Source: an optimization exercise on an open RTL-to-GDS flow (aim: a short achievable clock period and few clock cycles). Production flows keep margins and buffers that such runs may drop.
In this exercise RTL edits were held to simulation tests only and were not proved equivalent to the original.
Some runs may be left out. An edit can pass the tests and still lose a function that they never use.

--- flow/design.v ---
module adder (
    input wire  [31:0] inA,
    input wire  [31:0] inB,
    output wire [31:0] out
);
wire [32:0] result;
assign result = inA + inB;
assign out    = result[31:0];
endmodule
module mux2x1(
    input               sel,
    input       [31:0]  inA,
    input       [31:0]  inB,
    output  reg [31:0]  out
);
always @* begin
    case (sel)
        1'b0: out = inA;
        1'b1: out = inB;
    endcase
end
endmodule
module mux3x1(
    input        [1:0]  sel,
    input       [31:0]  inA,
    input       [31:0]  inB,
    input       [31:0]  inC,
    output  reg [31:0]  out
);
always @* begin
    case (sel)
        2'b00: out = inA;
        2'b01: out = inB;
        2'b10: out = inC;
        default: out = inA;
    endcase
end
endmodule
module mux4x1(
    input       [1:0]   sel,
    input       [31:0]  inA,
    input       [31:0]  inB,
    input       [31:0]  inC,
    input       [31:0]  inD,
    output reg  [31:0]  out
);
always @* begin
    case (sel)
        2'b00: out = inA;
        2'b01: out = inB;
        2'b10: out = inC;
        2'b11: out = inD;
    endcase
end
endmodule
module ALU (
    input wire  [31:0]      srcA,
    input wire  [31:0]      srcB,
    input wire  [3:0]       ALUControl,
    output reg  [31:0]      ALUResult,
    output wire [3:0]       flags
);
localparam ADD  = 4'b0000;
localparam SUB  = 4'b0001;
localparam AND  = 4'b0010;
localparam OR   = 4'b0011;
localparam SLT  = 4'b0100;
localparam SLL  = 4'b0101;
localparam SLTU = 4'b0110;
localparam XOR  = 4'b0111;
localparam SRL  = 4'b1000;
localparam SRA  = 4'b1001;
wire flag_N;
wire flag_Z;
wire flag_C;
wire flag_V;
wire [32:0] a_sum_b;
wire carry_out;
wire [32:0] a_sub_b;
wire borrow_in;
wire [31:0] a_and_b;
wire [31:0] a_or_b;
wire [31:0] a_slt_b;
wire [31:0] a_sll_b;
wire [31:0] a_sltu_b;
wire [31:0] a_xor_b;
wire [31:0] a_srl_b;
wire [31:0] a_sra_b;
assign a_sum_b      = srcA + srcB;
assign carry_out    = a_sum_b[32];
assign a_sub_b      = {1'b1, srcA} + {1'b0, ~srcB} + 32'h00000001;
assign borrow_in    = a_sub_b[32];
assign a_and_b      = srcA & srcB;
assign a_or_b       = srcA | srcB;
assign a_slt_b      = {{31{1'b0}}, (a_sub_b[31] ^ ((srcA[31] ^ srcB[31]) & (srcA[31] ^ a_sub_b[31])))};
assign a_sll_b      = srcA << srcB[4:0];
assign a_sltu_b     = {{31{1'b0}}, borrow_in};
assign a_xor_b      = srcA ^ srcB;
assign a_srl_b      = srcA >> srcB[4:0];
assign a_sra_b      = $signed(srcA) >>> srcB[4:0];
always @* begin
    case (ALUControl)
        ADD     : ALUResult = a_sum_b[31:0];
        SUB     : ALUResult = a_sub_b[31:0];
        AND     : ALUResult = a_and_b;
        OR      : ALUResult = a_or_b;
        SLT     : ALUResult = a_slt_b;
        SLL     : ALUResult = a_sll_b;
        SLTU    : ALUResult = a_sltu_b;
        XOR     : ALUResult = a_xor_b;
        SRL     : ALUResult = a_srl_b;
        SRA     : ALUResult = a_sra_b;
        default : ALUResult = 32'h00000000;
    endcase
end
assign flag_N       = (ALUControl == ADD) ? ALUResult[31] :
                      (ALUControl == SUB) ? ALUResult[31] :
                      (ALUControl == SLT) ? ALUResult[31] :
                      (ALUControl == SRA) ? ALUResult[31] : 1'b0;
assign flag_Z       = &(~ALUResult);
assign flag_C       = (ALUControl == ADD) ? carry_out :
                      (ALUControl == SUB) ? ~borrow_in : 1'b0;
assign flag_V       = (~ALUControl[1]) & (srcA[31] ^ ALUResult[31]) & (~(ALUControl[0] ^ srcA[31] ^ srcB[31]));
assign flags        = {flag_N, flag_Z, flag_C, flag_V};
endmodule
module ALUDecoder (
    input       [1:0]   ALUOp,
    input       [2:0]   funct3,
    input               funct75,
    input               OPCode5,
    output  reg [3:0]   ALUControl
);
localparam ALU_ADD  = 4'b0000;  
localparam ALU_SUB  = 4'b0001;  
localparam ALU_AND  = 4'b0010;  
localparam ALU_OR   = 4'b0011;  
localparam ALU_SLT  = 4'b0100;  
localparam ALU_SLL  = 4'b0101;  
localparam ALU_SLTU = 4'b0110;  
localparam ALU_XOR  = 4'b0111;  
localparam ALU_SRL  = 4'b1000;  
localparam ALU_SRA  = 4'b1001;  
wire [1:0] op5funct75 = {OPCode5, funct75};
always @* begin
    case (ALUOp)
        2'b00: 
            ALUControl = ALU_ADD;
        2'b01: 
            ALUControl = ALU_SUB;
        2'b10: begin
            case (funct3)
                3'b000: 
                begin
                    if (op5funct75 == 2'b11) begin
                        ALUControl = ALU_SUB;
                    end
                    else begin
                        ALUControl = ALU_ADD;
                    end
                end
                3'b001: 
                    ALUControl = ALU_SLL;
                3'b010: 
                    ALUControl = ALU_SLT;
                3'b011: 
                    ALUControl = ALU_SLTU;
                3'b100: 
                    ALUControl = ALU_XOR;
                3'b101: 
                begin
                    if (op5funct75 == 2'b00) begin
                        ALUControl = ALU_SRL; 
                    end
                    else if (op5funct75 == 2'b01) begin 
                        ALUControl = ALU_SRA;
                    end
                    else if (op5funct75 == 2'b11) begin
                        ALUControl = ALU_SRA;
                    end
                    else begin
                        ALUControl = ALU_SRL;
                    end
                end
                3'b110: 
                    ALUControl = ALU_OR;
                3'b111: 
                    ALUControl = ALU_AND;
                default: 
                    ALUControl = ALU_ADD;
            endcase
        end
        default: 
            ALUControl = ALU_ADD;
    endcase
end
endmodule
module mainDecoder(
    input   [6:0]           OPCode,
    input   [2:0]           funct3,
    output reg [5:0]        branch,
    output wire             jump,
    output wire             regWrite,
    output wire [2:0]       immSrc,
    output wire             ASrc,
    output wire             BSrc,
    output wire [1:0]       resultSrc,
    output wire             memWrite,
    output wire             PCTargetSrc,
    output wire [1:0]       ALUOp,
    output wire [1:0]       DQM
);
localparam OPCode_I_LW         = 7'b0000011;  
localparam OPCode_I_IMM        = 7'b0010011;  
localparam OPCode_U_AUI        = 7'b0010111;  
localparam OPCode_S_STORE      = 7'b0100011;  
localparam OPCode_R_TYPE       = 7'b0110011;  
localparam OPCode_U_LUI        = 7'b0110111;  
localparam OPCode_B_BRANCH     = 7'b1100011;  
localparam OPCode_I_JALR       = 7'b1100111;  
localparam OPCode_J_JAL        = 7'b1101111;  
assign jump   = (OPCode == OPCode_I_JALR)     ? 1'b1 : 
                (OPCode == OPCode_J_JAL)      ? 1'b1 : 1'b0;
localparam branchBEQ    = 3'b000;
localparam branchBNE    = 3'b001;
localparam branchBLT    = 3'b100;
localparam branchBGE    = 3'b101;
localparam branchBLTU   = 3'b110;
localparam branchBGEU   = 3'b111;
always @* begin
    if (OPCode == OPCode_B_BRANCH) begin
        case (funct3)
            branchBEQ : branch = 6'b100000;
            branchBNE : branch = 6'b010000;
            branchBLT : branch = 6'b001000;
            branchBGE : branch = 6'b000100;
            branchBLTU: branch = 6'b000010;
            branchBGEU: branch = 6'b000001;
            default   : branch = 6'b000000;
        endcase
    end
    else begin
        branch = 6'b000000;
    end
end
assign memWrite     = (OPCode == OPCode_S_STORE)    ? 1'b1 : 1'b0;
assign PCTargetSrc  = (OPCode == OPCode_B_BRANCH)   ? 1'b1 : 
                      (OPCode == OPCode_J_JAL)      ? 1'b1 : 1'b0;
assign regWrite     = (OPCode == OPCode_S_STORE)    ? 1'b0 :
                      (OPCode == OPCode_B_BRANCH)   ? 1'b0 : 1'b1;
assign resultSrc    = (OPCode == OPCode_I_LW)       ? 2'b01 :
                      (OPCode == OPCode_R_TYPE)     ? 2'b00 :
                      (OPCode == OPCode_I_IMM)      ? 2'b00 :
                      (OPCode == OPCode_U_AUI)      ? 2'b00 :
                      (OPCode == OPCode_U_LUI)      ? 2'b10 :
                      (OPCode == OPCode_J_JAL)      ? 2'b11 :
                      (OPCode == OPCode_I_JALR)     ? 2'b11 : 2'b00 ;
assign ASrc         = (OPCode == OPCode_U_AUI)      ? 1'b0 : 1'b1;
assign BSrc         = (OPCode == OPCode_R_TYPE)     ? 1'b0 :
                      (OPCode == OPCode_B_BRANCH)   ? 1'b0 : 1'b1;
assign immSrc       = (OPCode == OPCode_I_LW)       ? 3'b000 :
                      (OPCode == OPCode_S_STORE)    ? 3'b001 :
                      (OPCode == OPCode_I_IMM)      ? 3'b000 :
                      (OPCode == OPCode_U_AUI)      ? 3'b100 :
                      (OPCode == OPCode_U_LUI)      ? 3'b100 :
                      (OPCode == OPCode_B_BRANCH)   ? 3'b010 :
                      (OPCode == OPCode_I_JALR)     ? 3'b000 :
                      (OPCode == OPCode_J_JAL)      ? 3'b011 : 3'b000;
assign ALUOp        = (OPCode == OPCode_I_LW)       ? 2'b00 :
                      (OPCode == OPCode_S_STORE)    ? 2'b00 :
                      (OPCode == OPCode_R_TYPE)     ? 2'b10 :
                      (OPCode == OPCode_I_IMM)      ? 2'b10 :
                      (OPCode == OPCode_U_AUI)      ? 2'b00 :
                      (OPCode == OPCode_B_BRANCH)   ? 2'b01 :
                      (OPCode == OPCode_I_JALR)     ? 2'b00 : 2'b00;
assign DQM          = (funct3 == 3'b000)            ? 2'b00 :
                      (funct3 == 3'b001)            ? 2'b01 :
                      (funct3 == 3'b010)            ? 2'b10 : 2'b00;
endmodule
module controlUnit (
    input wire  [6:0]   OPCode,
    input wire  [2:0]   funct3,
    input wire          funct75,
    output wire [5:0]   branch,
    output wire         jump,
    output wire         regWrite,
    output wire [2:0]   immSrc,
    output wire         ASrc,
    output wire         BSrc,
    output wire         PCTargetSrc,
    output wire [3:0]   ALUControl,
    output wire         memWrite,
    output wire [1:0]   resultSrc,
    output wire [1:0]   DQM
);
wire [1:0] ALUOp;
wire OPCode5 = OPCode[5];
mainDecoder mainDecoder (
    .OPCode         (OPCode),
    .funct3         (funct3),
    .branch         (branch),
    .jump           (jump),
    .regWrite       (regWrite),
    .immSrc         (immSrc),
    .ASrc           (ASrc),
    .BSrc           (BSrc),
    .resultSrc      (resultSrc),
    .memWrite       (memWrite),
    .PCTargetSrc    (PCTargetSrc),
    .ALUOp          (ALUOp),
    .DQM            (DQM)
);
ALUDecoder ALUDecoder (
    .ALUOp          (ALUOp),
    .funct3         (funct3),
    .funct75        (funct75),
    .OPCode5        (OPCode5),
    .ALUControl     (ALUControl)
);
endmodule
module branchJump (
    input [5:0] branch,
    input       jump,
    input [3:0] ALUFlags,
    output wire PCNextSrc
);
wire negative_flag  = ALUFlags[3];
wire zero_flag      = ALUFlags[2];
wire carry_flag     = ALUFlags[1];
wire overflow_flag  = ALUFlags[0];
wire beq    = zero_flag & branch[5];
wire bne    = ((zero_flag == 1'b0) ? 1'b1 : 1'b0) & branch[4];
wire blt    = (negative_flag ^ overflow_flag) & branch[3];
wire bge    = (~(negative_flag ^ overflow_flag)) & branch[2];
wire bltu   = (~carry_flag) & branch[1];
wire bgeu   = (carry_flag) & branch[0];
wire jalr   = jump;
wire jal    = jump;
assign PCNextSrc = beq | bne | blt | bge | bltu | bgeu | jalr | jal ;
endmodule
module immExt (
    input       [2:0]   immSrc,
    input       [31:0]  instr,
    output  reg [31:0]  immOut
);
localparam I_TYPE   = 3'b000;  
localparam S_TYPE   = 3'b001;  
localparam B_TYPE   = 3'b010;  
localparam J_TYPE   = 3'b011;  
localparam U_TYPE   = 3'b100;  
always @* begin
    case (immSrc)
        I_TYPE : immOut = {{20{instr[31]}}, instr[31:20]};
        S_TYPE : immOut = {{20{instr[31]}}, instr[31:25] , instr[11:7]};
        B_TYPE : immOut = {{20{instr[31]}}, instr[7]     , instr[30:25], instr[11:8], 1'b0};
        J_TYPE : immOut = {{12{instr[31]}}, instr[19:12] , instr[20]   , instr[30:21], 1'b0};
        U_TYPE : immOut = {instr[31:12], {12{1'b0}}};
        default: immOut = 32'h00000000;
    endcase
end
endmodule
module load(
    input       [2:0]   funct3,
    input       [31:0]  dataIn,
    output  reg [31:0]  dataOut
);
localparam LB       =   3'b000; 
localparam LH       =   3'b001; 
localparam LW       =   3'b010; 
localparam LBU      =   3'b100; 
localparam LHU      =   3'b101;
always @* begin
    case (funct3)
        LB : dataOut = {{24{dataIn[7]}}, dataIn[7:0]};
        LH : dataOut = {{16{dataIn[15]}}, dataIn[15:0]};
        LW : dataOut = {dataIn[31:0]};
        LBU : dataOut = {{24{1'b0}}, dataIn[7:0]};
        LHU : dataOut = {{16{1'b0}}, dataIn[15:0]};
        default : dataOut = dataIn[31:0];
    endcase
end
endmodule
module store(
    input   [2:0]   funct3,
    input   [31:0]  dataIn,
    output  [31:0]  dataOut
);
localparam SB   = 3'b000; 
localparam SH   = 3'b001;
localparam SW   = 3'b010;
assign dataOut  = (funct3 == SB) ? {{24{1'b0}}, dataIn[7:0]}    :
                  (funct3 == SH) ? {{16{1'b0}}, dataIn[15:0]}   : 
                  (funct3 == SW) ? dataIn[31:0]                 : 32'h00000000;
endmodule
module programCounter (
    input wire          clk,
    input wire          rst,
    input wire          en,
    input wire [31:0]   PCNext,
    output reg [31:0]   PC
);
always @(posedge clk or posedge rst) begin
    if (rst == 1'b1) begin
        PC <= 32'h00000000;
    end else if (en == 1'b1) begin
        PC <= PC;
    end else begin
        PC <= PCNext;
    end
end
endmodule
module registerFile (
    input               clk,
    input               rst,
    input               writeEnable,
    input wire  [4:0]   readAddress1,
    input wire  [4:0]   readAddress2,
    input wire  [4:0]   writeAddress,
    input wire  [31:0]  writeData,
    output wire [31:0]  readData1,
    output wire [31:0]  readData2
);
reg [31:0] registers [1:31];
wire bypass1 = writeEnable & (writeAddress != 5'd0) & (writeAddress == readAddress1);
wire bypass2 = writeEnable & (writeAddress != 5'd0) & (writeAddress == readAddress2);
assign readData1 = (readAddress1 == 5'd0) ? 32'h00000000 :
                   bypass1 ? writeData : registers[readAddress1];
assign readData2 = (readAddress2 == 5'd0) ? 32'h00000000 :
                   bypass2 ? writeData : registers[readAddress2];
integer i;
always @(posedge clk or posedge rst) begin
    if (rst == 1'b1) begin
        for (i = 1 ; i < 32 ; i = i + 1 ) begin
            registers[i] <= 32'h00000000;
        end
    end
    else if ((writeEnable == 1'b1) && (writeAddress != 5'd0)) begin
        registers[writeAddress] <= writeData;
    end
end
endmodule
module hazardUnit (
    input [4:0]         readAddress1_ID,
    input [4:0]         readAddress2_ID,
    input               PCNextSrc_EX,
    input [4:0]         readAddress1_EX,
    input [4:0]         readAddress2_EX,
    input [4:0]         writeAddress_EX,
    input [1:0]         resultSrc_EX,
    input [4:0]         writeAddress_MEM,
    input               regWrite_MEM,
    input [4:0]         writeAddress_WB,
    input               regWrite_WB,
    output wire         stall_IF,
    output wire         flush_ID,
    output wire         stall_ID,
    output wire         flush_EX,
    output reg [1:0]    AFwdSrc_EX,
    output reg [1:0]    BFwdSrc_EX
);
always @* begin
    if (((readAddress1_EX == writeAddress_MEM) & regWrite_MEM) & (readAddress1_EX != 0)) begin
        AFwdSrc_EX = 2'b01;
    end
    else if (((readAddress1_EX == writeAddress_WB) & regWrite_WB) & (readAddress1_EX != 0)) begin
        AFwdSrc_EX = 2'b10;
    end
    else begin 
        AFwdSrc_EX = 2'b00;
    end
end
always @* begin
    if (((readAddress2_EX == writeAddress_MEM) & regWrite_MEM) & (readAddress2_EX != 0)) begin
        BFwdSrc_EX = 2'b01;
    end
    else if (((readAddress2_EX == writeAddress_WB) & regWrite_WB) & (readAddress2_EX != 0)) begin
        BFwdSrc_EX = 2'b10;
    end
    else begin 
        BFwdSrc_EX = 2'b00;
    end
end
reg lwStall;
always @(*) begin
    if ((resultSrc_EX == 2'b01) & ((readAddress1_ID == writeAddress_EX)|(readAddress2_ID == writeAddress_EX))) begin
        lwStall = 1'b1;
    end
    else begin
        lwStall = 1'b0;
    end
end
assign stall_IF = lwStall;
assign stall_ID = lwStall;
assign flush_ID = PCNextSrc_EX;
assign flush_EX = lwStall | PCNextSrc_EX;
endmodule
module regFetchDecode (
    input              clk,
    input              rst,
    input              en,
    input              clr,
    input       [31:0] instr_IF,
    input       [31:0] PC_IF,
    input       [31:0] PCPlus4_IF,
    output wire [31:0] instr_ID,
    output wire [31:0] PC_ID,
    output wire [31:0] PCPlus4_ID
);
reg [31:0] instr;
reg [31:0] PC;
reg [31:0] PCPlus4;
always @(posedge clk or posedge rst) begin
    if (rst == 1'b1) begin
        instr   <= 32'h00000000;
        PC      <= 32'h00000000;
        PCPlus4 <= 32'h00000000;
    end
    else if (clr == 1'b1) begin
        instr   <= 32'h00000000;
        PC      <= 32'h00000000;
        PCPlus4 <= 32'h00000000;
    end
    else begin
        if (en == 1'b1) begin
            instr   <= instr;
            PC      <= PC;
            PCPlus4 <= PCPlus4;
        end
        else begin
            instr   <= instr_IF;
            PC      <= PC_IF;
            PCPlus4 <= PCPlus4_IF;
        end
    end
end
assign instr_ID     = instr;
assign PC_ID        = PC;
assign PCPlus4_ID   = PCPlus4;
endmodule
module regDecodeExecute (
    input              clk,
    input              rst,
    input              clr,
    input        [5:0] branch_ID,
    input              jump_ID,
    input              regWrite_ID,
    input              ASrc_ID,
    input              BSrc_ID,
    input              PCTargetSrc_ID,
    input        [3:0] ALUControl_ID,
    input              memWrite_ID,
    input        [1:0] resultSrc_ID,
    input        [1:0] DQM_ID,
    input        [2:0] funct3_ID,
    input       [31:0] readData1_ID,
    input       [31:0] readData2_ID,
    input       [31:0] immOut_ID,
    input        [4:0] readAddress1_ID,
    input        [4:0] readAddress2_ID,
    input        [4:0] writeAddress_ID,
    input       [31:0] PC_ID,
    input       [31:0] PCPlus4_ID,
    output wire  [5:0] branch_EX,
    output wire        jump_EX,
    output wire        regWrite_EX,
    output wire        ASrc_EX,
    output wire        BSrc_EX,
    output wire        PCTargetSrc_EX,
    output wire  [3:0] ALUControl_EX,
    output wire        memWrite_EX,
    output wire  [1:0] resultSrc_EX,
    output wire  [1:0] DQM_EX,
    output wire  [2:0] funct3_EX,
    output wire [31:0] readData1_EX,
    output wire [31:0] readData2_EX,
    output wire [31:0] immOut_EX,
    output wire  [4:0] readAddress1_EX,
    output wire  [4:0] readAddress2_EX,
    output wire  [4:0] writeAddress_EX,
    output wire [31:0] PC_EX,
    output wire [31:0] PCPlus4_EX
);
reg  [5:0] branch;
reg        jump;
reg        regWrite;
reg        ASrc;
reg        BSrc;
reg        PCTargetSrc;
reg  [3:0] ALUControl;
reg        memWrite;
reg  [1:0] resultSrc;
reg  [1:0] DQM;
reg  [2:0] funct3;
reg [31:0] readData1;
reg [31:0] readData2;
reg [31:0] immOut;
reg  [4:0] readAddress1;
reg  [4:0] readAddress2;
reg  [4:0] writeAddress;
reg [31:0] PC;
reg [31:0] PCPlus4;
always @(posedge clk or posedge rst) begin
    if (rst == 1'b1) begin
        branch          <= 6'b000000;
        jump            <= 1'b0;
        regWrite        <= 1'b0;
        ASrc            <= 1'b0;
        BSrc            <= 1'b0;
        PCTargetSrc     <= 1'b0;
        ALUControl      <= 4'b0000;
        memWrite        <= 1'b0;
        resultSrc       <= 2'b00;
        DQM             <= 2'b00;
        funct3          <= 3'b000;
        readData1       <= 32'h00000000;
        readData2       <= 32'h00000000;
        immOut          <= 32'h00000000;
        readAddress1    <= 5'b00000;
        readAddress2    <= 5'b00000;
        writeAddress    <= 5'b00000;
        PC              <= 32'h00000000;
        PCPlus4         <= 32'h00000000;
    end else begin
    if (clr == 1'b1) begin
        branch          <= 6'b00000;
        jump            <= 1'b0;
        regWrite        <= 1'b0;
        ASrc            <= 1'b0;
        BSrc            <= 1'b0;
        PCTargetSrc     <= 1'b0;
        ALUControl      <= 4'b0000;
        memWrite        <= 1'b0;
        resultSrc       <= 2'b00;
        DQM             <= 2'b00;
        funct3          <= 3'b000;
        readData1       <= 32'h00000000;
        readData2       <= 32'h00000000;
        immOut          <= 32'h00000000;
        readAddress1    <= 5'b00000;
        readAddress2    <= 5'b00000;
        writeAddress    <= 5'b00000;
        PC              <= 32'h00000000;
        PCPlus4         <= 32'h00000000;
    end else begin
        branch          <= branch_ID;
        jump            <= jump_ID;
        regWrite        <= regWrite_ID;
        ASrc            <= ASrc_ID;
        BSrc            <= BSrc_ID;
        PCTargetSrc     <= PCTargetSrc_ID;
        ALUControl      <= ALUControl_ID;
        memWrite        <= memWrite_ID;
        resultSrc       <= resultSrc_ID;
        DQM             <= DQM_ID;
        funct3          <= funct3_ID;
        readData1       <= readData1_ID;
        readData2       <= readData2_ID;
        immOut          <= immOut_ID;
        readAddress1    <= readAddress1_ID;
        readAddress2    <= readAddress2_ID;
        writeAddress    <= writeAddress_ID;
        PC              <= PC_ID;
        PCPlus4         <= PCPlus4_ID;
    end
end
end
assign branch_EX        = branch;
assign jump_EX          = jump;
assign regWrite_EX      = regWrite;
assign ASrc_EX          = ASrc;
assign BSrc_EX          = BSrc;
assign PCTargetSrc_EX   = PCTargetSrc;
assign ALUControl_EX    = ALUControl;
assign memWrite_EX      = memWrite;
assign resultSrc_EX     = resultSrc;
assign DQM_EX           = DQM;
assign funct3_EX        = funct3;
assign readData1_EX     = readData1;
assign readData2_EX     = readData2;
assign immOut_EX        = immOut;
assign readAddress1_EX  = readAddress1;
assign readAddress2_EX  = readAddress2;
assign writeAddress_EX  = writeAddress;
assign PC_EX            = PC;
assign PCPlus4_EX       = PCPlus4;
endmodule
module regExecuteMemory (
    input                clk,
    input                rst,
    input                regWrite_EX,
    input                memWrite_EX,
    input        [1:0]   resultSrc_EX,
    input        [1:0]   DQM_EX,
    input        [2:0]   funct3_EX,
    input       [31:0]   ALUResult_EX,
    input       [31:0]   storeOut_EX,
    input       [31:0]   immOut_EX,
    input        [4:0]   writeAddress_EX,
    input       [31:0]   PCPlus4_EX,
    output wire          regWrite_MEM,
    output wire          memWrite_MEM,
    output wire  [1:0]   resultSrc_MEM,
    output wire  [1:0]   DQM_MEM,
    output wire  [2:0]   funct3_MEM,
    output wire [31:0]   ALUResult_MEM,
    output wire [31:0]   storeOut_MEM,
    output wire [31:0]   immOut_MEM,
    output wire  [4:0]   writeAddress_MEM,
    output wire [31:0]   PCPlus4_MEM
);
reg         regWrite;
reg         memWrite;
reg  [1:0]  resultSrc;
reg  [1:0]  DQM;
reg  [2:0]  funct3;
reg [31:0]  ALUResult;
reg [31:0]  storeOut;
reg [31:0]  immOut;
reg  [4:0]  writeAddress;
reg [31:0]  PCPlus4;
always @(posedge clk or posedge rst) begin
    if (rst == 1'b1) begin
        regWrite        <= 1'b0;
        memWrite        <= 1'b0;
        resultSrc       <= 2'b00;
        DQM             <= 2'b00;
        funct3          <= 3'b000;
        ALUResult       <= 32'h00000000;
        storeOut        <= 32'h00000000;
        immOut          <= 32'h00000000;
        writeAddress    <= 5'b00000;
        PCPlus4         <= 32'h00000000;
    end else begin
    regWrite        <= regWrite_EX;
    memWrite        <= memWrite_EX;
    resultSrc       <= resultSrc_EX;
    DQM             <= DQM_EX;
    funct3          <= funct3_EX;
    ALUResult       <= ALUResult_EX;
    storeOut        <= storeOut_EX;
    immOut          <= immOut_EX;
    writeAddress    <= writeAddress_EX;
    PCPlus4         <= PCPlus4_EX;
end
end
assign regWrite_MEM        = regWrite;
assign memWrite_MEM        = memWrite;
assign resultSrc_MEM       = resultSrc;
assign DQM_MEM             = DQM;
assign funct3_MEM          = funct3;
assign ALUResult_MEM       = ALUResult;
assign storeOut_MEM        = storeOut;
assign immOut_MEM          = immOut;
assign writeAddress_MEM    = writeAddress;
assign PCPlus4_MEM         = PCPlus4;
endmodule
module regMemoryWriteback (
    input                clk,
    input                rst,
    input                regWrite_MEM,
    input        [1:0]   resultSrc_MEM,
    input       [31:0]   ALUResult_MEM,
    input       [31:0]   loadOut_MEM,
    input       [31:0]   immOut_MEM,
    input       [31:0]   PCPlus4_MEM,
    input        [4:0]   writeAddress_MEM,
    output wire          regWrite_WB,
    output wire  [1:0]   resultSrc_WB,
    output wire [31:0]   ALUResult_WB,
    output wire [31:0]   loadOut_WB,
    output wire [31:0]   immOut_WB,
    output wire [31:0]   PCPlus4_WB,
    output wire  [4:0]   writeAddress_WB
);
reg        regWrite;
reg  [1:0] resultSrc;
reg [31:0] ALUResult;
reg [31:0] loadOut;
reg [31:0] immOut;
reg [31:0] PCPlus4;
reg  [4:0] writeAddress;
always @(posedge clk or posedge rst) begin
    if (rst == 1'b1) begin
        regWrite        <= 1'b0;
        resultSrc       <= 2'b00;
        ALUResult       <= 32'h00000000;
        loadOut         <= 32'h00000000;
        immOut          <= 32'h00000000;
        PCPlus4         <= 32'h00000000;
        writeAddress    <= 5'b00000;
    end else begin
    regWrite        <= regWrite_MEM;
    resultSrc       <= resultSrc_MEM;
    ALUResult       <= ALUResult_MEM;
    loadOut         <= loadOut_MEM;
    immOut          <= immOut_MEM;
    PCPlus4         <= PCPlus4_MEM;
    writeAddress    <= writeAddress_MEM;
end
end
assign regWrite_WB      = regWrite;
assign resultSrc_WB     = resultSrc;
assign ALUResult_WB     = ALUResult;
assign loadOut_WB       = loadOut;
assign immOut_WB        = immOut;
assign PCPlus4_WB       = PCPlus4;
assign writeAddress_WB  = writeAddress;
endmodule
module core (
    input  wire         clk,
    input  wire         rst,
    output wire [31:0]  imem_addr,
    input  wire [31:0]  imem_rdata,
    output wire [31:0]  dmem_addr,
    output wire         dmem_we,
    output wire [31:0]  dmem_wdata,
    output wire  [1:0]  dmem_dqm,
    input  wire [31:0]  dmem_rdata
);
wire [31:0] PCPlus4_IF;
wire [31:0] PCNext_IF;
wire [31:0] PC_IF;
wire [31:0] instr_IF;
wire [31:0] instr_ID;
wire [2:0]  funct3_ID           = instr_ID[14:12];
wire [6:0]  OPCode_ID           = instr_ID[6:0];
wire        funct75_ID          = instr_ID[30];
wire [4:0]  readAddress1_ID     = instr_ID[19:15];
wire [4:0]  readAddress2_ID     = instr_ID[24:20];
wire [4:0]  writeAddress_ID     = instr_ID[11:7];
wire [31:0] readData1_ID;
wire [31:0] readData2_ID;
wire [31:0] immOut_ID;
wire [31:0] PC_ID;
wire [31:0] PCPlus4_ID;
wire [5:0]  branch_ID;
wire        jump_ID;
wire        regWrite_ID;
wire [2:0]  immSrc_ID;
wire        ASrc_ID;
wire        BSrc_ID;
wire        PCTargetSrc_ID;
wire [3:0]  ALUControl_ID;
wire        memWrite_ID;
wire [1:0]  resultSrc_ID;
wire [1:0]  DQM_ID;
wire        PCNextSrc_EX;
wire  [5:0] branch_EX;
wire        jump_EX;
wire        regWrite_EX;
wire        ASrc_EX;
wire        BSrc_EX;
wire        PCTargetSrc_EX;
wire  [3:0] ALUControl_EX;
wire        memWrite_EX;
wire  [1:0] resultSrc_EX;
wire  [1:0] DQM_EX;
wire  [2:0] funct3_EX;
wire [31:0] readData1_EX;
wire [31:0] readData2_EX;
wire [31:0] immOut_EX;
wire  [4:0] readAddress1_EX;
wire  [4:0] readAddress2_EX;
wire  [4:0] writeAddress_EX;
wire [31:0] PC_EX;
wire [31:0] PCPlus4_EX;
wire [31:0] ALUResult_EX;
wire  [3:0] ALUFlags_EX;
wire [31:0] storeOut_EX;
wire [31:0] PCTarget_EX;
wire [31:0] PCTargetOP_EX;
wire        regWrite_MEM;
wire        memWrite_MEM;
wire [1:0]  resultSrc_MEM;
wire [1:0]  DQM_MEM;
wire [2:0]  funct3_MEM;
wire [31:0] ALUResult_MEM;
wire [31:0] storeOut_MEM;
wire [31:0] immOut_MEM;
wire  [4:0] writeAddress_MEM;
wire [31:0] PCPlus4_MEM;
wire [31:0] memoryData_MEM;
wire [31:0] loadOut_MEM;
wire        regWrite_WB;
wire  [1:0] resultSrc_WB;
wire [31:0] ALUResult_WB;
wire [31:0] loadOut_WB;
wire [31:0] immOut_WB;
wire [31:0] PCPlus4_WB;
wire [31:0] writeDataRegister_WB;
wire  [4:0] writeAddress_WB;
wire stall_IF;
wire stall_ID;
wire flush_ID;
wire flush_EX;
wire [1:0] AFwdSrc_EX;
wire [1:0] BFwdSrc_EX;
mux2x1 PCNextMux (
    .sel            (PCNextSrc_EX),
    .inA            (PCPlus4_IF),
    .inB            (PCTarget_EX),
    .out            (PCNext_IF)
);
programCounter programCounter (
    .clk            (clk),
    .rst            (rst),
    .en             (stall_IF),
    .PCNext         (PCNext_IF),
    .PC             (PC_IF)
);
assign imem_addr = PC_IF;
assign instr_IF  = imem_rdata;
wire [31:0] constant4 = 32'b00000000_00000000_00000000_00000001;
adder PCPlus4Adder (
    .inA            (PC_IF),
    .inB            (constant4),
    .out            (PCPlus4_IF)
);
regFetchDecode regFetchDecode (
    .clk            (clk),
    .rst            (rst),
    .en             (stall_ID),
    .clr            (flush_ID),
    .instr_IF       (instr_IF),
    .PC_IF          (PC_IF),
    .PCPlus4_IF     (PCPlus4_IF),
    .instr_ID       (instr_ID),
    .PC_ID          (PC_ID),
    .PCPlus4_ID     (PCPlus4_ID)
);
controlUnit controlUnit (
    .OPCode         (OPCode_ID), 
    .funct3         (funct3_ID),
    .funct75        (funct75_ID),
    .branch         (branch_ID),
    .jump           (jump_ID),
    .regWrite       (regWrite_ID),
    .immSrc         (immSrc_ID),
    .ASrc           (ASrc_ID),
    .BSrc           (BSrc_ID),
    .PCTargetSrc    (PCTargetSrc_ID),
    .ALUControl     (ALUControl_ID),
    .memWrite       (memWrite_ID),
    .resultSrc      (resultSrc_ID),
    .DQM            (DQM_ID)  
);
registerFile registerFile (
    .clk            (clk),
    .rst            (rst),
    .writeEnable    (regWrite_WB),
    .readAddress1   (readAddress1_ID),
    .readAddress2   (readAddress2_ID),
    .writeAddress   (writeAddress_WB),
    .writeData      (writeDataRegister_WB),
    .readData1      (readData1_ID),
    .readData2      (readData2_ID)
);
immExt immExt (
    .immSrc         (immSrc_ID),
    .instr          (instr_ID),
    .immOut         (immOut_ID)
);
regDecodeExecute regDecodeExecute (
    .clk                (clk),
    .rst                (rst),
    .clr                (flush_EX),
    .branch_ID          (branch_ID),
    .jump_ID            (jump_ID),
    .regWrite_ID        (regWrite_ID),
    .ASrc_ID            (ASrc_ID),
    .BSrc_ID            (BSrc_ID),
    .PCTargetSrc_ID     (PCTargetSrc_ID),
    .ALUControl_ID      (ALUControl_ID),
    .memWrite_ID        (memWrite_ID),
    .resultSrc_ID       (resultSrc_ID),
    .DQM_ID             (DQM_ID),
    .funct3_ID          (funct3_ID),
    .readData1_ID       (readData1_ID),
    .readData2_ID       (readData2_ID),
    .immOut_ID          (immOut_ID),
    .readAddress1_ID    (readAddress1_ID),
    .readAddress2_ID    (readAddress2_ID),
    .writeAddress_ID    (writeAddress_ID),
    .PC_ID              (PC_ID),
    .PCPlus4_ID         (PCPlus4_ID),
    .branch_EX          (branch_EX),
    .jump_EX            (jump_EX),
    .regWrite_EX        (regWrite_EX),
    .ASrc_EX            (ASrc_EX),
    .BSrc_EX            (BSrc_EX),
    .PCTargetSrc_EX     (PCTargetSrc_EX),
    .ALUControl_EX      (ALUControl_EX),
    .memWrite_EX        (memWrite_EX),
    .resultSrc_EX       (resultSrc_EX),
    .DQM_EX             (DQM_EX),
    .funct3_EX          (funct3_EX),
    .readData1_EX       (readData1_EX),
    .readData2_EX       (readData2_EX),
    .immOut_EX          (immOut_EX),
    .readAddress1_EX    (readAddress1_EX),
    .readAddress2_EX    (readAddress2_EX),
    .writeAddress_EX    (writeAddress_EX),
    .PC_EX              (PC_EX),
    .PCPlus4_EX         (PCPlus4_EX)
);
branchJump branchJump (
    .branch         (branch_EX),
    .jump           (jump_EX),
    .ALUFlags       (ALUFlags_EX),
    .PCNextSrc      (PCNextSrc_EX)
);
wire [31:0] resultFwd_MEM;
mux4x1 resultFwdMux (
    .sel            (resultSrc_MEM),
    .inA            (ALUResult_MEM),
    .inB            (loadOut_MEM),
    .inC            (immOut_MEM),
    .inD            (PCPlus4_MEM),
    .out            (resultFwd_MEM)
);
wire [31:0] AFwdOut_EX;
mux3x1 AFwdMux (
    .sel            (AFwdSrc_EX),
    .inA            (readData1_EX),
    .inB            (resultFwd_MEM),
    .inC            (writeDataRegister_WB),
    .out            (AFwdOut_EX)
);
wire [31:0] BFwdOut_EX;
mux3x1 BFwdMux (
    .sel            (BFwdSrc_EX),
    .inA            (readData2_EX),
    .inB            (resultFwd_MEM),
    .inC            (writeDataRegister_WB),
    .out            (BFwdOut_EX)
);
wire [31:0] ALUDataA_EX;
mux2x1 ASrcmux (
    .sel            (ASrc_EX),
    .inA            (PC_EX),
    .inB            (AFwdOut_EX),
    .out            (ALUDataA_EX)
);
wire [31:0] ALUDataB_EX;
mux2x1 BSrcmux (
    .sel            (BSrc_EX),
    .inA            (BFwdOut_EX),
    .inB            (immOut_EX),
    .out            (ALUDataB_EX)
);
mux2x1 PCTargetMux (
    .sel            (PCTargetSrc_EX),
    .inA            (AFwdOut_EX),
    .inB            (PC_EX),
    .out            (PCTargetOP_EX)
);
ALU ALU (
    .srcA           (ALUDataA_EX),
    .srcB           (ALUDataB_EX),
    .ALUControl     (ALUControl_EX),
    .ALUResult      (ALUResult_EX),
    .flags          (ALUFlags_EX)
);
store store (
    .funct3         (funct3_EX),
    .dataIn         (BFwdOut_EX),
    .dataOut        (storeOut_EX)
);
adder PCTargetAdder (
    .inA            (PCTargetOP_EX),
    .inB            (immOut_EX),
    .out            (PCTarget_EX)
);
regExecuteMemory regExecuteMemory (
    .clk                (clk),
    .rst                (rst),
    .regWrite_EX        (regWrite_EX),
    .memWrite_EX        (memWrite_EX),
    .resultSrc_EX       (resultSrc_EX),
    .DQM_EX             (DQM_EX),
    .funct3_EX          (funct3_EX),
    .ALUResult_EX       (ALUResult_EX),
    .storeOut_EX        (storeOut_EX),
    .immOut_EX          (immOut_EX),
    .writeAddress_EX    (writeAddress_EX),
    .PCPlus4_EX         (PCPlus4_EX),
    .regWrite_MEM       (regWrite_MEM),
    .memWrite_MEM       (memWrite_MEM),
    .resultSrc_MEM      (resultSrc_MEM),
    .DQM_MEM            (DQM_MEM),
    .funct3_MEM         (funct3_MEM),
    .ALUResult_MEM      (ALUResult_MEM),
    .storeOut_MEM       (storeOut_MEM),
    .immOut_MEM         (immOut_MEM),
    .writeAddress_MEM   (writeAddress_MEM),
    .PCPlus4_MEM        (PCPlus4_MEM)
);
assign dmem_addr      = ALUResult_MEM;
assign dmem_we        = memWrite_MEM;
assign dmem_wdata     = storeOut_MEM;
assign dmem_dqm       = DQM_MEM;
assign memoryData_MEM = dmem_rdata;
load load (
    .funct3         (funct3_MEM),
    .dataIn         (memoryData_MEM),
    .dataOut        (loadOut_MEM)
);
regMemoryWriteback regMemoryWriteback (
    .clk                    (clk),
    .rst                    (rst),
    .regWrite_MEM           (regWrite_MEM),
    .resultSrc_MEM          (resultSrc_MEM),
    .ALUResult_MEM          (ALUResult_MEM),
    .loadOut_MEM            (loadOut_MEM),
    .immOut_MEM             (immOut_MEM),
    .PCPlus4_MEM            (PCPlus4_MEM),
    .writeAddress_MEM       (writeAddress_MEM),
    .regWrite_WB            (regWrite_WB),
    .resultSrc_WB           (resultSrc_WB),
    .ALUResult_WB           (ALUResult_WB),
    .loadOut_WB             (loadOut_WB),
    .immOut_WB              (immOut_WB),
    .PCPlus4_WB             (PCPlus4_WB),
    .writeAddress_WB        (writeAddress_WB)
);
mux4x1 resultSrcMux (
    .sel            (resultSrc_WB),
    .inA            (ALUResult_WB),
    .inB            (loadOut_WB),
    .inC            (immOut_WB),
    .inD            (PCPlus4_WB),
    .out            (writeDataRegister_WB)
);
hazardUnit hazardUnit (
    .readAddress1_ID    (readAddress1_ID),
    .readAddress2_ID    (readAddress2_ID),
    .PCNextSrc_EX       (PCNextSrc_EX),
    .readAddress1_EX    (readAddress1_EX),
    .readAddress2_EX    (readAddress2_EX),
    .writeAddress_EX    (writeAddress_EX),
    .resultSrc_EX       (resultSrc_EX),
    .writeAddress_MEM   (writeAddress_MEM),
    .regWrite_MEM       (regWrite_MEM),
    .writeAddress_WB    (writeAddress_WB),
    .regWrite_WB        (regWrite_WB),
    .stall_IF           (stall_IF),
    .flush_ID           (flush_ID),
    .stall_ID           (stall_ID),
    .flush_EX           (flush_EX),
    .AFwdSrc_EX         (AFwdSrc_EX),
    .BFwdSrc_EX         (BFwdSrc_EX)
);
endmodule
--- flow/run.sh ---
#!/bin/bash
# synth_recipe.tcl (not shown) runs the flow's synth.tcl, then flattens the netlist and writes it again
# the make line also repeats each setting of config.mk as NAME=value (left out here)
make -C /OpenROAD-flow-scripts/flow DESIGN_CONFIG=/design/flow/config.mk WORK_HOME=/design/flow/orfs CLKGATE_MAP_FILE= SYNTH_SCRIPT=/design/flow/synth_recipe.tcl finish
--- flow/config.mk ---
export PLATFORM = sky130hd
export DESIGN_NAME = core
export DESIGN_NICKNAME = core
export VERILOG_FILES = /design/flow/design.v
export SDC_FILE = /design/flow/constraint.sdc
export NUM_CORES = 4
export LEC_CHECK = 0
export CAP_MARGIN = 20
export CORE_MARGIN = 2
export CORE_UTILIZATION = 40
export PLACE_DENSITY = 0.6
export SLEW_MARGIN = 20
--- flow/constraint.sdc ---
create_clock -name core_clock -period 12.0 [get_ports {clk}]
set_input_delay 2.4000 -clock core_clock [delete_from_list [all_inputs] [get_ports {clk}]]
set_output_delay 2.4000 -clock core_clock [all_outputs]
set_load 0.01 [all_outputs]
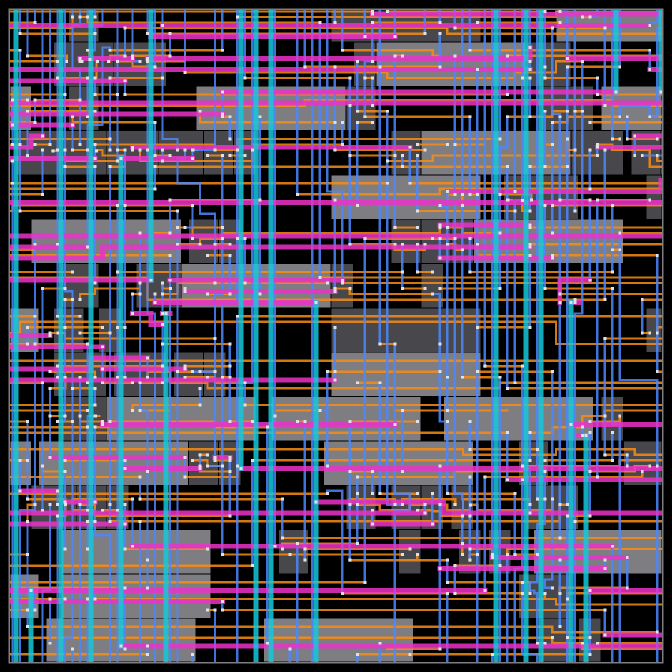
Fig. 1. Layout detail (run 1).
Region (208, 117) to (248, 157) um. Cells in gray, sequential cells in the stronger gray; small squares are vias.
Key: met4 = cyan; met2 = blue; met1 = orange; met3 = magenta
Sequential cells in the window: 19. Most frequent: dfrtp_1 (19), nand2_1 (18), o21ai_0 (18). Netlist names of flops here include registerFile.registers (19). 78 logic cells have their middle in the window.

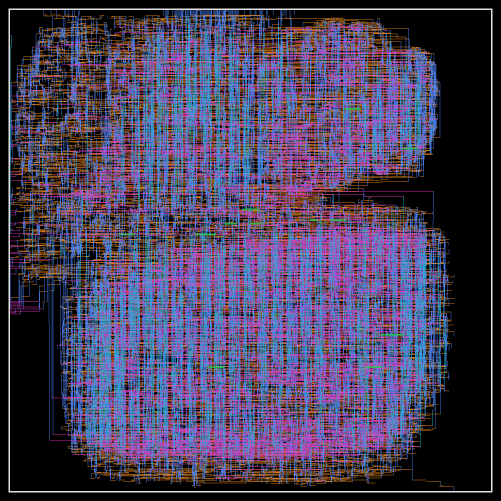
Fig. 2. Routed metal, one color a layer (run 1).
Key: met3 = magenta [wire length 62.7 mm]; met2 = blue [wire length 162 mm]; met1 = orange [wire length 159 mm]; met4 = cyan [wire length 31.9 mm]; met5 = green [wire length 158 um]
routed len/inst: 36.4 um
All-Layer GR Usage: 38.9%
via count: 79201
final wirelength: 416000 um

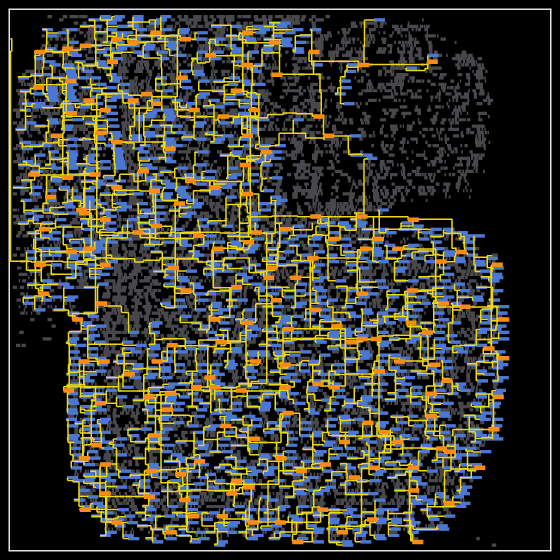
Fig. 3. Clock distribution (run 1).
Key: clock wires = yellow [length 21.3 mm]; flip-flops = blue [count 1596]; cells driving clock nets = orange [count 173]
Position of the flops: spread over the die.
Setup Skew: 66.3 ps
Worst-Skew Late Latency: 880 ps

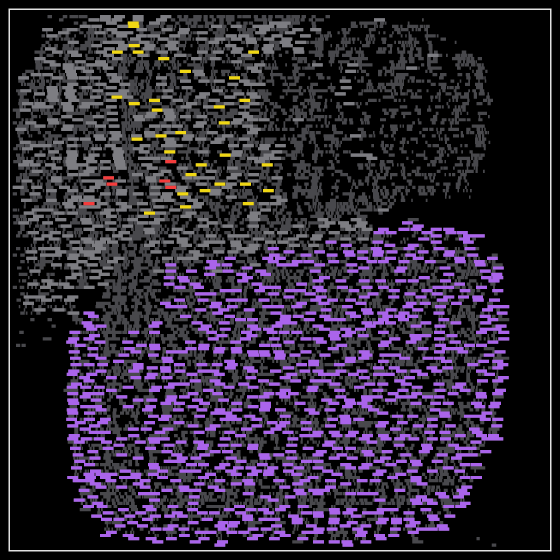
Fig. 4. Where the registers sit (run 1).
Other sequential cells in the stronger gray, the rest of the logic in the fainter gray.
Key: regDecodeExecute.branch = red [flops 6]; regExecuteMemory.immOut = yellow [flops 32]; registerFile.registers = purple [flops 992]
Seq/total area: 43.0%
Reg area: 40000 sq um

==> impl_metrics.json, run 1 <==
{
  "drive_gt1_share_pct": 10.2,
  "yosys_warnings": 16,
  "crit_path_start": "dmem_rdata[7]",
  "reg2reg_to": "regDecodeExecute.immOut[9]",
  "wl_met3_um": 62700,
  "synth-edff-count": 0,
  "nFlopsAndLatches": 1596,
  "synth-xor-area-share_pct": 1.26,
  "synth.most_common_cell": "nand2_1",
  "final.setup.worst_slack_ps": 1150,
  "buffers_excl_clock": 430,
  "final_core_util_pct": 45.9,
  "crit_end": "regDecodeExecute.immOut[9]",
  "cts.sinks": 1596,
  "top_area_cell_class": "sequential cells",
  "cp_slowest_cell": "a2111oi_0",
  "gr-usage-met1_pct": 52.3,
  "final_cells": 11432,
  "final_area_sq_um": 92900,
  "num_antenna_cells": 31,
  "yosysUniqueCellTypes": 88,
  "cpLargestDelayFamily": "simple AND/OR/NAND/NOR gates",
  "grt_max_degree": 174,
  "required_ps": 12790,
  "place_area_sq_um": 86700,
  "worstHoldPathType": "register to register",
  "cts.path.max_buffers": 3,
  "taps": 2672,
  "syn_area_sq_um": 81600,
  "rows": 165,
  "holdWs_ps": 338,
  "top_register": "registerFile.registers",
  "route.met2.wl_um": 162000,
  "dieArea_sq_um": 208000,
  "first_iter_violations": 15204,
  "synth_simple_gate_area_share_pct": 14.1,
  "busiest_layer": "met1",
  "synth_common_cells": "nand2_1 (1597), dfrtp_1 (1596), o21ai_0 (1236)",
  "drc": 0,
  "hpwl_um": 262000,
  "maxCapViolCount": 0,
  "coreArea_sq_um": 203000,
  "fin_crit_sh_pct": 90.4,
  "clock_buffer_count": 239,
  "drv_slew": 0,
  "setup_viol": 0,
  "grt_pass1_wl_um": 578000,
  "wl_met1_um": 159000,
  "fin_setup_tns_ps": 0,
  "firstDrtPassIters": 11,
  "viasPerCell": 6.93,
  "clock_area_share_pct": 6.43,
  "pre_cts_slack_ps": 531,
  "initial_core_util_pct": 40.3,
  "layout.nets": 8790,
  "synthAdderAreaFrac_pct": 2.14,
  "synth_compound_gate_area_share_pct": 24.6,
  "syn_nets": 8962,
  "use_met2_pct": 52.1,
  "hp-start": "regDecodeExecute.PCPlus4[21]",
  "status": "timing/DRC/antenna clean",
  "cts_tree": "built",
  "htree_levels": 4,
  "multiInputGateArea_sq_um": 39300,
  "syn_area_per_cell_sq_um": 9.32,
  "largest_register_ffs": 992,
  "startpoint_type": "primary input",
  "max_freq_mhz": 92.1,
  "synth-seq-cells": 1596,
  "synth_top_area_cell": "dfrtp_1",
  "numCtsBuffers": 173,
  "use_met3_pct": 15.6,
  "worstSetupEndpointType": "register",
  "fill_cells": 19142,
  "final_common_cell": "dfrtp_1",
  "clk_pin_slew_ps": 60,
  "grt-ovfl-total": 0,
  "ff2ff_path_depth": 26,
  "crit_fanout": 47,
  "multi_input_gates": 6269,
  "yosys-top-cells-area": "dfrtp_1 (49%), o21ai_0 (7.6%), nand2_1 (7.3%), a221oi_1 (4.6%), a22o_1 (3.9%)",
  "period_needed_ps": 10850,
  "root_buffer": "clkbuf_16",
  "cts_hold_buf": 0,
  "critPathArrivalTime_ps": 11640,
  "rsz0062_at_grt": "false",
  "cts_setup_buffers": 0,
  "async_flop_share_pct": 100,
  "multi_input_area_share_pct": 42.3,
  "io_pins": 165,
  "worst_pin_slew_ps": 1320,
  "slew_headroom_pct": 9.88,
  "gp_congestion": 1.04,
  "die_h_um": 456
}
Testbench counts for the RTL of run 1, summed over its fixed seeds: cycles 47,641.
Fig. 5: run 1, placement view
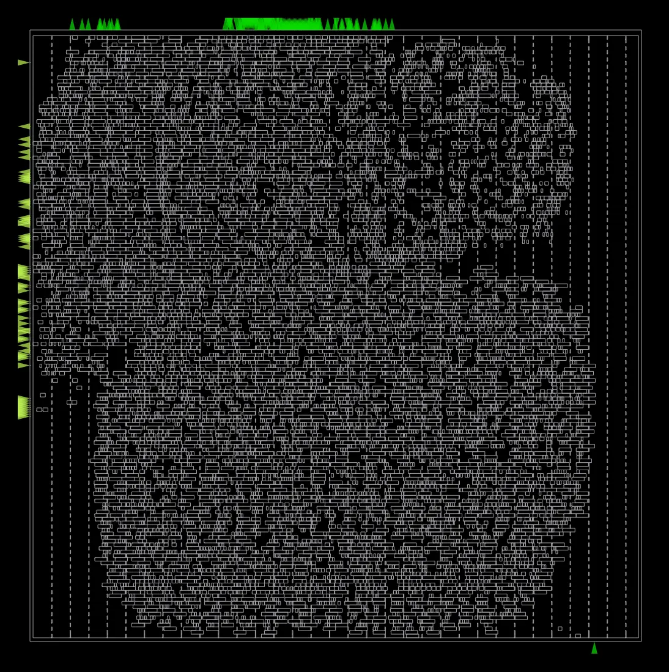

--- run 2 (changed files replaced; the others as in run 1) ---
==> flow/design.v <==
module core (
    input  wire         clk,
    input  wire         rst,
    output wire [31:0]  imem_addr,
    input  wire [31:0]  imem_rdata,
    output wire [31:0]  dmem_addr,
    output wire         dmem_we,
    output wire [31:0]  dmem_wdata,
    output wire  [1:0]  dmem_dqm,
    input  wire [31:0]  dmem_rdata
);
reg  [31:0] pc_f;
reg  [31:0] ir_d;
reg  [31:0] pc_d;
reg         v_d;
reg  [31:0] a_e, b_e, s_e, tgt_e, link_e;
reg         fa_m, fa_w, fa_n;
reg         fb_m, fb_w, fb_n;
reg         fs_m, fs_w, fs_n;
reg         r_add, r_sub, r_sll, r_slt, r_sltu, r_xor, r_sr, r_or, r_and, r_link;
reg         sra_e;
reg         c_eq, c_ne, c_lt, c_ge, c_ltu, c_geu, j_e, jalr_e;
reg         wen_e, load_e, store_e;
reg  [4:0]  rd_e;
reg  [2:0]  f3_e;
reg  [31:0] res_m, sd_m;
reg         wen_m, load_m, store_m;
reg  [4:0]  rd_m;
reg  [2:0]  f3_m;
reg  [1:0]  dqm_m;
reg  [31:0] res_w;
reg         wen_w;
reg  [4:0]  rd_w;
reg  [31:0] rf [1:31];
reg  [31:1] rfv;
wire [6:0]  op   = ir_d[6:0];
wire [2:0]  f3   = ir_d[14:12];
wire        f7b  = ir_d[30];
wire [4:0]  rd   = ir_d[11:7];
wire [4:0]  rs1  = ir_d[19:15];
wire [4:0]  rs2  = ir_d[24:20];
wire is_lui   = (op[6:2] == 5'b01101);
wire is_auipc = (op[6:2] == 5'b00101);
wire is_jal   = (op[6:2] == 5'b11011);
wire is_jalr  = (op[6:2] == 5'b11001);
wire is_br    = (op[6:2] == 5'b11000);
wire is_load  = (op[6:2] == 5'b00000);
wire is_store = (op[6:2] == 5'b01000);
wire is_opi   = (op[6:2] == 5'b00100);
wire is_op    = (op[6:2] == 5'b01100);
wire [31:0] imm_i = {{20{ir_d[31]}}, ir_d[31:20]};
wire [31:0] imm_s = {{20{ir_d[31]}}, ir_d[31:25], ir_d[11:7]};
wire [31:0] imm_b = {{20{ir_d[31]}}, ir_d[7], ir_d[30:25], ir_d[11:8], 1'b0};
wire [31:0] imm_u = {ir_d[31:12], 12'b0};
wire [31:0] imm_j = {{12{ir_d[31]}}, ir_d[19:12], ir_d[20], ir_d[30:21], 1'b0};
wire [31:0] imm   = is_store ? imm_s : (is_lui | is_auipc) ? imm_u : imm_i;
wire uses_rs1 = ~(is_lui | is_auipc | is_jal);
wire uses_rs2 = is_op | is_br | is_store;
wire b_reg    = is_op | is_br;
wire writes   = ~(is_br | is_store) & (rd != 5'd0);
wire [31:0] rf1 = (wen_w & (rd_w == rs1)) ? res_w :
                  (rs1 == 5'd0) ? 32'd0 : (rfv[rs1] ? rf[rs1] : 32'd0);
wire [31:0] rf2 = (wen_w & (rd_w == rs2)) ? res_w :
                  (rs2 == 5'd0) ? 32'd0 : (rfv[rs2] ? rf[rs2] : 32'd0);
wire a_hit_e = wen_e & (rd_e == rs1);
wire a_hit_m = wen_m & (rd_m == rs1);
wire b_hit_e = wen_e & (rd_e == rs2);
wire b_hit_m = wen_m & (rd_m == rs2);
wire stall = v_d & load_e & wen_e &
             ((uses_rs1 & (rd_e == rs1)) | (uses_rs2 & (rd_e == rs2)));
wire [31:0] A = ({32{fa_m}} & res_m) | ({32{fa_w}} & res_w) | ({32{fa_n}} & a_e);
wire [31:0] B = ({32{fb_m}} & res_m) | ({32{fb_w}} & res_w) | ({32{fb_n}} & b_e);
wire [31:0] S = ({32{fs_m}} & res_m) | ({32{fs_w}} & res_w) | ({32{fs_n}} & s_e);
wire [31:0] sum_add = A + B;
wire [31:0] sum_sub = A - B;
wire        eq  = (A == B);
wire        lt  = ($signed(A) < $signed(B));
wire        ltu = (A < B);
wire [31:0] sll = A << B[4:0];
wire [32:0] sra_in = {sra_e & A[31], A};
wire [32:0] sr33 = $signed(sra_in) >>> B[4:0];
wire [31:0] res_e = ({32{r_add}}  & sum_add)
                  | ({32{r_sub}}  & sum_sub)
                  | ({32{r_sll}}  & sll)
                  | ({32{r_slt}}  & {31'd0, lt})
                  | ({32{r_sltu}} & {31'd0, ltu})
                  | ({32{r_xor}}  & (A ^ B))
                  | ({32{r_sr}}   & sr33[31:0])
                  | ({32{r_or}}   & (A | B))
                  | ({32{r_and}}  & (A & B))
                  | ({32{r_link}} & link_e);
wire taken = (c_eq & eq) | (c_ne & ~eq) | (c_lt & lt) | (c_ge & ~lt) |
             (c_ltu & ltu) | (c_geu & ~ltu) | j_e;
wire [31:0] target = jalr_e ? sum_add : tgt_e;
wire [31:0] sd_e = (f3_e[1:0] == 2'b00) ? {24'd0, S[7:0]} :
                   (f3_e[1:0] == 2'b01) ? {16'd0, S[15:0]} :
                   (f3_e[1:0] == 2'b10) ? S : 32'd0;
assign dmem_addr  = res_m;
assign dmem_we    = store_m;
assign dmem_wdata = sd_m;
assign dmem_dqm   = dqm_m;
reg [31:0] ld_m;
always @* begin
    case (f3_m)
        3'b000:  ld_m = {{24{dmem_rdata[7]}}, dmem_rdata[7:0]};
        3'b001:  ld_m = {{16{dmem_rdata[15]}}, dmem_rdata[15:0]};
        3'b100:  ld_m = {24'd0, dmem_rdata[7:0]};
        3'b101:  ld_m = {16'd0, dmem_rdata[15:0]};
        default: ld_m = dmem_rdata;
    endcase
end
assign imem_addr = pc_f;
always @(posedge clk or posedge rst) begin
    if (rst) begin
        pc_f <= 32'd0;
        v_d  <= 1'b0;
    end else if (taken) begin
        pc_f <= target;
        v_d  <= 1'b0;
    end else if (!stall) begin
        pc_f <= pc_f + 32'd1;
        v_d  <= 1'b1;
    end
end
always @(posedge clk) begin
    if (!stall) begin
        ir_d <= imem_rdata;
        pc_d <= pc_f;
    end
end
wire go = v_d & ~stall & ~taken;
always @(posedge clk or posedge rst) begin
    if (rst) begin
        r_add <= 1'b0; r_sub <= 1'b0; r_sll <= 1'b0; r_slt <= 1'b0; r_sltu <= 1'b0;
        r_xor <= 1'b0; r_sr <= 1'b0; r_or <= 1'b0; r_and <= 1'b0; r_link <= 1'b0;
        c_eq <= 1'b0; c_ne <= 1'b0; c_lt <= 1'b0; c_ge <= 1'b0; c_ltu <= 1'b0; c_geu <= 1'b0;
        j_e <= 1'b0; jalr_e <= 1'b0;
        wen_e <= 1'b0; load_e <= 1'b0; store_e <= 1'b0;
    end else begin
        r_add  <= go & (is_lui | is_auipc | is_load | is_store |
                        ((is_op | is_opi) & (f3 == 3'b000) & ~(is_op & f7b)));
        r_sub  <= go & is_op & (f3 == 3'b000) & f7b;
        r_sll  <= go & (is_op | is_opi) & (f3 == 3'b001);
        r_slt  <= go & (is_op | is_opi) & (f3 == 3'b010);
        r_sltu <= go & (is_op | is_opi) & (f3 == 3'b011);
        r_xor  <= go & (is_op | is_opi) & (f3 == 3'b100);
        r_sr   <= go & (is_op | is_opi) & (f3 == 3'b101);
        r_or   <= go & (is_op | is_opi) & (f3 == 3'b110);
        r_and  <= go & (is_op | is_opi) & (f3 == 3'b111);
        r_link <= go & (is_jal | is_jalr);
        c_eq   <= go & is_br & (f3 == 3'b000);
        c_ne   <= go & is_br & (f3 == 3'b001);
        c_lt   <= go & is_br & (f3 == 3'b100);
        c_ge   <= go & is_br & (f3 == 3'b101);
        c_ltu  <= go & is_br & (f3 == 3'b110);
        c_geu  <= go & is_br & (f3 == 3'b111);
        j_e    <= go & (is_jal | is_jalr);
        jalr_e <= go & is_jalr;
        wen_e  <= go & writes;
        load_e <= go & is_load;
        store_e <= go & is_store;
    end
end
always @(posedge clk) begin
    a_e    <= is_lui ? 32'd0 : is_auipc ? pc_d : rf1;
    b_e    <= b_reg ? rf2 : imm;
    s_e    <= rf2;
    tgt_e  <= pc_d + (is_jal ? imm_j : imm_b);
    link_e <= pc_d + 32'd1;
    fa_m   <= uses_rs1 & a_hit_e;
    fa_w   <= uses_rs1 & ~a_hit_e & a_hit_m;
    fa_n   <= ~(uses_rs1 & (a_hit_e | a_hit_m));
    fb_m   <= b_reg & b_hit_e;
    fb_w   <= b_reg & ~b_hit_e & b_hit_m;
    fb_n   <= ~(b_reg & (b_hit_e | b_hit_m));
    fs_m   <= b_hit_e;
    fs_w   <= ~b_hit_e & b_hit_m;
    fs_n   <= ~(b_hit_e | b_hit_m);
    sra_e  <= f7b;
    rd_e   <= rd;
    f3_e   <= f3;
end
always @(posedge clk or posedge rst) begin
    if (rst) begin
        wen_m   <= 1'b0;
        load_m  <= 1'b0;
        store_m <= 1'b0;
        wen_w   <= 1'b0;
    end else begin
        wen_m   <= wen_e;
        load_m  <= load_e;
        store_m <= store_e;
        wen_w   <= wen_m;
    end
end
always @(posedge clk) begin
    res_m <= res_e;
    sd_m  <= sd_e;
    rd_m  <= rd_e;
    f3_m  <= f3_e;
    dqm_m <= (f3_e == 3'b001) ? 2'b01 : (f3_e == 3'b010) ? 2'b10 : 2'b00;
    res_w <= load_m ? ld_m : res_m;
    rd_w  <= rd_m;
end
always @(posedge clk) begin
    if (wen_w)
        rf[rd_w] <= res_w;
end
always @(posedge clk or posedge rst) begin
    if (rst)
        rfv <= 31'd0;
    else if (wen_w)
        rfv[rd_w] <= 1'b1;
end
endmodule
==> flow/config.mk <==
export PLATFORM = sky130hd
export DESIGN_NAME = core
export DESIGN_NICKNAME = core
export VERILOG_FILES = /design/flow/design.v
export SDC_FILE = /design/flow/constraint.sdc
export NUM_CORES = 4
export LEC_CHECK = 0
export ABC_CLOCK_PERIOD_IN_PS = 2500
export CAP_MARGIN = 20
export CORE_MARGIN = 2
export CORE_UTILIZATION = 40
export PLACE_DENSITY = 0.6
export SETUP_SLACK_MARGIN = 5
export SLEW_MARGIN = 20
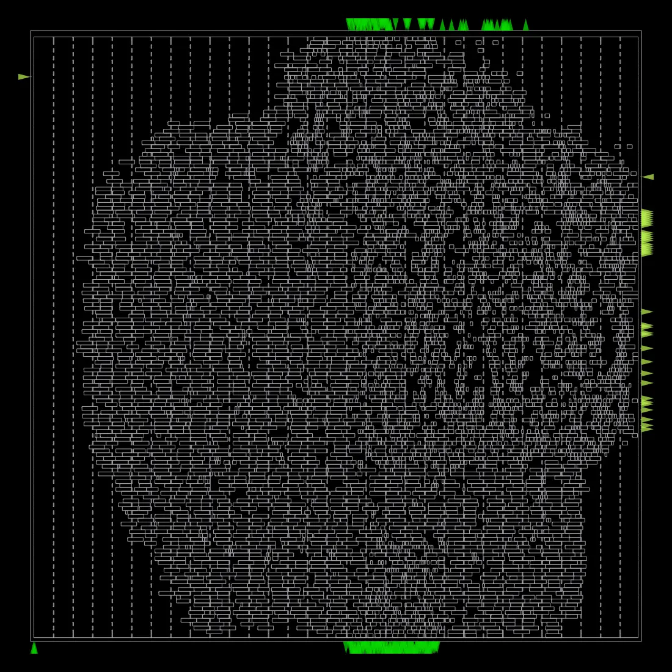
Fig. 6. Placement view (run 2).
Layout Cells excl Fill: 7767
Core ar.: 181000 sq um

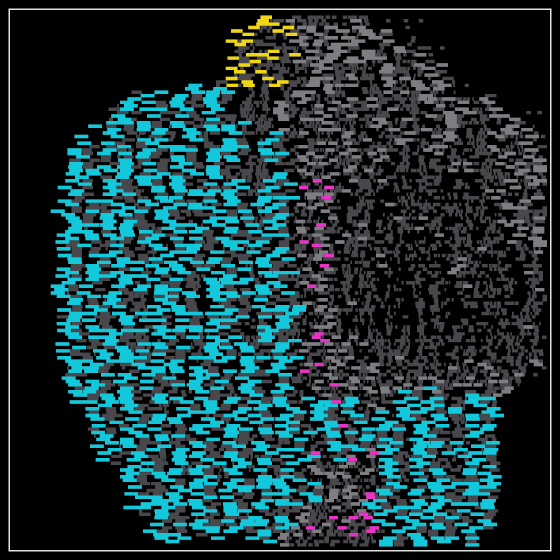
Fig. 7. Where the registers sit (run 2).
Other sequential cells in the stronger gray, the rest of the logic in the fainter gray.
Key: rfv = yellow [flops 31, where north]; res_w = magenta [flops 32, where a column down the middle]; rf = cyan [flops 992]
Another 386 sequential cells are not colored.
final core utilization: 45.8%

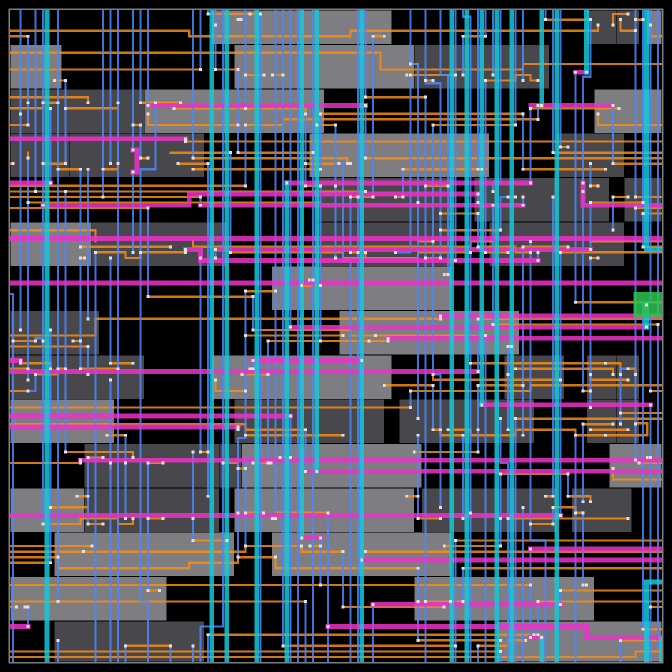
Fig. 8. Layout detail (run 2).
Region (196, 109) to (236, 149) um. Cells in gray, sequential cells in the stronger gray; small squares are vias.
Key: met1 = orange; met3 = magenta; met4 = cyan; met2 = blue; met5 = green
43 logic cells have their middle in the window. Most frequent: edfxtp_1 (15), mux4_2 (14), mux2i_1 (3). Netlist names of flops here include rf (15), res_w (1). Sequential cells in the window: 16.

==> run 2 against run 1 <==
  * Die area decreased by 10%
  * Hold slack improved by 46 ps
  * Register-to-register slack improved by 4600 ps
  * Critical path type is now register to register
  * Critical endpoint is now store_e
  * Highest routed layer unchanged
==> impl_metrics.json, run 2 <==
{
  "worstSetupEndpointType": "register",
  "cts_setup_buffers": 0,
  "synth_top_area_cell": "edfxtp_1",
  "root_buffer": "clkbuf_16",
  "cp_slowest_cell": "a222oi_1",
  "wl_met3_um": 21000,
  "via_count": 49525,
  "yosys_warnings": 1,
  "reg2reg_to": "store_e",
  "fill_cells": 15859,
  "status": "timing/DRC/antenna clean",
  "taps": 2370,
  "hpwl_um": 168000,
  "io_pins": 165,
  "busiest_layer": "met2",
  "maxCapViolCount": 0,
  "syn_area_sq_um": 73100,
  "worstHoldPathType": "register to register",
  "place_area_sq_um": 77800,
  "largest_register_ffs": 992,
  "drv_slew": 0,
  "cts_hold_buf": 0,
  "synth-xor-area-share_pct": 1.97,
  "yosysUniqueCellTypes": 92,
  "clock_area_share_pct": 6.19,
  "skew_ps": 39.0,
  "pre_cts_slack_ps": 6060,
  "final_common_cell": "edfxtp_1",
  "cts.sinks": 1441,
  "viasPerCell": 6.38,
  "crit_path_start": "fb_m",
  "synth_simple_gate_area_share_pct": 6.43,
  "layout.nets": 5480,
  "numCtsBuffers": 157,
  "period_needed_ps": 6030,
  "nFlopsAndLatches": 1441,
  "use_met3_pct": 4.78,
  "yosys-top-cells-area": "edfxtp_1 (43%), mux4_2 (18%), dfxtp_1 (8.2%), dfrtp_1 (3.0%), mux2i_1 (2.9%)",
  "grt_max_degree": 118,
  "final_area_sq_um": 82900,
  "final.setup.worst_slack_ps": 5970,
  "synth_common_cells": "edfxtp_1 (1054), mux4_2 (592), nor2_1 (332)",
  "firstDrtPassIters": 10,
  "synth.most_common_cell": "edfxtp_1",
  "async_flop_share_pct": 6.11,
  "use_met2_pct": 44.0,
  "seqAreaFraction_pct": 48.1,
  "crit_fanout": 54,
  "top_area_cell_class": "sequential cells",
  "rsz0062_at_grt": "false",
  "slew_headroom_pct": 15.9,
  "rows": 156,
  "multi_input_area_share_pct": 38.0,
  "buffers_excl_clock": 324,
  "track_usage_pct": 27.2,
  "htree_levels": 4,
  "grt_pass1_wl_um": 362000,
  "synth-seq-cells": 1441,
  "drive_gt1_share_pct": 21.8,
  "ff2ff_path_depth": 14,
  "fin_crit_sh_pct": 50.2,
  "holdWs_ps": 385,
  "wl_um": 257000,
  "wl_met1_um": 96700,
  "grt-ovfl-total": 0
}
Testbench counts for the RTL of run 2, summed over its fixed seeds: cycles 47,524.
Fig. 9: run 2, clock distribution
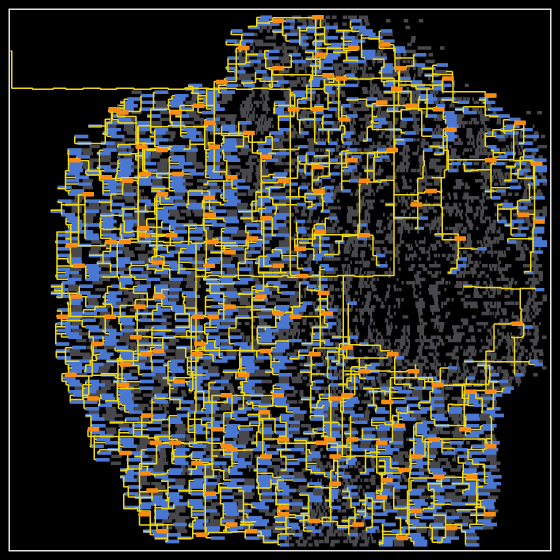

==> run 3: changes to the inputs <==
--- a/flow/design.v
+++ b/flow/design.v
@@ -14,4 +14,6 @@
 reg  [31:0] pc_d;
 reg         v_d;
+reg         pred_d;
+reg         kill_q;      
 reg  [31:0] a_e, b_e, s_e, tgt_e, link_e;
 reg         fa_m, fa_w, fa_n;
@@ -20,5 +22,5 @@
 reg         r_add, r_sub, r_sll, r_slt, r_sltu, r_xor, r_sr, r_or, r_and, r_link;
 reg         sra_e;
-reg         c_eq, c_ne, c_lt, c_ge, c_ltu, c_geu, j_e, jalr_e;
+reg         c_eq, c_ne, c_lt, c_ge, c_ltu, c_geu, j_e, jalr_e, pt_e;
 reg         wen_e, load_e, store_e;
 reg  [4:0]  rd_e;
@@ -32,4 +34,9 @@
 reg         wen_w;
 reg  [4:0]  rd_w;
+localparam BTB_BITS = 4;
+localparam BTB_N    = 1 << BTB_BITS;
+reg  [31:BTB_BITS] btb_tag [0:BTB_N-1];
+reg  [31:0]        btb_tgt [0:BTB_N-1];
+reg  [BTB_N-1:0]   btb_v;
 reg  [31:0] rf [1:31];
 reg  [31:1] rfv;
@@ -59,14 +66,21 @@
 wire b_reg    = is_op | is_br;
 wire writes   = ~(is_br | is_store) & (rd != 5'd0);
+wire vd       = v_d & ~kill_q;
+wire wen_ex   = wen_e & ~kill_q;
+wire load_ex  = load_e & ~kill_q;
+wire store_ex = store_e & ~kill_q;
 wire [31:0] rf1 = (wen_w & (rd_w == rs1)) ? res_w :
                   (rs1 == 5'd0) ? 32'd0 : (rfv[rs1] ? rf[rs1] : 32'd0);
 wire [31:0] rf2 = (wen_w & (rd_w == rs2)) ? res_w :
                   (rs2 == 5'd0) ? 32'd0 : (rfv[rs2] ? rf[rs2] : 32'd0);
-wire a_hit_e = wen_e & (rd_e == rs1);
+wire a_hit_e = wen_ex & (rd_e == rs1);
 wire a_hit_m = wen_m & (rd_m == rs1);
-wire b_hit_e = wen_e & (rd_e == rs2);
+wire b_hit_e = wen_ex & (rd_e == rs2);
 wire b_hit_m = wen_m & (rd_m == rs2);
-wire stall = v_d & load_e & wen_e &
+wire stall = vd & load_ex & wen_ex &
              ((uses_rs1 & (rd_e == rs1)) | (uses_rs2 & (rd_e == rs2)));
+wire [31:0] tgt_d  = pc_d + (is_jal ? imm_j : imm_b);
+wire        pred_j = is_jal | (is_br & ir_d[31]);
+wire        red_d  = vd & ~pred_d & pred_j & ~stall;
 wire [31:0] A = ({32{fa_m}} & res_m) | ({32{fa_w}} & res_w) | ({32{fa_n}} & a_e);
 wire [31:0] B = ({32{fb_m}} & res_m) | ({32{fb_w}} & res_w) | ({32{fb_n}} & b_e);
@@ -90,7 +104,8 @@
                   | ({32{r_and}}  & (A & B))
                   | ({32{r_link}} & link_e);
-wire taken = (c_eq & eq) | (c_ne & ~eq) | (c_lt & lt) | (c_ge & ~lt) |
+wire cond  = (c_eq & eq) | (c_ne & ~eq) | (c_lt & lt) | (c_ge & ~lt) |
              (c_ltu & ltu) | (c_geu & ~ltu) | j_e;
-wire [31:0] target = jalr_e ? sum_add : tgt_e;
+wire taken = ((cond ^ pt_e) | jalr_e) & ~kill_q;
+wire [31:0] target = pt_e ? link_e : jalr_e ? sum_add : tgt_e;
 wire [31:0] sd_e = (f3_e[1:0] == 2'b00) ? {24'd0, S[7:0]} :
                    (f3_e[1:0] == 2'b01) ? {16'd0, S[15:0]} :
@@ -111,14 +126,22 @@
 end
 assign imem_addr = pc_f;
+wire [BTB_BITS-1:0] bi_f = pc_f[BTB_BITS-1:0];
+wire        hit_f = btb_v[bi_f] & (btb_tag[bi_f] == pc_f[31:BTB_BITS]);
 always @(posedge clk or posedge rst) begin
     if (rst) begin
-        pc_f <= 32'd0;
-        v_d  <= 1'b0;
-    end else if (taken) begin
-        pc_f <= target;
-        v_d  <= 1'b0;
-    end else if (!stall) begin
-        pc_f <= pc_f + 32'd1;
-        v_d  <= 1'b1;
+        pc_f   <= 32'd0;
+        v_d    <= 1'b0;
+        pred_d <= 1'b0;
+        kill_q <= 1'b0;
+    end else begin
+        kill_q <= taken;
+        if (taken)
+            pc_f <= target;
+        else if (!stall)
+            pc_f <= red_d ? tgt_d : hit_f ? btb_tgt[bi_f] : pc_f + 32'd1;
+        if (!stall) begin
+            v_d    <= ~red_d;
+            pred_d <= ~red_d & hit_f;
+        end
     end
 end
@@ -129,5 +152,17 @@
     end
 end
-wire go = v_d & ~stall & ~taken;
+always @(posedge clk or posedge rst) begin
+    if (rst)
+        btb_v <= {BTB_N{1'b0}};
+    else if (red_d)
+        btb_v[pc_d[BTB_BITS-1:0]] <= 1'b1;
+end
+always @(posedge clk) begin
+    if (red_d) begin
+        btb_tag[pc_d[BTB_BITS-1:0]] <= pc_d[31:BTB_BITS];
+        btb_tgt[pc_d[BTB_BITS-1:0]] <= tgt_d;
+    end
+end
+wire go = vd & ~stall;
 always @(posedge clk or posedge rst) begin
     if (rst) begin
@@ -135,5 +170,5 @@
         r_xor <= 1'b0; r_sr <= 1'b0; r_or <= 1'b0; r_and <= 1'b0; r_link <= 1'b0;
         c_eq <= 1'b0; c_ne <= 1'b0; c_lt <= 1'b0; c_ge <= 1'b0; c_ltu <= 1'b0; c_geu <= 1'b0;
-        j_e <= 1'b0; jalr_e <= 1'b0;
+        j_e <= 1'b0; jalr_e <= 1'b0; pt_e <= 1'b0;
         wen_e <= 1'b0; load_e <= 1'b0; store_e <= 1'b0;
     end else begin
@@ -157,4 +192,5 @@
         j_e    <= go & (is_jal | is_jalr);
         jalr_e <= go & is_jalr;
+        pt_e   <= go & (pred_d | red_d);
         wen_e  <= go & writes;
         load_e <= go & is_load;
@@ -188,7 +224,7 @@
         wen_w   <= 1'b0;
     end else begin
-        wen_m   <= wen_e;
-        load_m  <= load_e;
-        store_m <= store_e;
+        wen_m   <= wen_ex;
+        load_m  <= load_ex;
+        store_m <= store_ex;
         wen_w   <= wen_m;
     end
==> flow/flow/run.sh (new file) <==
#!/bin/bash
set -euo pipefail
MARGIN=${MARGIN:-8.5}
sed "s/SETUP_SLACK_MARGIN=[0-9.]*/SETUP_SLACK_MARGIN=${MARGIN}/" standard.sh > standard_margin.sh
grep -q "SETUP_SLACK_MARGIN=${MARGIN}" standard_margin.sh
bash standard_margin.sh > flow_make.log 2>&1
==> flow/standard.sh (new file) <==
#!/bin/bash
# synth_recipe.tcl (not shown) runs the flow's synth.tcl, then flattens the netlist and writes it again
# the make line also repeats each setting of config.mk as NAME=value (left out here)
make -C /OpenROAD-flow-scripts/flow DESIGN_CONFIG=/design/flow/config.mk WORK_HOME=/design/flow/orfs CLKGATE_MAP_FILE= SYNTH_SCRIPT=/design/flow/synth_recipe.tcl "${@:-finish}"
removed: flow/run.sh
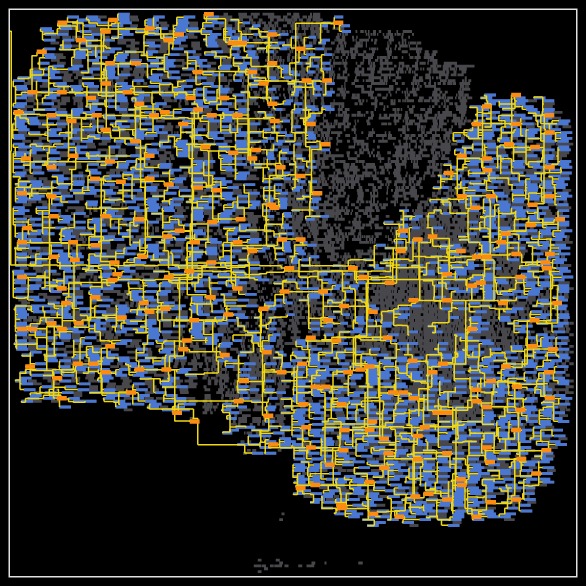
Fig. 10. Clock distribution (run 3).
Key: clock wires = yellow [length 29.4 mm]; flip-flops = blue [count 2420]; cells driving clock nets = orange [count 249]
Position of the flops: spread over the die.
Setup Skew: 98.9 ps
Worst-Skew Late Latency: 960 ps

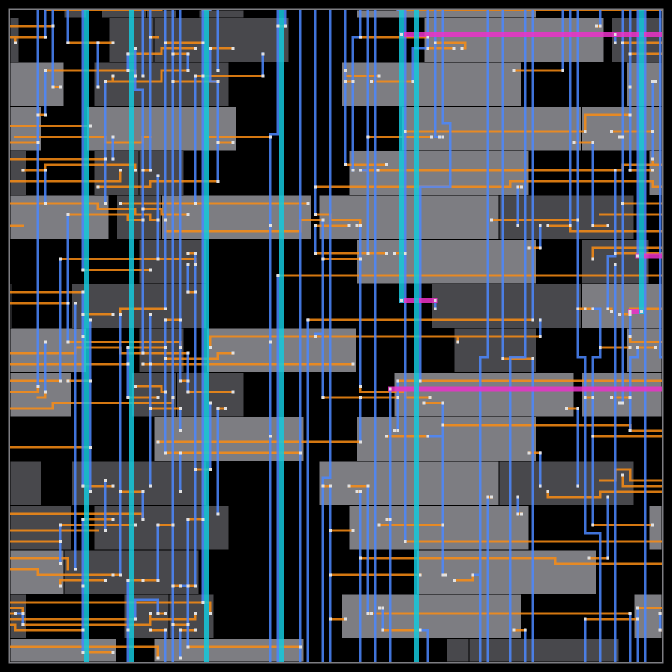
Fig. 11. Layout detail (run 3).
Region (246, 140) to (286, 180) um. Cells in gray, sequential cells in the stronger gray; small squares are vias.
Key: met4 = cyan; met2 = blue; met1 = orange; met3 = magenta
Netlist names of flops here include btb_tgt (12), rfv (8). Sequential cells in the window: 20. Most frequent: edfxtp_1 (12), mux4_2 (8), dfrtp_1 (8). 43 logic cells have their middle in the window.

==> run 3 against run 2 <==
  * Setup slack improved by 1100 ps
  * Area after synthesis increased by 53%
  * Register-to-register slack improved by 1100 ps
  * Critical path type unchanged
==> impl_metrics.json, run 3 <==
{
  "clk_pin_slew_ps": 70,
  "clock_buffer_count": 310,
  "use_met2_pct": 46.9,
  "hpwl_um": 242000,
  "cts.sinks": 2420,
  "nFlopsAndLatches": 2420,
  "synth.most_common_cell": "edfxtp_1",
  "drv_slew": 0,
  "worstSetupEndpointType": "register",
  "period_needed_ps": 4900,
  "grt-ovfl-total": 0,
  "cts.path.max_buffers": 4,
  "cp_num_cells": 16,
  "worst_pin_slew_ps": 1230,
  "top_area_cell_class": "sequential cells",
  "gp_congestion": 1.00,
  "cts_tree": "built",
  "yosys-top-cells-area": "edfxtp_1 (54%), mux4_2 (17%), dfxtp_1 (5.3%), mux2i_1 (2.7%), dfrtp_1 (2.4%)",
  "setup_viol": 0,
  "async_flop_share_pct": 4.42,
  "reg2reg_to": "pc_f[17]",
  "htree_levels": 4,
  "cp_slowest_cell": "a222oi_1",
  "taps": 3724,
  "grt_pass1_vias": 73482,
  "coreArea_sq_um": 279000,
  "synth_top_area_cell": "edfxtp_1",
  "reg2reg_slack_ps": 7100,
  "max_freq_mhz": 204,
  "syn_area_per_cell_sq_um": 15.7,
  "root_buffer": "clkbuf_16",
  "cts_setup_buffers": 448,
  "die_h_um": 533,
  "synth_common_cells": "edfxtp_1 (2014), mux4_2 (838), nor2_1 (461)",
  "yosysUniqueCellTypes": 108,
  "ff2ff_path_depth": 16,
  "crit_end": "pc_f[17]",
  "fin_crit_sh_pct": 40.8,
  "crit_fanout": 8,
  "rows": 194,
  "synth-xor-area-share_pct": 1.32,
  "use_met3_pct": 6.65,
  "holdWs_ps": 355,
  "worstHoldPathType": "register to register",
  "synth-seq-cells": 2420,
  "cpLargestDelayFamily": "compound AO/OA/AOI/OAI gates",
  "rsz0062_at_grt": "true",
  "synth_compound_gate_area_share_pct": 7.42,
  "numCtsBuffers": 249,
  "grt_pass1_wl_um": 585000,
  "cts_hold_buf": 0,
  "final_common_cell": "edfxtp_1",
  "gr-usage-met1_pct": 35.9,
  "fill_cells": 22270,
  "grt_max_degree": 99,
  "place_area_sq_um": 119000,
  "hp-start": "rd_m[0]",
  "via_count": 77581,
  "synthAdderAreaFrac_pct": 1.73,
  "drive_gt1_share_pct": 36.8,
  "fin_setup_tns_ps": 0,
  "initial_core_util_pct": 40.1,
  "synth_simple_gate_area_share_pct": 5.26,
  "viasPerCell": 6.48,
  "wl_met3_um": 49100,
  "first_iter_violations": 12170,
  "syn_area_sq_um": 112000,
  "status": "timing/DRC/antenna clean",
  "startpoint_type": "register",
  "final_cells": 11973,
  "dieArea_sq_um": 284000,
  "final.setup.worst_slack_ps": 7100,
  "wl_met1_um": 154000,
  "pre_cts_slack_ps": 5860,
  "layout.nets": 8251,
  "track_usage_pct": 29.3,
  "synth-edff-count": 2014,
  "io_pins": 165,
  "slew_headroom_pct": 18.1,
  "firstDrtPassIters": 14,
  "yosys_warnings": 1,
  "buffers_excl_clock": 1139,
  "multi_input_gates": 4073,
  "multiInputGateArea_sq_um": 44200,
  "num_antenna_cells": 12
}
Testbench counts for the RTL of run 3, summed over its fixed seeds: cycles 44,340.
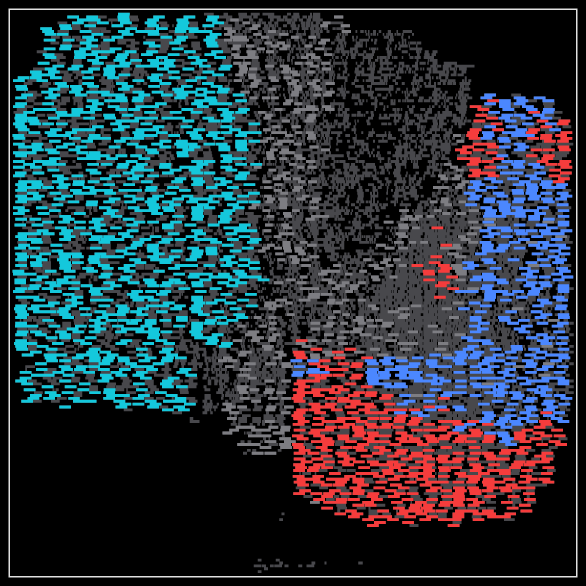
Fig. 12. Where the registers sit (run 3).
Other sequential cells in the stronger gray, the rest of the logic in the fainter gray.
Key: btb_tgt = red [flops 512]; btb_tag = blue [flops 448]; rf = cyan [flops 992]
Reg area: 69500 sq um
Seq/total area: 48.8%
final core utilization: 51.1%

Fig. 13: run 3, routed metal, one color a layer
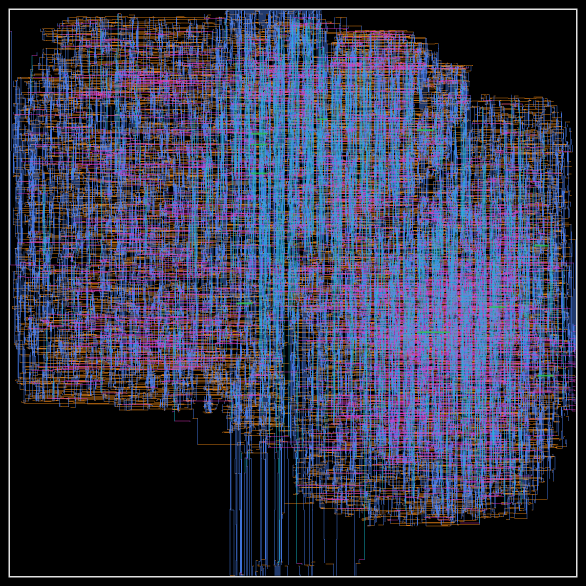

==> run 4: changes to the inputs <==
--- a/flow/design.v
+++ b/flow/design.v
@@ -34,9 +34,4 @@
 reg         wen_w;
 reg  [4:0]  rd_w;
-localparam BTB_BITS = 4;
-localparam BTB_N    = 1 << BTB_BITS;
-reg  [31:BTB_BITS] btb_tag [0:BTB_N-1];
-reg  [31:0]        btb_tgt [0:BTB_N-1];
-reg  [BTB_N-1:0]   btb_v;
 reg  [31:0] rf [1:31];
 reg  [31:1] rfv;
@@ -80,7 +75,4 @@
 wire stall = vd & load_ex & wen_ex &
              ((uses_rs1 & (rd_e == rs1)) | (uses_rs2 & (rd_e == rs2)));
-wire [31:0] tgt_d  = pc_d + (is_jal ? imm_j : imm_b);
-wire        pred_j = is_jal | (is_br & ir_d[31]);
-wire        red_d  = vd & ~pred_d & pred_j & ~stall;
 wire [31:0] A = ({32{fa_m}} & res_m) | ({32{fa_w}} & res_w) | ({32{fa_n}} & a_e);
 wire [31:0] B = ({32{fb_m}} & res_m) | ({32{fb_w}} & res_w) | ({32{fb_n}} & b_e);
@@ -126,6 +118,10 @@
 end
 assign imem_addr = pc_f;
-wire [BTB_BITS-1:0] bi_f = pc_f[BTB_BITS-1:0];
-wire        hit_f = btb_v[bi_f] & (btb_tag[bi_f] == pc_f[31:BTB_BITS]);
+wire [31:0] fi      = imem_rdata;
+wire        f_jal   = (fi[6:2] == 5'b11011);
+wire        f_bb    = (fi[6:2] == 5'b11000) & fi[31];
+wire [31:0] tgt_fj  = pc_f + {{12{fi[31]}}, fi[19:12], fi[20], fi[30:21], 1'b0};
+wire [31:0] tgt_fb  = pc_f + {{20{fi[31]}}, fi[7], fi[30:25], fi[11:8], 1'b0};
+wire [31:0] pc_inc  = pc_f + 32'd1;
 always @(posedge clk or posedge rst) begin
     if (rst) begin
@@ -139,8 +135,8 @@
             pc_f <= target;
         else if (!stall)
-            pc_f <= red_d ? tgt_d : hit_f ? btb_tgt[bi_f] : pc_f + 32'd1;
+            pc_f <= f_jal ? tgt_fj : f_bb ? tgt_fb : pc_inc;
         if (!stall) begin
-            v_d    <= ~red_d;
-            pred_d <= ~red_d & hit_f;
+            v_d    <= 1'b1;
+            pred_d <= f_jal | f_bb;
         end
     end
@@ -150,16 +146,4 @@
         ir_d <= imem_rdata;
         pc_d <= pc_f;
-    end
-end
-always @(posedge clk or posedge rst) begin
-    if (rst)
-        btb_v <= {BTB_N{1'b0}};
-    else if (red_d)
-        btb_v[pc_d[BTB_BITS-1:0]] <= 1'b1;
-end
-always @(posedge clk) begin
-    if (red_d) begin
-        btb_tag[pc_d[BTB_BITS-1:0]] <= pc_d[31:BTB_BITS];
-        btb_tgt[pc_d[BTB_BITS-1:0]] <= tgt_d;
     end
 end
@@ -192,5 +176,5 @@
         j_e    <= go & (is_jal | is_jalr);
         jalr_e <= go & is_jalr;
-        pt_e   <= go & (pred_d | red_d);
+        pt_e   <= go & pred_d;
         wen_e  <= go & writes;
         load_e <= go & is_load;
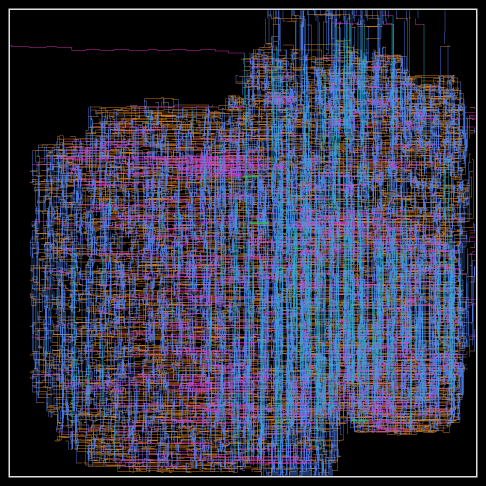
Fig. 14. Routed metal, one color a layer (run 4).
Key: met5 = green [wire length 50.6 um]; met3 = magenta [wire length 25.5 mm]; met1 = orange [wire length 105 mm]; met2 = blue [wire length 137 mm]; met4 = cyan [wire length 23.1 mm]
final wirelength: 291000 um
routed len/inst: 32.7 um
All-Layer GR Usage: 28.9%
via count: 56939

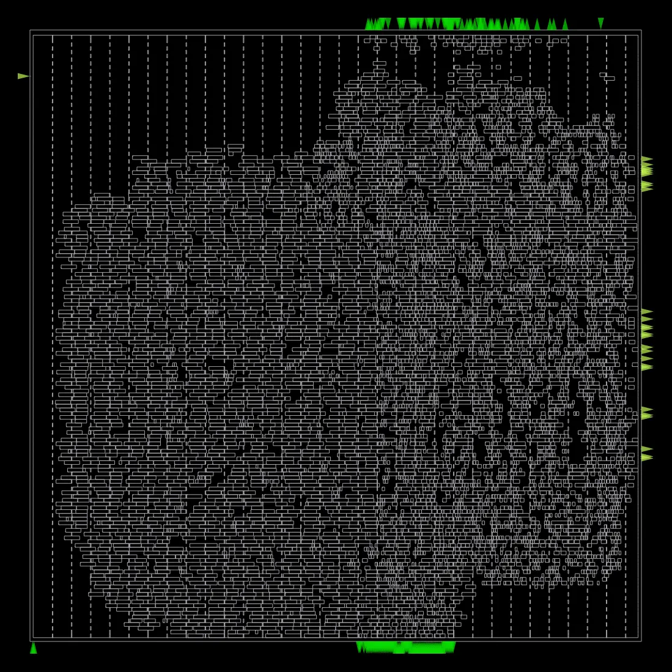
Fig. 15. Placement view (run 4).
Layout Cells excl Fill: 8904
num sequential: 1444
Core ar.: 190000 sq um
fillcell total: 16410

==> run 4 against run 3 <==
  * Still clean on timing, DRC and antenna
  * Routed wire length fell by 35%
  * Area after synthesis fell by 32%
  * Register-to-register slack improved by 90 ps
  * Sequential cell count fell by 976
  * Setup slack improved by 89 ps
  * Clock skew fell by 40 ps
  * Clock-buffer cell count fell by 102
  * Final cell count fell by 26%
  * Core utilization fell by 2.3 points
  * Via count fell by 27%
==> impl_metrics.json, run 4 <==
{
  "status": "timing/DRC/antenna clean",
  "grt_pass1_vias": 55113,
  "synth.most_common_cell": "edfxtp_1",
  "route.met2.wl_um": 137000,
  "worstSkewPairLatency_ps": 840,
  "syn_area_sq_um": 76600,
  "multiInputGateArea_sq_um": 36900,
  "gp_congestion": 0.979,
  "syn_area_per_cell_sq_um": 13.1,
  "wl_met1_um": 105000,
  "seqAreaFraction_pct": 43.4,
  "root_buffer": "clkbuf_16",
  "maxCapViolCount": 0,
  "grt-ovfl-total": 0,
  "critPathArrivalTime_ps": 5490,
  "setup_viol": 0,
  "hpwl_um": 182000,
  "syn_nets": 6106,
  "firstDrtPassIters": 9,
  "yosysUniqueCellTypes": 92,
  "first_iter_violations": 7640,
  "worstHoldPathType": "register to register",
  "cts_setup_buffers": 255,
  "hp-start": "f3_e[2]",
  "dieArea_sq_um": 195000,
  "viasPerCell": 6.39,
  "yosys_warnings": 1,
  "clock_buffer_count": 208,
  "clock_area_share_pct": 5.42,
  "gr-usage-met1_pct": 35.7,
  "crit_path_start": "fa_m",
  "fin_crit_sh_pct": 40.1,
  "synth-seq-cells": 1444,
  "synth_common_cells": "edfxtp_1 (1054), mux4_2 (591), nor2_1 (479)",
  "taps": 2511,
  "worst_pin_slew_ps": 1040,
  "synth_top_area_cell": "edfxtp_1",
  "cts.path.max_buffers": 3
}
Testbench counts for the RTL of run 4, summed over its fixed seeds: cycles 42,738.
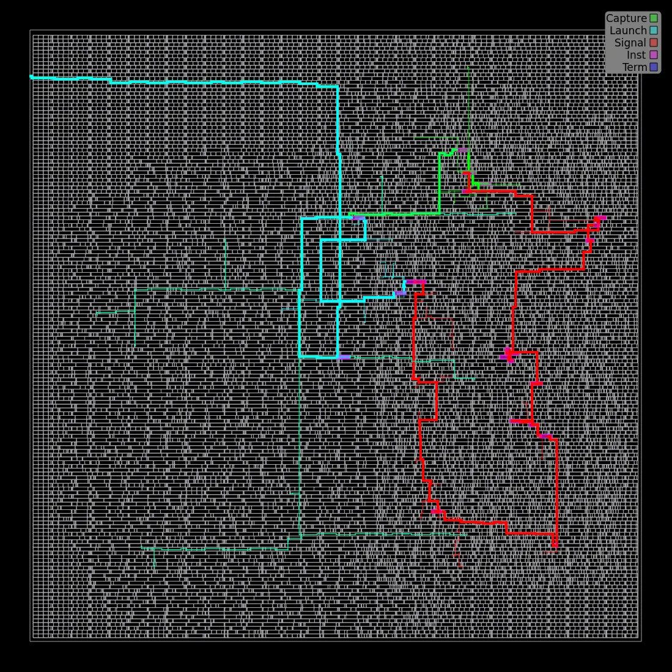
Fig. 16. Worst path highlighted (run 4).
final core utilization: 48.7%
Worst Slack Setup Final: 7190 ps
Setup TNS: 0 ps
Period minus WS final: 4810 ps

Fig. 17: run 4, clock distribution
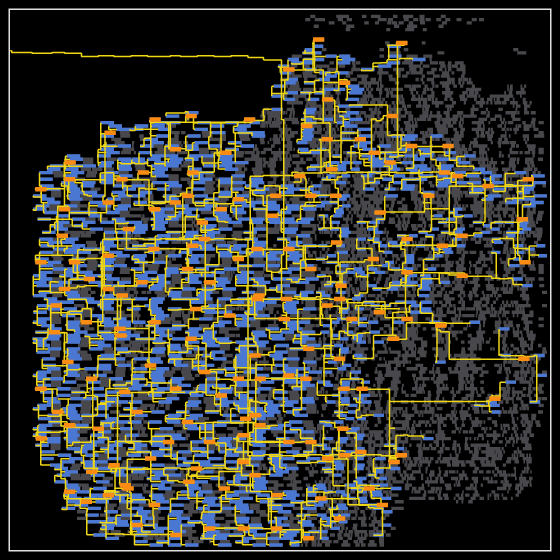

==> run 5: changes to the inputs <==
--- a/flow/design.v
+++ b/flow/design.v
@@ -11,8 +11,4 @@
 );
 reg  [31:0] pc_f;
-reg  [31:0] ir_d;
-reg  [31:0] pc_d;
-reg         v_d;
-reg         pred_d;
 reg         kill_q;      
 reg  [31:0] a_e, b_e, s_e, tgt_e, link_e;
@@ -36,10 +32,11 @@
 reg  [31:0] rf [1:31];
 reg  [31:1] rfv;
-wire [6:0]  op   = ir_d[6:0];
-wire [2:0]  f3   = ir_d[14:12];
-wire        f7b  = ir_d[30];
-wire [4:0]  rd   = ir_d[11:7];
-wire [4:0]  rs1  = ir_d[19:15];
-wire [4:0]  rs2  = ir_d[24:20];
+wire [31:0] fi = imem_rdata;
+wire [6:0]  op   = fi[6:0];
+wire [2:0]  f3   = fi[14:12];
+wire        f7b  = fi[30];
+wire [4:0]  rd   = fi[11:7];
+wire [4:0]  rs1  = fi[19:15];
+wire [4:0]  rs2  = fi[24:20];
 wire is_lui   = (op[6:2] == 5'b01101);
 wire is_auipc = (op[6:2] == 5'b00101);
@@ -51,9 +48,9 @@
 wire is_opi   = (op[6:2] == 5'b00100);
 wire is_op    = (op[6:2] == 5'b01100);
-wire [31:0] imm_i = {{20{ir_d[31]}}, ir_d[31:20]};
-wire [31:0] imm_s = {{20{ir_d[31]}}, ir_d[31:25], ir_d[11:7]};
-wire [31:0] imm_b = {{20{ir_d[31]}}, ir_d[7], ir_d[30:25], ir_d[11:8], 1'b0};
-wire [31:0] imm_u = {ir_d[31:12], 12'b0};
-wire [31:0] imm_j = {{12{ir_d[31]}}, ir_d[19:12], ir_d[20], ir_d[30:21], 1'b0};
+wire [31:0] imm_i = {{20{fi[31]}}, fi[31:20]};
+wire [31:0] imm_s = {{20{fi[31]}}, fi[31:25], fi[11:7]};
+wire [31:0] imm_b = {{20{fi[31]}}, fi[7], fi[30:25], fi[11:8], 1'b0};
+wire [31:0] imm_u = {fi[31:12], 12'b0};
+wire [31:0] imm_j = {{12{fi[31]}}, fi[19:12], fi[20], fi[30:21], 1'b0};
 wire [31:0] imm   = is_store ? imm_s : (is_lui | is_auipc) ? imm_u : imm_i;
 wire uses_rs1 = ~(is_lui | is_auipc | is_jal);
@@ -61,5 +58,4 @@
 wire b_reg    = is_op | is_br;
 wire writes   = ~(is_br | is_store) & (rd != 5'd0);
-wire vd       = v_d & ~kill_q;
 wire wen_ex   = wen_e & ~kill_q;
 wire load_ex  = load_e & ~kill_q;
@@ -73,5 +69,5 @@
 wire b_hit_e = wen_ex & (rd_e == rs2);
 wire b_hit_m = wen_m & (rd_m == rs2);
-wire stall = vd & load_ex & wen_ex &
+wire stall = load_ex & wen_ex &
              ((uses_rs1 & (rd_e == rs1)) | (uses_rs2 & (rd_e == rs2)));
 wire [31:0] A = ({32{fa_m}} & res_m) | ({32{fa_w}} & res_w) | ({32{fa_n}} & a_e);
@@ -118,5 +114,4 @@
 end
 assign imem_addr = pc_f;
-wire [31:0] fi      = imem_rdata;
 wire        f_jal   = (fi[6:2] == 5'b11011);
 wire        f_bb    = (fi[6:2] == 5'b11000) & fi[31];
@@ -127,6 +122,4 @@
     if (rst) begin
         pc_f   <= 32'd0;
-        v_d    <= 1'b0;
-        pred_d <= 1'b0;
         kill_q <= 1'b0;
     end else begin
@@ -136,17 +129,7 @@
         else if (!stall)
             pc_f <= f_jal ? tgt_fj : f_bb ? tgt_fb : pc_inc;
-        if (!stall) begin
-            v_d    <= 1'b1;
-            pred_d <= f_jal | f_bb;
-        end
     end
 end
-always @(posedge clk) begin
-    if (!stall) begin
-        ir_d <= imem_rdata;
-        pc_d <= pc_f;
-    end
-end
-wire go = vd & ~stall;
+wire go = ~stall;
 always @(posedge clk or posedge rst) begin
     if (rst) begin
@@ -176,5 +159,5 @@
         j_e    <= go & (is_jal | is_jalr);
         jalr_e <= go & is_jalr;
-        pt_e   <= go & pred_d;
+        pt_e   <= go & (f_jal | f_bb);
         wen_e  <= go & writes;
         load_e <= go & is_load;
@@ -183,9 +166,9 @@
 end
 always @(posedge clk) begin
-    a_e    <= is_lui ? 32'd0 : is_auipc ? pc_d : rf1;
+    a_e    <= is_lui ? 32'd0 : is_auipc ? pc_f : rf1;
     b_e    <= b_reg ? rf2 : imm;
     s_e    <= rf2;
-    tgt_e  <= pc_d + (is_jal ? imm_j : imm_b);
-    link_e <= pc_d + 32'd1;
+    tgt_e  <= is_jal ? tgt_fj : tgt_fb;
+    link_e <= pc_inc;
     fa_m   <= uses_rs1 & a_hit_e;
     fa_w   <= uses_rs1 & ~a_hit_e & a_hit_m;
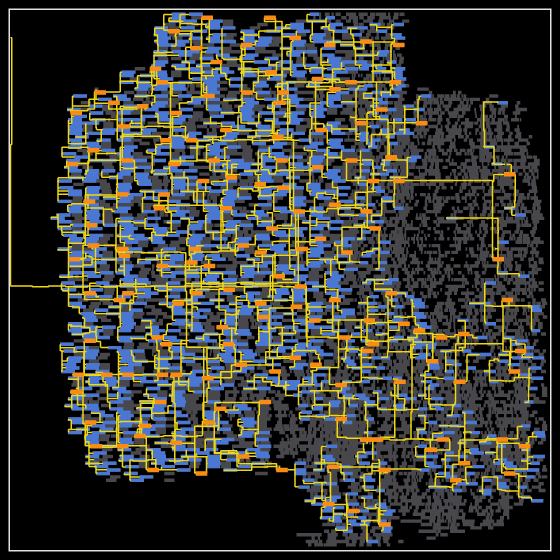
Fig. 18. Clock distribution (run 5).
Key: clock wires = yellow [length 17400 um]; cells driving clock nets = orange [count 150]; flip-flops = blue [count 1370]
There are 151 routed clock nets.
Setup Skew: 45.6 ps
Worst-Skew Late Latency: 820 ps

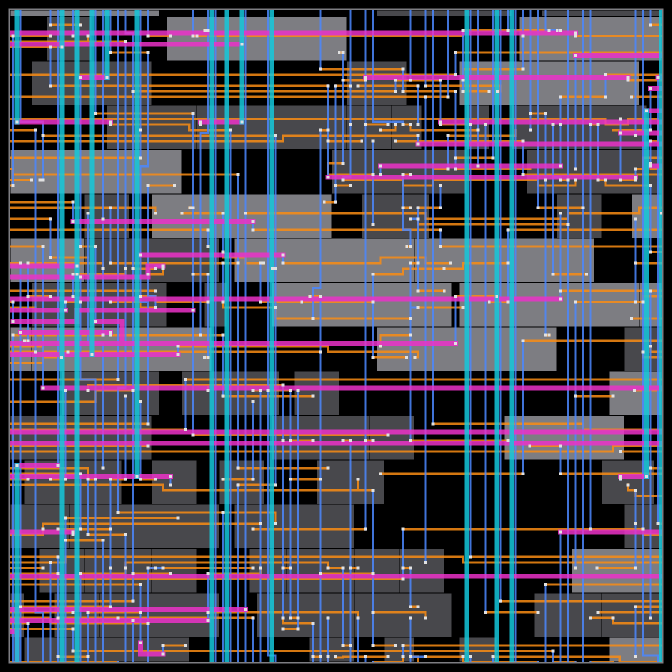
Fig. 19. Layout detail (run 5).
Region (196, 110) to (236, 150) um. Cells in gray, sequential cells in the stronger gray; small squares are vias.
Key: met1 = orange; met3 = magenta; met4 = cyan; met2 = blue
Sequential cells in the window: 13. Netlist names of flops here include rf (11). Most frequent: buf_4 (11), edfxtp_1 (11), nor3_4 (7). 63 logic cells have their middle in the window.

==> run 5 against run 4 <==
  * First-iteration DRC count grew 12%
  * Global-route usage grew 3.1 points
  * Register-to-register slack gained 200 ps
  * Via count grew 0.18%
  * Critical path type unchanged
  * Largest cell class unchanged
==> impl_metrics.json, run 5 <==
{
  "final_core_util_pct": 52.0,
  "reg2reg_to": "pc_f[8]",
  "place_area_sq_um": 78500,
  "syn_area_per_cell_sq_um": 13.3,
  "hpwl_um": 176000,
  "htree_levels": 4,
  "holdWs_ps": 385,
  "fin_crit_sh_pct": 38.4,
  "use_met2_pct": 49.6,
  "yosysUniqueCellTypes": 106,
  "taps": 2385,
  "yosys_warnings": 1,
  "io_pins": 165,
  "max_freq_mhz": 217,
  "firstDrtPassIters": 12,
  "period_needed_ps": 4610,
  "drv_slew": 0,
  "wl_met1_um": 107000,
  "buffers_excl_clock": 891,
  "synth_top_area_cell": "edfxtp_1",
  "clock_area_share_pct": 4.97,
  "synth.most_common_cell": "edfxtp_1",
  "worst_pin_slew_ps": 1330,
  "cts.path.max_buffers": 3,
  "worstHoldPathType": "register to register",
  "critPathArrivalTime_ps": 5290,
  "synthAdderAreaFrac_pct": 2.79,
  "coreArea_sq_um": 182000,
  "setup_viol": 0,
  "synth_compound_gate_area_share_pct": 11.7,
  "synth-edff-count": 992,
  "top_register": "rf",
  "root_buffer": "clkbuf_16",
  "maxCapViolCount": 0,
  "nFlopsAndLatches": 1370,
  "route.met2.wl_um": 140000,
  "async_flop_share_pct": 6.50,
  "numCtsBuffers": 150,
  "seqAreaFraction_pct": 40.2,
  "busiest_layer": "met2",
  "rsz0062_at_grt": "true",
  "worstSetupEndpointType": "register",
  "synth_common_cells": "edfxtp_1 (992), mux4_2 (587), nor2_1 (415)",
  "final.setup.worst_slack_ps": 7390,
  "gr-usage-met1_pct": 39.3,
  "syn_area_sq_um": 73200,
  "rows": 157,
  "initial_core_util_pct": 40.1,
  "reg2reg_slack_ps": 7390,
  "crit_path_start": "fa_w",
  "required_ps": 12680,
  "cts_setup_buffers": 368,
  "wl_met3_um": 30300,
  "drive_gt1_share_pct": 39.8,
  "status": "timing/DRC/antenna clean",
  "cts.sinks": 1370,
  "cts_tree": "built",
  "layout.nets": 6328,
  "cp_slowest_cell": "or3b_4",
  "grt-ovfl-total": 0,
  "seq_area_sq_um": 38100,
  "dieArea_sq_um": 186000,
  "viasPerCell": 6.62,
  "cts_hold_buf": 0,
  "final_common_cell": "edfxtp_1",
  "multiInputGateArea_sq_um": 37800,
  "fill_cells": 14872,
  "grt_max_degree": 65,
  "crit_fanout": 16,
  "hp-start": "rd_m[3]",
  "multi_input_area_share_pct": 39.8,
  "clock_buffer_count": 195,
  "synth-xor-area-share_pct": 1.86,
  "pre_cts_slack_ps": 5300,
  "mostFrequentLayoutCells": "edfxtp_1 (992), mux4_2 (587), buf_4 (447)",
  "syn_nets": 5720,
  "final_cells": 8617,
  "yosys-top-cells-area": "edfxtp_1 (41%), mux4_2 (18%), dfxtp_1 (7.9%), dfrtp_1 (3.0%), mux2i_1 (3.0%)",
  "grt_pass1_vias": 54606,
  "ff2ff_path_depth": 18,
  "first_iter_violations": 8555,
  "drc": 0,
  "top_area_cell_class": "sequential cells",
  "fin_setup_tns_ps": 0,
  "crit_end": "pc_f[8]",
  "cp_num_cells": 18,
  "synth_simple_gate_area_share_pct": 7.11,
  "die_h_um": 432,
  "num_antenna_cells": 12,
  "cpLargestDelayFamily": "simple AND/OR/NAND/NOR gates",
  "grt_pass1_wl_um": 421000,
  "gp_congestion": 1.02,
  "final_area_sq_um": 94900,
  "slew_headroom_pct": 10.2
}
Testbench counts for the RTL of run 5, summed over its fixed seeds: cycles 40,254.
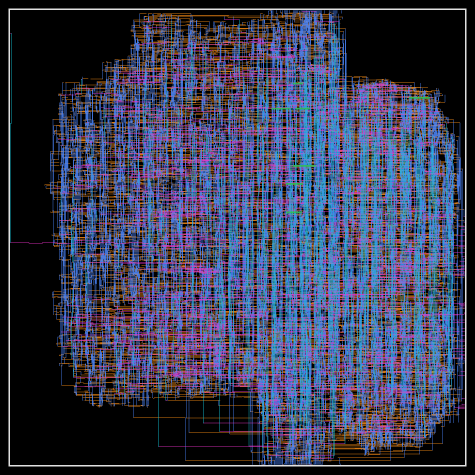
Fig. 20. Routed metal, one color a layer (run 5).
Key: met1 = orange [wire length 107 mm]; met2 = blue [wire length 140 mm]; met3 = magenta [wire length 30.3 mm]; met5 = green [wire length 104 um]; met4 = cyan [wire length 29.4 mm]
via count: 57041
All-Layer GR Usage: 32.0%
final wirelength: 308000 um
routed len/inst: 35.7 um

Fig. 21: run 5, where the registers sit
Other sequential cells in the stronger gray, the rest of the logic in the fainter gray.
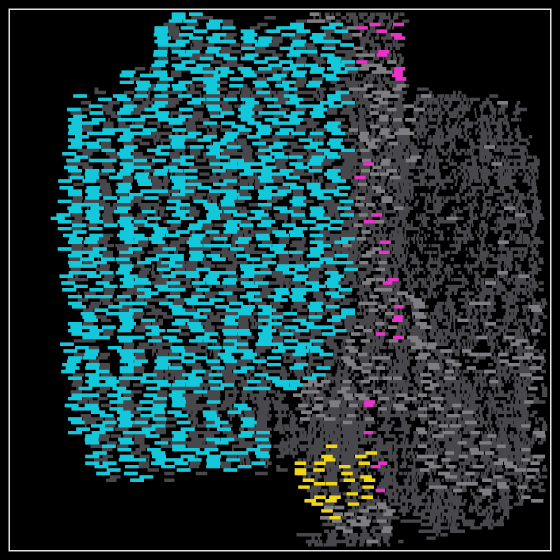

==> run 6: changes to the inputs <==
--- a/flow/design.v
+++ b/flow/design.v
@@ -16,4 +16,5 @@
 reg         fb_m, fb_w, fb_n;
 reg         fs_m, fs_w, fs_n;
+reg         k_same, k_mw, k_mb, k_wm, k_wb, k_am, k_aw, k_ab;
 reg         r_add, r_sub, r_sll, r_slt, r_sltu, r_xor, r_sr, r_or, r_and, r_link;
 reg         sra_e;
@@ -69,4 +70,10 @@
 wire b_hit_e = wen_ex & (rd_e == rs2);
 wire b_hit_m = wen_m & (rd_m == rs2);
+wire a_m_n = uses_rs1 & a_hit_e;
+wire a_w_n = uses_rs1 & ~a_hit_e & a_hit_m;
+wire a_n_n = ~(uses_rs1 & (a_hit_e | a_hit_m));
+wire b_m_n = b_reg & b_hit_e;
+wire b_w_n = b_reg & ~b_hit_e & b_hit_m;
+wire b_n_n = ~(b_reg & (b_hit_e | b_hit_m));
 wire stall = load_ex & wen_ex &
              ((uses_rs1 & (rd_e == rs1)) | (uses_rs2 & (rd_e == rs2)));
@@ -76,7 +83,26 @@
 wire [31:0] sum_add = A + B;
 wire [31:0] sum_sub = A - B;
-wire        eq  = (A == B);
-wire        lt  = ($signed(A) < $signed(B));
-wire        ltu = (A < B);
+wire eq_mw = (res_m == res_w), ltu_mw = (res_m < res_w);
+wire eq_mb = (res_m == b_e),   ltu_mb = (res_m < b_e);
+wire eq_wb = (res_w == b_e),   ltu_wb = (res_w < b_e);
+wire eq_am = (a_e == res_m),   ltu_am = (a_e < res_m);
+wire eq_aw = (a_e == res_w),   ltu_aw = (a_e < res_w);
+wire eq_ab = (a_e == b_e),     ltu_ab = (a_e < b_e);
+wire ltu_wm = ~ltu_mw & ~eq_mw;
+wire lt_mw = (res_m[31] ^ res_w[31]) ? res_m[31] : ltu_mw;
+wire lt_mb = (res_m[31] ^ b_e[31])   ? res_m[31] : ltu_mb;
+wire lt_wb = (res_w[31] ^ b_e[31])   ? res_w[31] : ltu_wb;
+wire lt_wm = (res_m[31] ^ res_w[31]) ? res_w[31] : ltu_wm;
+wire lt_am = (a_e[31] ^ res_m[31])   ? a_e[31]   : ltu_am;
+wire lt_aw = (a_e[31] ^ res_w[31])   ? a_e[31]   : ltu_aw;
+wire lt_ab = (a_e[31] ^ b_e[31])     ? a_e[31]   : ltu_ab;
+wire eq  = k_same | (k_mw & eq_mw) | (k_mb & eq_mb) | (k_wm & eq_mw) | (k_wb & eq_wb) |
+           (k_am & eq_am) | (k_aw & eq_aw) | (k_ab & eq_ab);
+wire ltu = (k_mw & ltu_mw) | (k_mb & ltu_mb) | (k_wm & ltu_wm) | (k_wb & ltu_wb) |
+           (k_am & ltu_am) | (k_aw & ltu_aw) | (k_ab & ltu_ab);
+wire lt  = (k_mw & lt_mw) | (k_mb & lt_mb) | (k_wm & lt_wm) | (k_wb & lt_wb) |
+           (k_am & lt_am) | (k_aw & lt_aw) | (k_ab & lt_ab);
+wire [31:0] jt = ({32{fa_m}} & (res_m + b_e)) | ({32{fa_w}} & (res_w + b_e)) |
+                 ({32{fa_n}} & (a_e + b_e));
 wire [31:0] sll = A << B[4:0];
 wire [32:0] sra_in = {sra_e & A[31], A};
@@ -95,5 +121,5 @@
              (c_ltu & ltu) | (c_geu & ~ltu) | j_e;
 wire taken = ((cond ^ pt_e) | jalr_e) & ~kill_q;
-wire [31:0] target = pt_e ? link_e : jalr_e ? sum_add : tgt_e;
+wire [31:0] target = pt_e ? link_e : jalr_e ? jt : tgt_e;
 wire [31:0] sd_e = (f3_e[1:0] == 2'b00) ? {24'd0, S[7:0]} :
                    (f3_e[1:0] == 2'b01) ? {16'd0, S[15:0]} :
@@ -171,10 +197,18 @@
     tgt_e  <= is_jal ? tgt_fj : tgt_fb;
     link_e <= pc_inc;
-    fa_m   <= uses_rs1 & a_hit_e;
-    fa_w   <= uses_rs1 & ~a_hit_e & a_hit_m;
-    fa_n   <= ~(uses_rs1 & (a_hit_e | a_hit_m));
-    fb_m   <= b_reg & b_hit_e;
-    fb_w   <= b_reg & ~b_hit_e & b_hit_m;
-    fb_n   <= ~(b_reg & (b_hit_e | b_hit_m));
+    fa_m   <= a_m_n;
+    fa_w   <= a_w_n;
+    fa_n   <= a_n_n;
+    fb_m   <= b_m_n;
+    fb_w   <= b_w_n;
+    fb_n   <= b_n_n;
+    k_same <= (a_m_n & b_m_n) | (a_w_n & b_w_n);
+    k_mw   <= a_m_n & b_w_n;
+    k_mb   <= a_m_n & b_n_n;
+    k_wm   <= a_w_n & b_m_n;
+    k_wb   <= a_w_n & b_n_n;
+    k_am   <= a_n_n & b_m_n;
+    k_aw   <= a_n_n & b_w_n;
+    k_ab   <= a_n_n & b_n_n;
     fs_m   <= b_hit_e;
     fs_w   <= ~b_hit_e & b_hit_m;
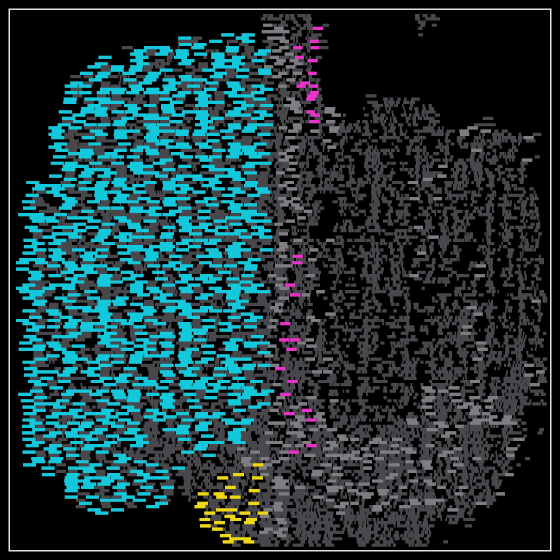
Fig. 22. Where the registers sit (run 6).
Other sequential cells in the stronger gray, the rest of the logic in the fainter gray.
Key: rf = cyan [flops 992]; res_w = magenta [flops 32, where a column down the middle]; rfv = yellow [flops 31, where south]
Another 323 sequential cells are not colored.
final core utilization: 50.8%
Reg area: 38300 sq um
Seq/total area: 36.9%

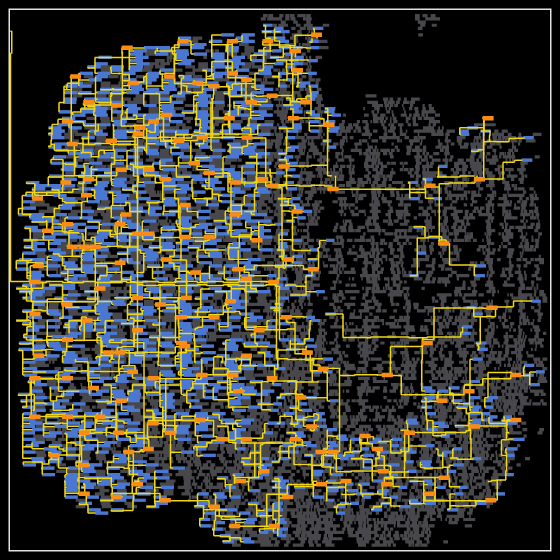
Fig. 23. Clock distribution (run 6).
Key: cells driving clock nets = orange [count 154]; clock wires = yellow [length 18700 um]; flip-flops = blue [count 1378]
There are 155 routed clock nets.
Setup Skew: 45.4 ps
Worst-Skew Late Latency: 850 ps

==> run 6 against run 5 <==
  * Sequential share of layout area is 3.3 points lower
  * First-iteration DRC count is 17% higher
  * Die area is 12% higher
  * Critical endpoint is now pc_f[25]
  * Critical path depth is 2 lower
  * Core utilization is 1.2 points lower
  * Critical path type is now primary input to register
==> impl_metrics.json, run 6 <==
{
  "fin_crit_sh_pct": 39.3,
  "reg2reg_to": "pc_f[17]",
  "synth_top_area_cell": "edfxtp_1",
  "gr-usage-met1_pct": 41.3,
  "place_area_sq_um": 88300,
  "final_common_cell": "edfxtp_1",
  "grt_pass1_wl_um": 500000,
  "multi_input_gates": 4668,
  "holdWs_ps": 402,
  "reg2reg_slack_ps": 7520,
  "async_flop_share_pct": 6.46,
  "num_antenna_cells": 6,
  "cts.path.max_buffers": 3,
  "worst_pin_slew_ps": 1240,
  "crit_fanout": 4,
  "crit_chain": "buf_16 -> ha_4 -> inv_2 -> fa_2 -> nand2b_4 -> a221o_1 -> a21oi_4 -> o211ai_1 -> buf_4 -> nand3b_1 -> a21oi_4 -> nor3_2 -> mux2_4 -> o211ai_1 -> o211ai_1 -> mux2_4",
  "final_cells": 10198,
  "route.met2.wl_um": 166000,
  "wl_met1_um": 129000,
  "io_pins": 165,
  "cp_slowest_cell": "a221o_1",
  "use_met2_pct": 53.7,
  "yosysUniqueCellTypes": 90,
  "hp-start": "rd_e[2]",
  "synthAdderAreaFrac_pct": 6.89,
  "maxCapViolCount": 0,
  "yosys-top-cells-area": "edfxtp_1 (36%), mux4_2 (16%), dfxtp_1 (7.2%), ha_1 (6.7%), mux2i_1 (3.0%)",
  "wl_met3_um": 35900,
  "slew_headroom_pct": 17.2,
  "worstHoldPathType": "register to register",
  "startpoint_type": "primary input",
  "syn_area_sq_um": 82300,
  "worstSetupEndpointType": "register",
  "coreArea_sq_um": 205000,
  "first_iter_violations": 10004,
  "buffers_excl_clock": 863,
  "multiInputGateArea_sq_um": 45800,
  "track_usage_pct": 33.7,
  "ff2ff_path_depth": 13,
  "viasPerCell": 6.65,
  "firstDrtPassIters": 9,
  "drc": 0,
  "mostFrequentLayoutCells": "edfxtp_1 (992), mux4_2 (577), nor2_1 (463)",
  "max_freq_mhz": 212,
  "htree_levels": 4,
  "yosys_warnings": 1,
  "synth_compound_gate_area_share_pct": 13.9,
  "synth_simple_gate_area_share_pct": 8.20,
  "required_ps": 12730,
  "clk_pin_slew_ps": 70,
  "wl_um": 364000,
  "cp_num_cells": 16,
  "grt-ovfl-total": 0,
  "status": "timing/DRC/antenna clean",
  "top_area_cell_class": "multi-input combinational cells",
  "synth-edff-count": 992,
  "busiest_layer": "met2",
  "clock_area_share_pct": 4.74,
  "die_h_um": 458,
  "critPathArrivalTime_ps": 5440,
  "multi_input_area_share_pct": 44.0,
  "synth_cells": 6783,
  "fin_setup_tns_ps": 0,
  "dieArea_sq_um": 209000,
  "cts_hold_buf": 0,
  "largest_register_ffs": 992,
  "syn_area_per_cell_sq_um": 12.1,
  "root_buffer": "clkbuf_16",
  "top_register": "rf",
  "period_needed_ps": 4710,
  "setup_viol": 0,
  "synth_common_cells": "edfxtp_1 (992), mux4_2 (577), nor2_1 (514)",
  "synth.most_common_cell": "edfxtp_1",
  "layout.nets": 7895,
  "pre_cts_slack_ps": 5360,
  "grt_pass1_vias": 65779,
  "crit_end": "pc_f[25]",
  "hpwl_um": 222000,
  "cts.sinks": 1378,
  "drv_slew": 0,
  "gp_congestion": 0.971,
  "via_count": 67775,
  "clock_buffer_count": 197,
  "rsz0062_at_grt": "true",
  "final.setup.worst_slack_ps": 7290,
  "final_area_sq_um": 104000,
  "syn_nets": 7298,
  "cpLargestDelayFamily": "compound AO/OA/AOI/OAI gates",
  "wl_per_cell_um": 35.7,
  "synth-xor-area-share_pct": 2.14,
  "use_met3_pct": 6.26,
  "crit_path_start": "imem_rdata[21]",
  "cts_tree": "built",
  "grt_max_degree": 72
}
Testbench counts for the RTL of run 6, summed over its fixed seeds: cycles 40,254.
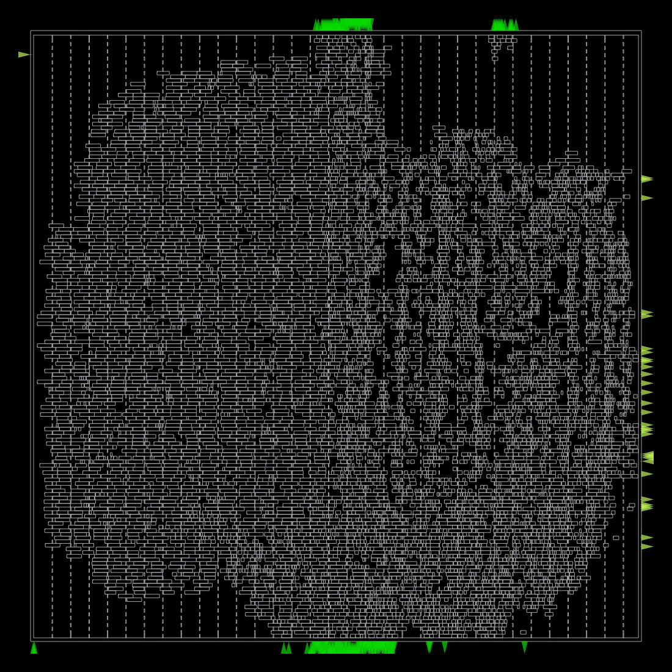
Fig. 24. Placement view (run 6).
row count: 166
# Taps: 2688
num sequential: 1378
fillcell total: 17308

Fig. 25: run 6, layout detail
Region (209, 117) to (249, 157) um. Cells in gray, sequential cells in the stronger gray; small squares are vias.
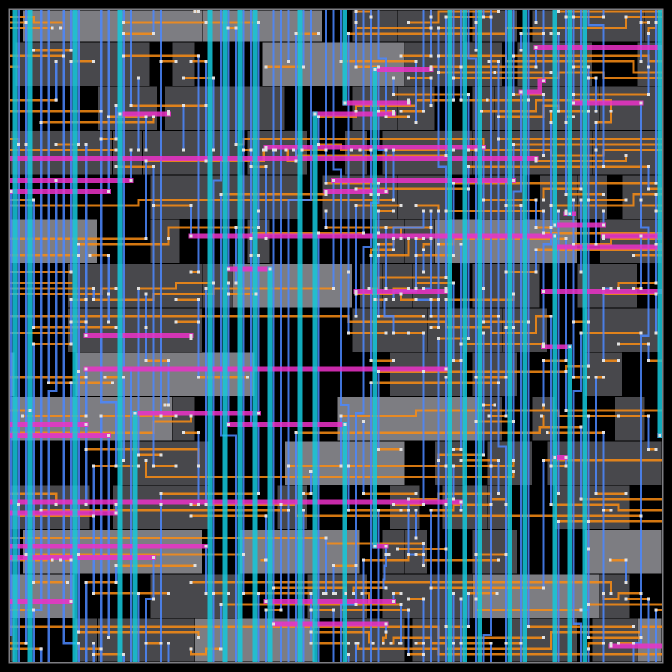

==> run 7: changes to the inputs <==
--- a/flow/design.v
+++ b/flow/design.v
@@ -62,8 +62,14 @@
 wire load_ex  = load_e & ~kill_q;
 wire store_ex = store_e & ~kill_q;
-wire [31:0] rf1 = (wen_w & (rd_w == rs1)) ? res_w :
-                  (rs1 == 5'd0) ? 32'd0 : (rfv[rs1] ? rf[rs1] : 32'd0);
-wire [31:0] rf2 = (wen_w & (rd_w == rs2)) ? res_w :
-                  (rs2 == 5'd0) ? 32'd0 : (rfv[rs2] ? rf[rs2] : 32'd0);
+wire [32*32-1:0] rnext;
+assign rnext[31:0] = 32'd0;
+genvar gi;
+generate
+    for (gi = 1; gi < 32; gi = gi + 1) begin : g_rnext
+        assign rnext[gi*32 +: 32] = (wen_w & (rd_w == gi)) ? res_w : (rfv[gi] ? rf[gi] : 32'd0);
+    end
+endgenerate
+wire [31:0] rf1 = rnext[rs1*32 +: 32];
+wire [31:0] rf2 = rnext[rs2*32 +: 32];
 wire a_hit_e = wen_ex & (rd_e == rs1);
 wire a_hit_m = wen_m & (rd_m == rs1);
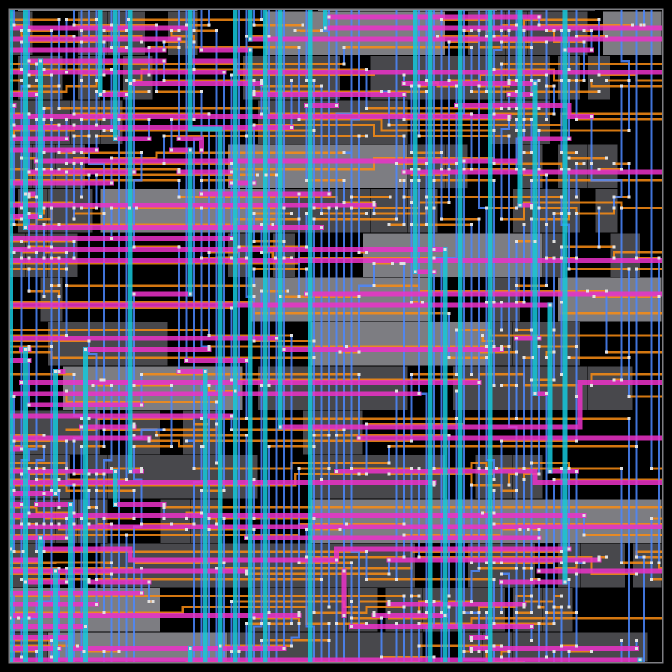
Fig. 26. Layout detail (run 7).
Region (224, 126) to (264, 166) um. Cells in gray, sequential cells in the stronger gray; small squares are vias.
Key: met3 = magenta; met2 = blue; met4 = cyan; met1 = orange
Sequential cells in the window: 12. 100 logic cells have their middle in the window. Most frequent: a21oi_1 (15), nand2_1 (14), edfxtp_1 (12). Netlist names of flops here include rf (12).

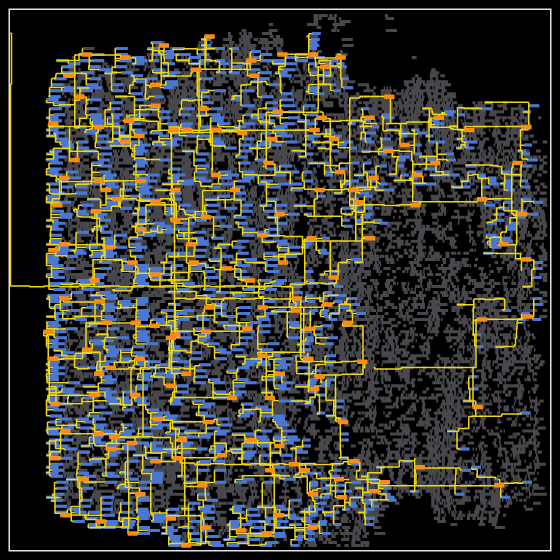
Fig. 27. Clock distribution (run 7).
Key: cells driving clock nets = orange [count 159]; flip-flops = blue [count 1378]; clock wires = yellow [length 19400 um]
There are 160 routed clock nets.
Setup Skew: 48.2 ps

==> run 7 against run 6 <==
  * Hold slack worse by 8.1 ps
  * Sequential cell count stayed put
  * Synthesized cell count grew 40%
  * Still clean
  * Via count grew 39%
  * Register-to-register slack worse by 140 ps
  * Core utilization grew 1.1 points
  * Global-route usage rose by 7.8 points
  * Die area grew 14%
==> impl_metrics.json, run 7 <==
{
  "status": "timing/DRC/antenna clean",
  "initial_core_util_pct": 40.2,
  "numCtsBuffers": 159,
  "fin_setup_tns_ps": 0,
  "final_common_cell": "edfxtp_1",
  "wl_met3_um": 76800,
  "synth_common_cells": "a21oi_1 (1000), edfxtp_1 (992), nor2_1 (893)",
  "synth_simple_gate_area_share_pct": 14.2,
  "synth_cells": 9472,
  "final_area_sq_um": 121000,
  "first_iter_violations": 15924,
  "clock_area_share_pct": 4.37,
  "required_ps": 12780,
  "layout.nets": 10493,
  "cp_num_cells": 19,
  "seq_area_sq_um": 38400,
  "reg2reg_to": "res_m[28]",
  "maxCapViolCount": 0,
  "taps": 3043,
  "slew_headroom_pct": 8.80,
  "hp-start": "rd_e[0]",
  "largest_register_ffs": 992,
  "top_area_cell_class": "multi-input combinational cells",
  "drc": 0,
  "seqAreaFraction_pct": 31.8,
  "yosys_warnings": 1,
  "fill_cells": 20111,
  "busiest_layer": "met2",
  "track_usage_pct": 41.5,
  "yosys-top-cells-area": "edfxtp_1 (32%), mux4_2 (12%), dfxtp_1 (6.4%), ha_1 (5.8%), a21oi_1 (5.3%)",
  "place_area_sq_um": 98700,
  "drv_slew": 0,
  "startpoint_type": "register",
  "clock_buffer_count": 202,
  "worstHoldPathType": "register to register",
  "fin_crit_sh_pct": 38.5,
  "wl_met1_um": 166000,
  "max_freq_mhz": 216,
  "multi_input_gates": 6865,
  "mostFrequentLayoutCells": "edfxtp_1 (992), a21oi_1 (904), nor2_1 (872)",
  "synth-seq-cells": 1378,
  "worstSkewPairLatency_ps": 880,
  "critPathArrivalTime_ps": 5400,
  "reg2reg_slack_ps": 7380,
  "multi_input_area_share_pct": 46.1,
  "gr-usage-met1_pct": 47.7,
  "grt_pass1_vias": 87653,
  "cp_slowest_cell": "a222oi_1",
  "drive_gt1_share_pct": 28.4,
  "cts.path.max_buffers": 3,
  "crit_chain": "buf_12 -> buf_16 -> buf_4 -> a222oi_1 -> buf_4 -> inv_1 -> ha_4 -> o21a_1 -> o21ai_2 -> a31oi_4 -> o31ai_4 -> nand4_1 -> buf_6 -> a311oi_4 -> nand2_1 -> a221o_1 -> a211o_1 -> a2111o_1 -> and2_4",
  "rows": 177,
  "setup_viol": 0,
  "route.met2.wl_um": 216000,
  "async_flop_share_pct": 6.46,
  "ff2ff_path_depth": 19,
  "grt_pass1_wl_um": 693000,
  "via_count": 94179
}
Testbench counts for the RTL of run 7, summed over its fixed seeds: cycles 40,254.
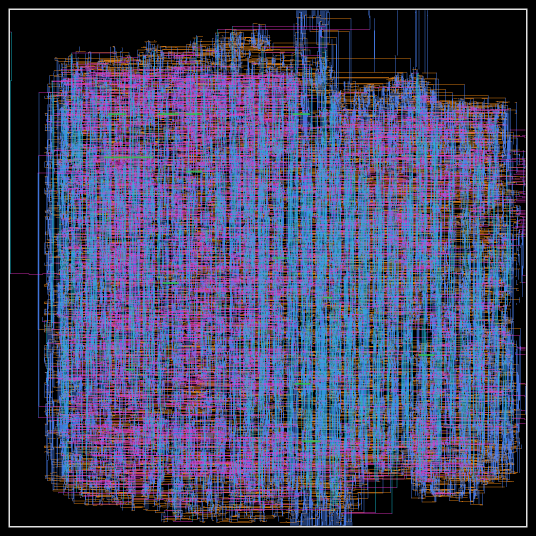
Fig. 28. Routed metal, one color a layer (run 7).
Key: met1 = orange [wire length 166 mm]; met3 = magenta [wire length 76.8 mm]; met5 = green [wire length 208 um]; met2 = blue [wire length 216 mm]; met4 = cyan [wire length 53.2 mm]
final wirelength: 512000 um
routed len/inst: 38.8 um

Fig. 29: run 7, where the registers sit
Other sequential cells in the stronger gray, the rest of the logic in the fainter gray.
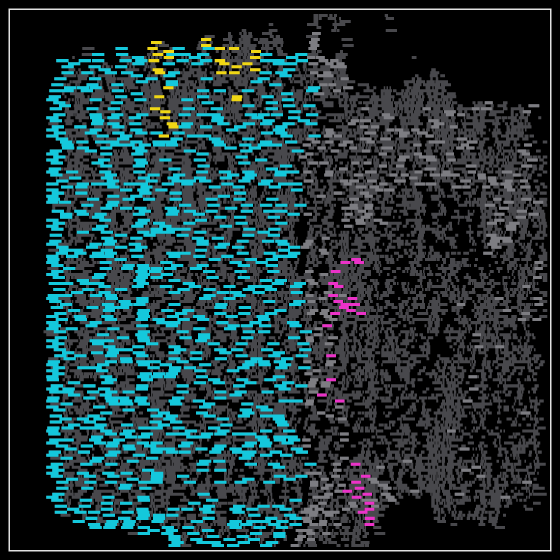

--- run 8 (changed files replaced; the others as in run 7) ---
==> flow/design.v <==
module ksadd #(
    parameter W = 32
) (
    input  wire [W-1:0] a,
    input  wire [W-1:0] b,
    input  wire         ci,
    output wire [W-1:0] s,
    output wire         co
);
localparam L = (W <= 2) ? 1 : (W <= 4) ? 2 : (W <= 8) ? 3 : (W <= 16) ? 4 : (W <= 32) ? 5 : 6;
wire [(L+1)*W-1:0] G;
wire [(L+1)*W-1:0] P;
wire [W-1:0]       x = a ^ b;
genvar k, i;
generate
    for (i = 0; i < W; i = i + 1) begin : g_in
        if (i == 0) begin : g_b0
            assign G[i] = (a[i] & b[i]) | (x[i] & ci);
        end else begin : g_bi
            assign G[i] = a[i] & b[i];
        end
        assign P[i] = x[i];
    end
    for (k = 0; k < L; k = k + 1) begin : g_lvl
        for (i = 0; i < W; i = i + 1) begin : g_bit
            if (i >= (1 << k)) begin : g_op
                assign G[(k+1)*W + i] = G[k*W + i] | (P[k*W + i] & G[k*W + i - (1 << k)]);
                assign P[(k+1)*W + i] = P[k*W + i] & P[k*W + i - (1 << k)];
            end else begin : g_pass
                assign G[(k+1)*W + i] = G[k*W + i];
                assign P[(k+1)*W + i] = P[k*W + i];
            end
        end
    end
endgenerate
wire [W-1:0] c = {G[L*W +: W-1], ci};
assign s  = x ^ c;
assign co = G[L*W + W-1];
endmodule
module core (
    input  wire         clk,
    input  wire         rst,
    output wire [31:0]  imem_addr,
    input  wire [31:0]  imem_rdata,
    output wire [31:0]  dmem_addr,
    output wire         dmem_we,
    output wire [31:0]  dmem_wdata,
    output wire  [1:0]  dmem_dqm,
    input  wire [31:0]  dmem_rdata
);
reg  [31:0] pc_f;
reg         kill_q;      
reg  [31:0] a_e, b_e, s_e, tgt_e, link_e;
reg         r_add, r_sub, r_sll, r_slt, r_sltu, r_xor, r_sr, r_or, r_and, r_link;
reg         sra_e;
reg         c_eq, c_ne, c_lt, c_ge, c_ltu, c_geu, j_e, jalr_e, pt_e;
reg         wen_e, load_e, store_e;
reg  [4:0]  rd_e;
reg  [2:0]  f3_e;
reg  [31:0] res_m, sd_m;
reg         wen_m, load_m, store_m;
reg  [4:0]  rd_m;
reg  [2:0]  f3_m;
reg  [1:0]  dqm_m;
reg  [31:0] res_w;
reg         wen_w;
reg  [4:0]  rd_w;
reg  [31:0] rf [1:31];
reg  [31:1] rfv;
wire [31:0] fi = imem_rdata;
wire [6:0]  op   = fi[6:0];
wire [2:0]  f3   = fi[14:12];
wire        f7b  = fi[30];
wire [4:0]  rd   = fi[11:7];
wire [4:0]  rs1  = fi[19:15];
wire [4:0]  rs2  = fi[24:20];
wire is_lui   = (op[6:2] == 5'b01101);
wire is_auipc = (op[6:2] == 5'b00101);
wire is_jal   = (op[6:2] == 5'b11011);
wire is_jalr  = (op[6:2] == 5'b11001);
wire is_br    = (op[6:2] == 5'b11000);
wire is_load  = (op[6:2] == 5'b00000);
wire is_store = (op[6:2] == 5'b01000);
wire is_opi   = (op[6:2] == 5'b00100);
wire is_op    = (op[6:2] == 5'b01100);
wire [31:0] imm_i = {{20{fi[31]}}, fi[31:20]};
wire [31:0] imm_s = {{20{fi[31]}}, fi[31:25], fi[11:7]};
wire [31:0] imm_u = {fi[31:12], 12'b0};
wire [31:0] imm   = is_store ? imm_s : (is_lui | is_auipc) ? imm_u : imm_i;
wire uses_rs1 = ~(is_lui | is_auipc | is_jal);
wire uses_rs2 = is_op | is_br | is_store;
wire b_reg    = is_op | is_br;
wire writes   = ~(is_br | is_store) & (rd != 5'd0);
wire wen_ex   = wen_e & ~kill_q;
wire load_ex  = load_e & ~kill_q;
wire store_ex = store_e & ~kill_q;
wire [32*32-1:0] rnext;
assign rnext[31:0] = 32'd0;
genvar gi;
generate
    for (gi = 1; gi < 32; gi = gi + 1) begin : g_rnext
        assign rnext[gi*32 +: 32] = (wen_w & (rd_w == gi)) ? res_w : (rfv[gi] ? rf[gi] : 32'd0);
    end
endgenerate
wire [31:0] rf1 = rnext[rs1*32 +: 32];
wire [31:0] rf2 = rnext[rs2*32 +: 32];
wire a_hit_e = wen_ex & (rd_e == rs1);
wire a_hit_m = wen_m & (rd_m == rs1);
wire b_hit_e = wen_ex & (rd_e == rs2);
wire b_hit_m = wen_m & (rd_m == rs2);
wire a_sel_e = uses_rs1 & a_hit_e;
wire a_sel_m = uses_rs1 & ~a_hit_e & a_hit_m;
wire a_sel_n = ~(a_sel_e | a_sel_m);
wire b_sel_e = b_reg & b_hit_e;
wire b_sel_m = b_reg & ~b_hit_e & b_hit_m;
wire b_sel_n = ~(b_sel_e | b_sel_m);
wire s_sel_e = b_hit_e;
wire s_sel_m = ~b_hit_e & b_hit_m;
wire s_sel_n = ~(s_sel_e | s_sel_m);
wire stall = load_ex & wen_ex &
             ((uses_rs1 & (rd_e == rs1)) | (uses_rs2 & (rd_e == rs2)));
wire [31:0] A = a_e;
wire [31:0] B = b_e;
wire [31:0] sum_add, sum_sub;
wire        geu;
ksadd u_add (.a(A), .b(B),  .ci(1'b0), .s(sum_add), .co());
ksadd u_sub (.a(A), .b(~B), .ci(1'b1), .s(sum_sub), .co(geu));
wire        eq  = (A == B);
wire        ltu = ~geu;
wire        lt  = (A[31] ^ B[31]) ? A[31] : ltu;
wire [31:0] sll = A << B[4:0];
wire [32:0] sra_in = {sra_e & A[31], A};
wire [32:0] sr33 = $signed(sra_in) >>> B[4:0];
wire [31:0] res_o = ({32{r_sll}}  & sll)
                  | ({32{r_slt}}  & {31'd0, lt})
                  | ({32{r_sltu}} & {31'd0, ltu})
                  | ({32{r_xor}}  & (A ^ B))
                  | ({32{r_sr}}   & sr33[31:0])
                  | ({32{r_or}}   & (A | B))
                  | ({32{r_and}}  & (A & B))
                  | ({32{r_link}} & link_e);
wire [31:0] res_e = ({32{r_add}} & sum_add) | ({32{r_sub}} & sum_sub) | res_o;
wire cond  = (c_eq & eq) | (c_ne & ~eq) | (c_lt & lt) | (c_ge & ~lt) |
             (c_ltu & ltu) | (c_geu & ~ltu) | j_e;
wire taken = ((cond ^ pt_e) | jalr_e) & ~kill_q;
wire [31:0] target = pt_e ? link_e : jalr_e ? sum_add : tgt_e;
wire [31:0] sd_e = (f3_e[1:0] == 2'b00) ? {24'd0, s_e[7:0]} :
                   (f3_e[1:0] == 2'b01) ? {16'd0, s_e[15:0]} :
                   (f3_e[1:0] == 2'b10) ? s_e : 32'd0;
assign dmem_addr  = res_m;
assign dmem_we    = store_m;
assign dmem_wdata = sd_m;
assign dmem_dqm   = dqm_m;
reg [31:0] ld_m;
always @* begin
    case (f3_m)
        3'b000:  ld_m = {{24{dmem_rdata[7]}}, dmem_rdata[7:0]};
        3'b001:  ld_m = {{16{dmem_rdata[15]}}, dmem_rdata[15:0]};
        3'b100:  ld_m = {24'd0, dmem_rdata[7:0]};
        3'b101:  ld_m = {16'd0, dmem_rdata[15:0]};
        default: ld_m = dmem_rdata;
    endcase
end
wire [31:0] res_mw = load_m ? ld_m : res_m;
assign imem_addr = pc_f;
wire        f_jal   = (fi[6:2] == 5'b11011);
wire        f_bb    = (fi[6:2] == 5'b11000) & fi[31];
wire [31:0] pc_inc  = pc_f + 32'd1;
wire [31:0] tgt_fj, tgt_fb;
ksadd u_tfj (.a(pc_f), .b({{12{fi[31]}}, fi[19:12], fi[20], fi[30:21], 1'b0}), .ci(1'b0), .s(tgt_fj), .co());
ksadd u_tfb (.a(pc_f), .b({{20{fi[31]}}, fi[7], fi[30:25], fi[11:8], 1'b0}),   .ci(1'b0), .s(tgt_fb), .co());
always @(posedge clk or posedge rst) begin
    if (rst) begin
        pc_f   <= 32'd0;
        kill_q <= 1'b0;
    end else begin
        kill_q <= taken;
        if (taken)
            pc_f <= target;
        else if (!stall)
            pc_f <= f_jal ? tgt_fj : f_bb ? tgt_fb : pc_inc;
    end
end
wire go = ~stall;
always @(posedge clk or posedge rst) begin
    if (rst) begin
        r_add <= 1'b0; r_sub <= 1'b0; r_sll <= 1'b0; r_slt <= 1'b0; r_sltu <= 1'b0;
        r_xor <= 1'b0; r_sr <= 1'b0; r_or <= 1'b0; r_and <= 1'b0; r_link <= 1'b0;
        c_eq <= 1'b0; c_ne <= 1'b0; c_lt <= 1'b0; c_ge <= 1'b0; c_ltu <= 1'b0; c_geu <= 1'b0;
        j_e <= 1'b0; jalr_e <= 1'b0; pt_e <= 1'b0;
        wen_e <= 1'b0; load_e <= 1'b0; store_e <= 1'b0;
    end else begin
        r_add  <= go & (is_lui | is_auipc | is_load | is_store |
                        ((is_op | is_opi) & (f3 == 3'b000) & ~(is_op & f7b)));
        r_sub  <= go & is_op & (f3 == 3'b000) & f7b;
        r_sll  <= go & (is_op | is_opi) & (f3 == 3'b001);
        r_slt  <= go & (is_op | is_opi) & (f3 == 3'b010);
        r_sltu <= go & (is_op | is_opi) & (f3 == 3'b011);
        r_xor  <= go & (is_op | is_opi) & (f3 == 3'b100);
        r_sr   <= go & (is_op | is_opi) & (f3 == 3'b101);
        r_or   <= go & (is_op | is_opi) & (f3 == 3'b110);
        r_and  <= go & (is_op | is_opi) & (f3 == 3'b111);
        r_link <= go & (is_jal | is_jalr);
        c_eq   <= go & is_br & (f3 == 3'b000);
        c_ne   <= go & is_br & (f3 == 3'b001);
        c_lt   <= go & is_br & (f3 == 3'b100);
        c_ge   <= go & is_br & (f3 == 3'b101);
        c_ltu  <= go & is_br & (f3 == 3'b110);
        c_geu  <= go & is_br & (f3 == 3'b111);
        j_e    <= go & (is_jal | is_jalr);
        jalr_e <= go & is_jalr;
        pt_e   <= go & (f_jal | f_bb);
        wen_e  <= go & writes;
        load_e <= go & is_load;
        store_e <= go & is_store;
    end
end
always @(posedge clk) begin
    a_e    <= ({32{a_sel_e}} & res_e) | ({32{a_sel_m}} & res_mw) |
              ({32{a_sel_n}} & (is_lui ? 32'd0 : is_auipc ? pc_f : rf1));
    b_e    <= ({32{b_sel_e}} & res_e) | ({32{b_sel_m}} & res_mw) |
              ({32{b_sel_n}} & (b_reg ? rf2 : imm));
    s_e    <= ({32{s_sel_e}} & res_e) | ({32{s_sel_m}} & res_mw) |
              ({32{s_sel_n}} & rf2);
    tgt_e  <= is_jal ? tgt_fj : tgt_fb;
    link_e <= pc_inc;
    sra_e  <= f7b;
    rd_e   <= rd;
    f3_e   <= f3;
end
always @(posedge clk or posedge rst) begin
    if (rst) begin
        wen_m   <= 1'b0;
        load_m  <= 1'b0;
        store_m <= 1'b0;
        wen_w   <= 1'b0;
    end else begin
        wen_m   <= wen_ex;
        load_m  <= load_ex;
        store_m <= store_ex;
        wen_w   <= wen_m;
    end
end
always @(posedge clk) begin
    res_m <= res_e;
    sd_m  <= sd_e;
    rd_m  <= rd_e;
    f3_m  <= f3_e;
    dqm_m <= (f3_e == 3'b001) ? 2'b01 : (f3_e == 3'b010) ? 2'b10 : 2'b00;
    res_w <= res_mw;
    rd_w  <= rd_m;
end
always @(posedge clk) begin
    if (wen_w)
        rf[rd_w] <= res_w;
end
always @(posedge clk or posedge rst) begin
    if (rst)
        rfv <= 31'd0;
    else if (wen_w)
        rfv[rd_w] <= 1'b1;
end
endmodule
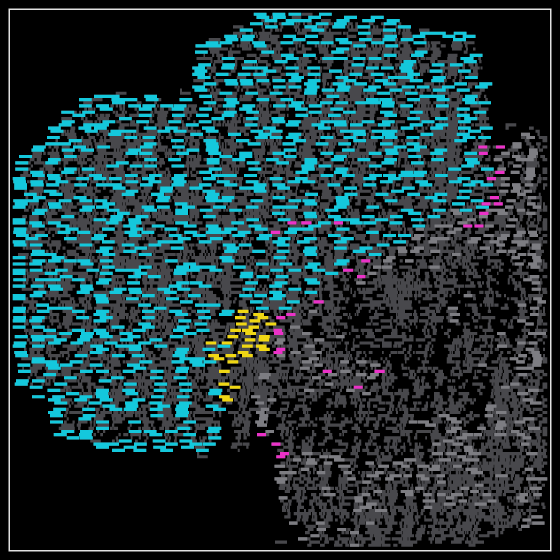
Fig. 30. Where the registers sit (run 8).
Other sequential cells in the stronger gray, the rest of the logic in the fainter gray.
Key: res_w = magenta [flops 32]; rfv = yellow [flops 31]; rf = cyan [flops 992]
Seq/total area: 34.4%
final core utilization: 52.2%

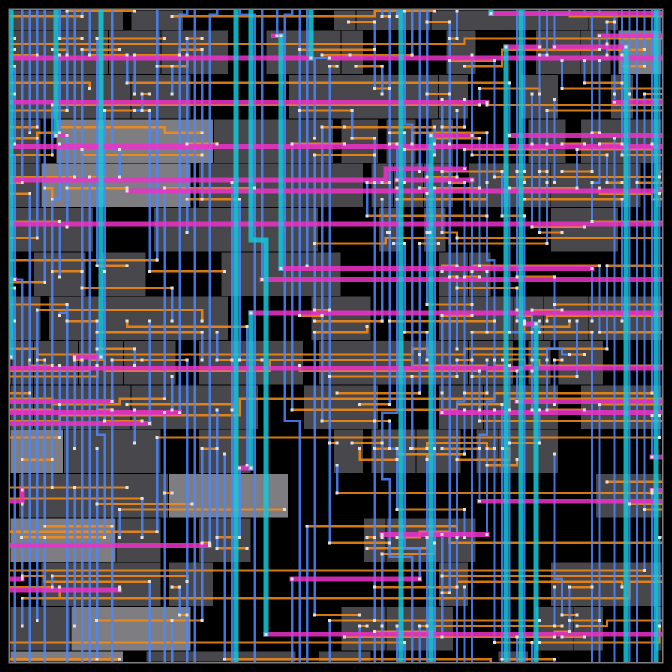
Fig. 31. Layout detail (run 8).
Region (212, 119) to (252, 159) um. Cells in gray, sequential cells in the stronger gray; small squares are vias.
Key: met1 = orange; met4 = cyan; met3 = magenta; met2 = blue
Sequential cells in the window: 5. Most frequent: a21oi_1 (7), buf_4 (7), buf_12 (6). 86 logic cells have their middle in the window. Netlist names of flops here include rd_w (3).

==> run 8 against run 7 <==
  * Still clean
  * Clock-buffer cell count increased by 7
  * Area after synthesis decreased by 9.3%
  * Critical path type is now primary input to register
  * Largest cell class unchanged
==> impl_metrics.json, run 8 <==
{
  "status": "timing/DRC/antenna clean",
  "fill_cells": 17910,
  "required_ps": 12710,
  "cts.path.max_buffers": 3,
  "io_pins": 165,
  "multi_input_area_share_pct": 43.5,
  "slew_headroom_pct": 5.62,
  "startpoint_type": "primary input",
  "drive_gt1_share_pct": 32.6,
  "synth_compound_gate_area_share_pct": 16.2,
  "clock_area_share_pct": 4.92,
  "rows": 169,
  "fin_crit_sh_pct": 37.7,
  "clock_buffer_count": 209,
  "final_common_cell": "edfxtp_1",
  "viasPerCell": 7.15,
  "crit_chain": "buf_12 -> buf_8 -> ha_2 -> or2_2 -> o31ai_1 -> o21ai_2 -> o211ai_1 -> buf_4 -> buf_4 -> buf_6 -> buf_8 -> a311o_1 -> a22oi_2 -> mux2i_1",
  "yosys-top-cells-area": "edfxtp_1 (35%), mux4_2 (16%), dfxtp_1 (6.6%), and3_1 (6.5%), a21oi_1 (5.9%)",
  "cts_setup_buffers": 345,
  "drc": 0,
  "synth_simple_gate_area_share_pct": 13.4,
  "synth_common_cells": "a21oi_1 (1009), edfxtp_1 (992), and3_1 (886)",
  "place_area_sq_um": 89600,
  "firstDrtPassIters": 9,
  "die_h_um": 465,
  "hpwl_um": 243000,
  "worst_pin_slew_ps": 1400,
  "top_register": "rf",
  "synth-seq-cells": 1361,
  "dieArea_sq_um": 216000,
  "async_flop_share_pct": 6.54,
  "gr-usage-met1_pct": 47.6,
  "synth-xor-area-share_pct": 1.38,
  "busiest_layer": "met2",
  "via_count": 80287,
  "crit_path_start": "imem_rdata[19]",
  "cts_tree": "built",
  "critPathArrivalTime_ps": 5240,
  "worstSkewPairLatency_ps": 860,
  "synthAdderAreaFrac_pct": 2.35,
  "largest_register_ffs": 992,
  "yosys_warnings": 1,
  "coreArea_sq_um": 211000,
  "pre_cts_slack_ps": 4800,
  "wl_um": 441000,
  "num_antenna_cells": 17,
  "skew_ps": 47.4,
  "use_met3_pct": 17.7,
  "worstSetupEndpointType": "register",
  "drv_slew": 0,
  "cp_num_cells": 14,
  "seq_area_sq_um": 38000,
  "fin_setup_tns_ps": 0,
  "final_area_sq_um": 110000,
  "ff2ff_path_depth": 16,
  "nFlopsAndLatches": 1361,
  "route.met2.wl_um": 181000,
  "holdWs_ps": 395,
  "gp_congestion": 1.05,
  "crit_end": "pc_f[29]"
}
Testbench counts for the RTL of run 8, summed over its fixed seeds: cycles 40,254.
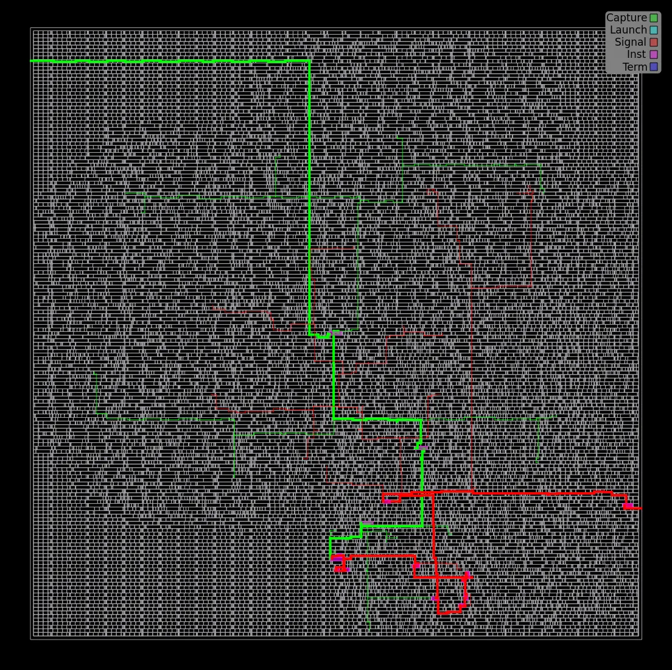
Fig. 32. Worst path highlighted (run 8).
Layout Cells excl Fill: 11223
Worst Slack Setup Final: 7470 ps
Period minus WS final: 4530 ps

Fig. 33: run 8, placement view
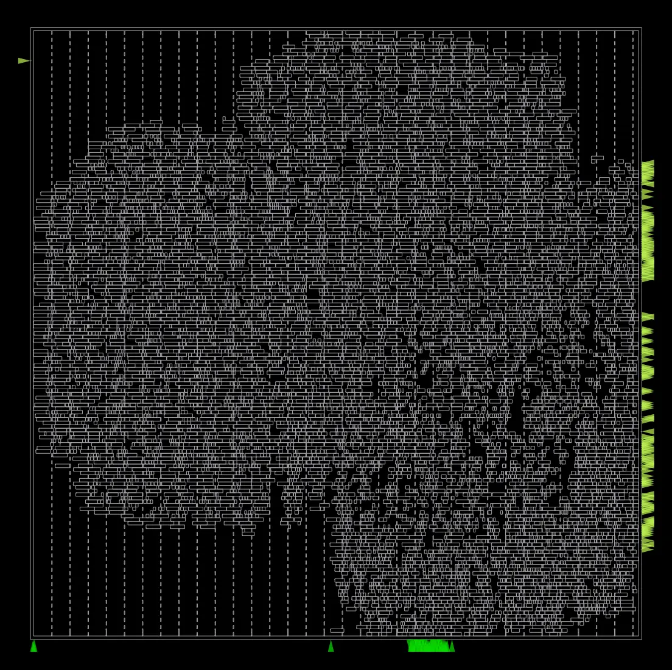

==> run 9: changes to the inputs <==
--- a/flow/config.mk
+++ b/flow/config.mk
@@ -9,6 +9,6 @@
 export CAP_MARGIN = 20
 export CORE_MARGIN = 2
-export CORE_UTILIZATION = 40
-export PLACE_DENSITY = 0.6
+export CORE_UTILIZATION = 55
+export PLACE_DENSITY = 0.72
 export SETUP_SLACK_MARGIN = 5
 export SLEW_MARGIN = 20
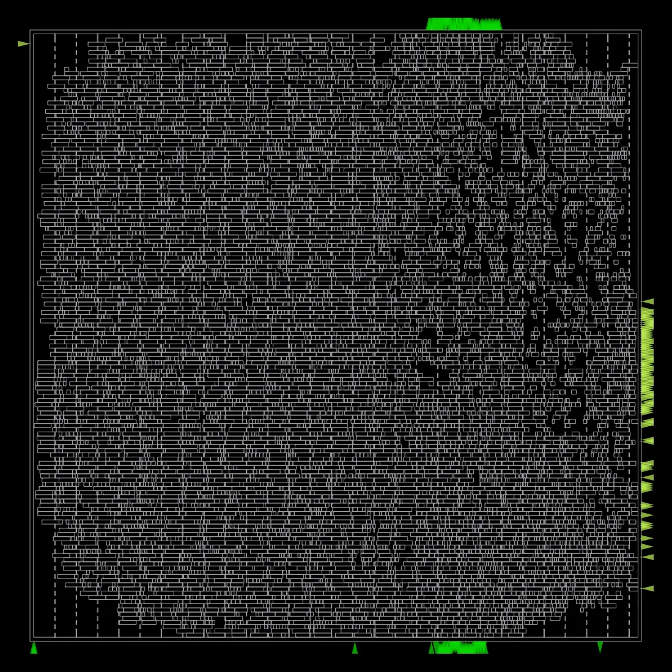
Fig. 34. Placement view (run 9).
Layout Cells excl Fill: 10459
fillcell total: 10165
num sequential: 1361

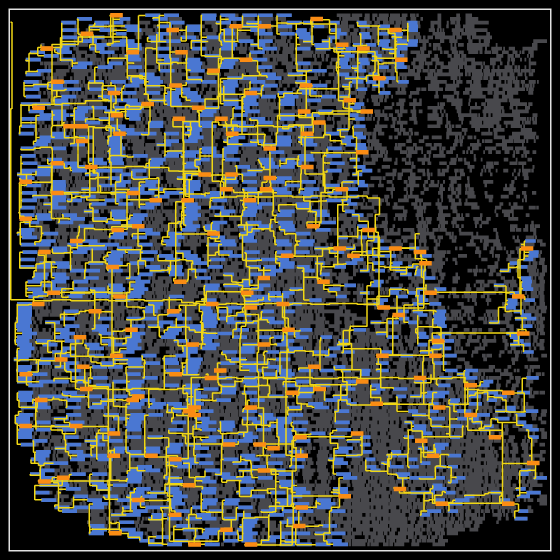
Fig. 35. Clock distribution (run 9).
Key: flip-flops = blue [count 1361]; cells driving clock nets = orange [count 152]; clock wires = yellow [length 18000 um]
Position of the flops: spread over the die.
Worst-Skew Late Latency: 860 ps
Setup Skew: 79.7 ps

==> run 9 against run 8 <==
  * Still clean on timing, DRC and antenna
  * Sequential cell count stayed put
  * Setup slack lost 99 ps
  * Via count grew 4.2%
  * Area after synthesis stayed put
  * Sequential share of layout area rose by 0.46 points
==> impl_metrics.json, run 9 <==
{
  "status": "timing/DRC/antenna clean",
  "clock_buffer_count": 216,
  "hpwl_um": 230000,
  "gr-usage-met1_pct": 59.1,
  "worstHoldPathType": "register to register",
  "place_area_sq_um": 88400,
  "multi_input_area_share_pct": 44.3,
  "cts_hold_buf": 0,
  "maxCapViolCount": 0,
  "cts.sinks": 1361,
  "layout.nets": 8464,
  "final_core_util_pct": 70.9,
  "holdWs_ps": 403,
  "critPathArrivalTime_ps": 5380,
  "crit_fanout": 6,
  "pre_cts_slack_ps": 5020,
  "reg2reg_to": "b_e[20]",
  "dieArea_sq_um": 158000,
  "largest_register_ffs": 992,
  "numCtsBuffers": 152,
  "final.setup.worst_slack_ps": 7370,
  "ff2ff_path_depth": 14,
  "syn_area_sq_um": 84900,
  "synth-xor-area-share_pct": 1.38,
  "yosys_warnings": 1,
  "synth_cells": 7823,
  "worst_pin_slew_ps": 1450,
  "via_count": 83684,
  "mostFrequentLayoutCells": "edfxtp_1 (992), a21oi_1 (936), and3_1 (878)",
  "route.met2.wl_um": 175000,
  "buffers_excl_clock": 1044,
  "coreArea_sq_um": 154000,
  "syn_nets": 8046,
  "wl_per_cell_um": 42.1,
  "initial_core_util_pct": 55.2,
  "cts_setup_buffers": 332,
  "clk_pin_slew_ps": 60,
  "rows": 144,
  "drive_gt1_share_pct": 33.0,
  "synth_seq_area_share_pct": 44.3,
  "use_met2_pct": 73.5,
  "async_flop_share_pct": 6.54,
  "cp_slowest_cell": "or4b_4",
  "slew_headroom_pct": 2.37,
  "final_common_cell": "edfxtp_1",
  "cts.path.max_buffers": 3,
  "required_ps": 12760,
  "fin_setup_tns_ps": 0,
  "synth_top_area_cell": "edfxtp_1",
  "reg2reg_slack_ps": 7540,
  "grt_pass1_vias": 76321,
  "track_usage_pct": 53.2,
  "startpoint_type": "primary input",
  "synth-seq-cells": 1361,
  "wl_met3_um": 77000,
  "fin_crit_sh_pct": 38.6,
  "first_iter_violations": 17077,
  "worstSetupEndpointType": "register",
  "cts_tree": "built",
  "grt_max_degree": 68,
  "synthAdderAreaFrac_pct": 2.35,
  "yosys-top-cells-area": "edfxtp_1 (35%), mux4_2 (16%), dfxtp_1 (6.6%), and3_1 (6.5%), a21oi_1 (5.9%)",
  "seqAreaFraction_pct": 34.9,
  "viasPerCell": 8.00,
  "crit_path_start": "imem_rdata[24]",
  "synth_compound_gate_area_share_pct": 16.2,
  "grt-ovfl-total": 0,
  "wl_um": 440000,
  "clock_area_share_pct": 4.56,
  "final_area_sq_um": 109000,
  "top_area_cell_class": "multi-input combinational cells",
  "seq_area_sq_um": 38000,
  "use_met3_pct": 26.6,
  "synth.most_common_cell": "a21oi_1",
  "top_register": "rf",
  "firstDrtPassIters": 15,
  "syn_area_per_cell_sq_um": 10.9,
  "hold_path_end": "rd_w[4]",
  "multiInputGateArea_sq_um": 48300,
  "rsz0062_at_grt": "true",
  "crit_chain": "buf_6 -> buf_12 -> ha_4 -> o211ai_1 -> a21oi_4 -> or4b_4 -> a2111oi_4 -> o21ai_1 -> o211ai_1 -> buf_6 -> o21a_1 -> xor2_2 -> a311o_1 -> mux2i_1",
  "period_needed_ps": 4630,
  "drv_slew": 0,
  "yosysUniqueCellTypes": 98,
  "wl_met1_um": 129000,
  "grt_pass1_wl_um": 586000,
  "io_pins": 165,
  "drc": 0,
  "max_freq_mhz": 216
}
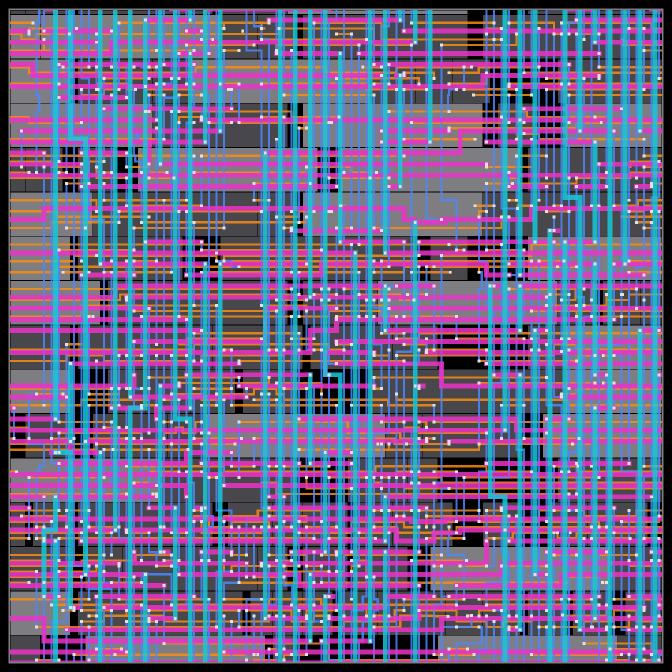
Fig. 36. Layout detail (run 9).
Region (178, 99) to (218, 139) um. Cells in gray, sequential cells in the stronger gray; small squares are vias.
Key: met1 = orange; met2 = blue; met4 = cyan; met3 = magenta
102 logic cells have their middle in the window. Most frequent: a31oi_1 (19), edfxtp_1 (19), and3_1 (17). Sequential cells in the window: 19. Netlist names of flops here include rf (19).

Fig. 37: run 9, where the registers sit
Other sequential cells in the stronger gray, the rest of the logic in the fainter gray.
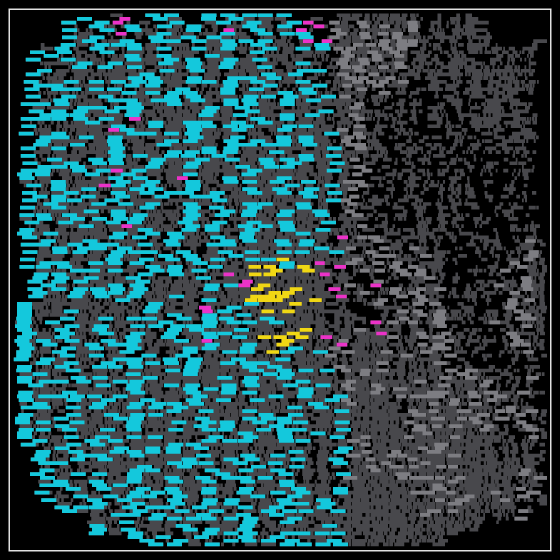

==> run 10: changes to the inputs <==
--- a/flow/design.v
+++ b/flow/design.v
@@ -64,6 +64,5 @@
 reg  [1:0]  dqm_m;
 reg  [31:0] res_w;
-reg         wen_w;
-reg  [4:0]  rd_w;
+reg  [31:1] we_w;        
 reg  [31:0] rf [1:31];
 reg  [31:1] rfv;
@@ -100,5 +99,5 @@
 generate
     for (gi = 1; gi < 32; gi = gi + 1) begin : g_rnext
-        assign rnext[gi*32 +: 32] = (wen_w & (rd_w == gi)) ? res_w : (rfv[gi] ? rf[gi] : 32'd0);
+        assign rnext[gi*32 +: 32] = we_w[gi] ? res_w : (rfv[gi] ? rf[gi] : 32'd0);
     end
 endgenerate
@@ -229,4 +228,5 @@
     f3_e   <= f3;
 end
+integer wi;
 always @(posedge clk or posedge rst) begin
     if (rst) begin
@@ -234,10 +234,11 @@
         load_m  <= 1'b0;
         store_m <= 1'b0;
-        wen_w   <= 1'b0;
+        we_w    <= 31'd0;
     end else begin
         wen_m   <= wen_ex;
         load_m  <= load_ex;
         store_m <= store_ex;
-        wen_w   <= wen_m;
+        for (wi = 1; wi < 32; wi = wi + 1)
+            we_w[wi] <= wen_m & (rd_m == wi);
     end
 end
@@ -249,15 +250,15 @@
     dqm_m <= (f3_e == 3'b001) ? 2'b01 : (f3_e == 3'b010) ? 2'b10 : 2'b00;
     res_w <= res_mw;
-    rd_w  <= rd_m;
 end
 always @(posedge clk) begin
-    if (wen_w)
-        rf[rd_w] <= res_w;
+    for (wi = 1; wi < 32; wi = wi + 1)
+        if (we_w[wi])
+            rf[wi] <= res_w;
 end
 always @(posedge clk or posedge rst) begin
     if (rst)
         rfv <= 31'd0;
-    else if (wen_w)
-        rfv[rd_w] <= 1'b1;
+    else
+        rfv <= rfv | we_w;
 end
 endmodule
--- a/flow/config.mk
+++ b/flow/config.mk
@@ -9,6 +9,6 @@
 export CAP_MARGIN = 20
 export CORE_MARGIN = 2
-export CORE_UTILIZATION = 55
-export PLACE_DENSITY = 0.72
+export CORE_UTILIZATION = 40
+export PLACE_DENSITY = 0.6
 export SETUP_SLACK_MARGIN = 5
 export SLEW_MARGIN = 20
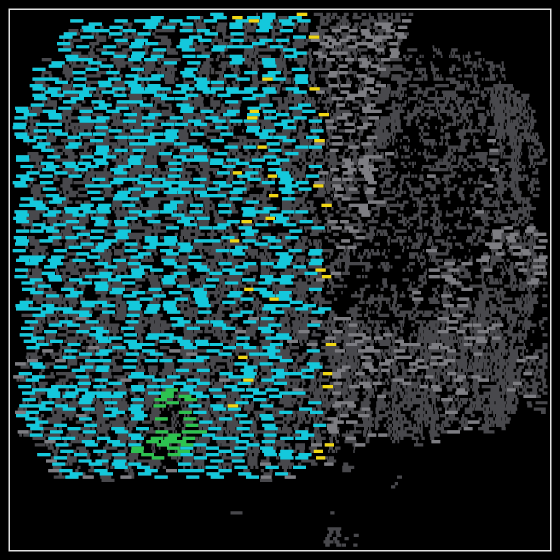
Fig. 38. Where the registers sit (run 10).
Other sequential cells in the stronger gray, the rest of the logic in the fainter gray.
Key: we_w = green [flops 31]; rf = cyan [flops 992]; res_w = yellow [flops 32, where a column down the middle]
Another 331 sequential cells are not colored.
Seq/total area: 37.8%
final core utilization: 50.8%
Reg area: 38800 sq um

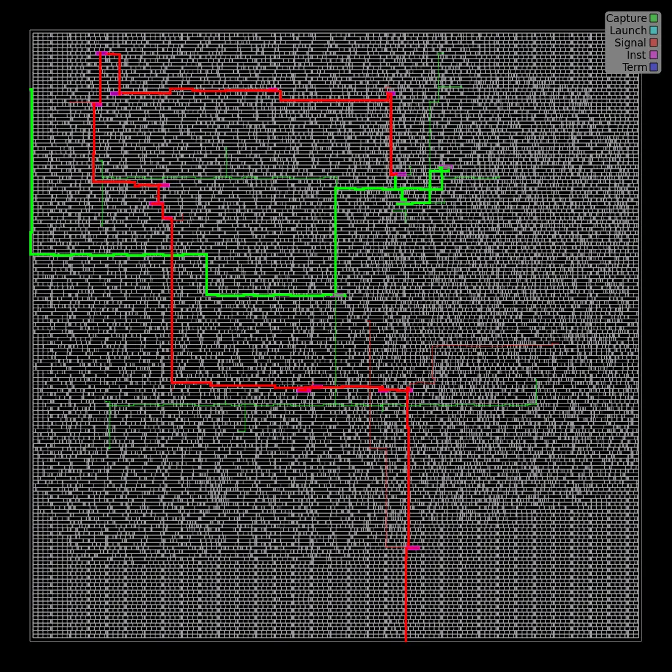
Fig. 39. Worst path highlighted (run 10).
Layout Cells excl Fill: 9787
Worst Slack Setup Final: 7540 ps

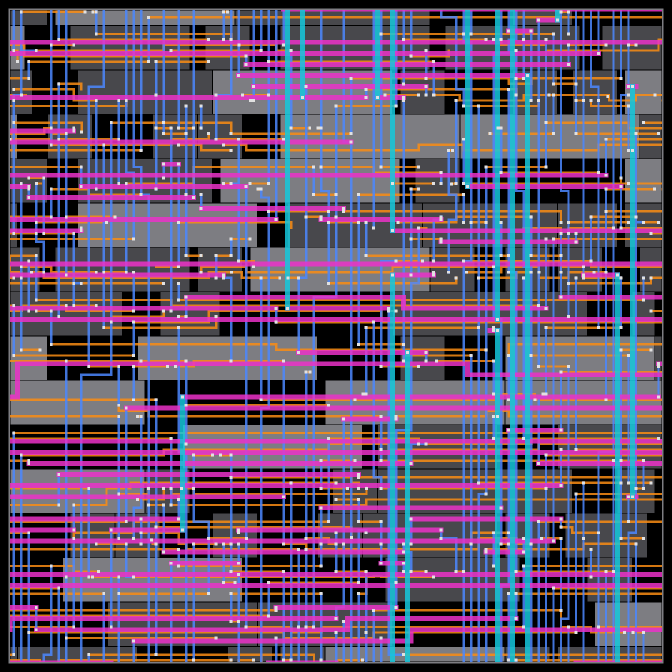
Fig. 40. Layout detail (run 10).
Region (207, 116) to (247, 156) um. Cells in gray, sequential cells in the stronger gray; small squares are vias.
Key: met1 = orange; met2 = blue; met4 = cyan; met3 = magenta
Most frequent: a22oi_1 (20), edfxtp_1 (13), mux4_2 (10). Sequential cells in the window: 14. Netlist names of flops here include rf (13), rfv (1). 61 logic cells have their middle in the window.

==> run 10 against run 9 <==
  * Still clean
  * Via count is 18% lower
  * Non-clock buffer count shrank 188
==> impl_metrics.json, run 10 <==
{
  "status": "timing/DRC/antenna clean",
  "route.met2.wl_um": 164000,
  "syn_area_per_cell_sq_um": 12.1,
  "final_area_sq_um": 103000,
  "cts.sinks": 1386,
  "synth_common_cells": "edfxtp_1 (992), a22oi_1 (963), clkbuf_1 (624)",
  "cpLargestDelayFamily": "buffers and inverters",
  "io_pins": 165,
  "synth_cells": 6704,
  "clock_buffer_count": 216,
  "synth.most_common_cell": "edfxtp_1",
  "taps": 2672,
  "numCtsBuffers": 151,
  "worstSetupEndpointType": "register",
  "synthAdderAreaFrac_pct": 2.28,
  "syn_area_sq_um": 80900,
  "multiInputGateArea_sq_um": 43800,
  "crit_fanout": 3,
  "hpwl_um": 208000,
  "use_met2_pct": 51.6,
  "die_h_um": 454,
  "gr-usage-met1_pct": 43.4,
  "first_iter_violations": 11354,
  "period_needed_ps": 4460,
  "wl_um": 365000,
  "final_common_cell": "edfxtp_1",
  "via_count": 68918,
  "crit_chain": "buf_16 -> buf_6 -> buf_12 -> buf_16 -> buf_12 -> buf_8 -> buf_16 -> buf_12 -> buf_12 -> mux4_2 -> mux4_2 -> a211o_4 -> a21oi_4 -> a21o_1",
  "clock_area_share_pct": 4.98,
  "fin_crit_sh_pct": 37.2,
  "rows": 165,
  "grt_max_degree": 67,
  "cp_num_cells": 14,
  "holdWs_ps": 403,
  "viasPerCell": 7.04,
  "yosys_warnings": 2,
  "wl_met3_um": 44200,
  "htree_levels": 4,
  "coreArea_sq_um": 202000,
  "drv_slew": 0,
  "wl_met1_um": 129000,
  "wl_per_cell_um": 37.3,
  "reg2reg_to": "b_e[10]",
  "dieArea_sq_um": 206000,
  "use_met3_pct": 8.21,
  "drc": 0,
  "firstDrtPassIters": 7,
  "setup_viol": 0,
  "worst_pin_slew_ps": 1170,
  "largest_register_ffs": 992,
  "busiest_layer": "met2",
  "cp_slowest_cell": "mux4_2",
  "crit_path_start": "imem_rdata[21]"
}
Testbench counts for the RTL of run 10, summed over its fixed seeds: cycles 40,254.
Fig. 41: run 10, clock distribution
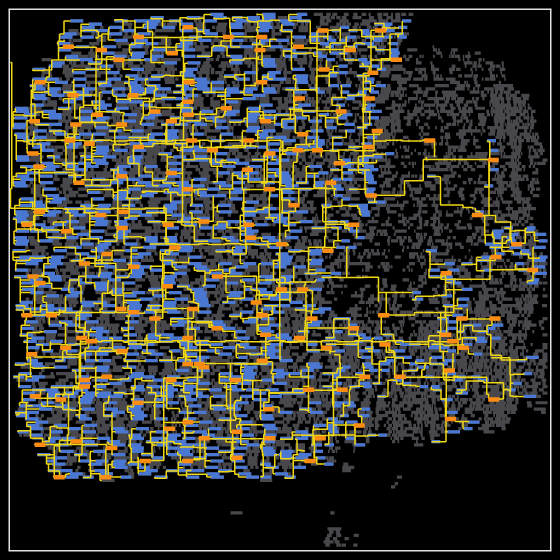

==> run 11: changes to the inputs <==
==> flow/flow/run.sh (replaced) <==
#!/bin/bash
set -euo pipefail
MARGIN=${MARGIN:-7.9}
sed "s/SETUP_SLACK_MARGIN=[0-9.]*/SETUP_SLACK_MARGIN=${MARGIN}/" standard.sh > standard_margin.sh
grep -q "SETUP_SLACK_MARGIN=${MARGIN}" standard_margin.sh
bash standard_margin.sh > flow_make.log 2>&1
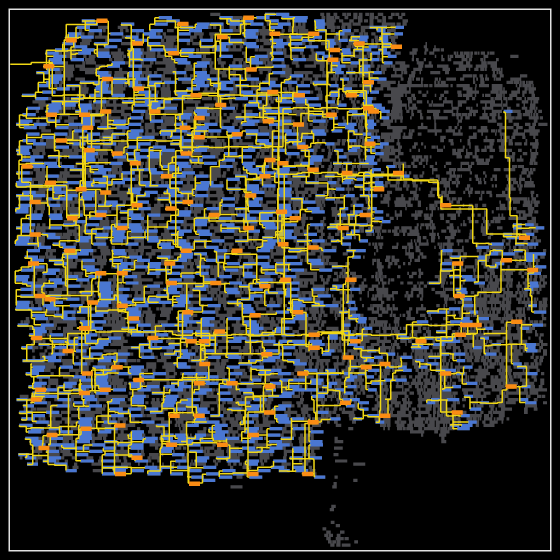
Fig. 42. Clock distribution (run 11).
Key: clock wires = yellow [length 18400 um]; cells driving clock nets = orange [count 151]; flip-flops = blue [count 1386]
There are 152 routed clock nets.
Setup Skew: 55.9 ps
Worst-Skew Late Latency: 820 ps

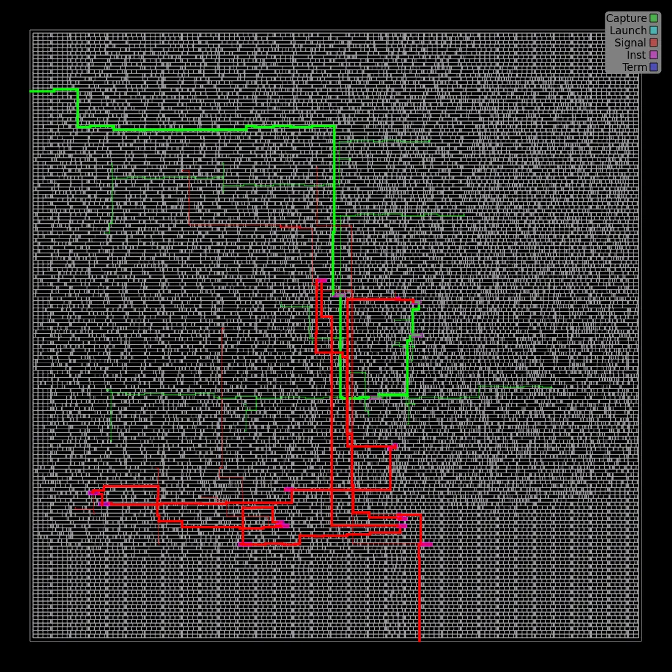
Fig. 43. Worst path highlighted (run 11).
Layout Cells excl Fill: 9521
final core utilization: 48.2%

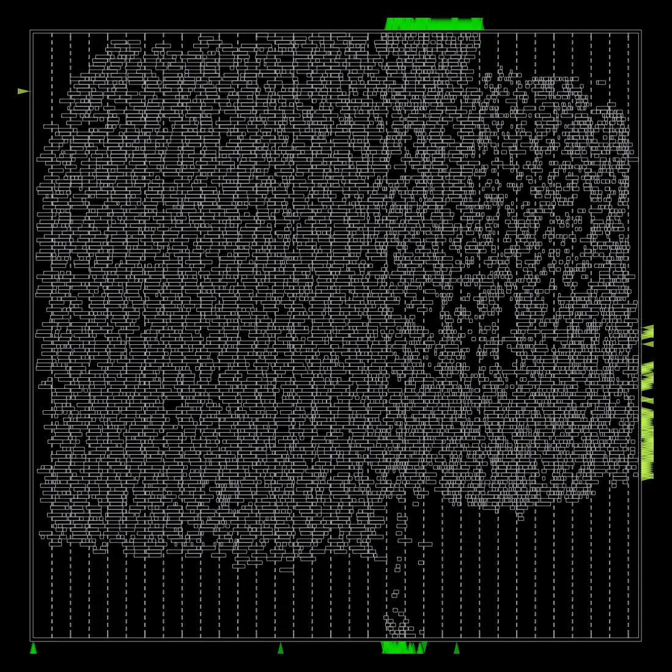
Fig. 44. Placement view (run 11).
# Taps: 2672
num sequential: 1386
Core ar.: 202000 sq um
Seq/total area: 39.7%

==> run 11 against run 10 <==
  * Still clean on timing, DRC and antenna
  * Die area unchanged
  * Setup slack got worse by 250 ps
==> impl_metrics.json, run 11 <==
{
  "top_register": "rf",
  "clock_area_share_pct": 5.11,
  "hpwl_um": 208000,
  "place_area_sq_um": 85400,
  "startpoint_type": "primary input",
  "grt_pass1_vias": 62858,
  "initial_core_util_pct": 40.1,
  "status": "timing/DRC/antenna clean",
  "setup_viol": 0,
  "gp_congestion": 0.982,
  "required_ps": 12750,
  "wl_met1_um": 125000,
  "worstHoldPathType": "register to register",
  "syn_nets": 6915,
  "syn_area_per_cell_sq_um": 12.1,
  "crit_path_start": "imem_rdata[21]",
  "buffers_excl_clock": 610,
  "dieArea_sq_um": 206000,
  "synthAdderAreaFrac_pct": 2.28,
  "io_pins": 165,
  "critPathArrivalTime_ps": 5470,
  "track_usage_pct": 32.8,
  "synth-edff-count": 992,
  "drive_gt1_share_pct": 27.7,
  "cts_hold_buf": 0,
  "syn_area_sq_um": 80900,
  "grt-ovfl-total": 0,
  "synth-seq-cells": 1386,
  "largest_register_ffs": 992,
  "hold_path_end": "rd_m[1]",
  "ff2ff_path_depth": 11,
  "cts.path.max_buffers": 3,
  "fin_crit_sh_pct": 39.3,
  "multi_input_gates": 4414,
  "cp_num_cells": 14,
  "rsz0062_at_grt": "true",
  "clk_pin_slew_ps": 60,
  "synth_top_area_cell": "edfxtp_1",
  "cp_slowest_cell": "mux4_2",
  "firstDrtPassIters": 8,
  "yosys-top-cells-area": "edfxtp_1 (37%), mux4_2 (16%), a22oi_1 (8.9%), dfxtp_1 (6.8%), dfrtp_1 (3.7%)",
  "rows": 165,
  "fill_cells": 17506,
  "first_iter_violations": 10830,
  "synth_compound_gate_area_share_pct": 20.3,
  "period_needed_ps": 4710,
  "multi_input_area_share_pct": 43.2,
  "fin_setup_tns_ps": 0,
  "cts_tree": "built",
  "cts_setup_buffers": 131,
  "reg2reg_to": "b_e[11]",
  "seq_area_sq_um": 38600,
  "max_freq_mhz": 212,
  "yosys_warnings": 2,
  "crit_chain": "buf_16 -> buf_4 -> buf_12 -> buf_12 -> buf_12 -> buf_16 -> buf_8 -> buf_16 -> mux4_2 -> mux4_2 -> a211o_4 -> o211ai_1 -> o21a_2 -> o21a_1",
  "multiInputGateArea_sq_um": 42000,
  "layout.nets": 6922,
  "root_buffer": "clkbuf_16",
  "final_common_cell": "edfxtp_1",
  "wl_met3_um": 41100,
  "grt_max_degree": 65,
  "mostFrequentLayoutCells": "edfxtp_1 (992), a22oi_1 (963), mux4_2 (576)",
  "async_flop_share_pct": 8.59,
  "synth-xor-area-share_pct": 1.38,
  "use_met3_pct": 8.64,
  "cpLargestDelayFamily": "buffers and inverters",
  "worst_pin_slew_ps": 1290,
  "synth_common_cells": "edfxtp_1 (992), a22oi_1 (963), clkbuf_1 (624)",
  "pre_cts_slack_ps": 5310,
  "wl_per_cell_um": 36.7,
  "synth_seq_area_share_pct": 47.3,
  "hp-start": "rd_e[1]",
  "drv_slew": 0,
  "wl_um": 350000,
  "route.met2.wl_um": 158000,
  "crit_end": "b_e[18]",
  "htree_levels": 4,
  "synth_simple_gate_area_share_pct": 6.28,
  "busiest_layer": "met2",
  "cts.sinks": 1386,
  "clock_buffer_count": 213,
  "gr-usage-met1_pct": 41.6,
  "slew_headroom_pct": 12.9,
  "synth.most_common_cell": "edfxtp_1",
  "crit_fanout": 6,
  "synth_cells": 6704,
  "via_count": 66661,
  "viasPerCell": 7.00,
  "final.setup.worst_slack_ps": 7290,
  "num_antenna_cells": 12,
  "numCtsBuffers": 151,
  "use_met2_pct": 50.6,
  "yosysUniqueCellTypes": 95,
  "die_h_um": 454
}

afterwards: timing with drivers on the ports:
The results above use ideal ports. As a check the final layouts listed here were re-extracted and re-timed, cells and wires unchanged.
Step 1, drivers: a clkbuf_16 drives clk and a buf_2 each remaining input, both assumed.
Step 2 times the ports against the registers' clock, not the clock port: input delays grow and output delays shrink by t, the midpoint of the rising clock arrivals with the driver on.
Three values: no drivers, after step 1, after step 2; two values: the first two.
| run | t (ns) | setup WS [ns] | worst register clock-pin slew, ns |
|---|---|---|---|
| run 1 | 0.934 | 1.148 / 1.213 / 0.279 | 0.07 / 0.07 |
| run 2 | 0.910 | 5.974 / 5.974 / 5.974 | 0.08 / 0.08 |
| run 3 | 0.997 | 7.104 / 7.104 / 7.104 | 0.07 / 0.07 |
| run 4 | 0.899 | 7.192 / 7.192 / 6.440 | 0.07 / 0.07 |
| run 5 | 0.883 | 7.392 / 7.392 / 6.622 | 0.07 / 0.07 |
| run 6 | 0.913 | 7.288 / 7.071 / 6.158 | 0.08 / 0.08 |
| run 7 | 0.956 | 7.375 / 7.329 / 6.373 | 0.07 / 0.07 |
| run 8 | 0.930 | 7.472 / 7.245 / 6.315 | 0.07 / 0.07 |
| run 9 | 0.907 | 7.373 / 7.211 / 6.304 | 0.07 / 0.07 |
| run 10 | 0.883 | 7.540 / 7.204 / 6.321 | 0.07 / 0.07 |
| run 11 | 0.883 | 7.288 / 6.940 / 6.056 | 0.07 / 0.07 |
After both steps every run listed still meets setup and hold. For run 11, which loses most, drivers alone change the setup slack by -0.348 ns; drivers and shift together by -1.232 ns.
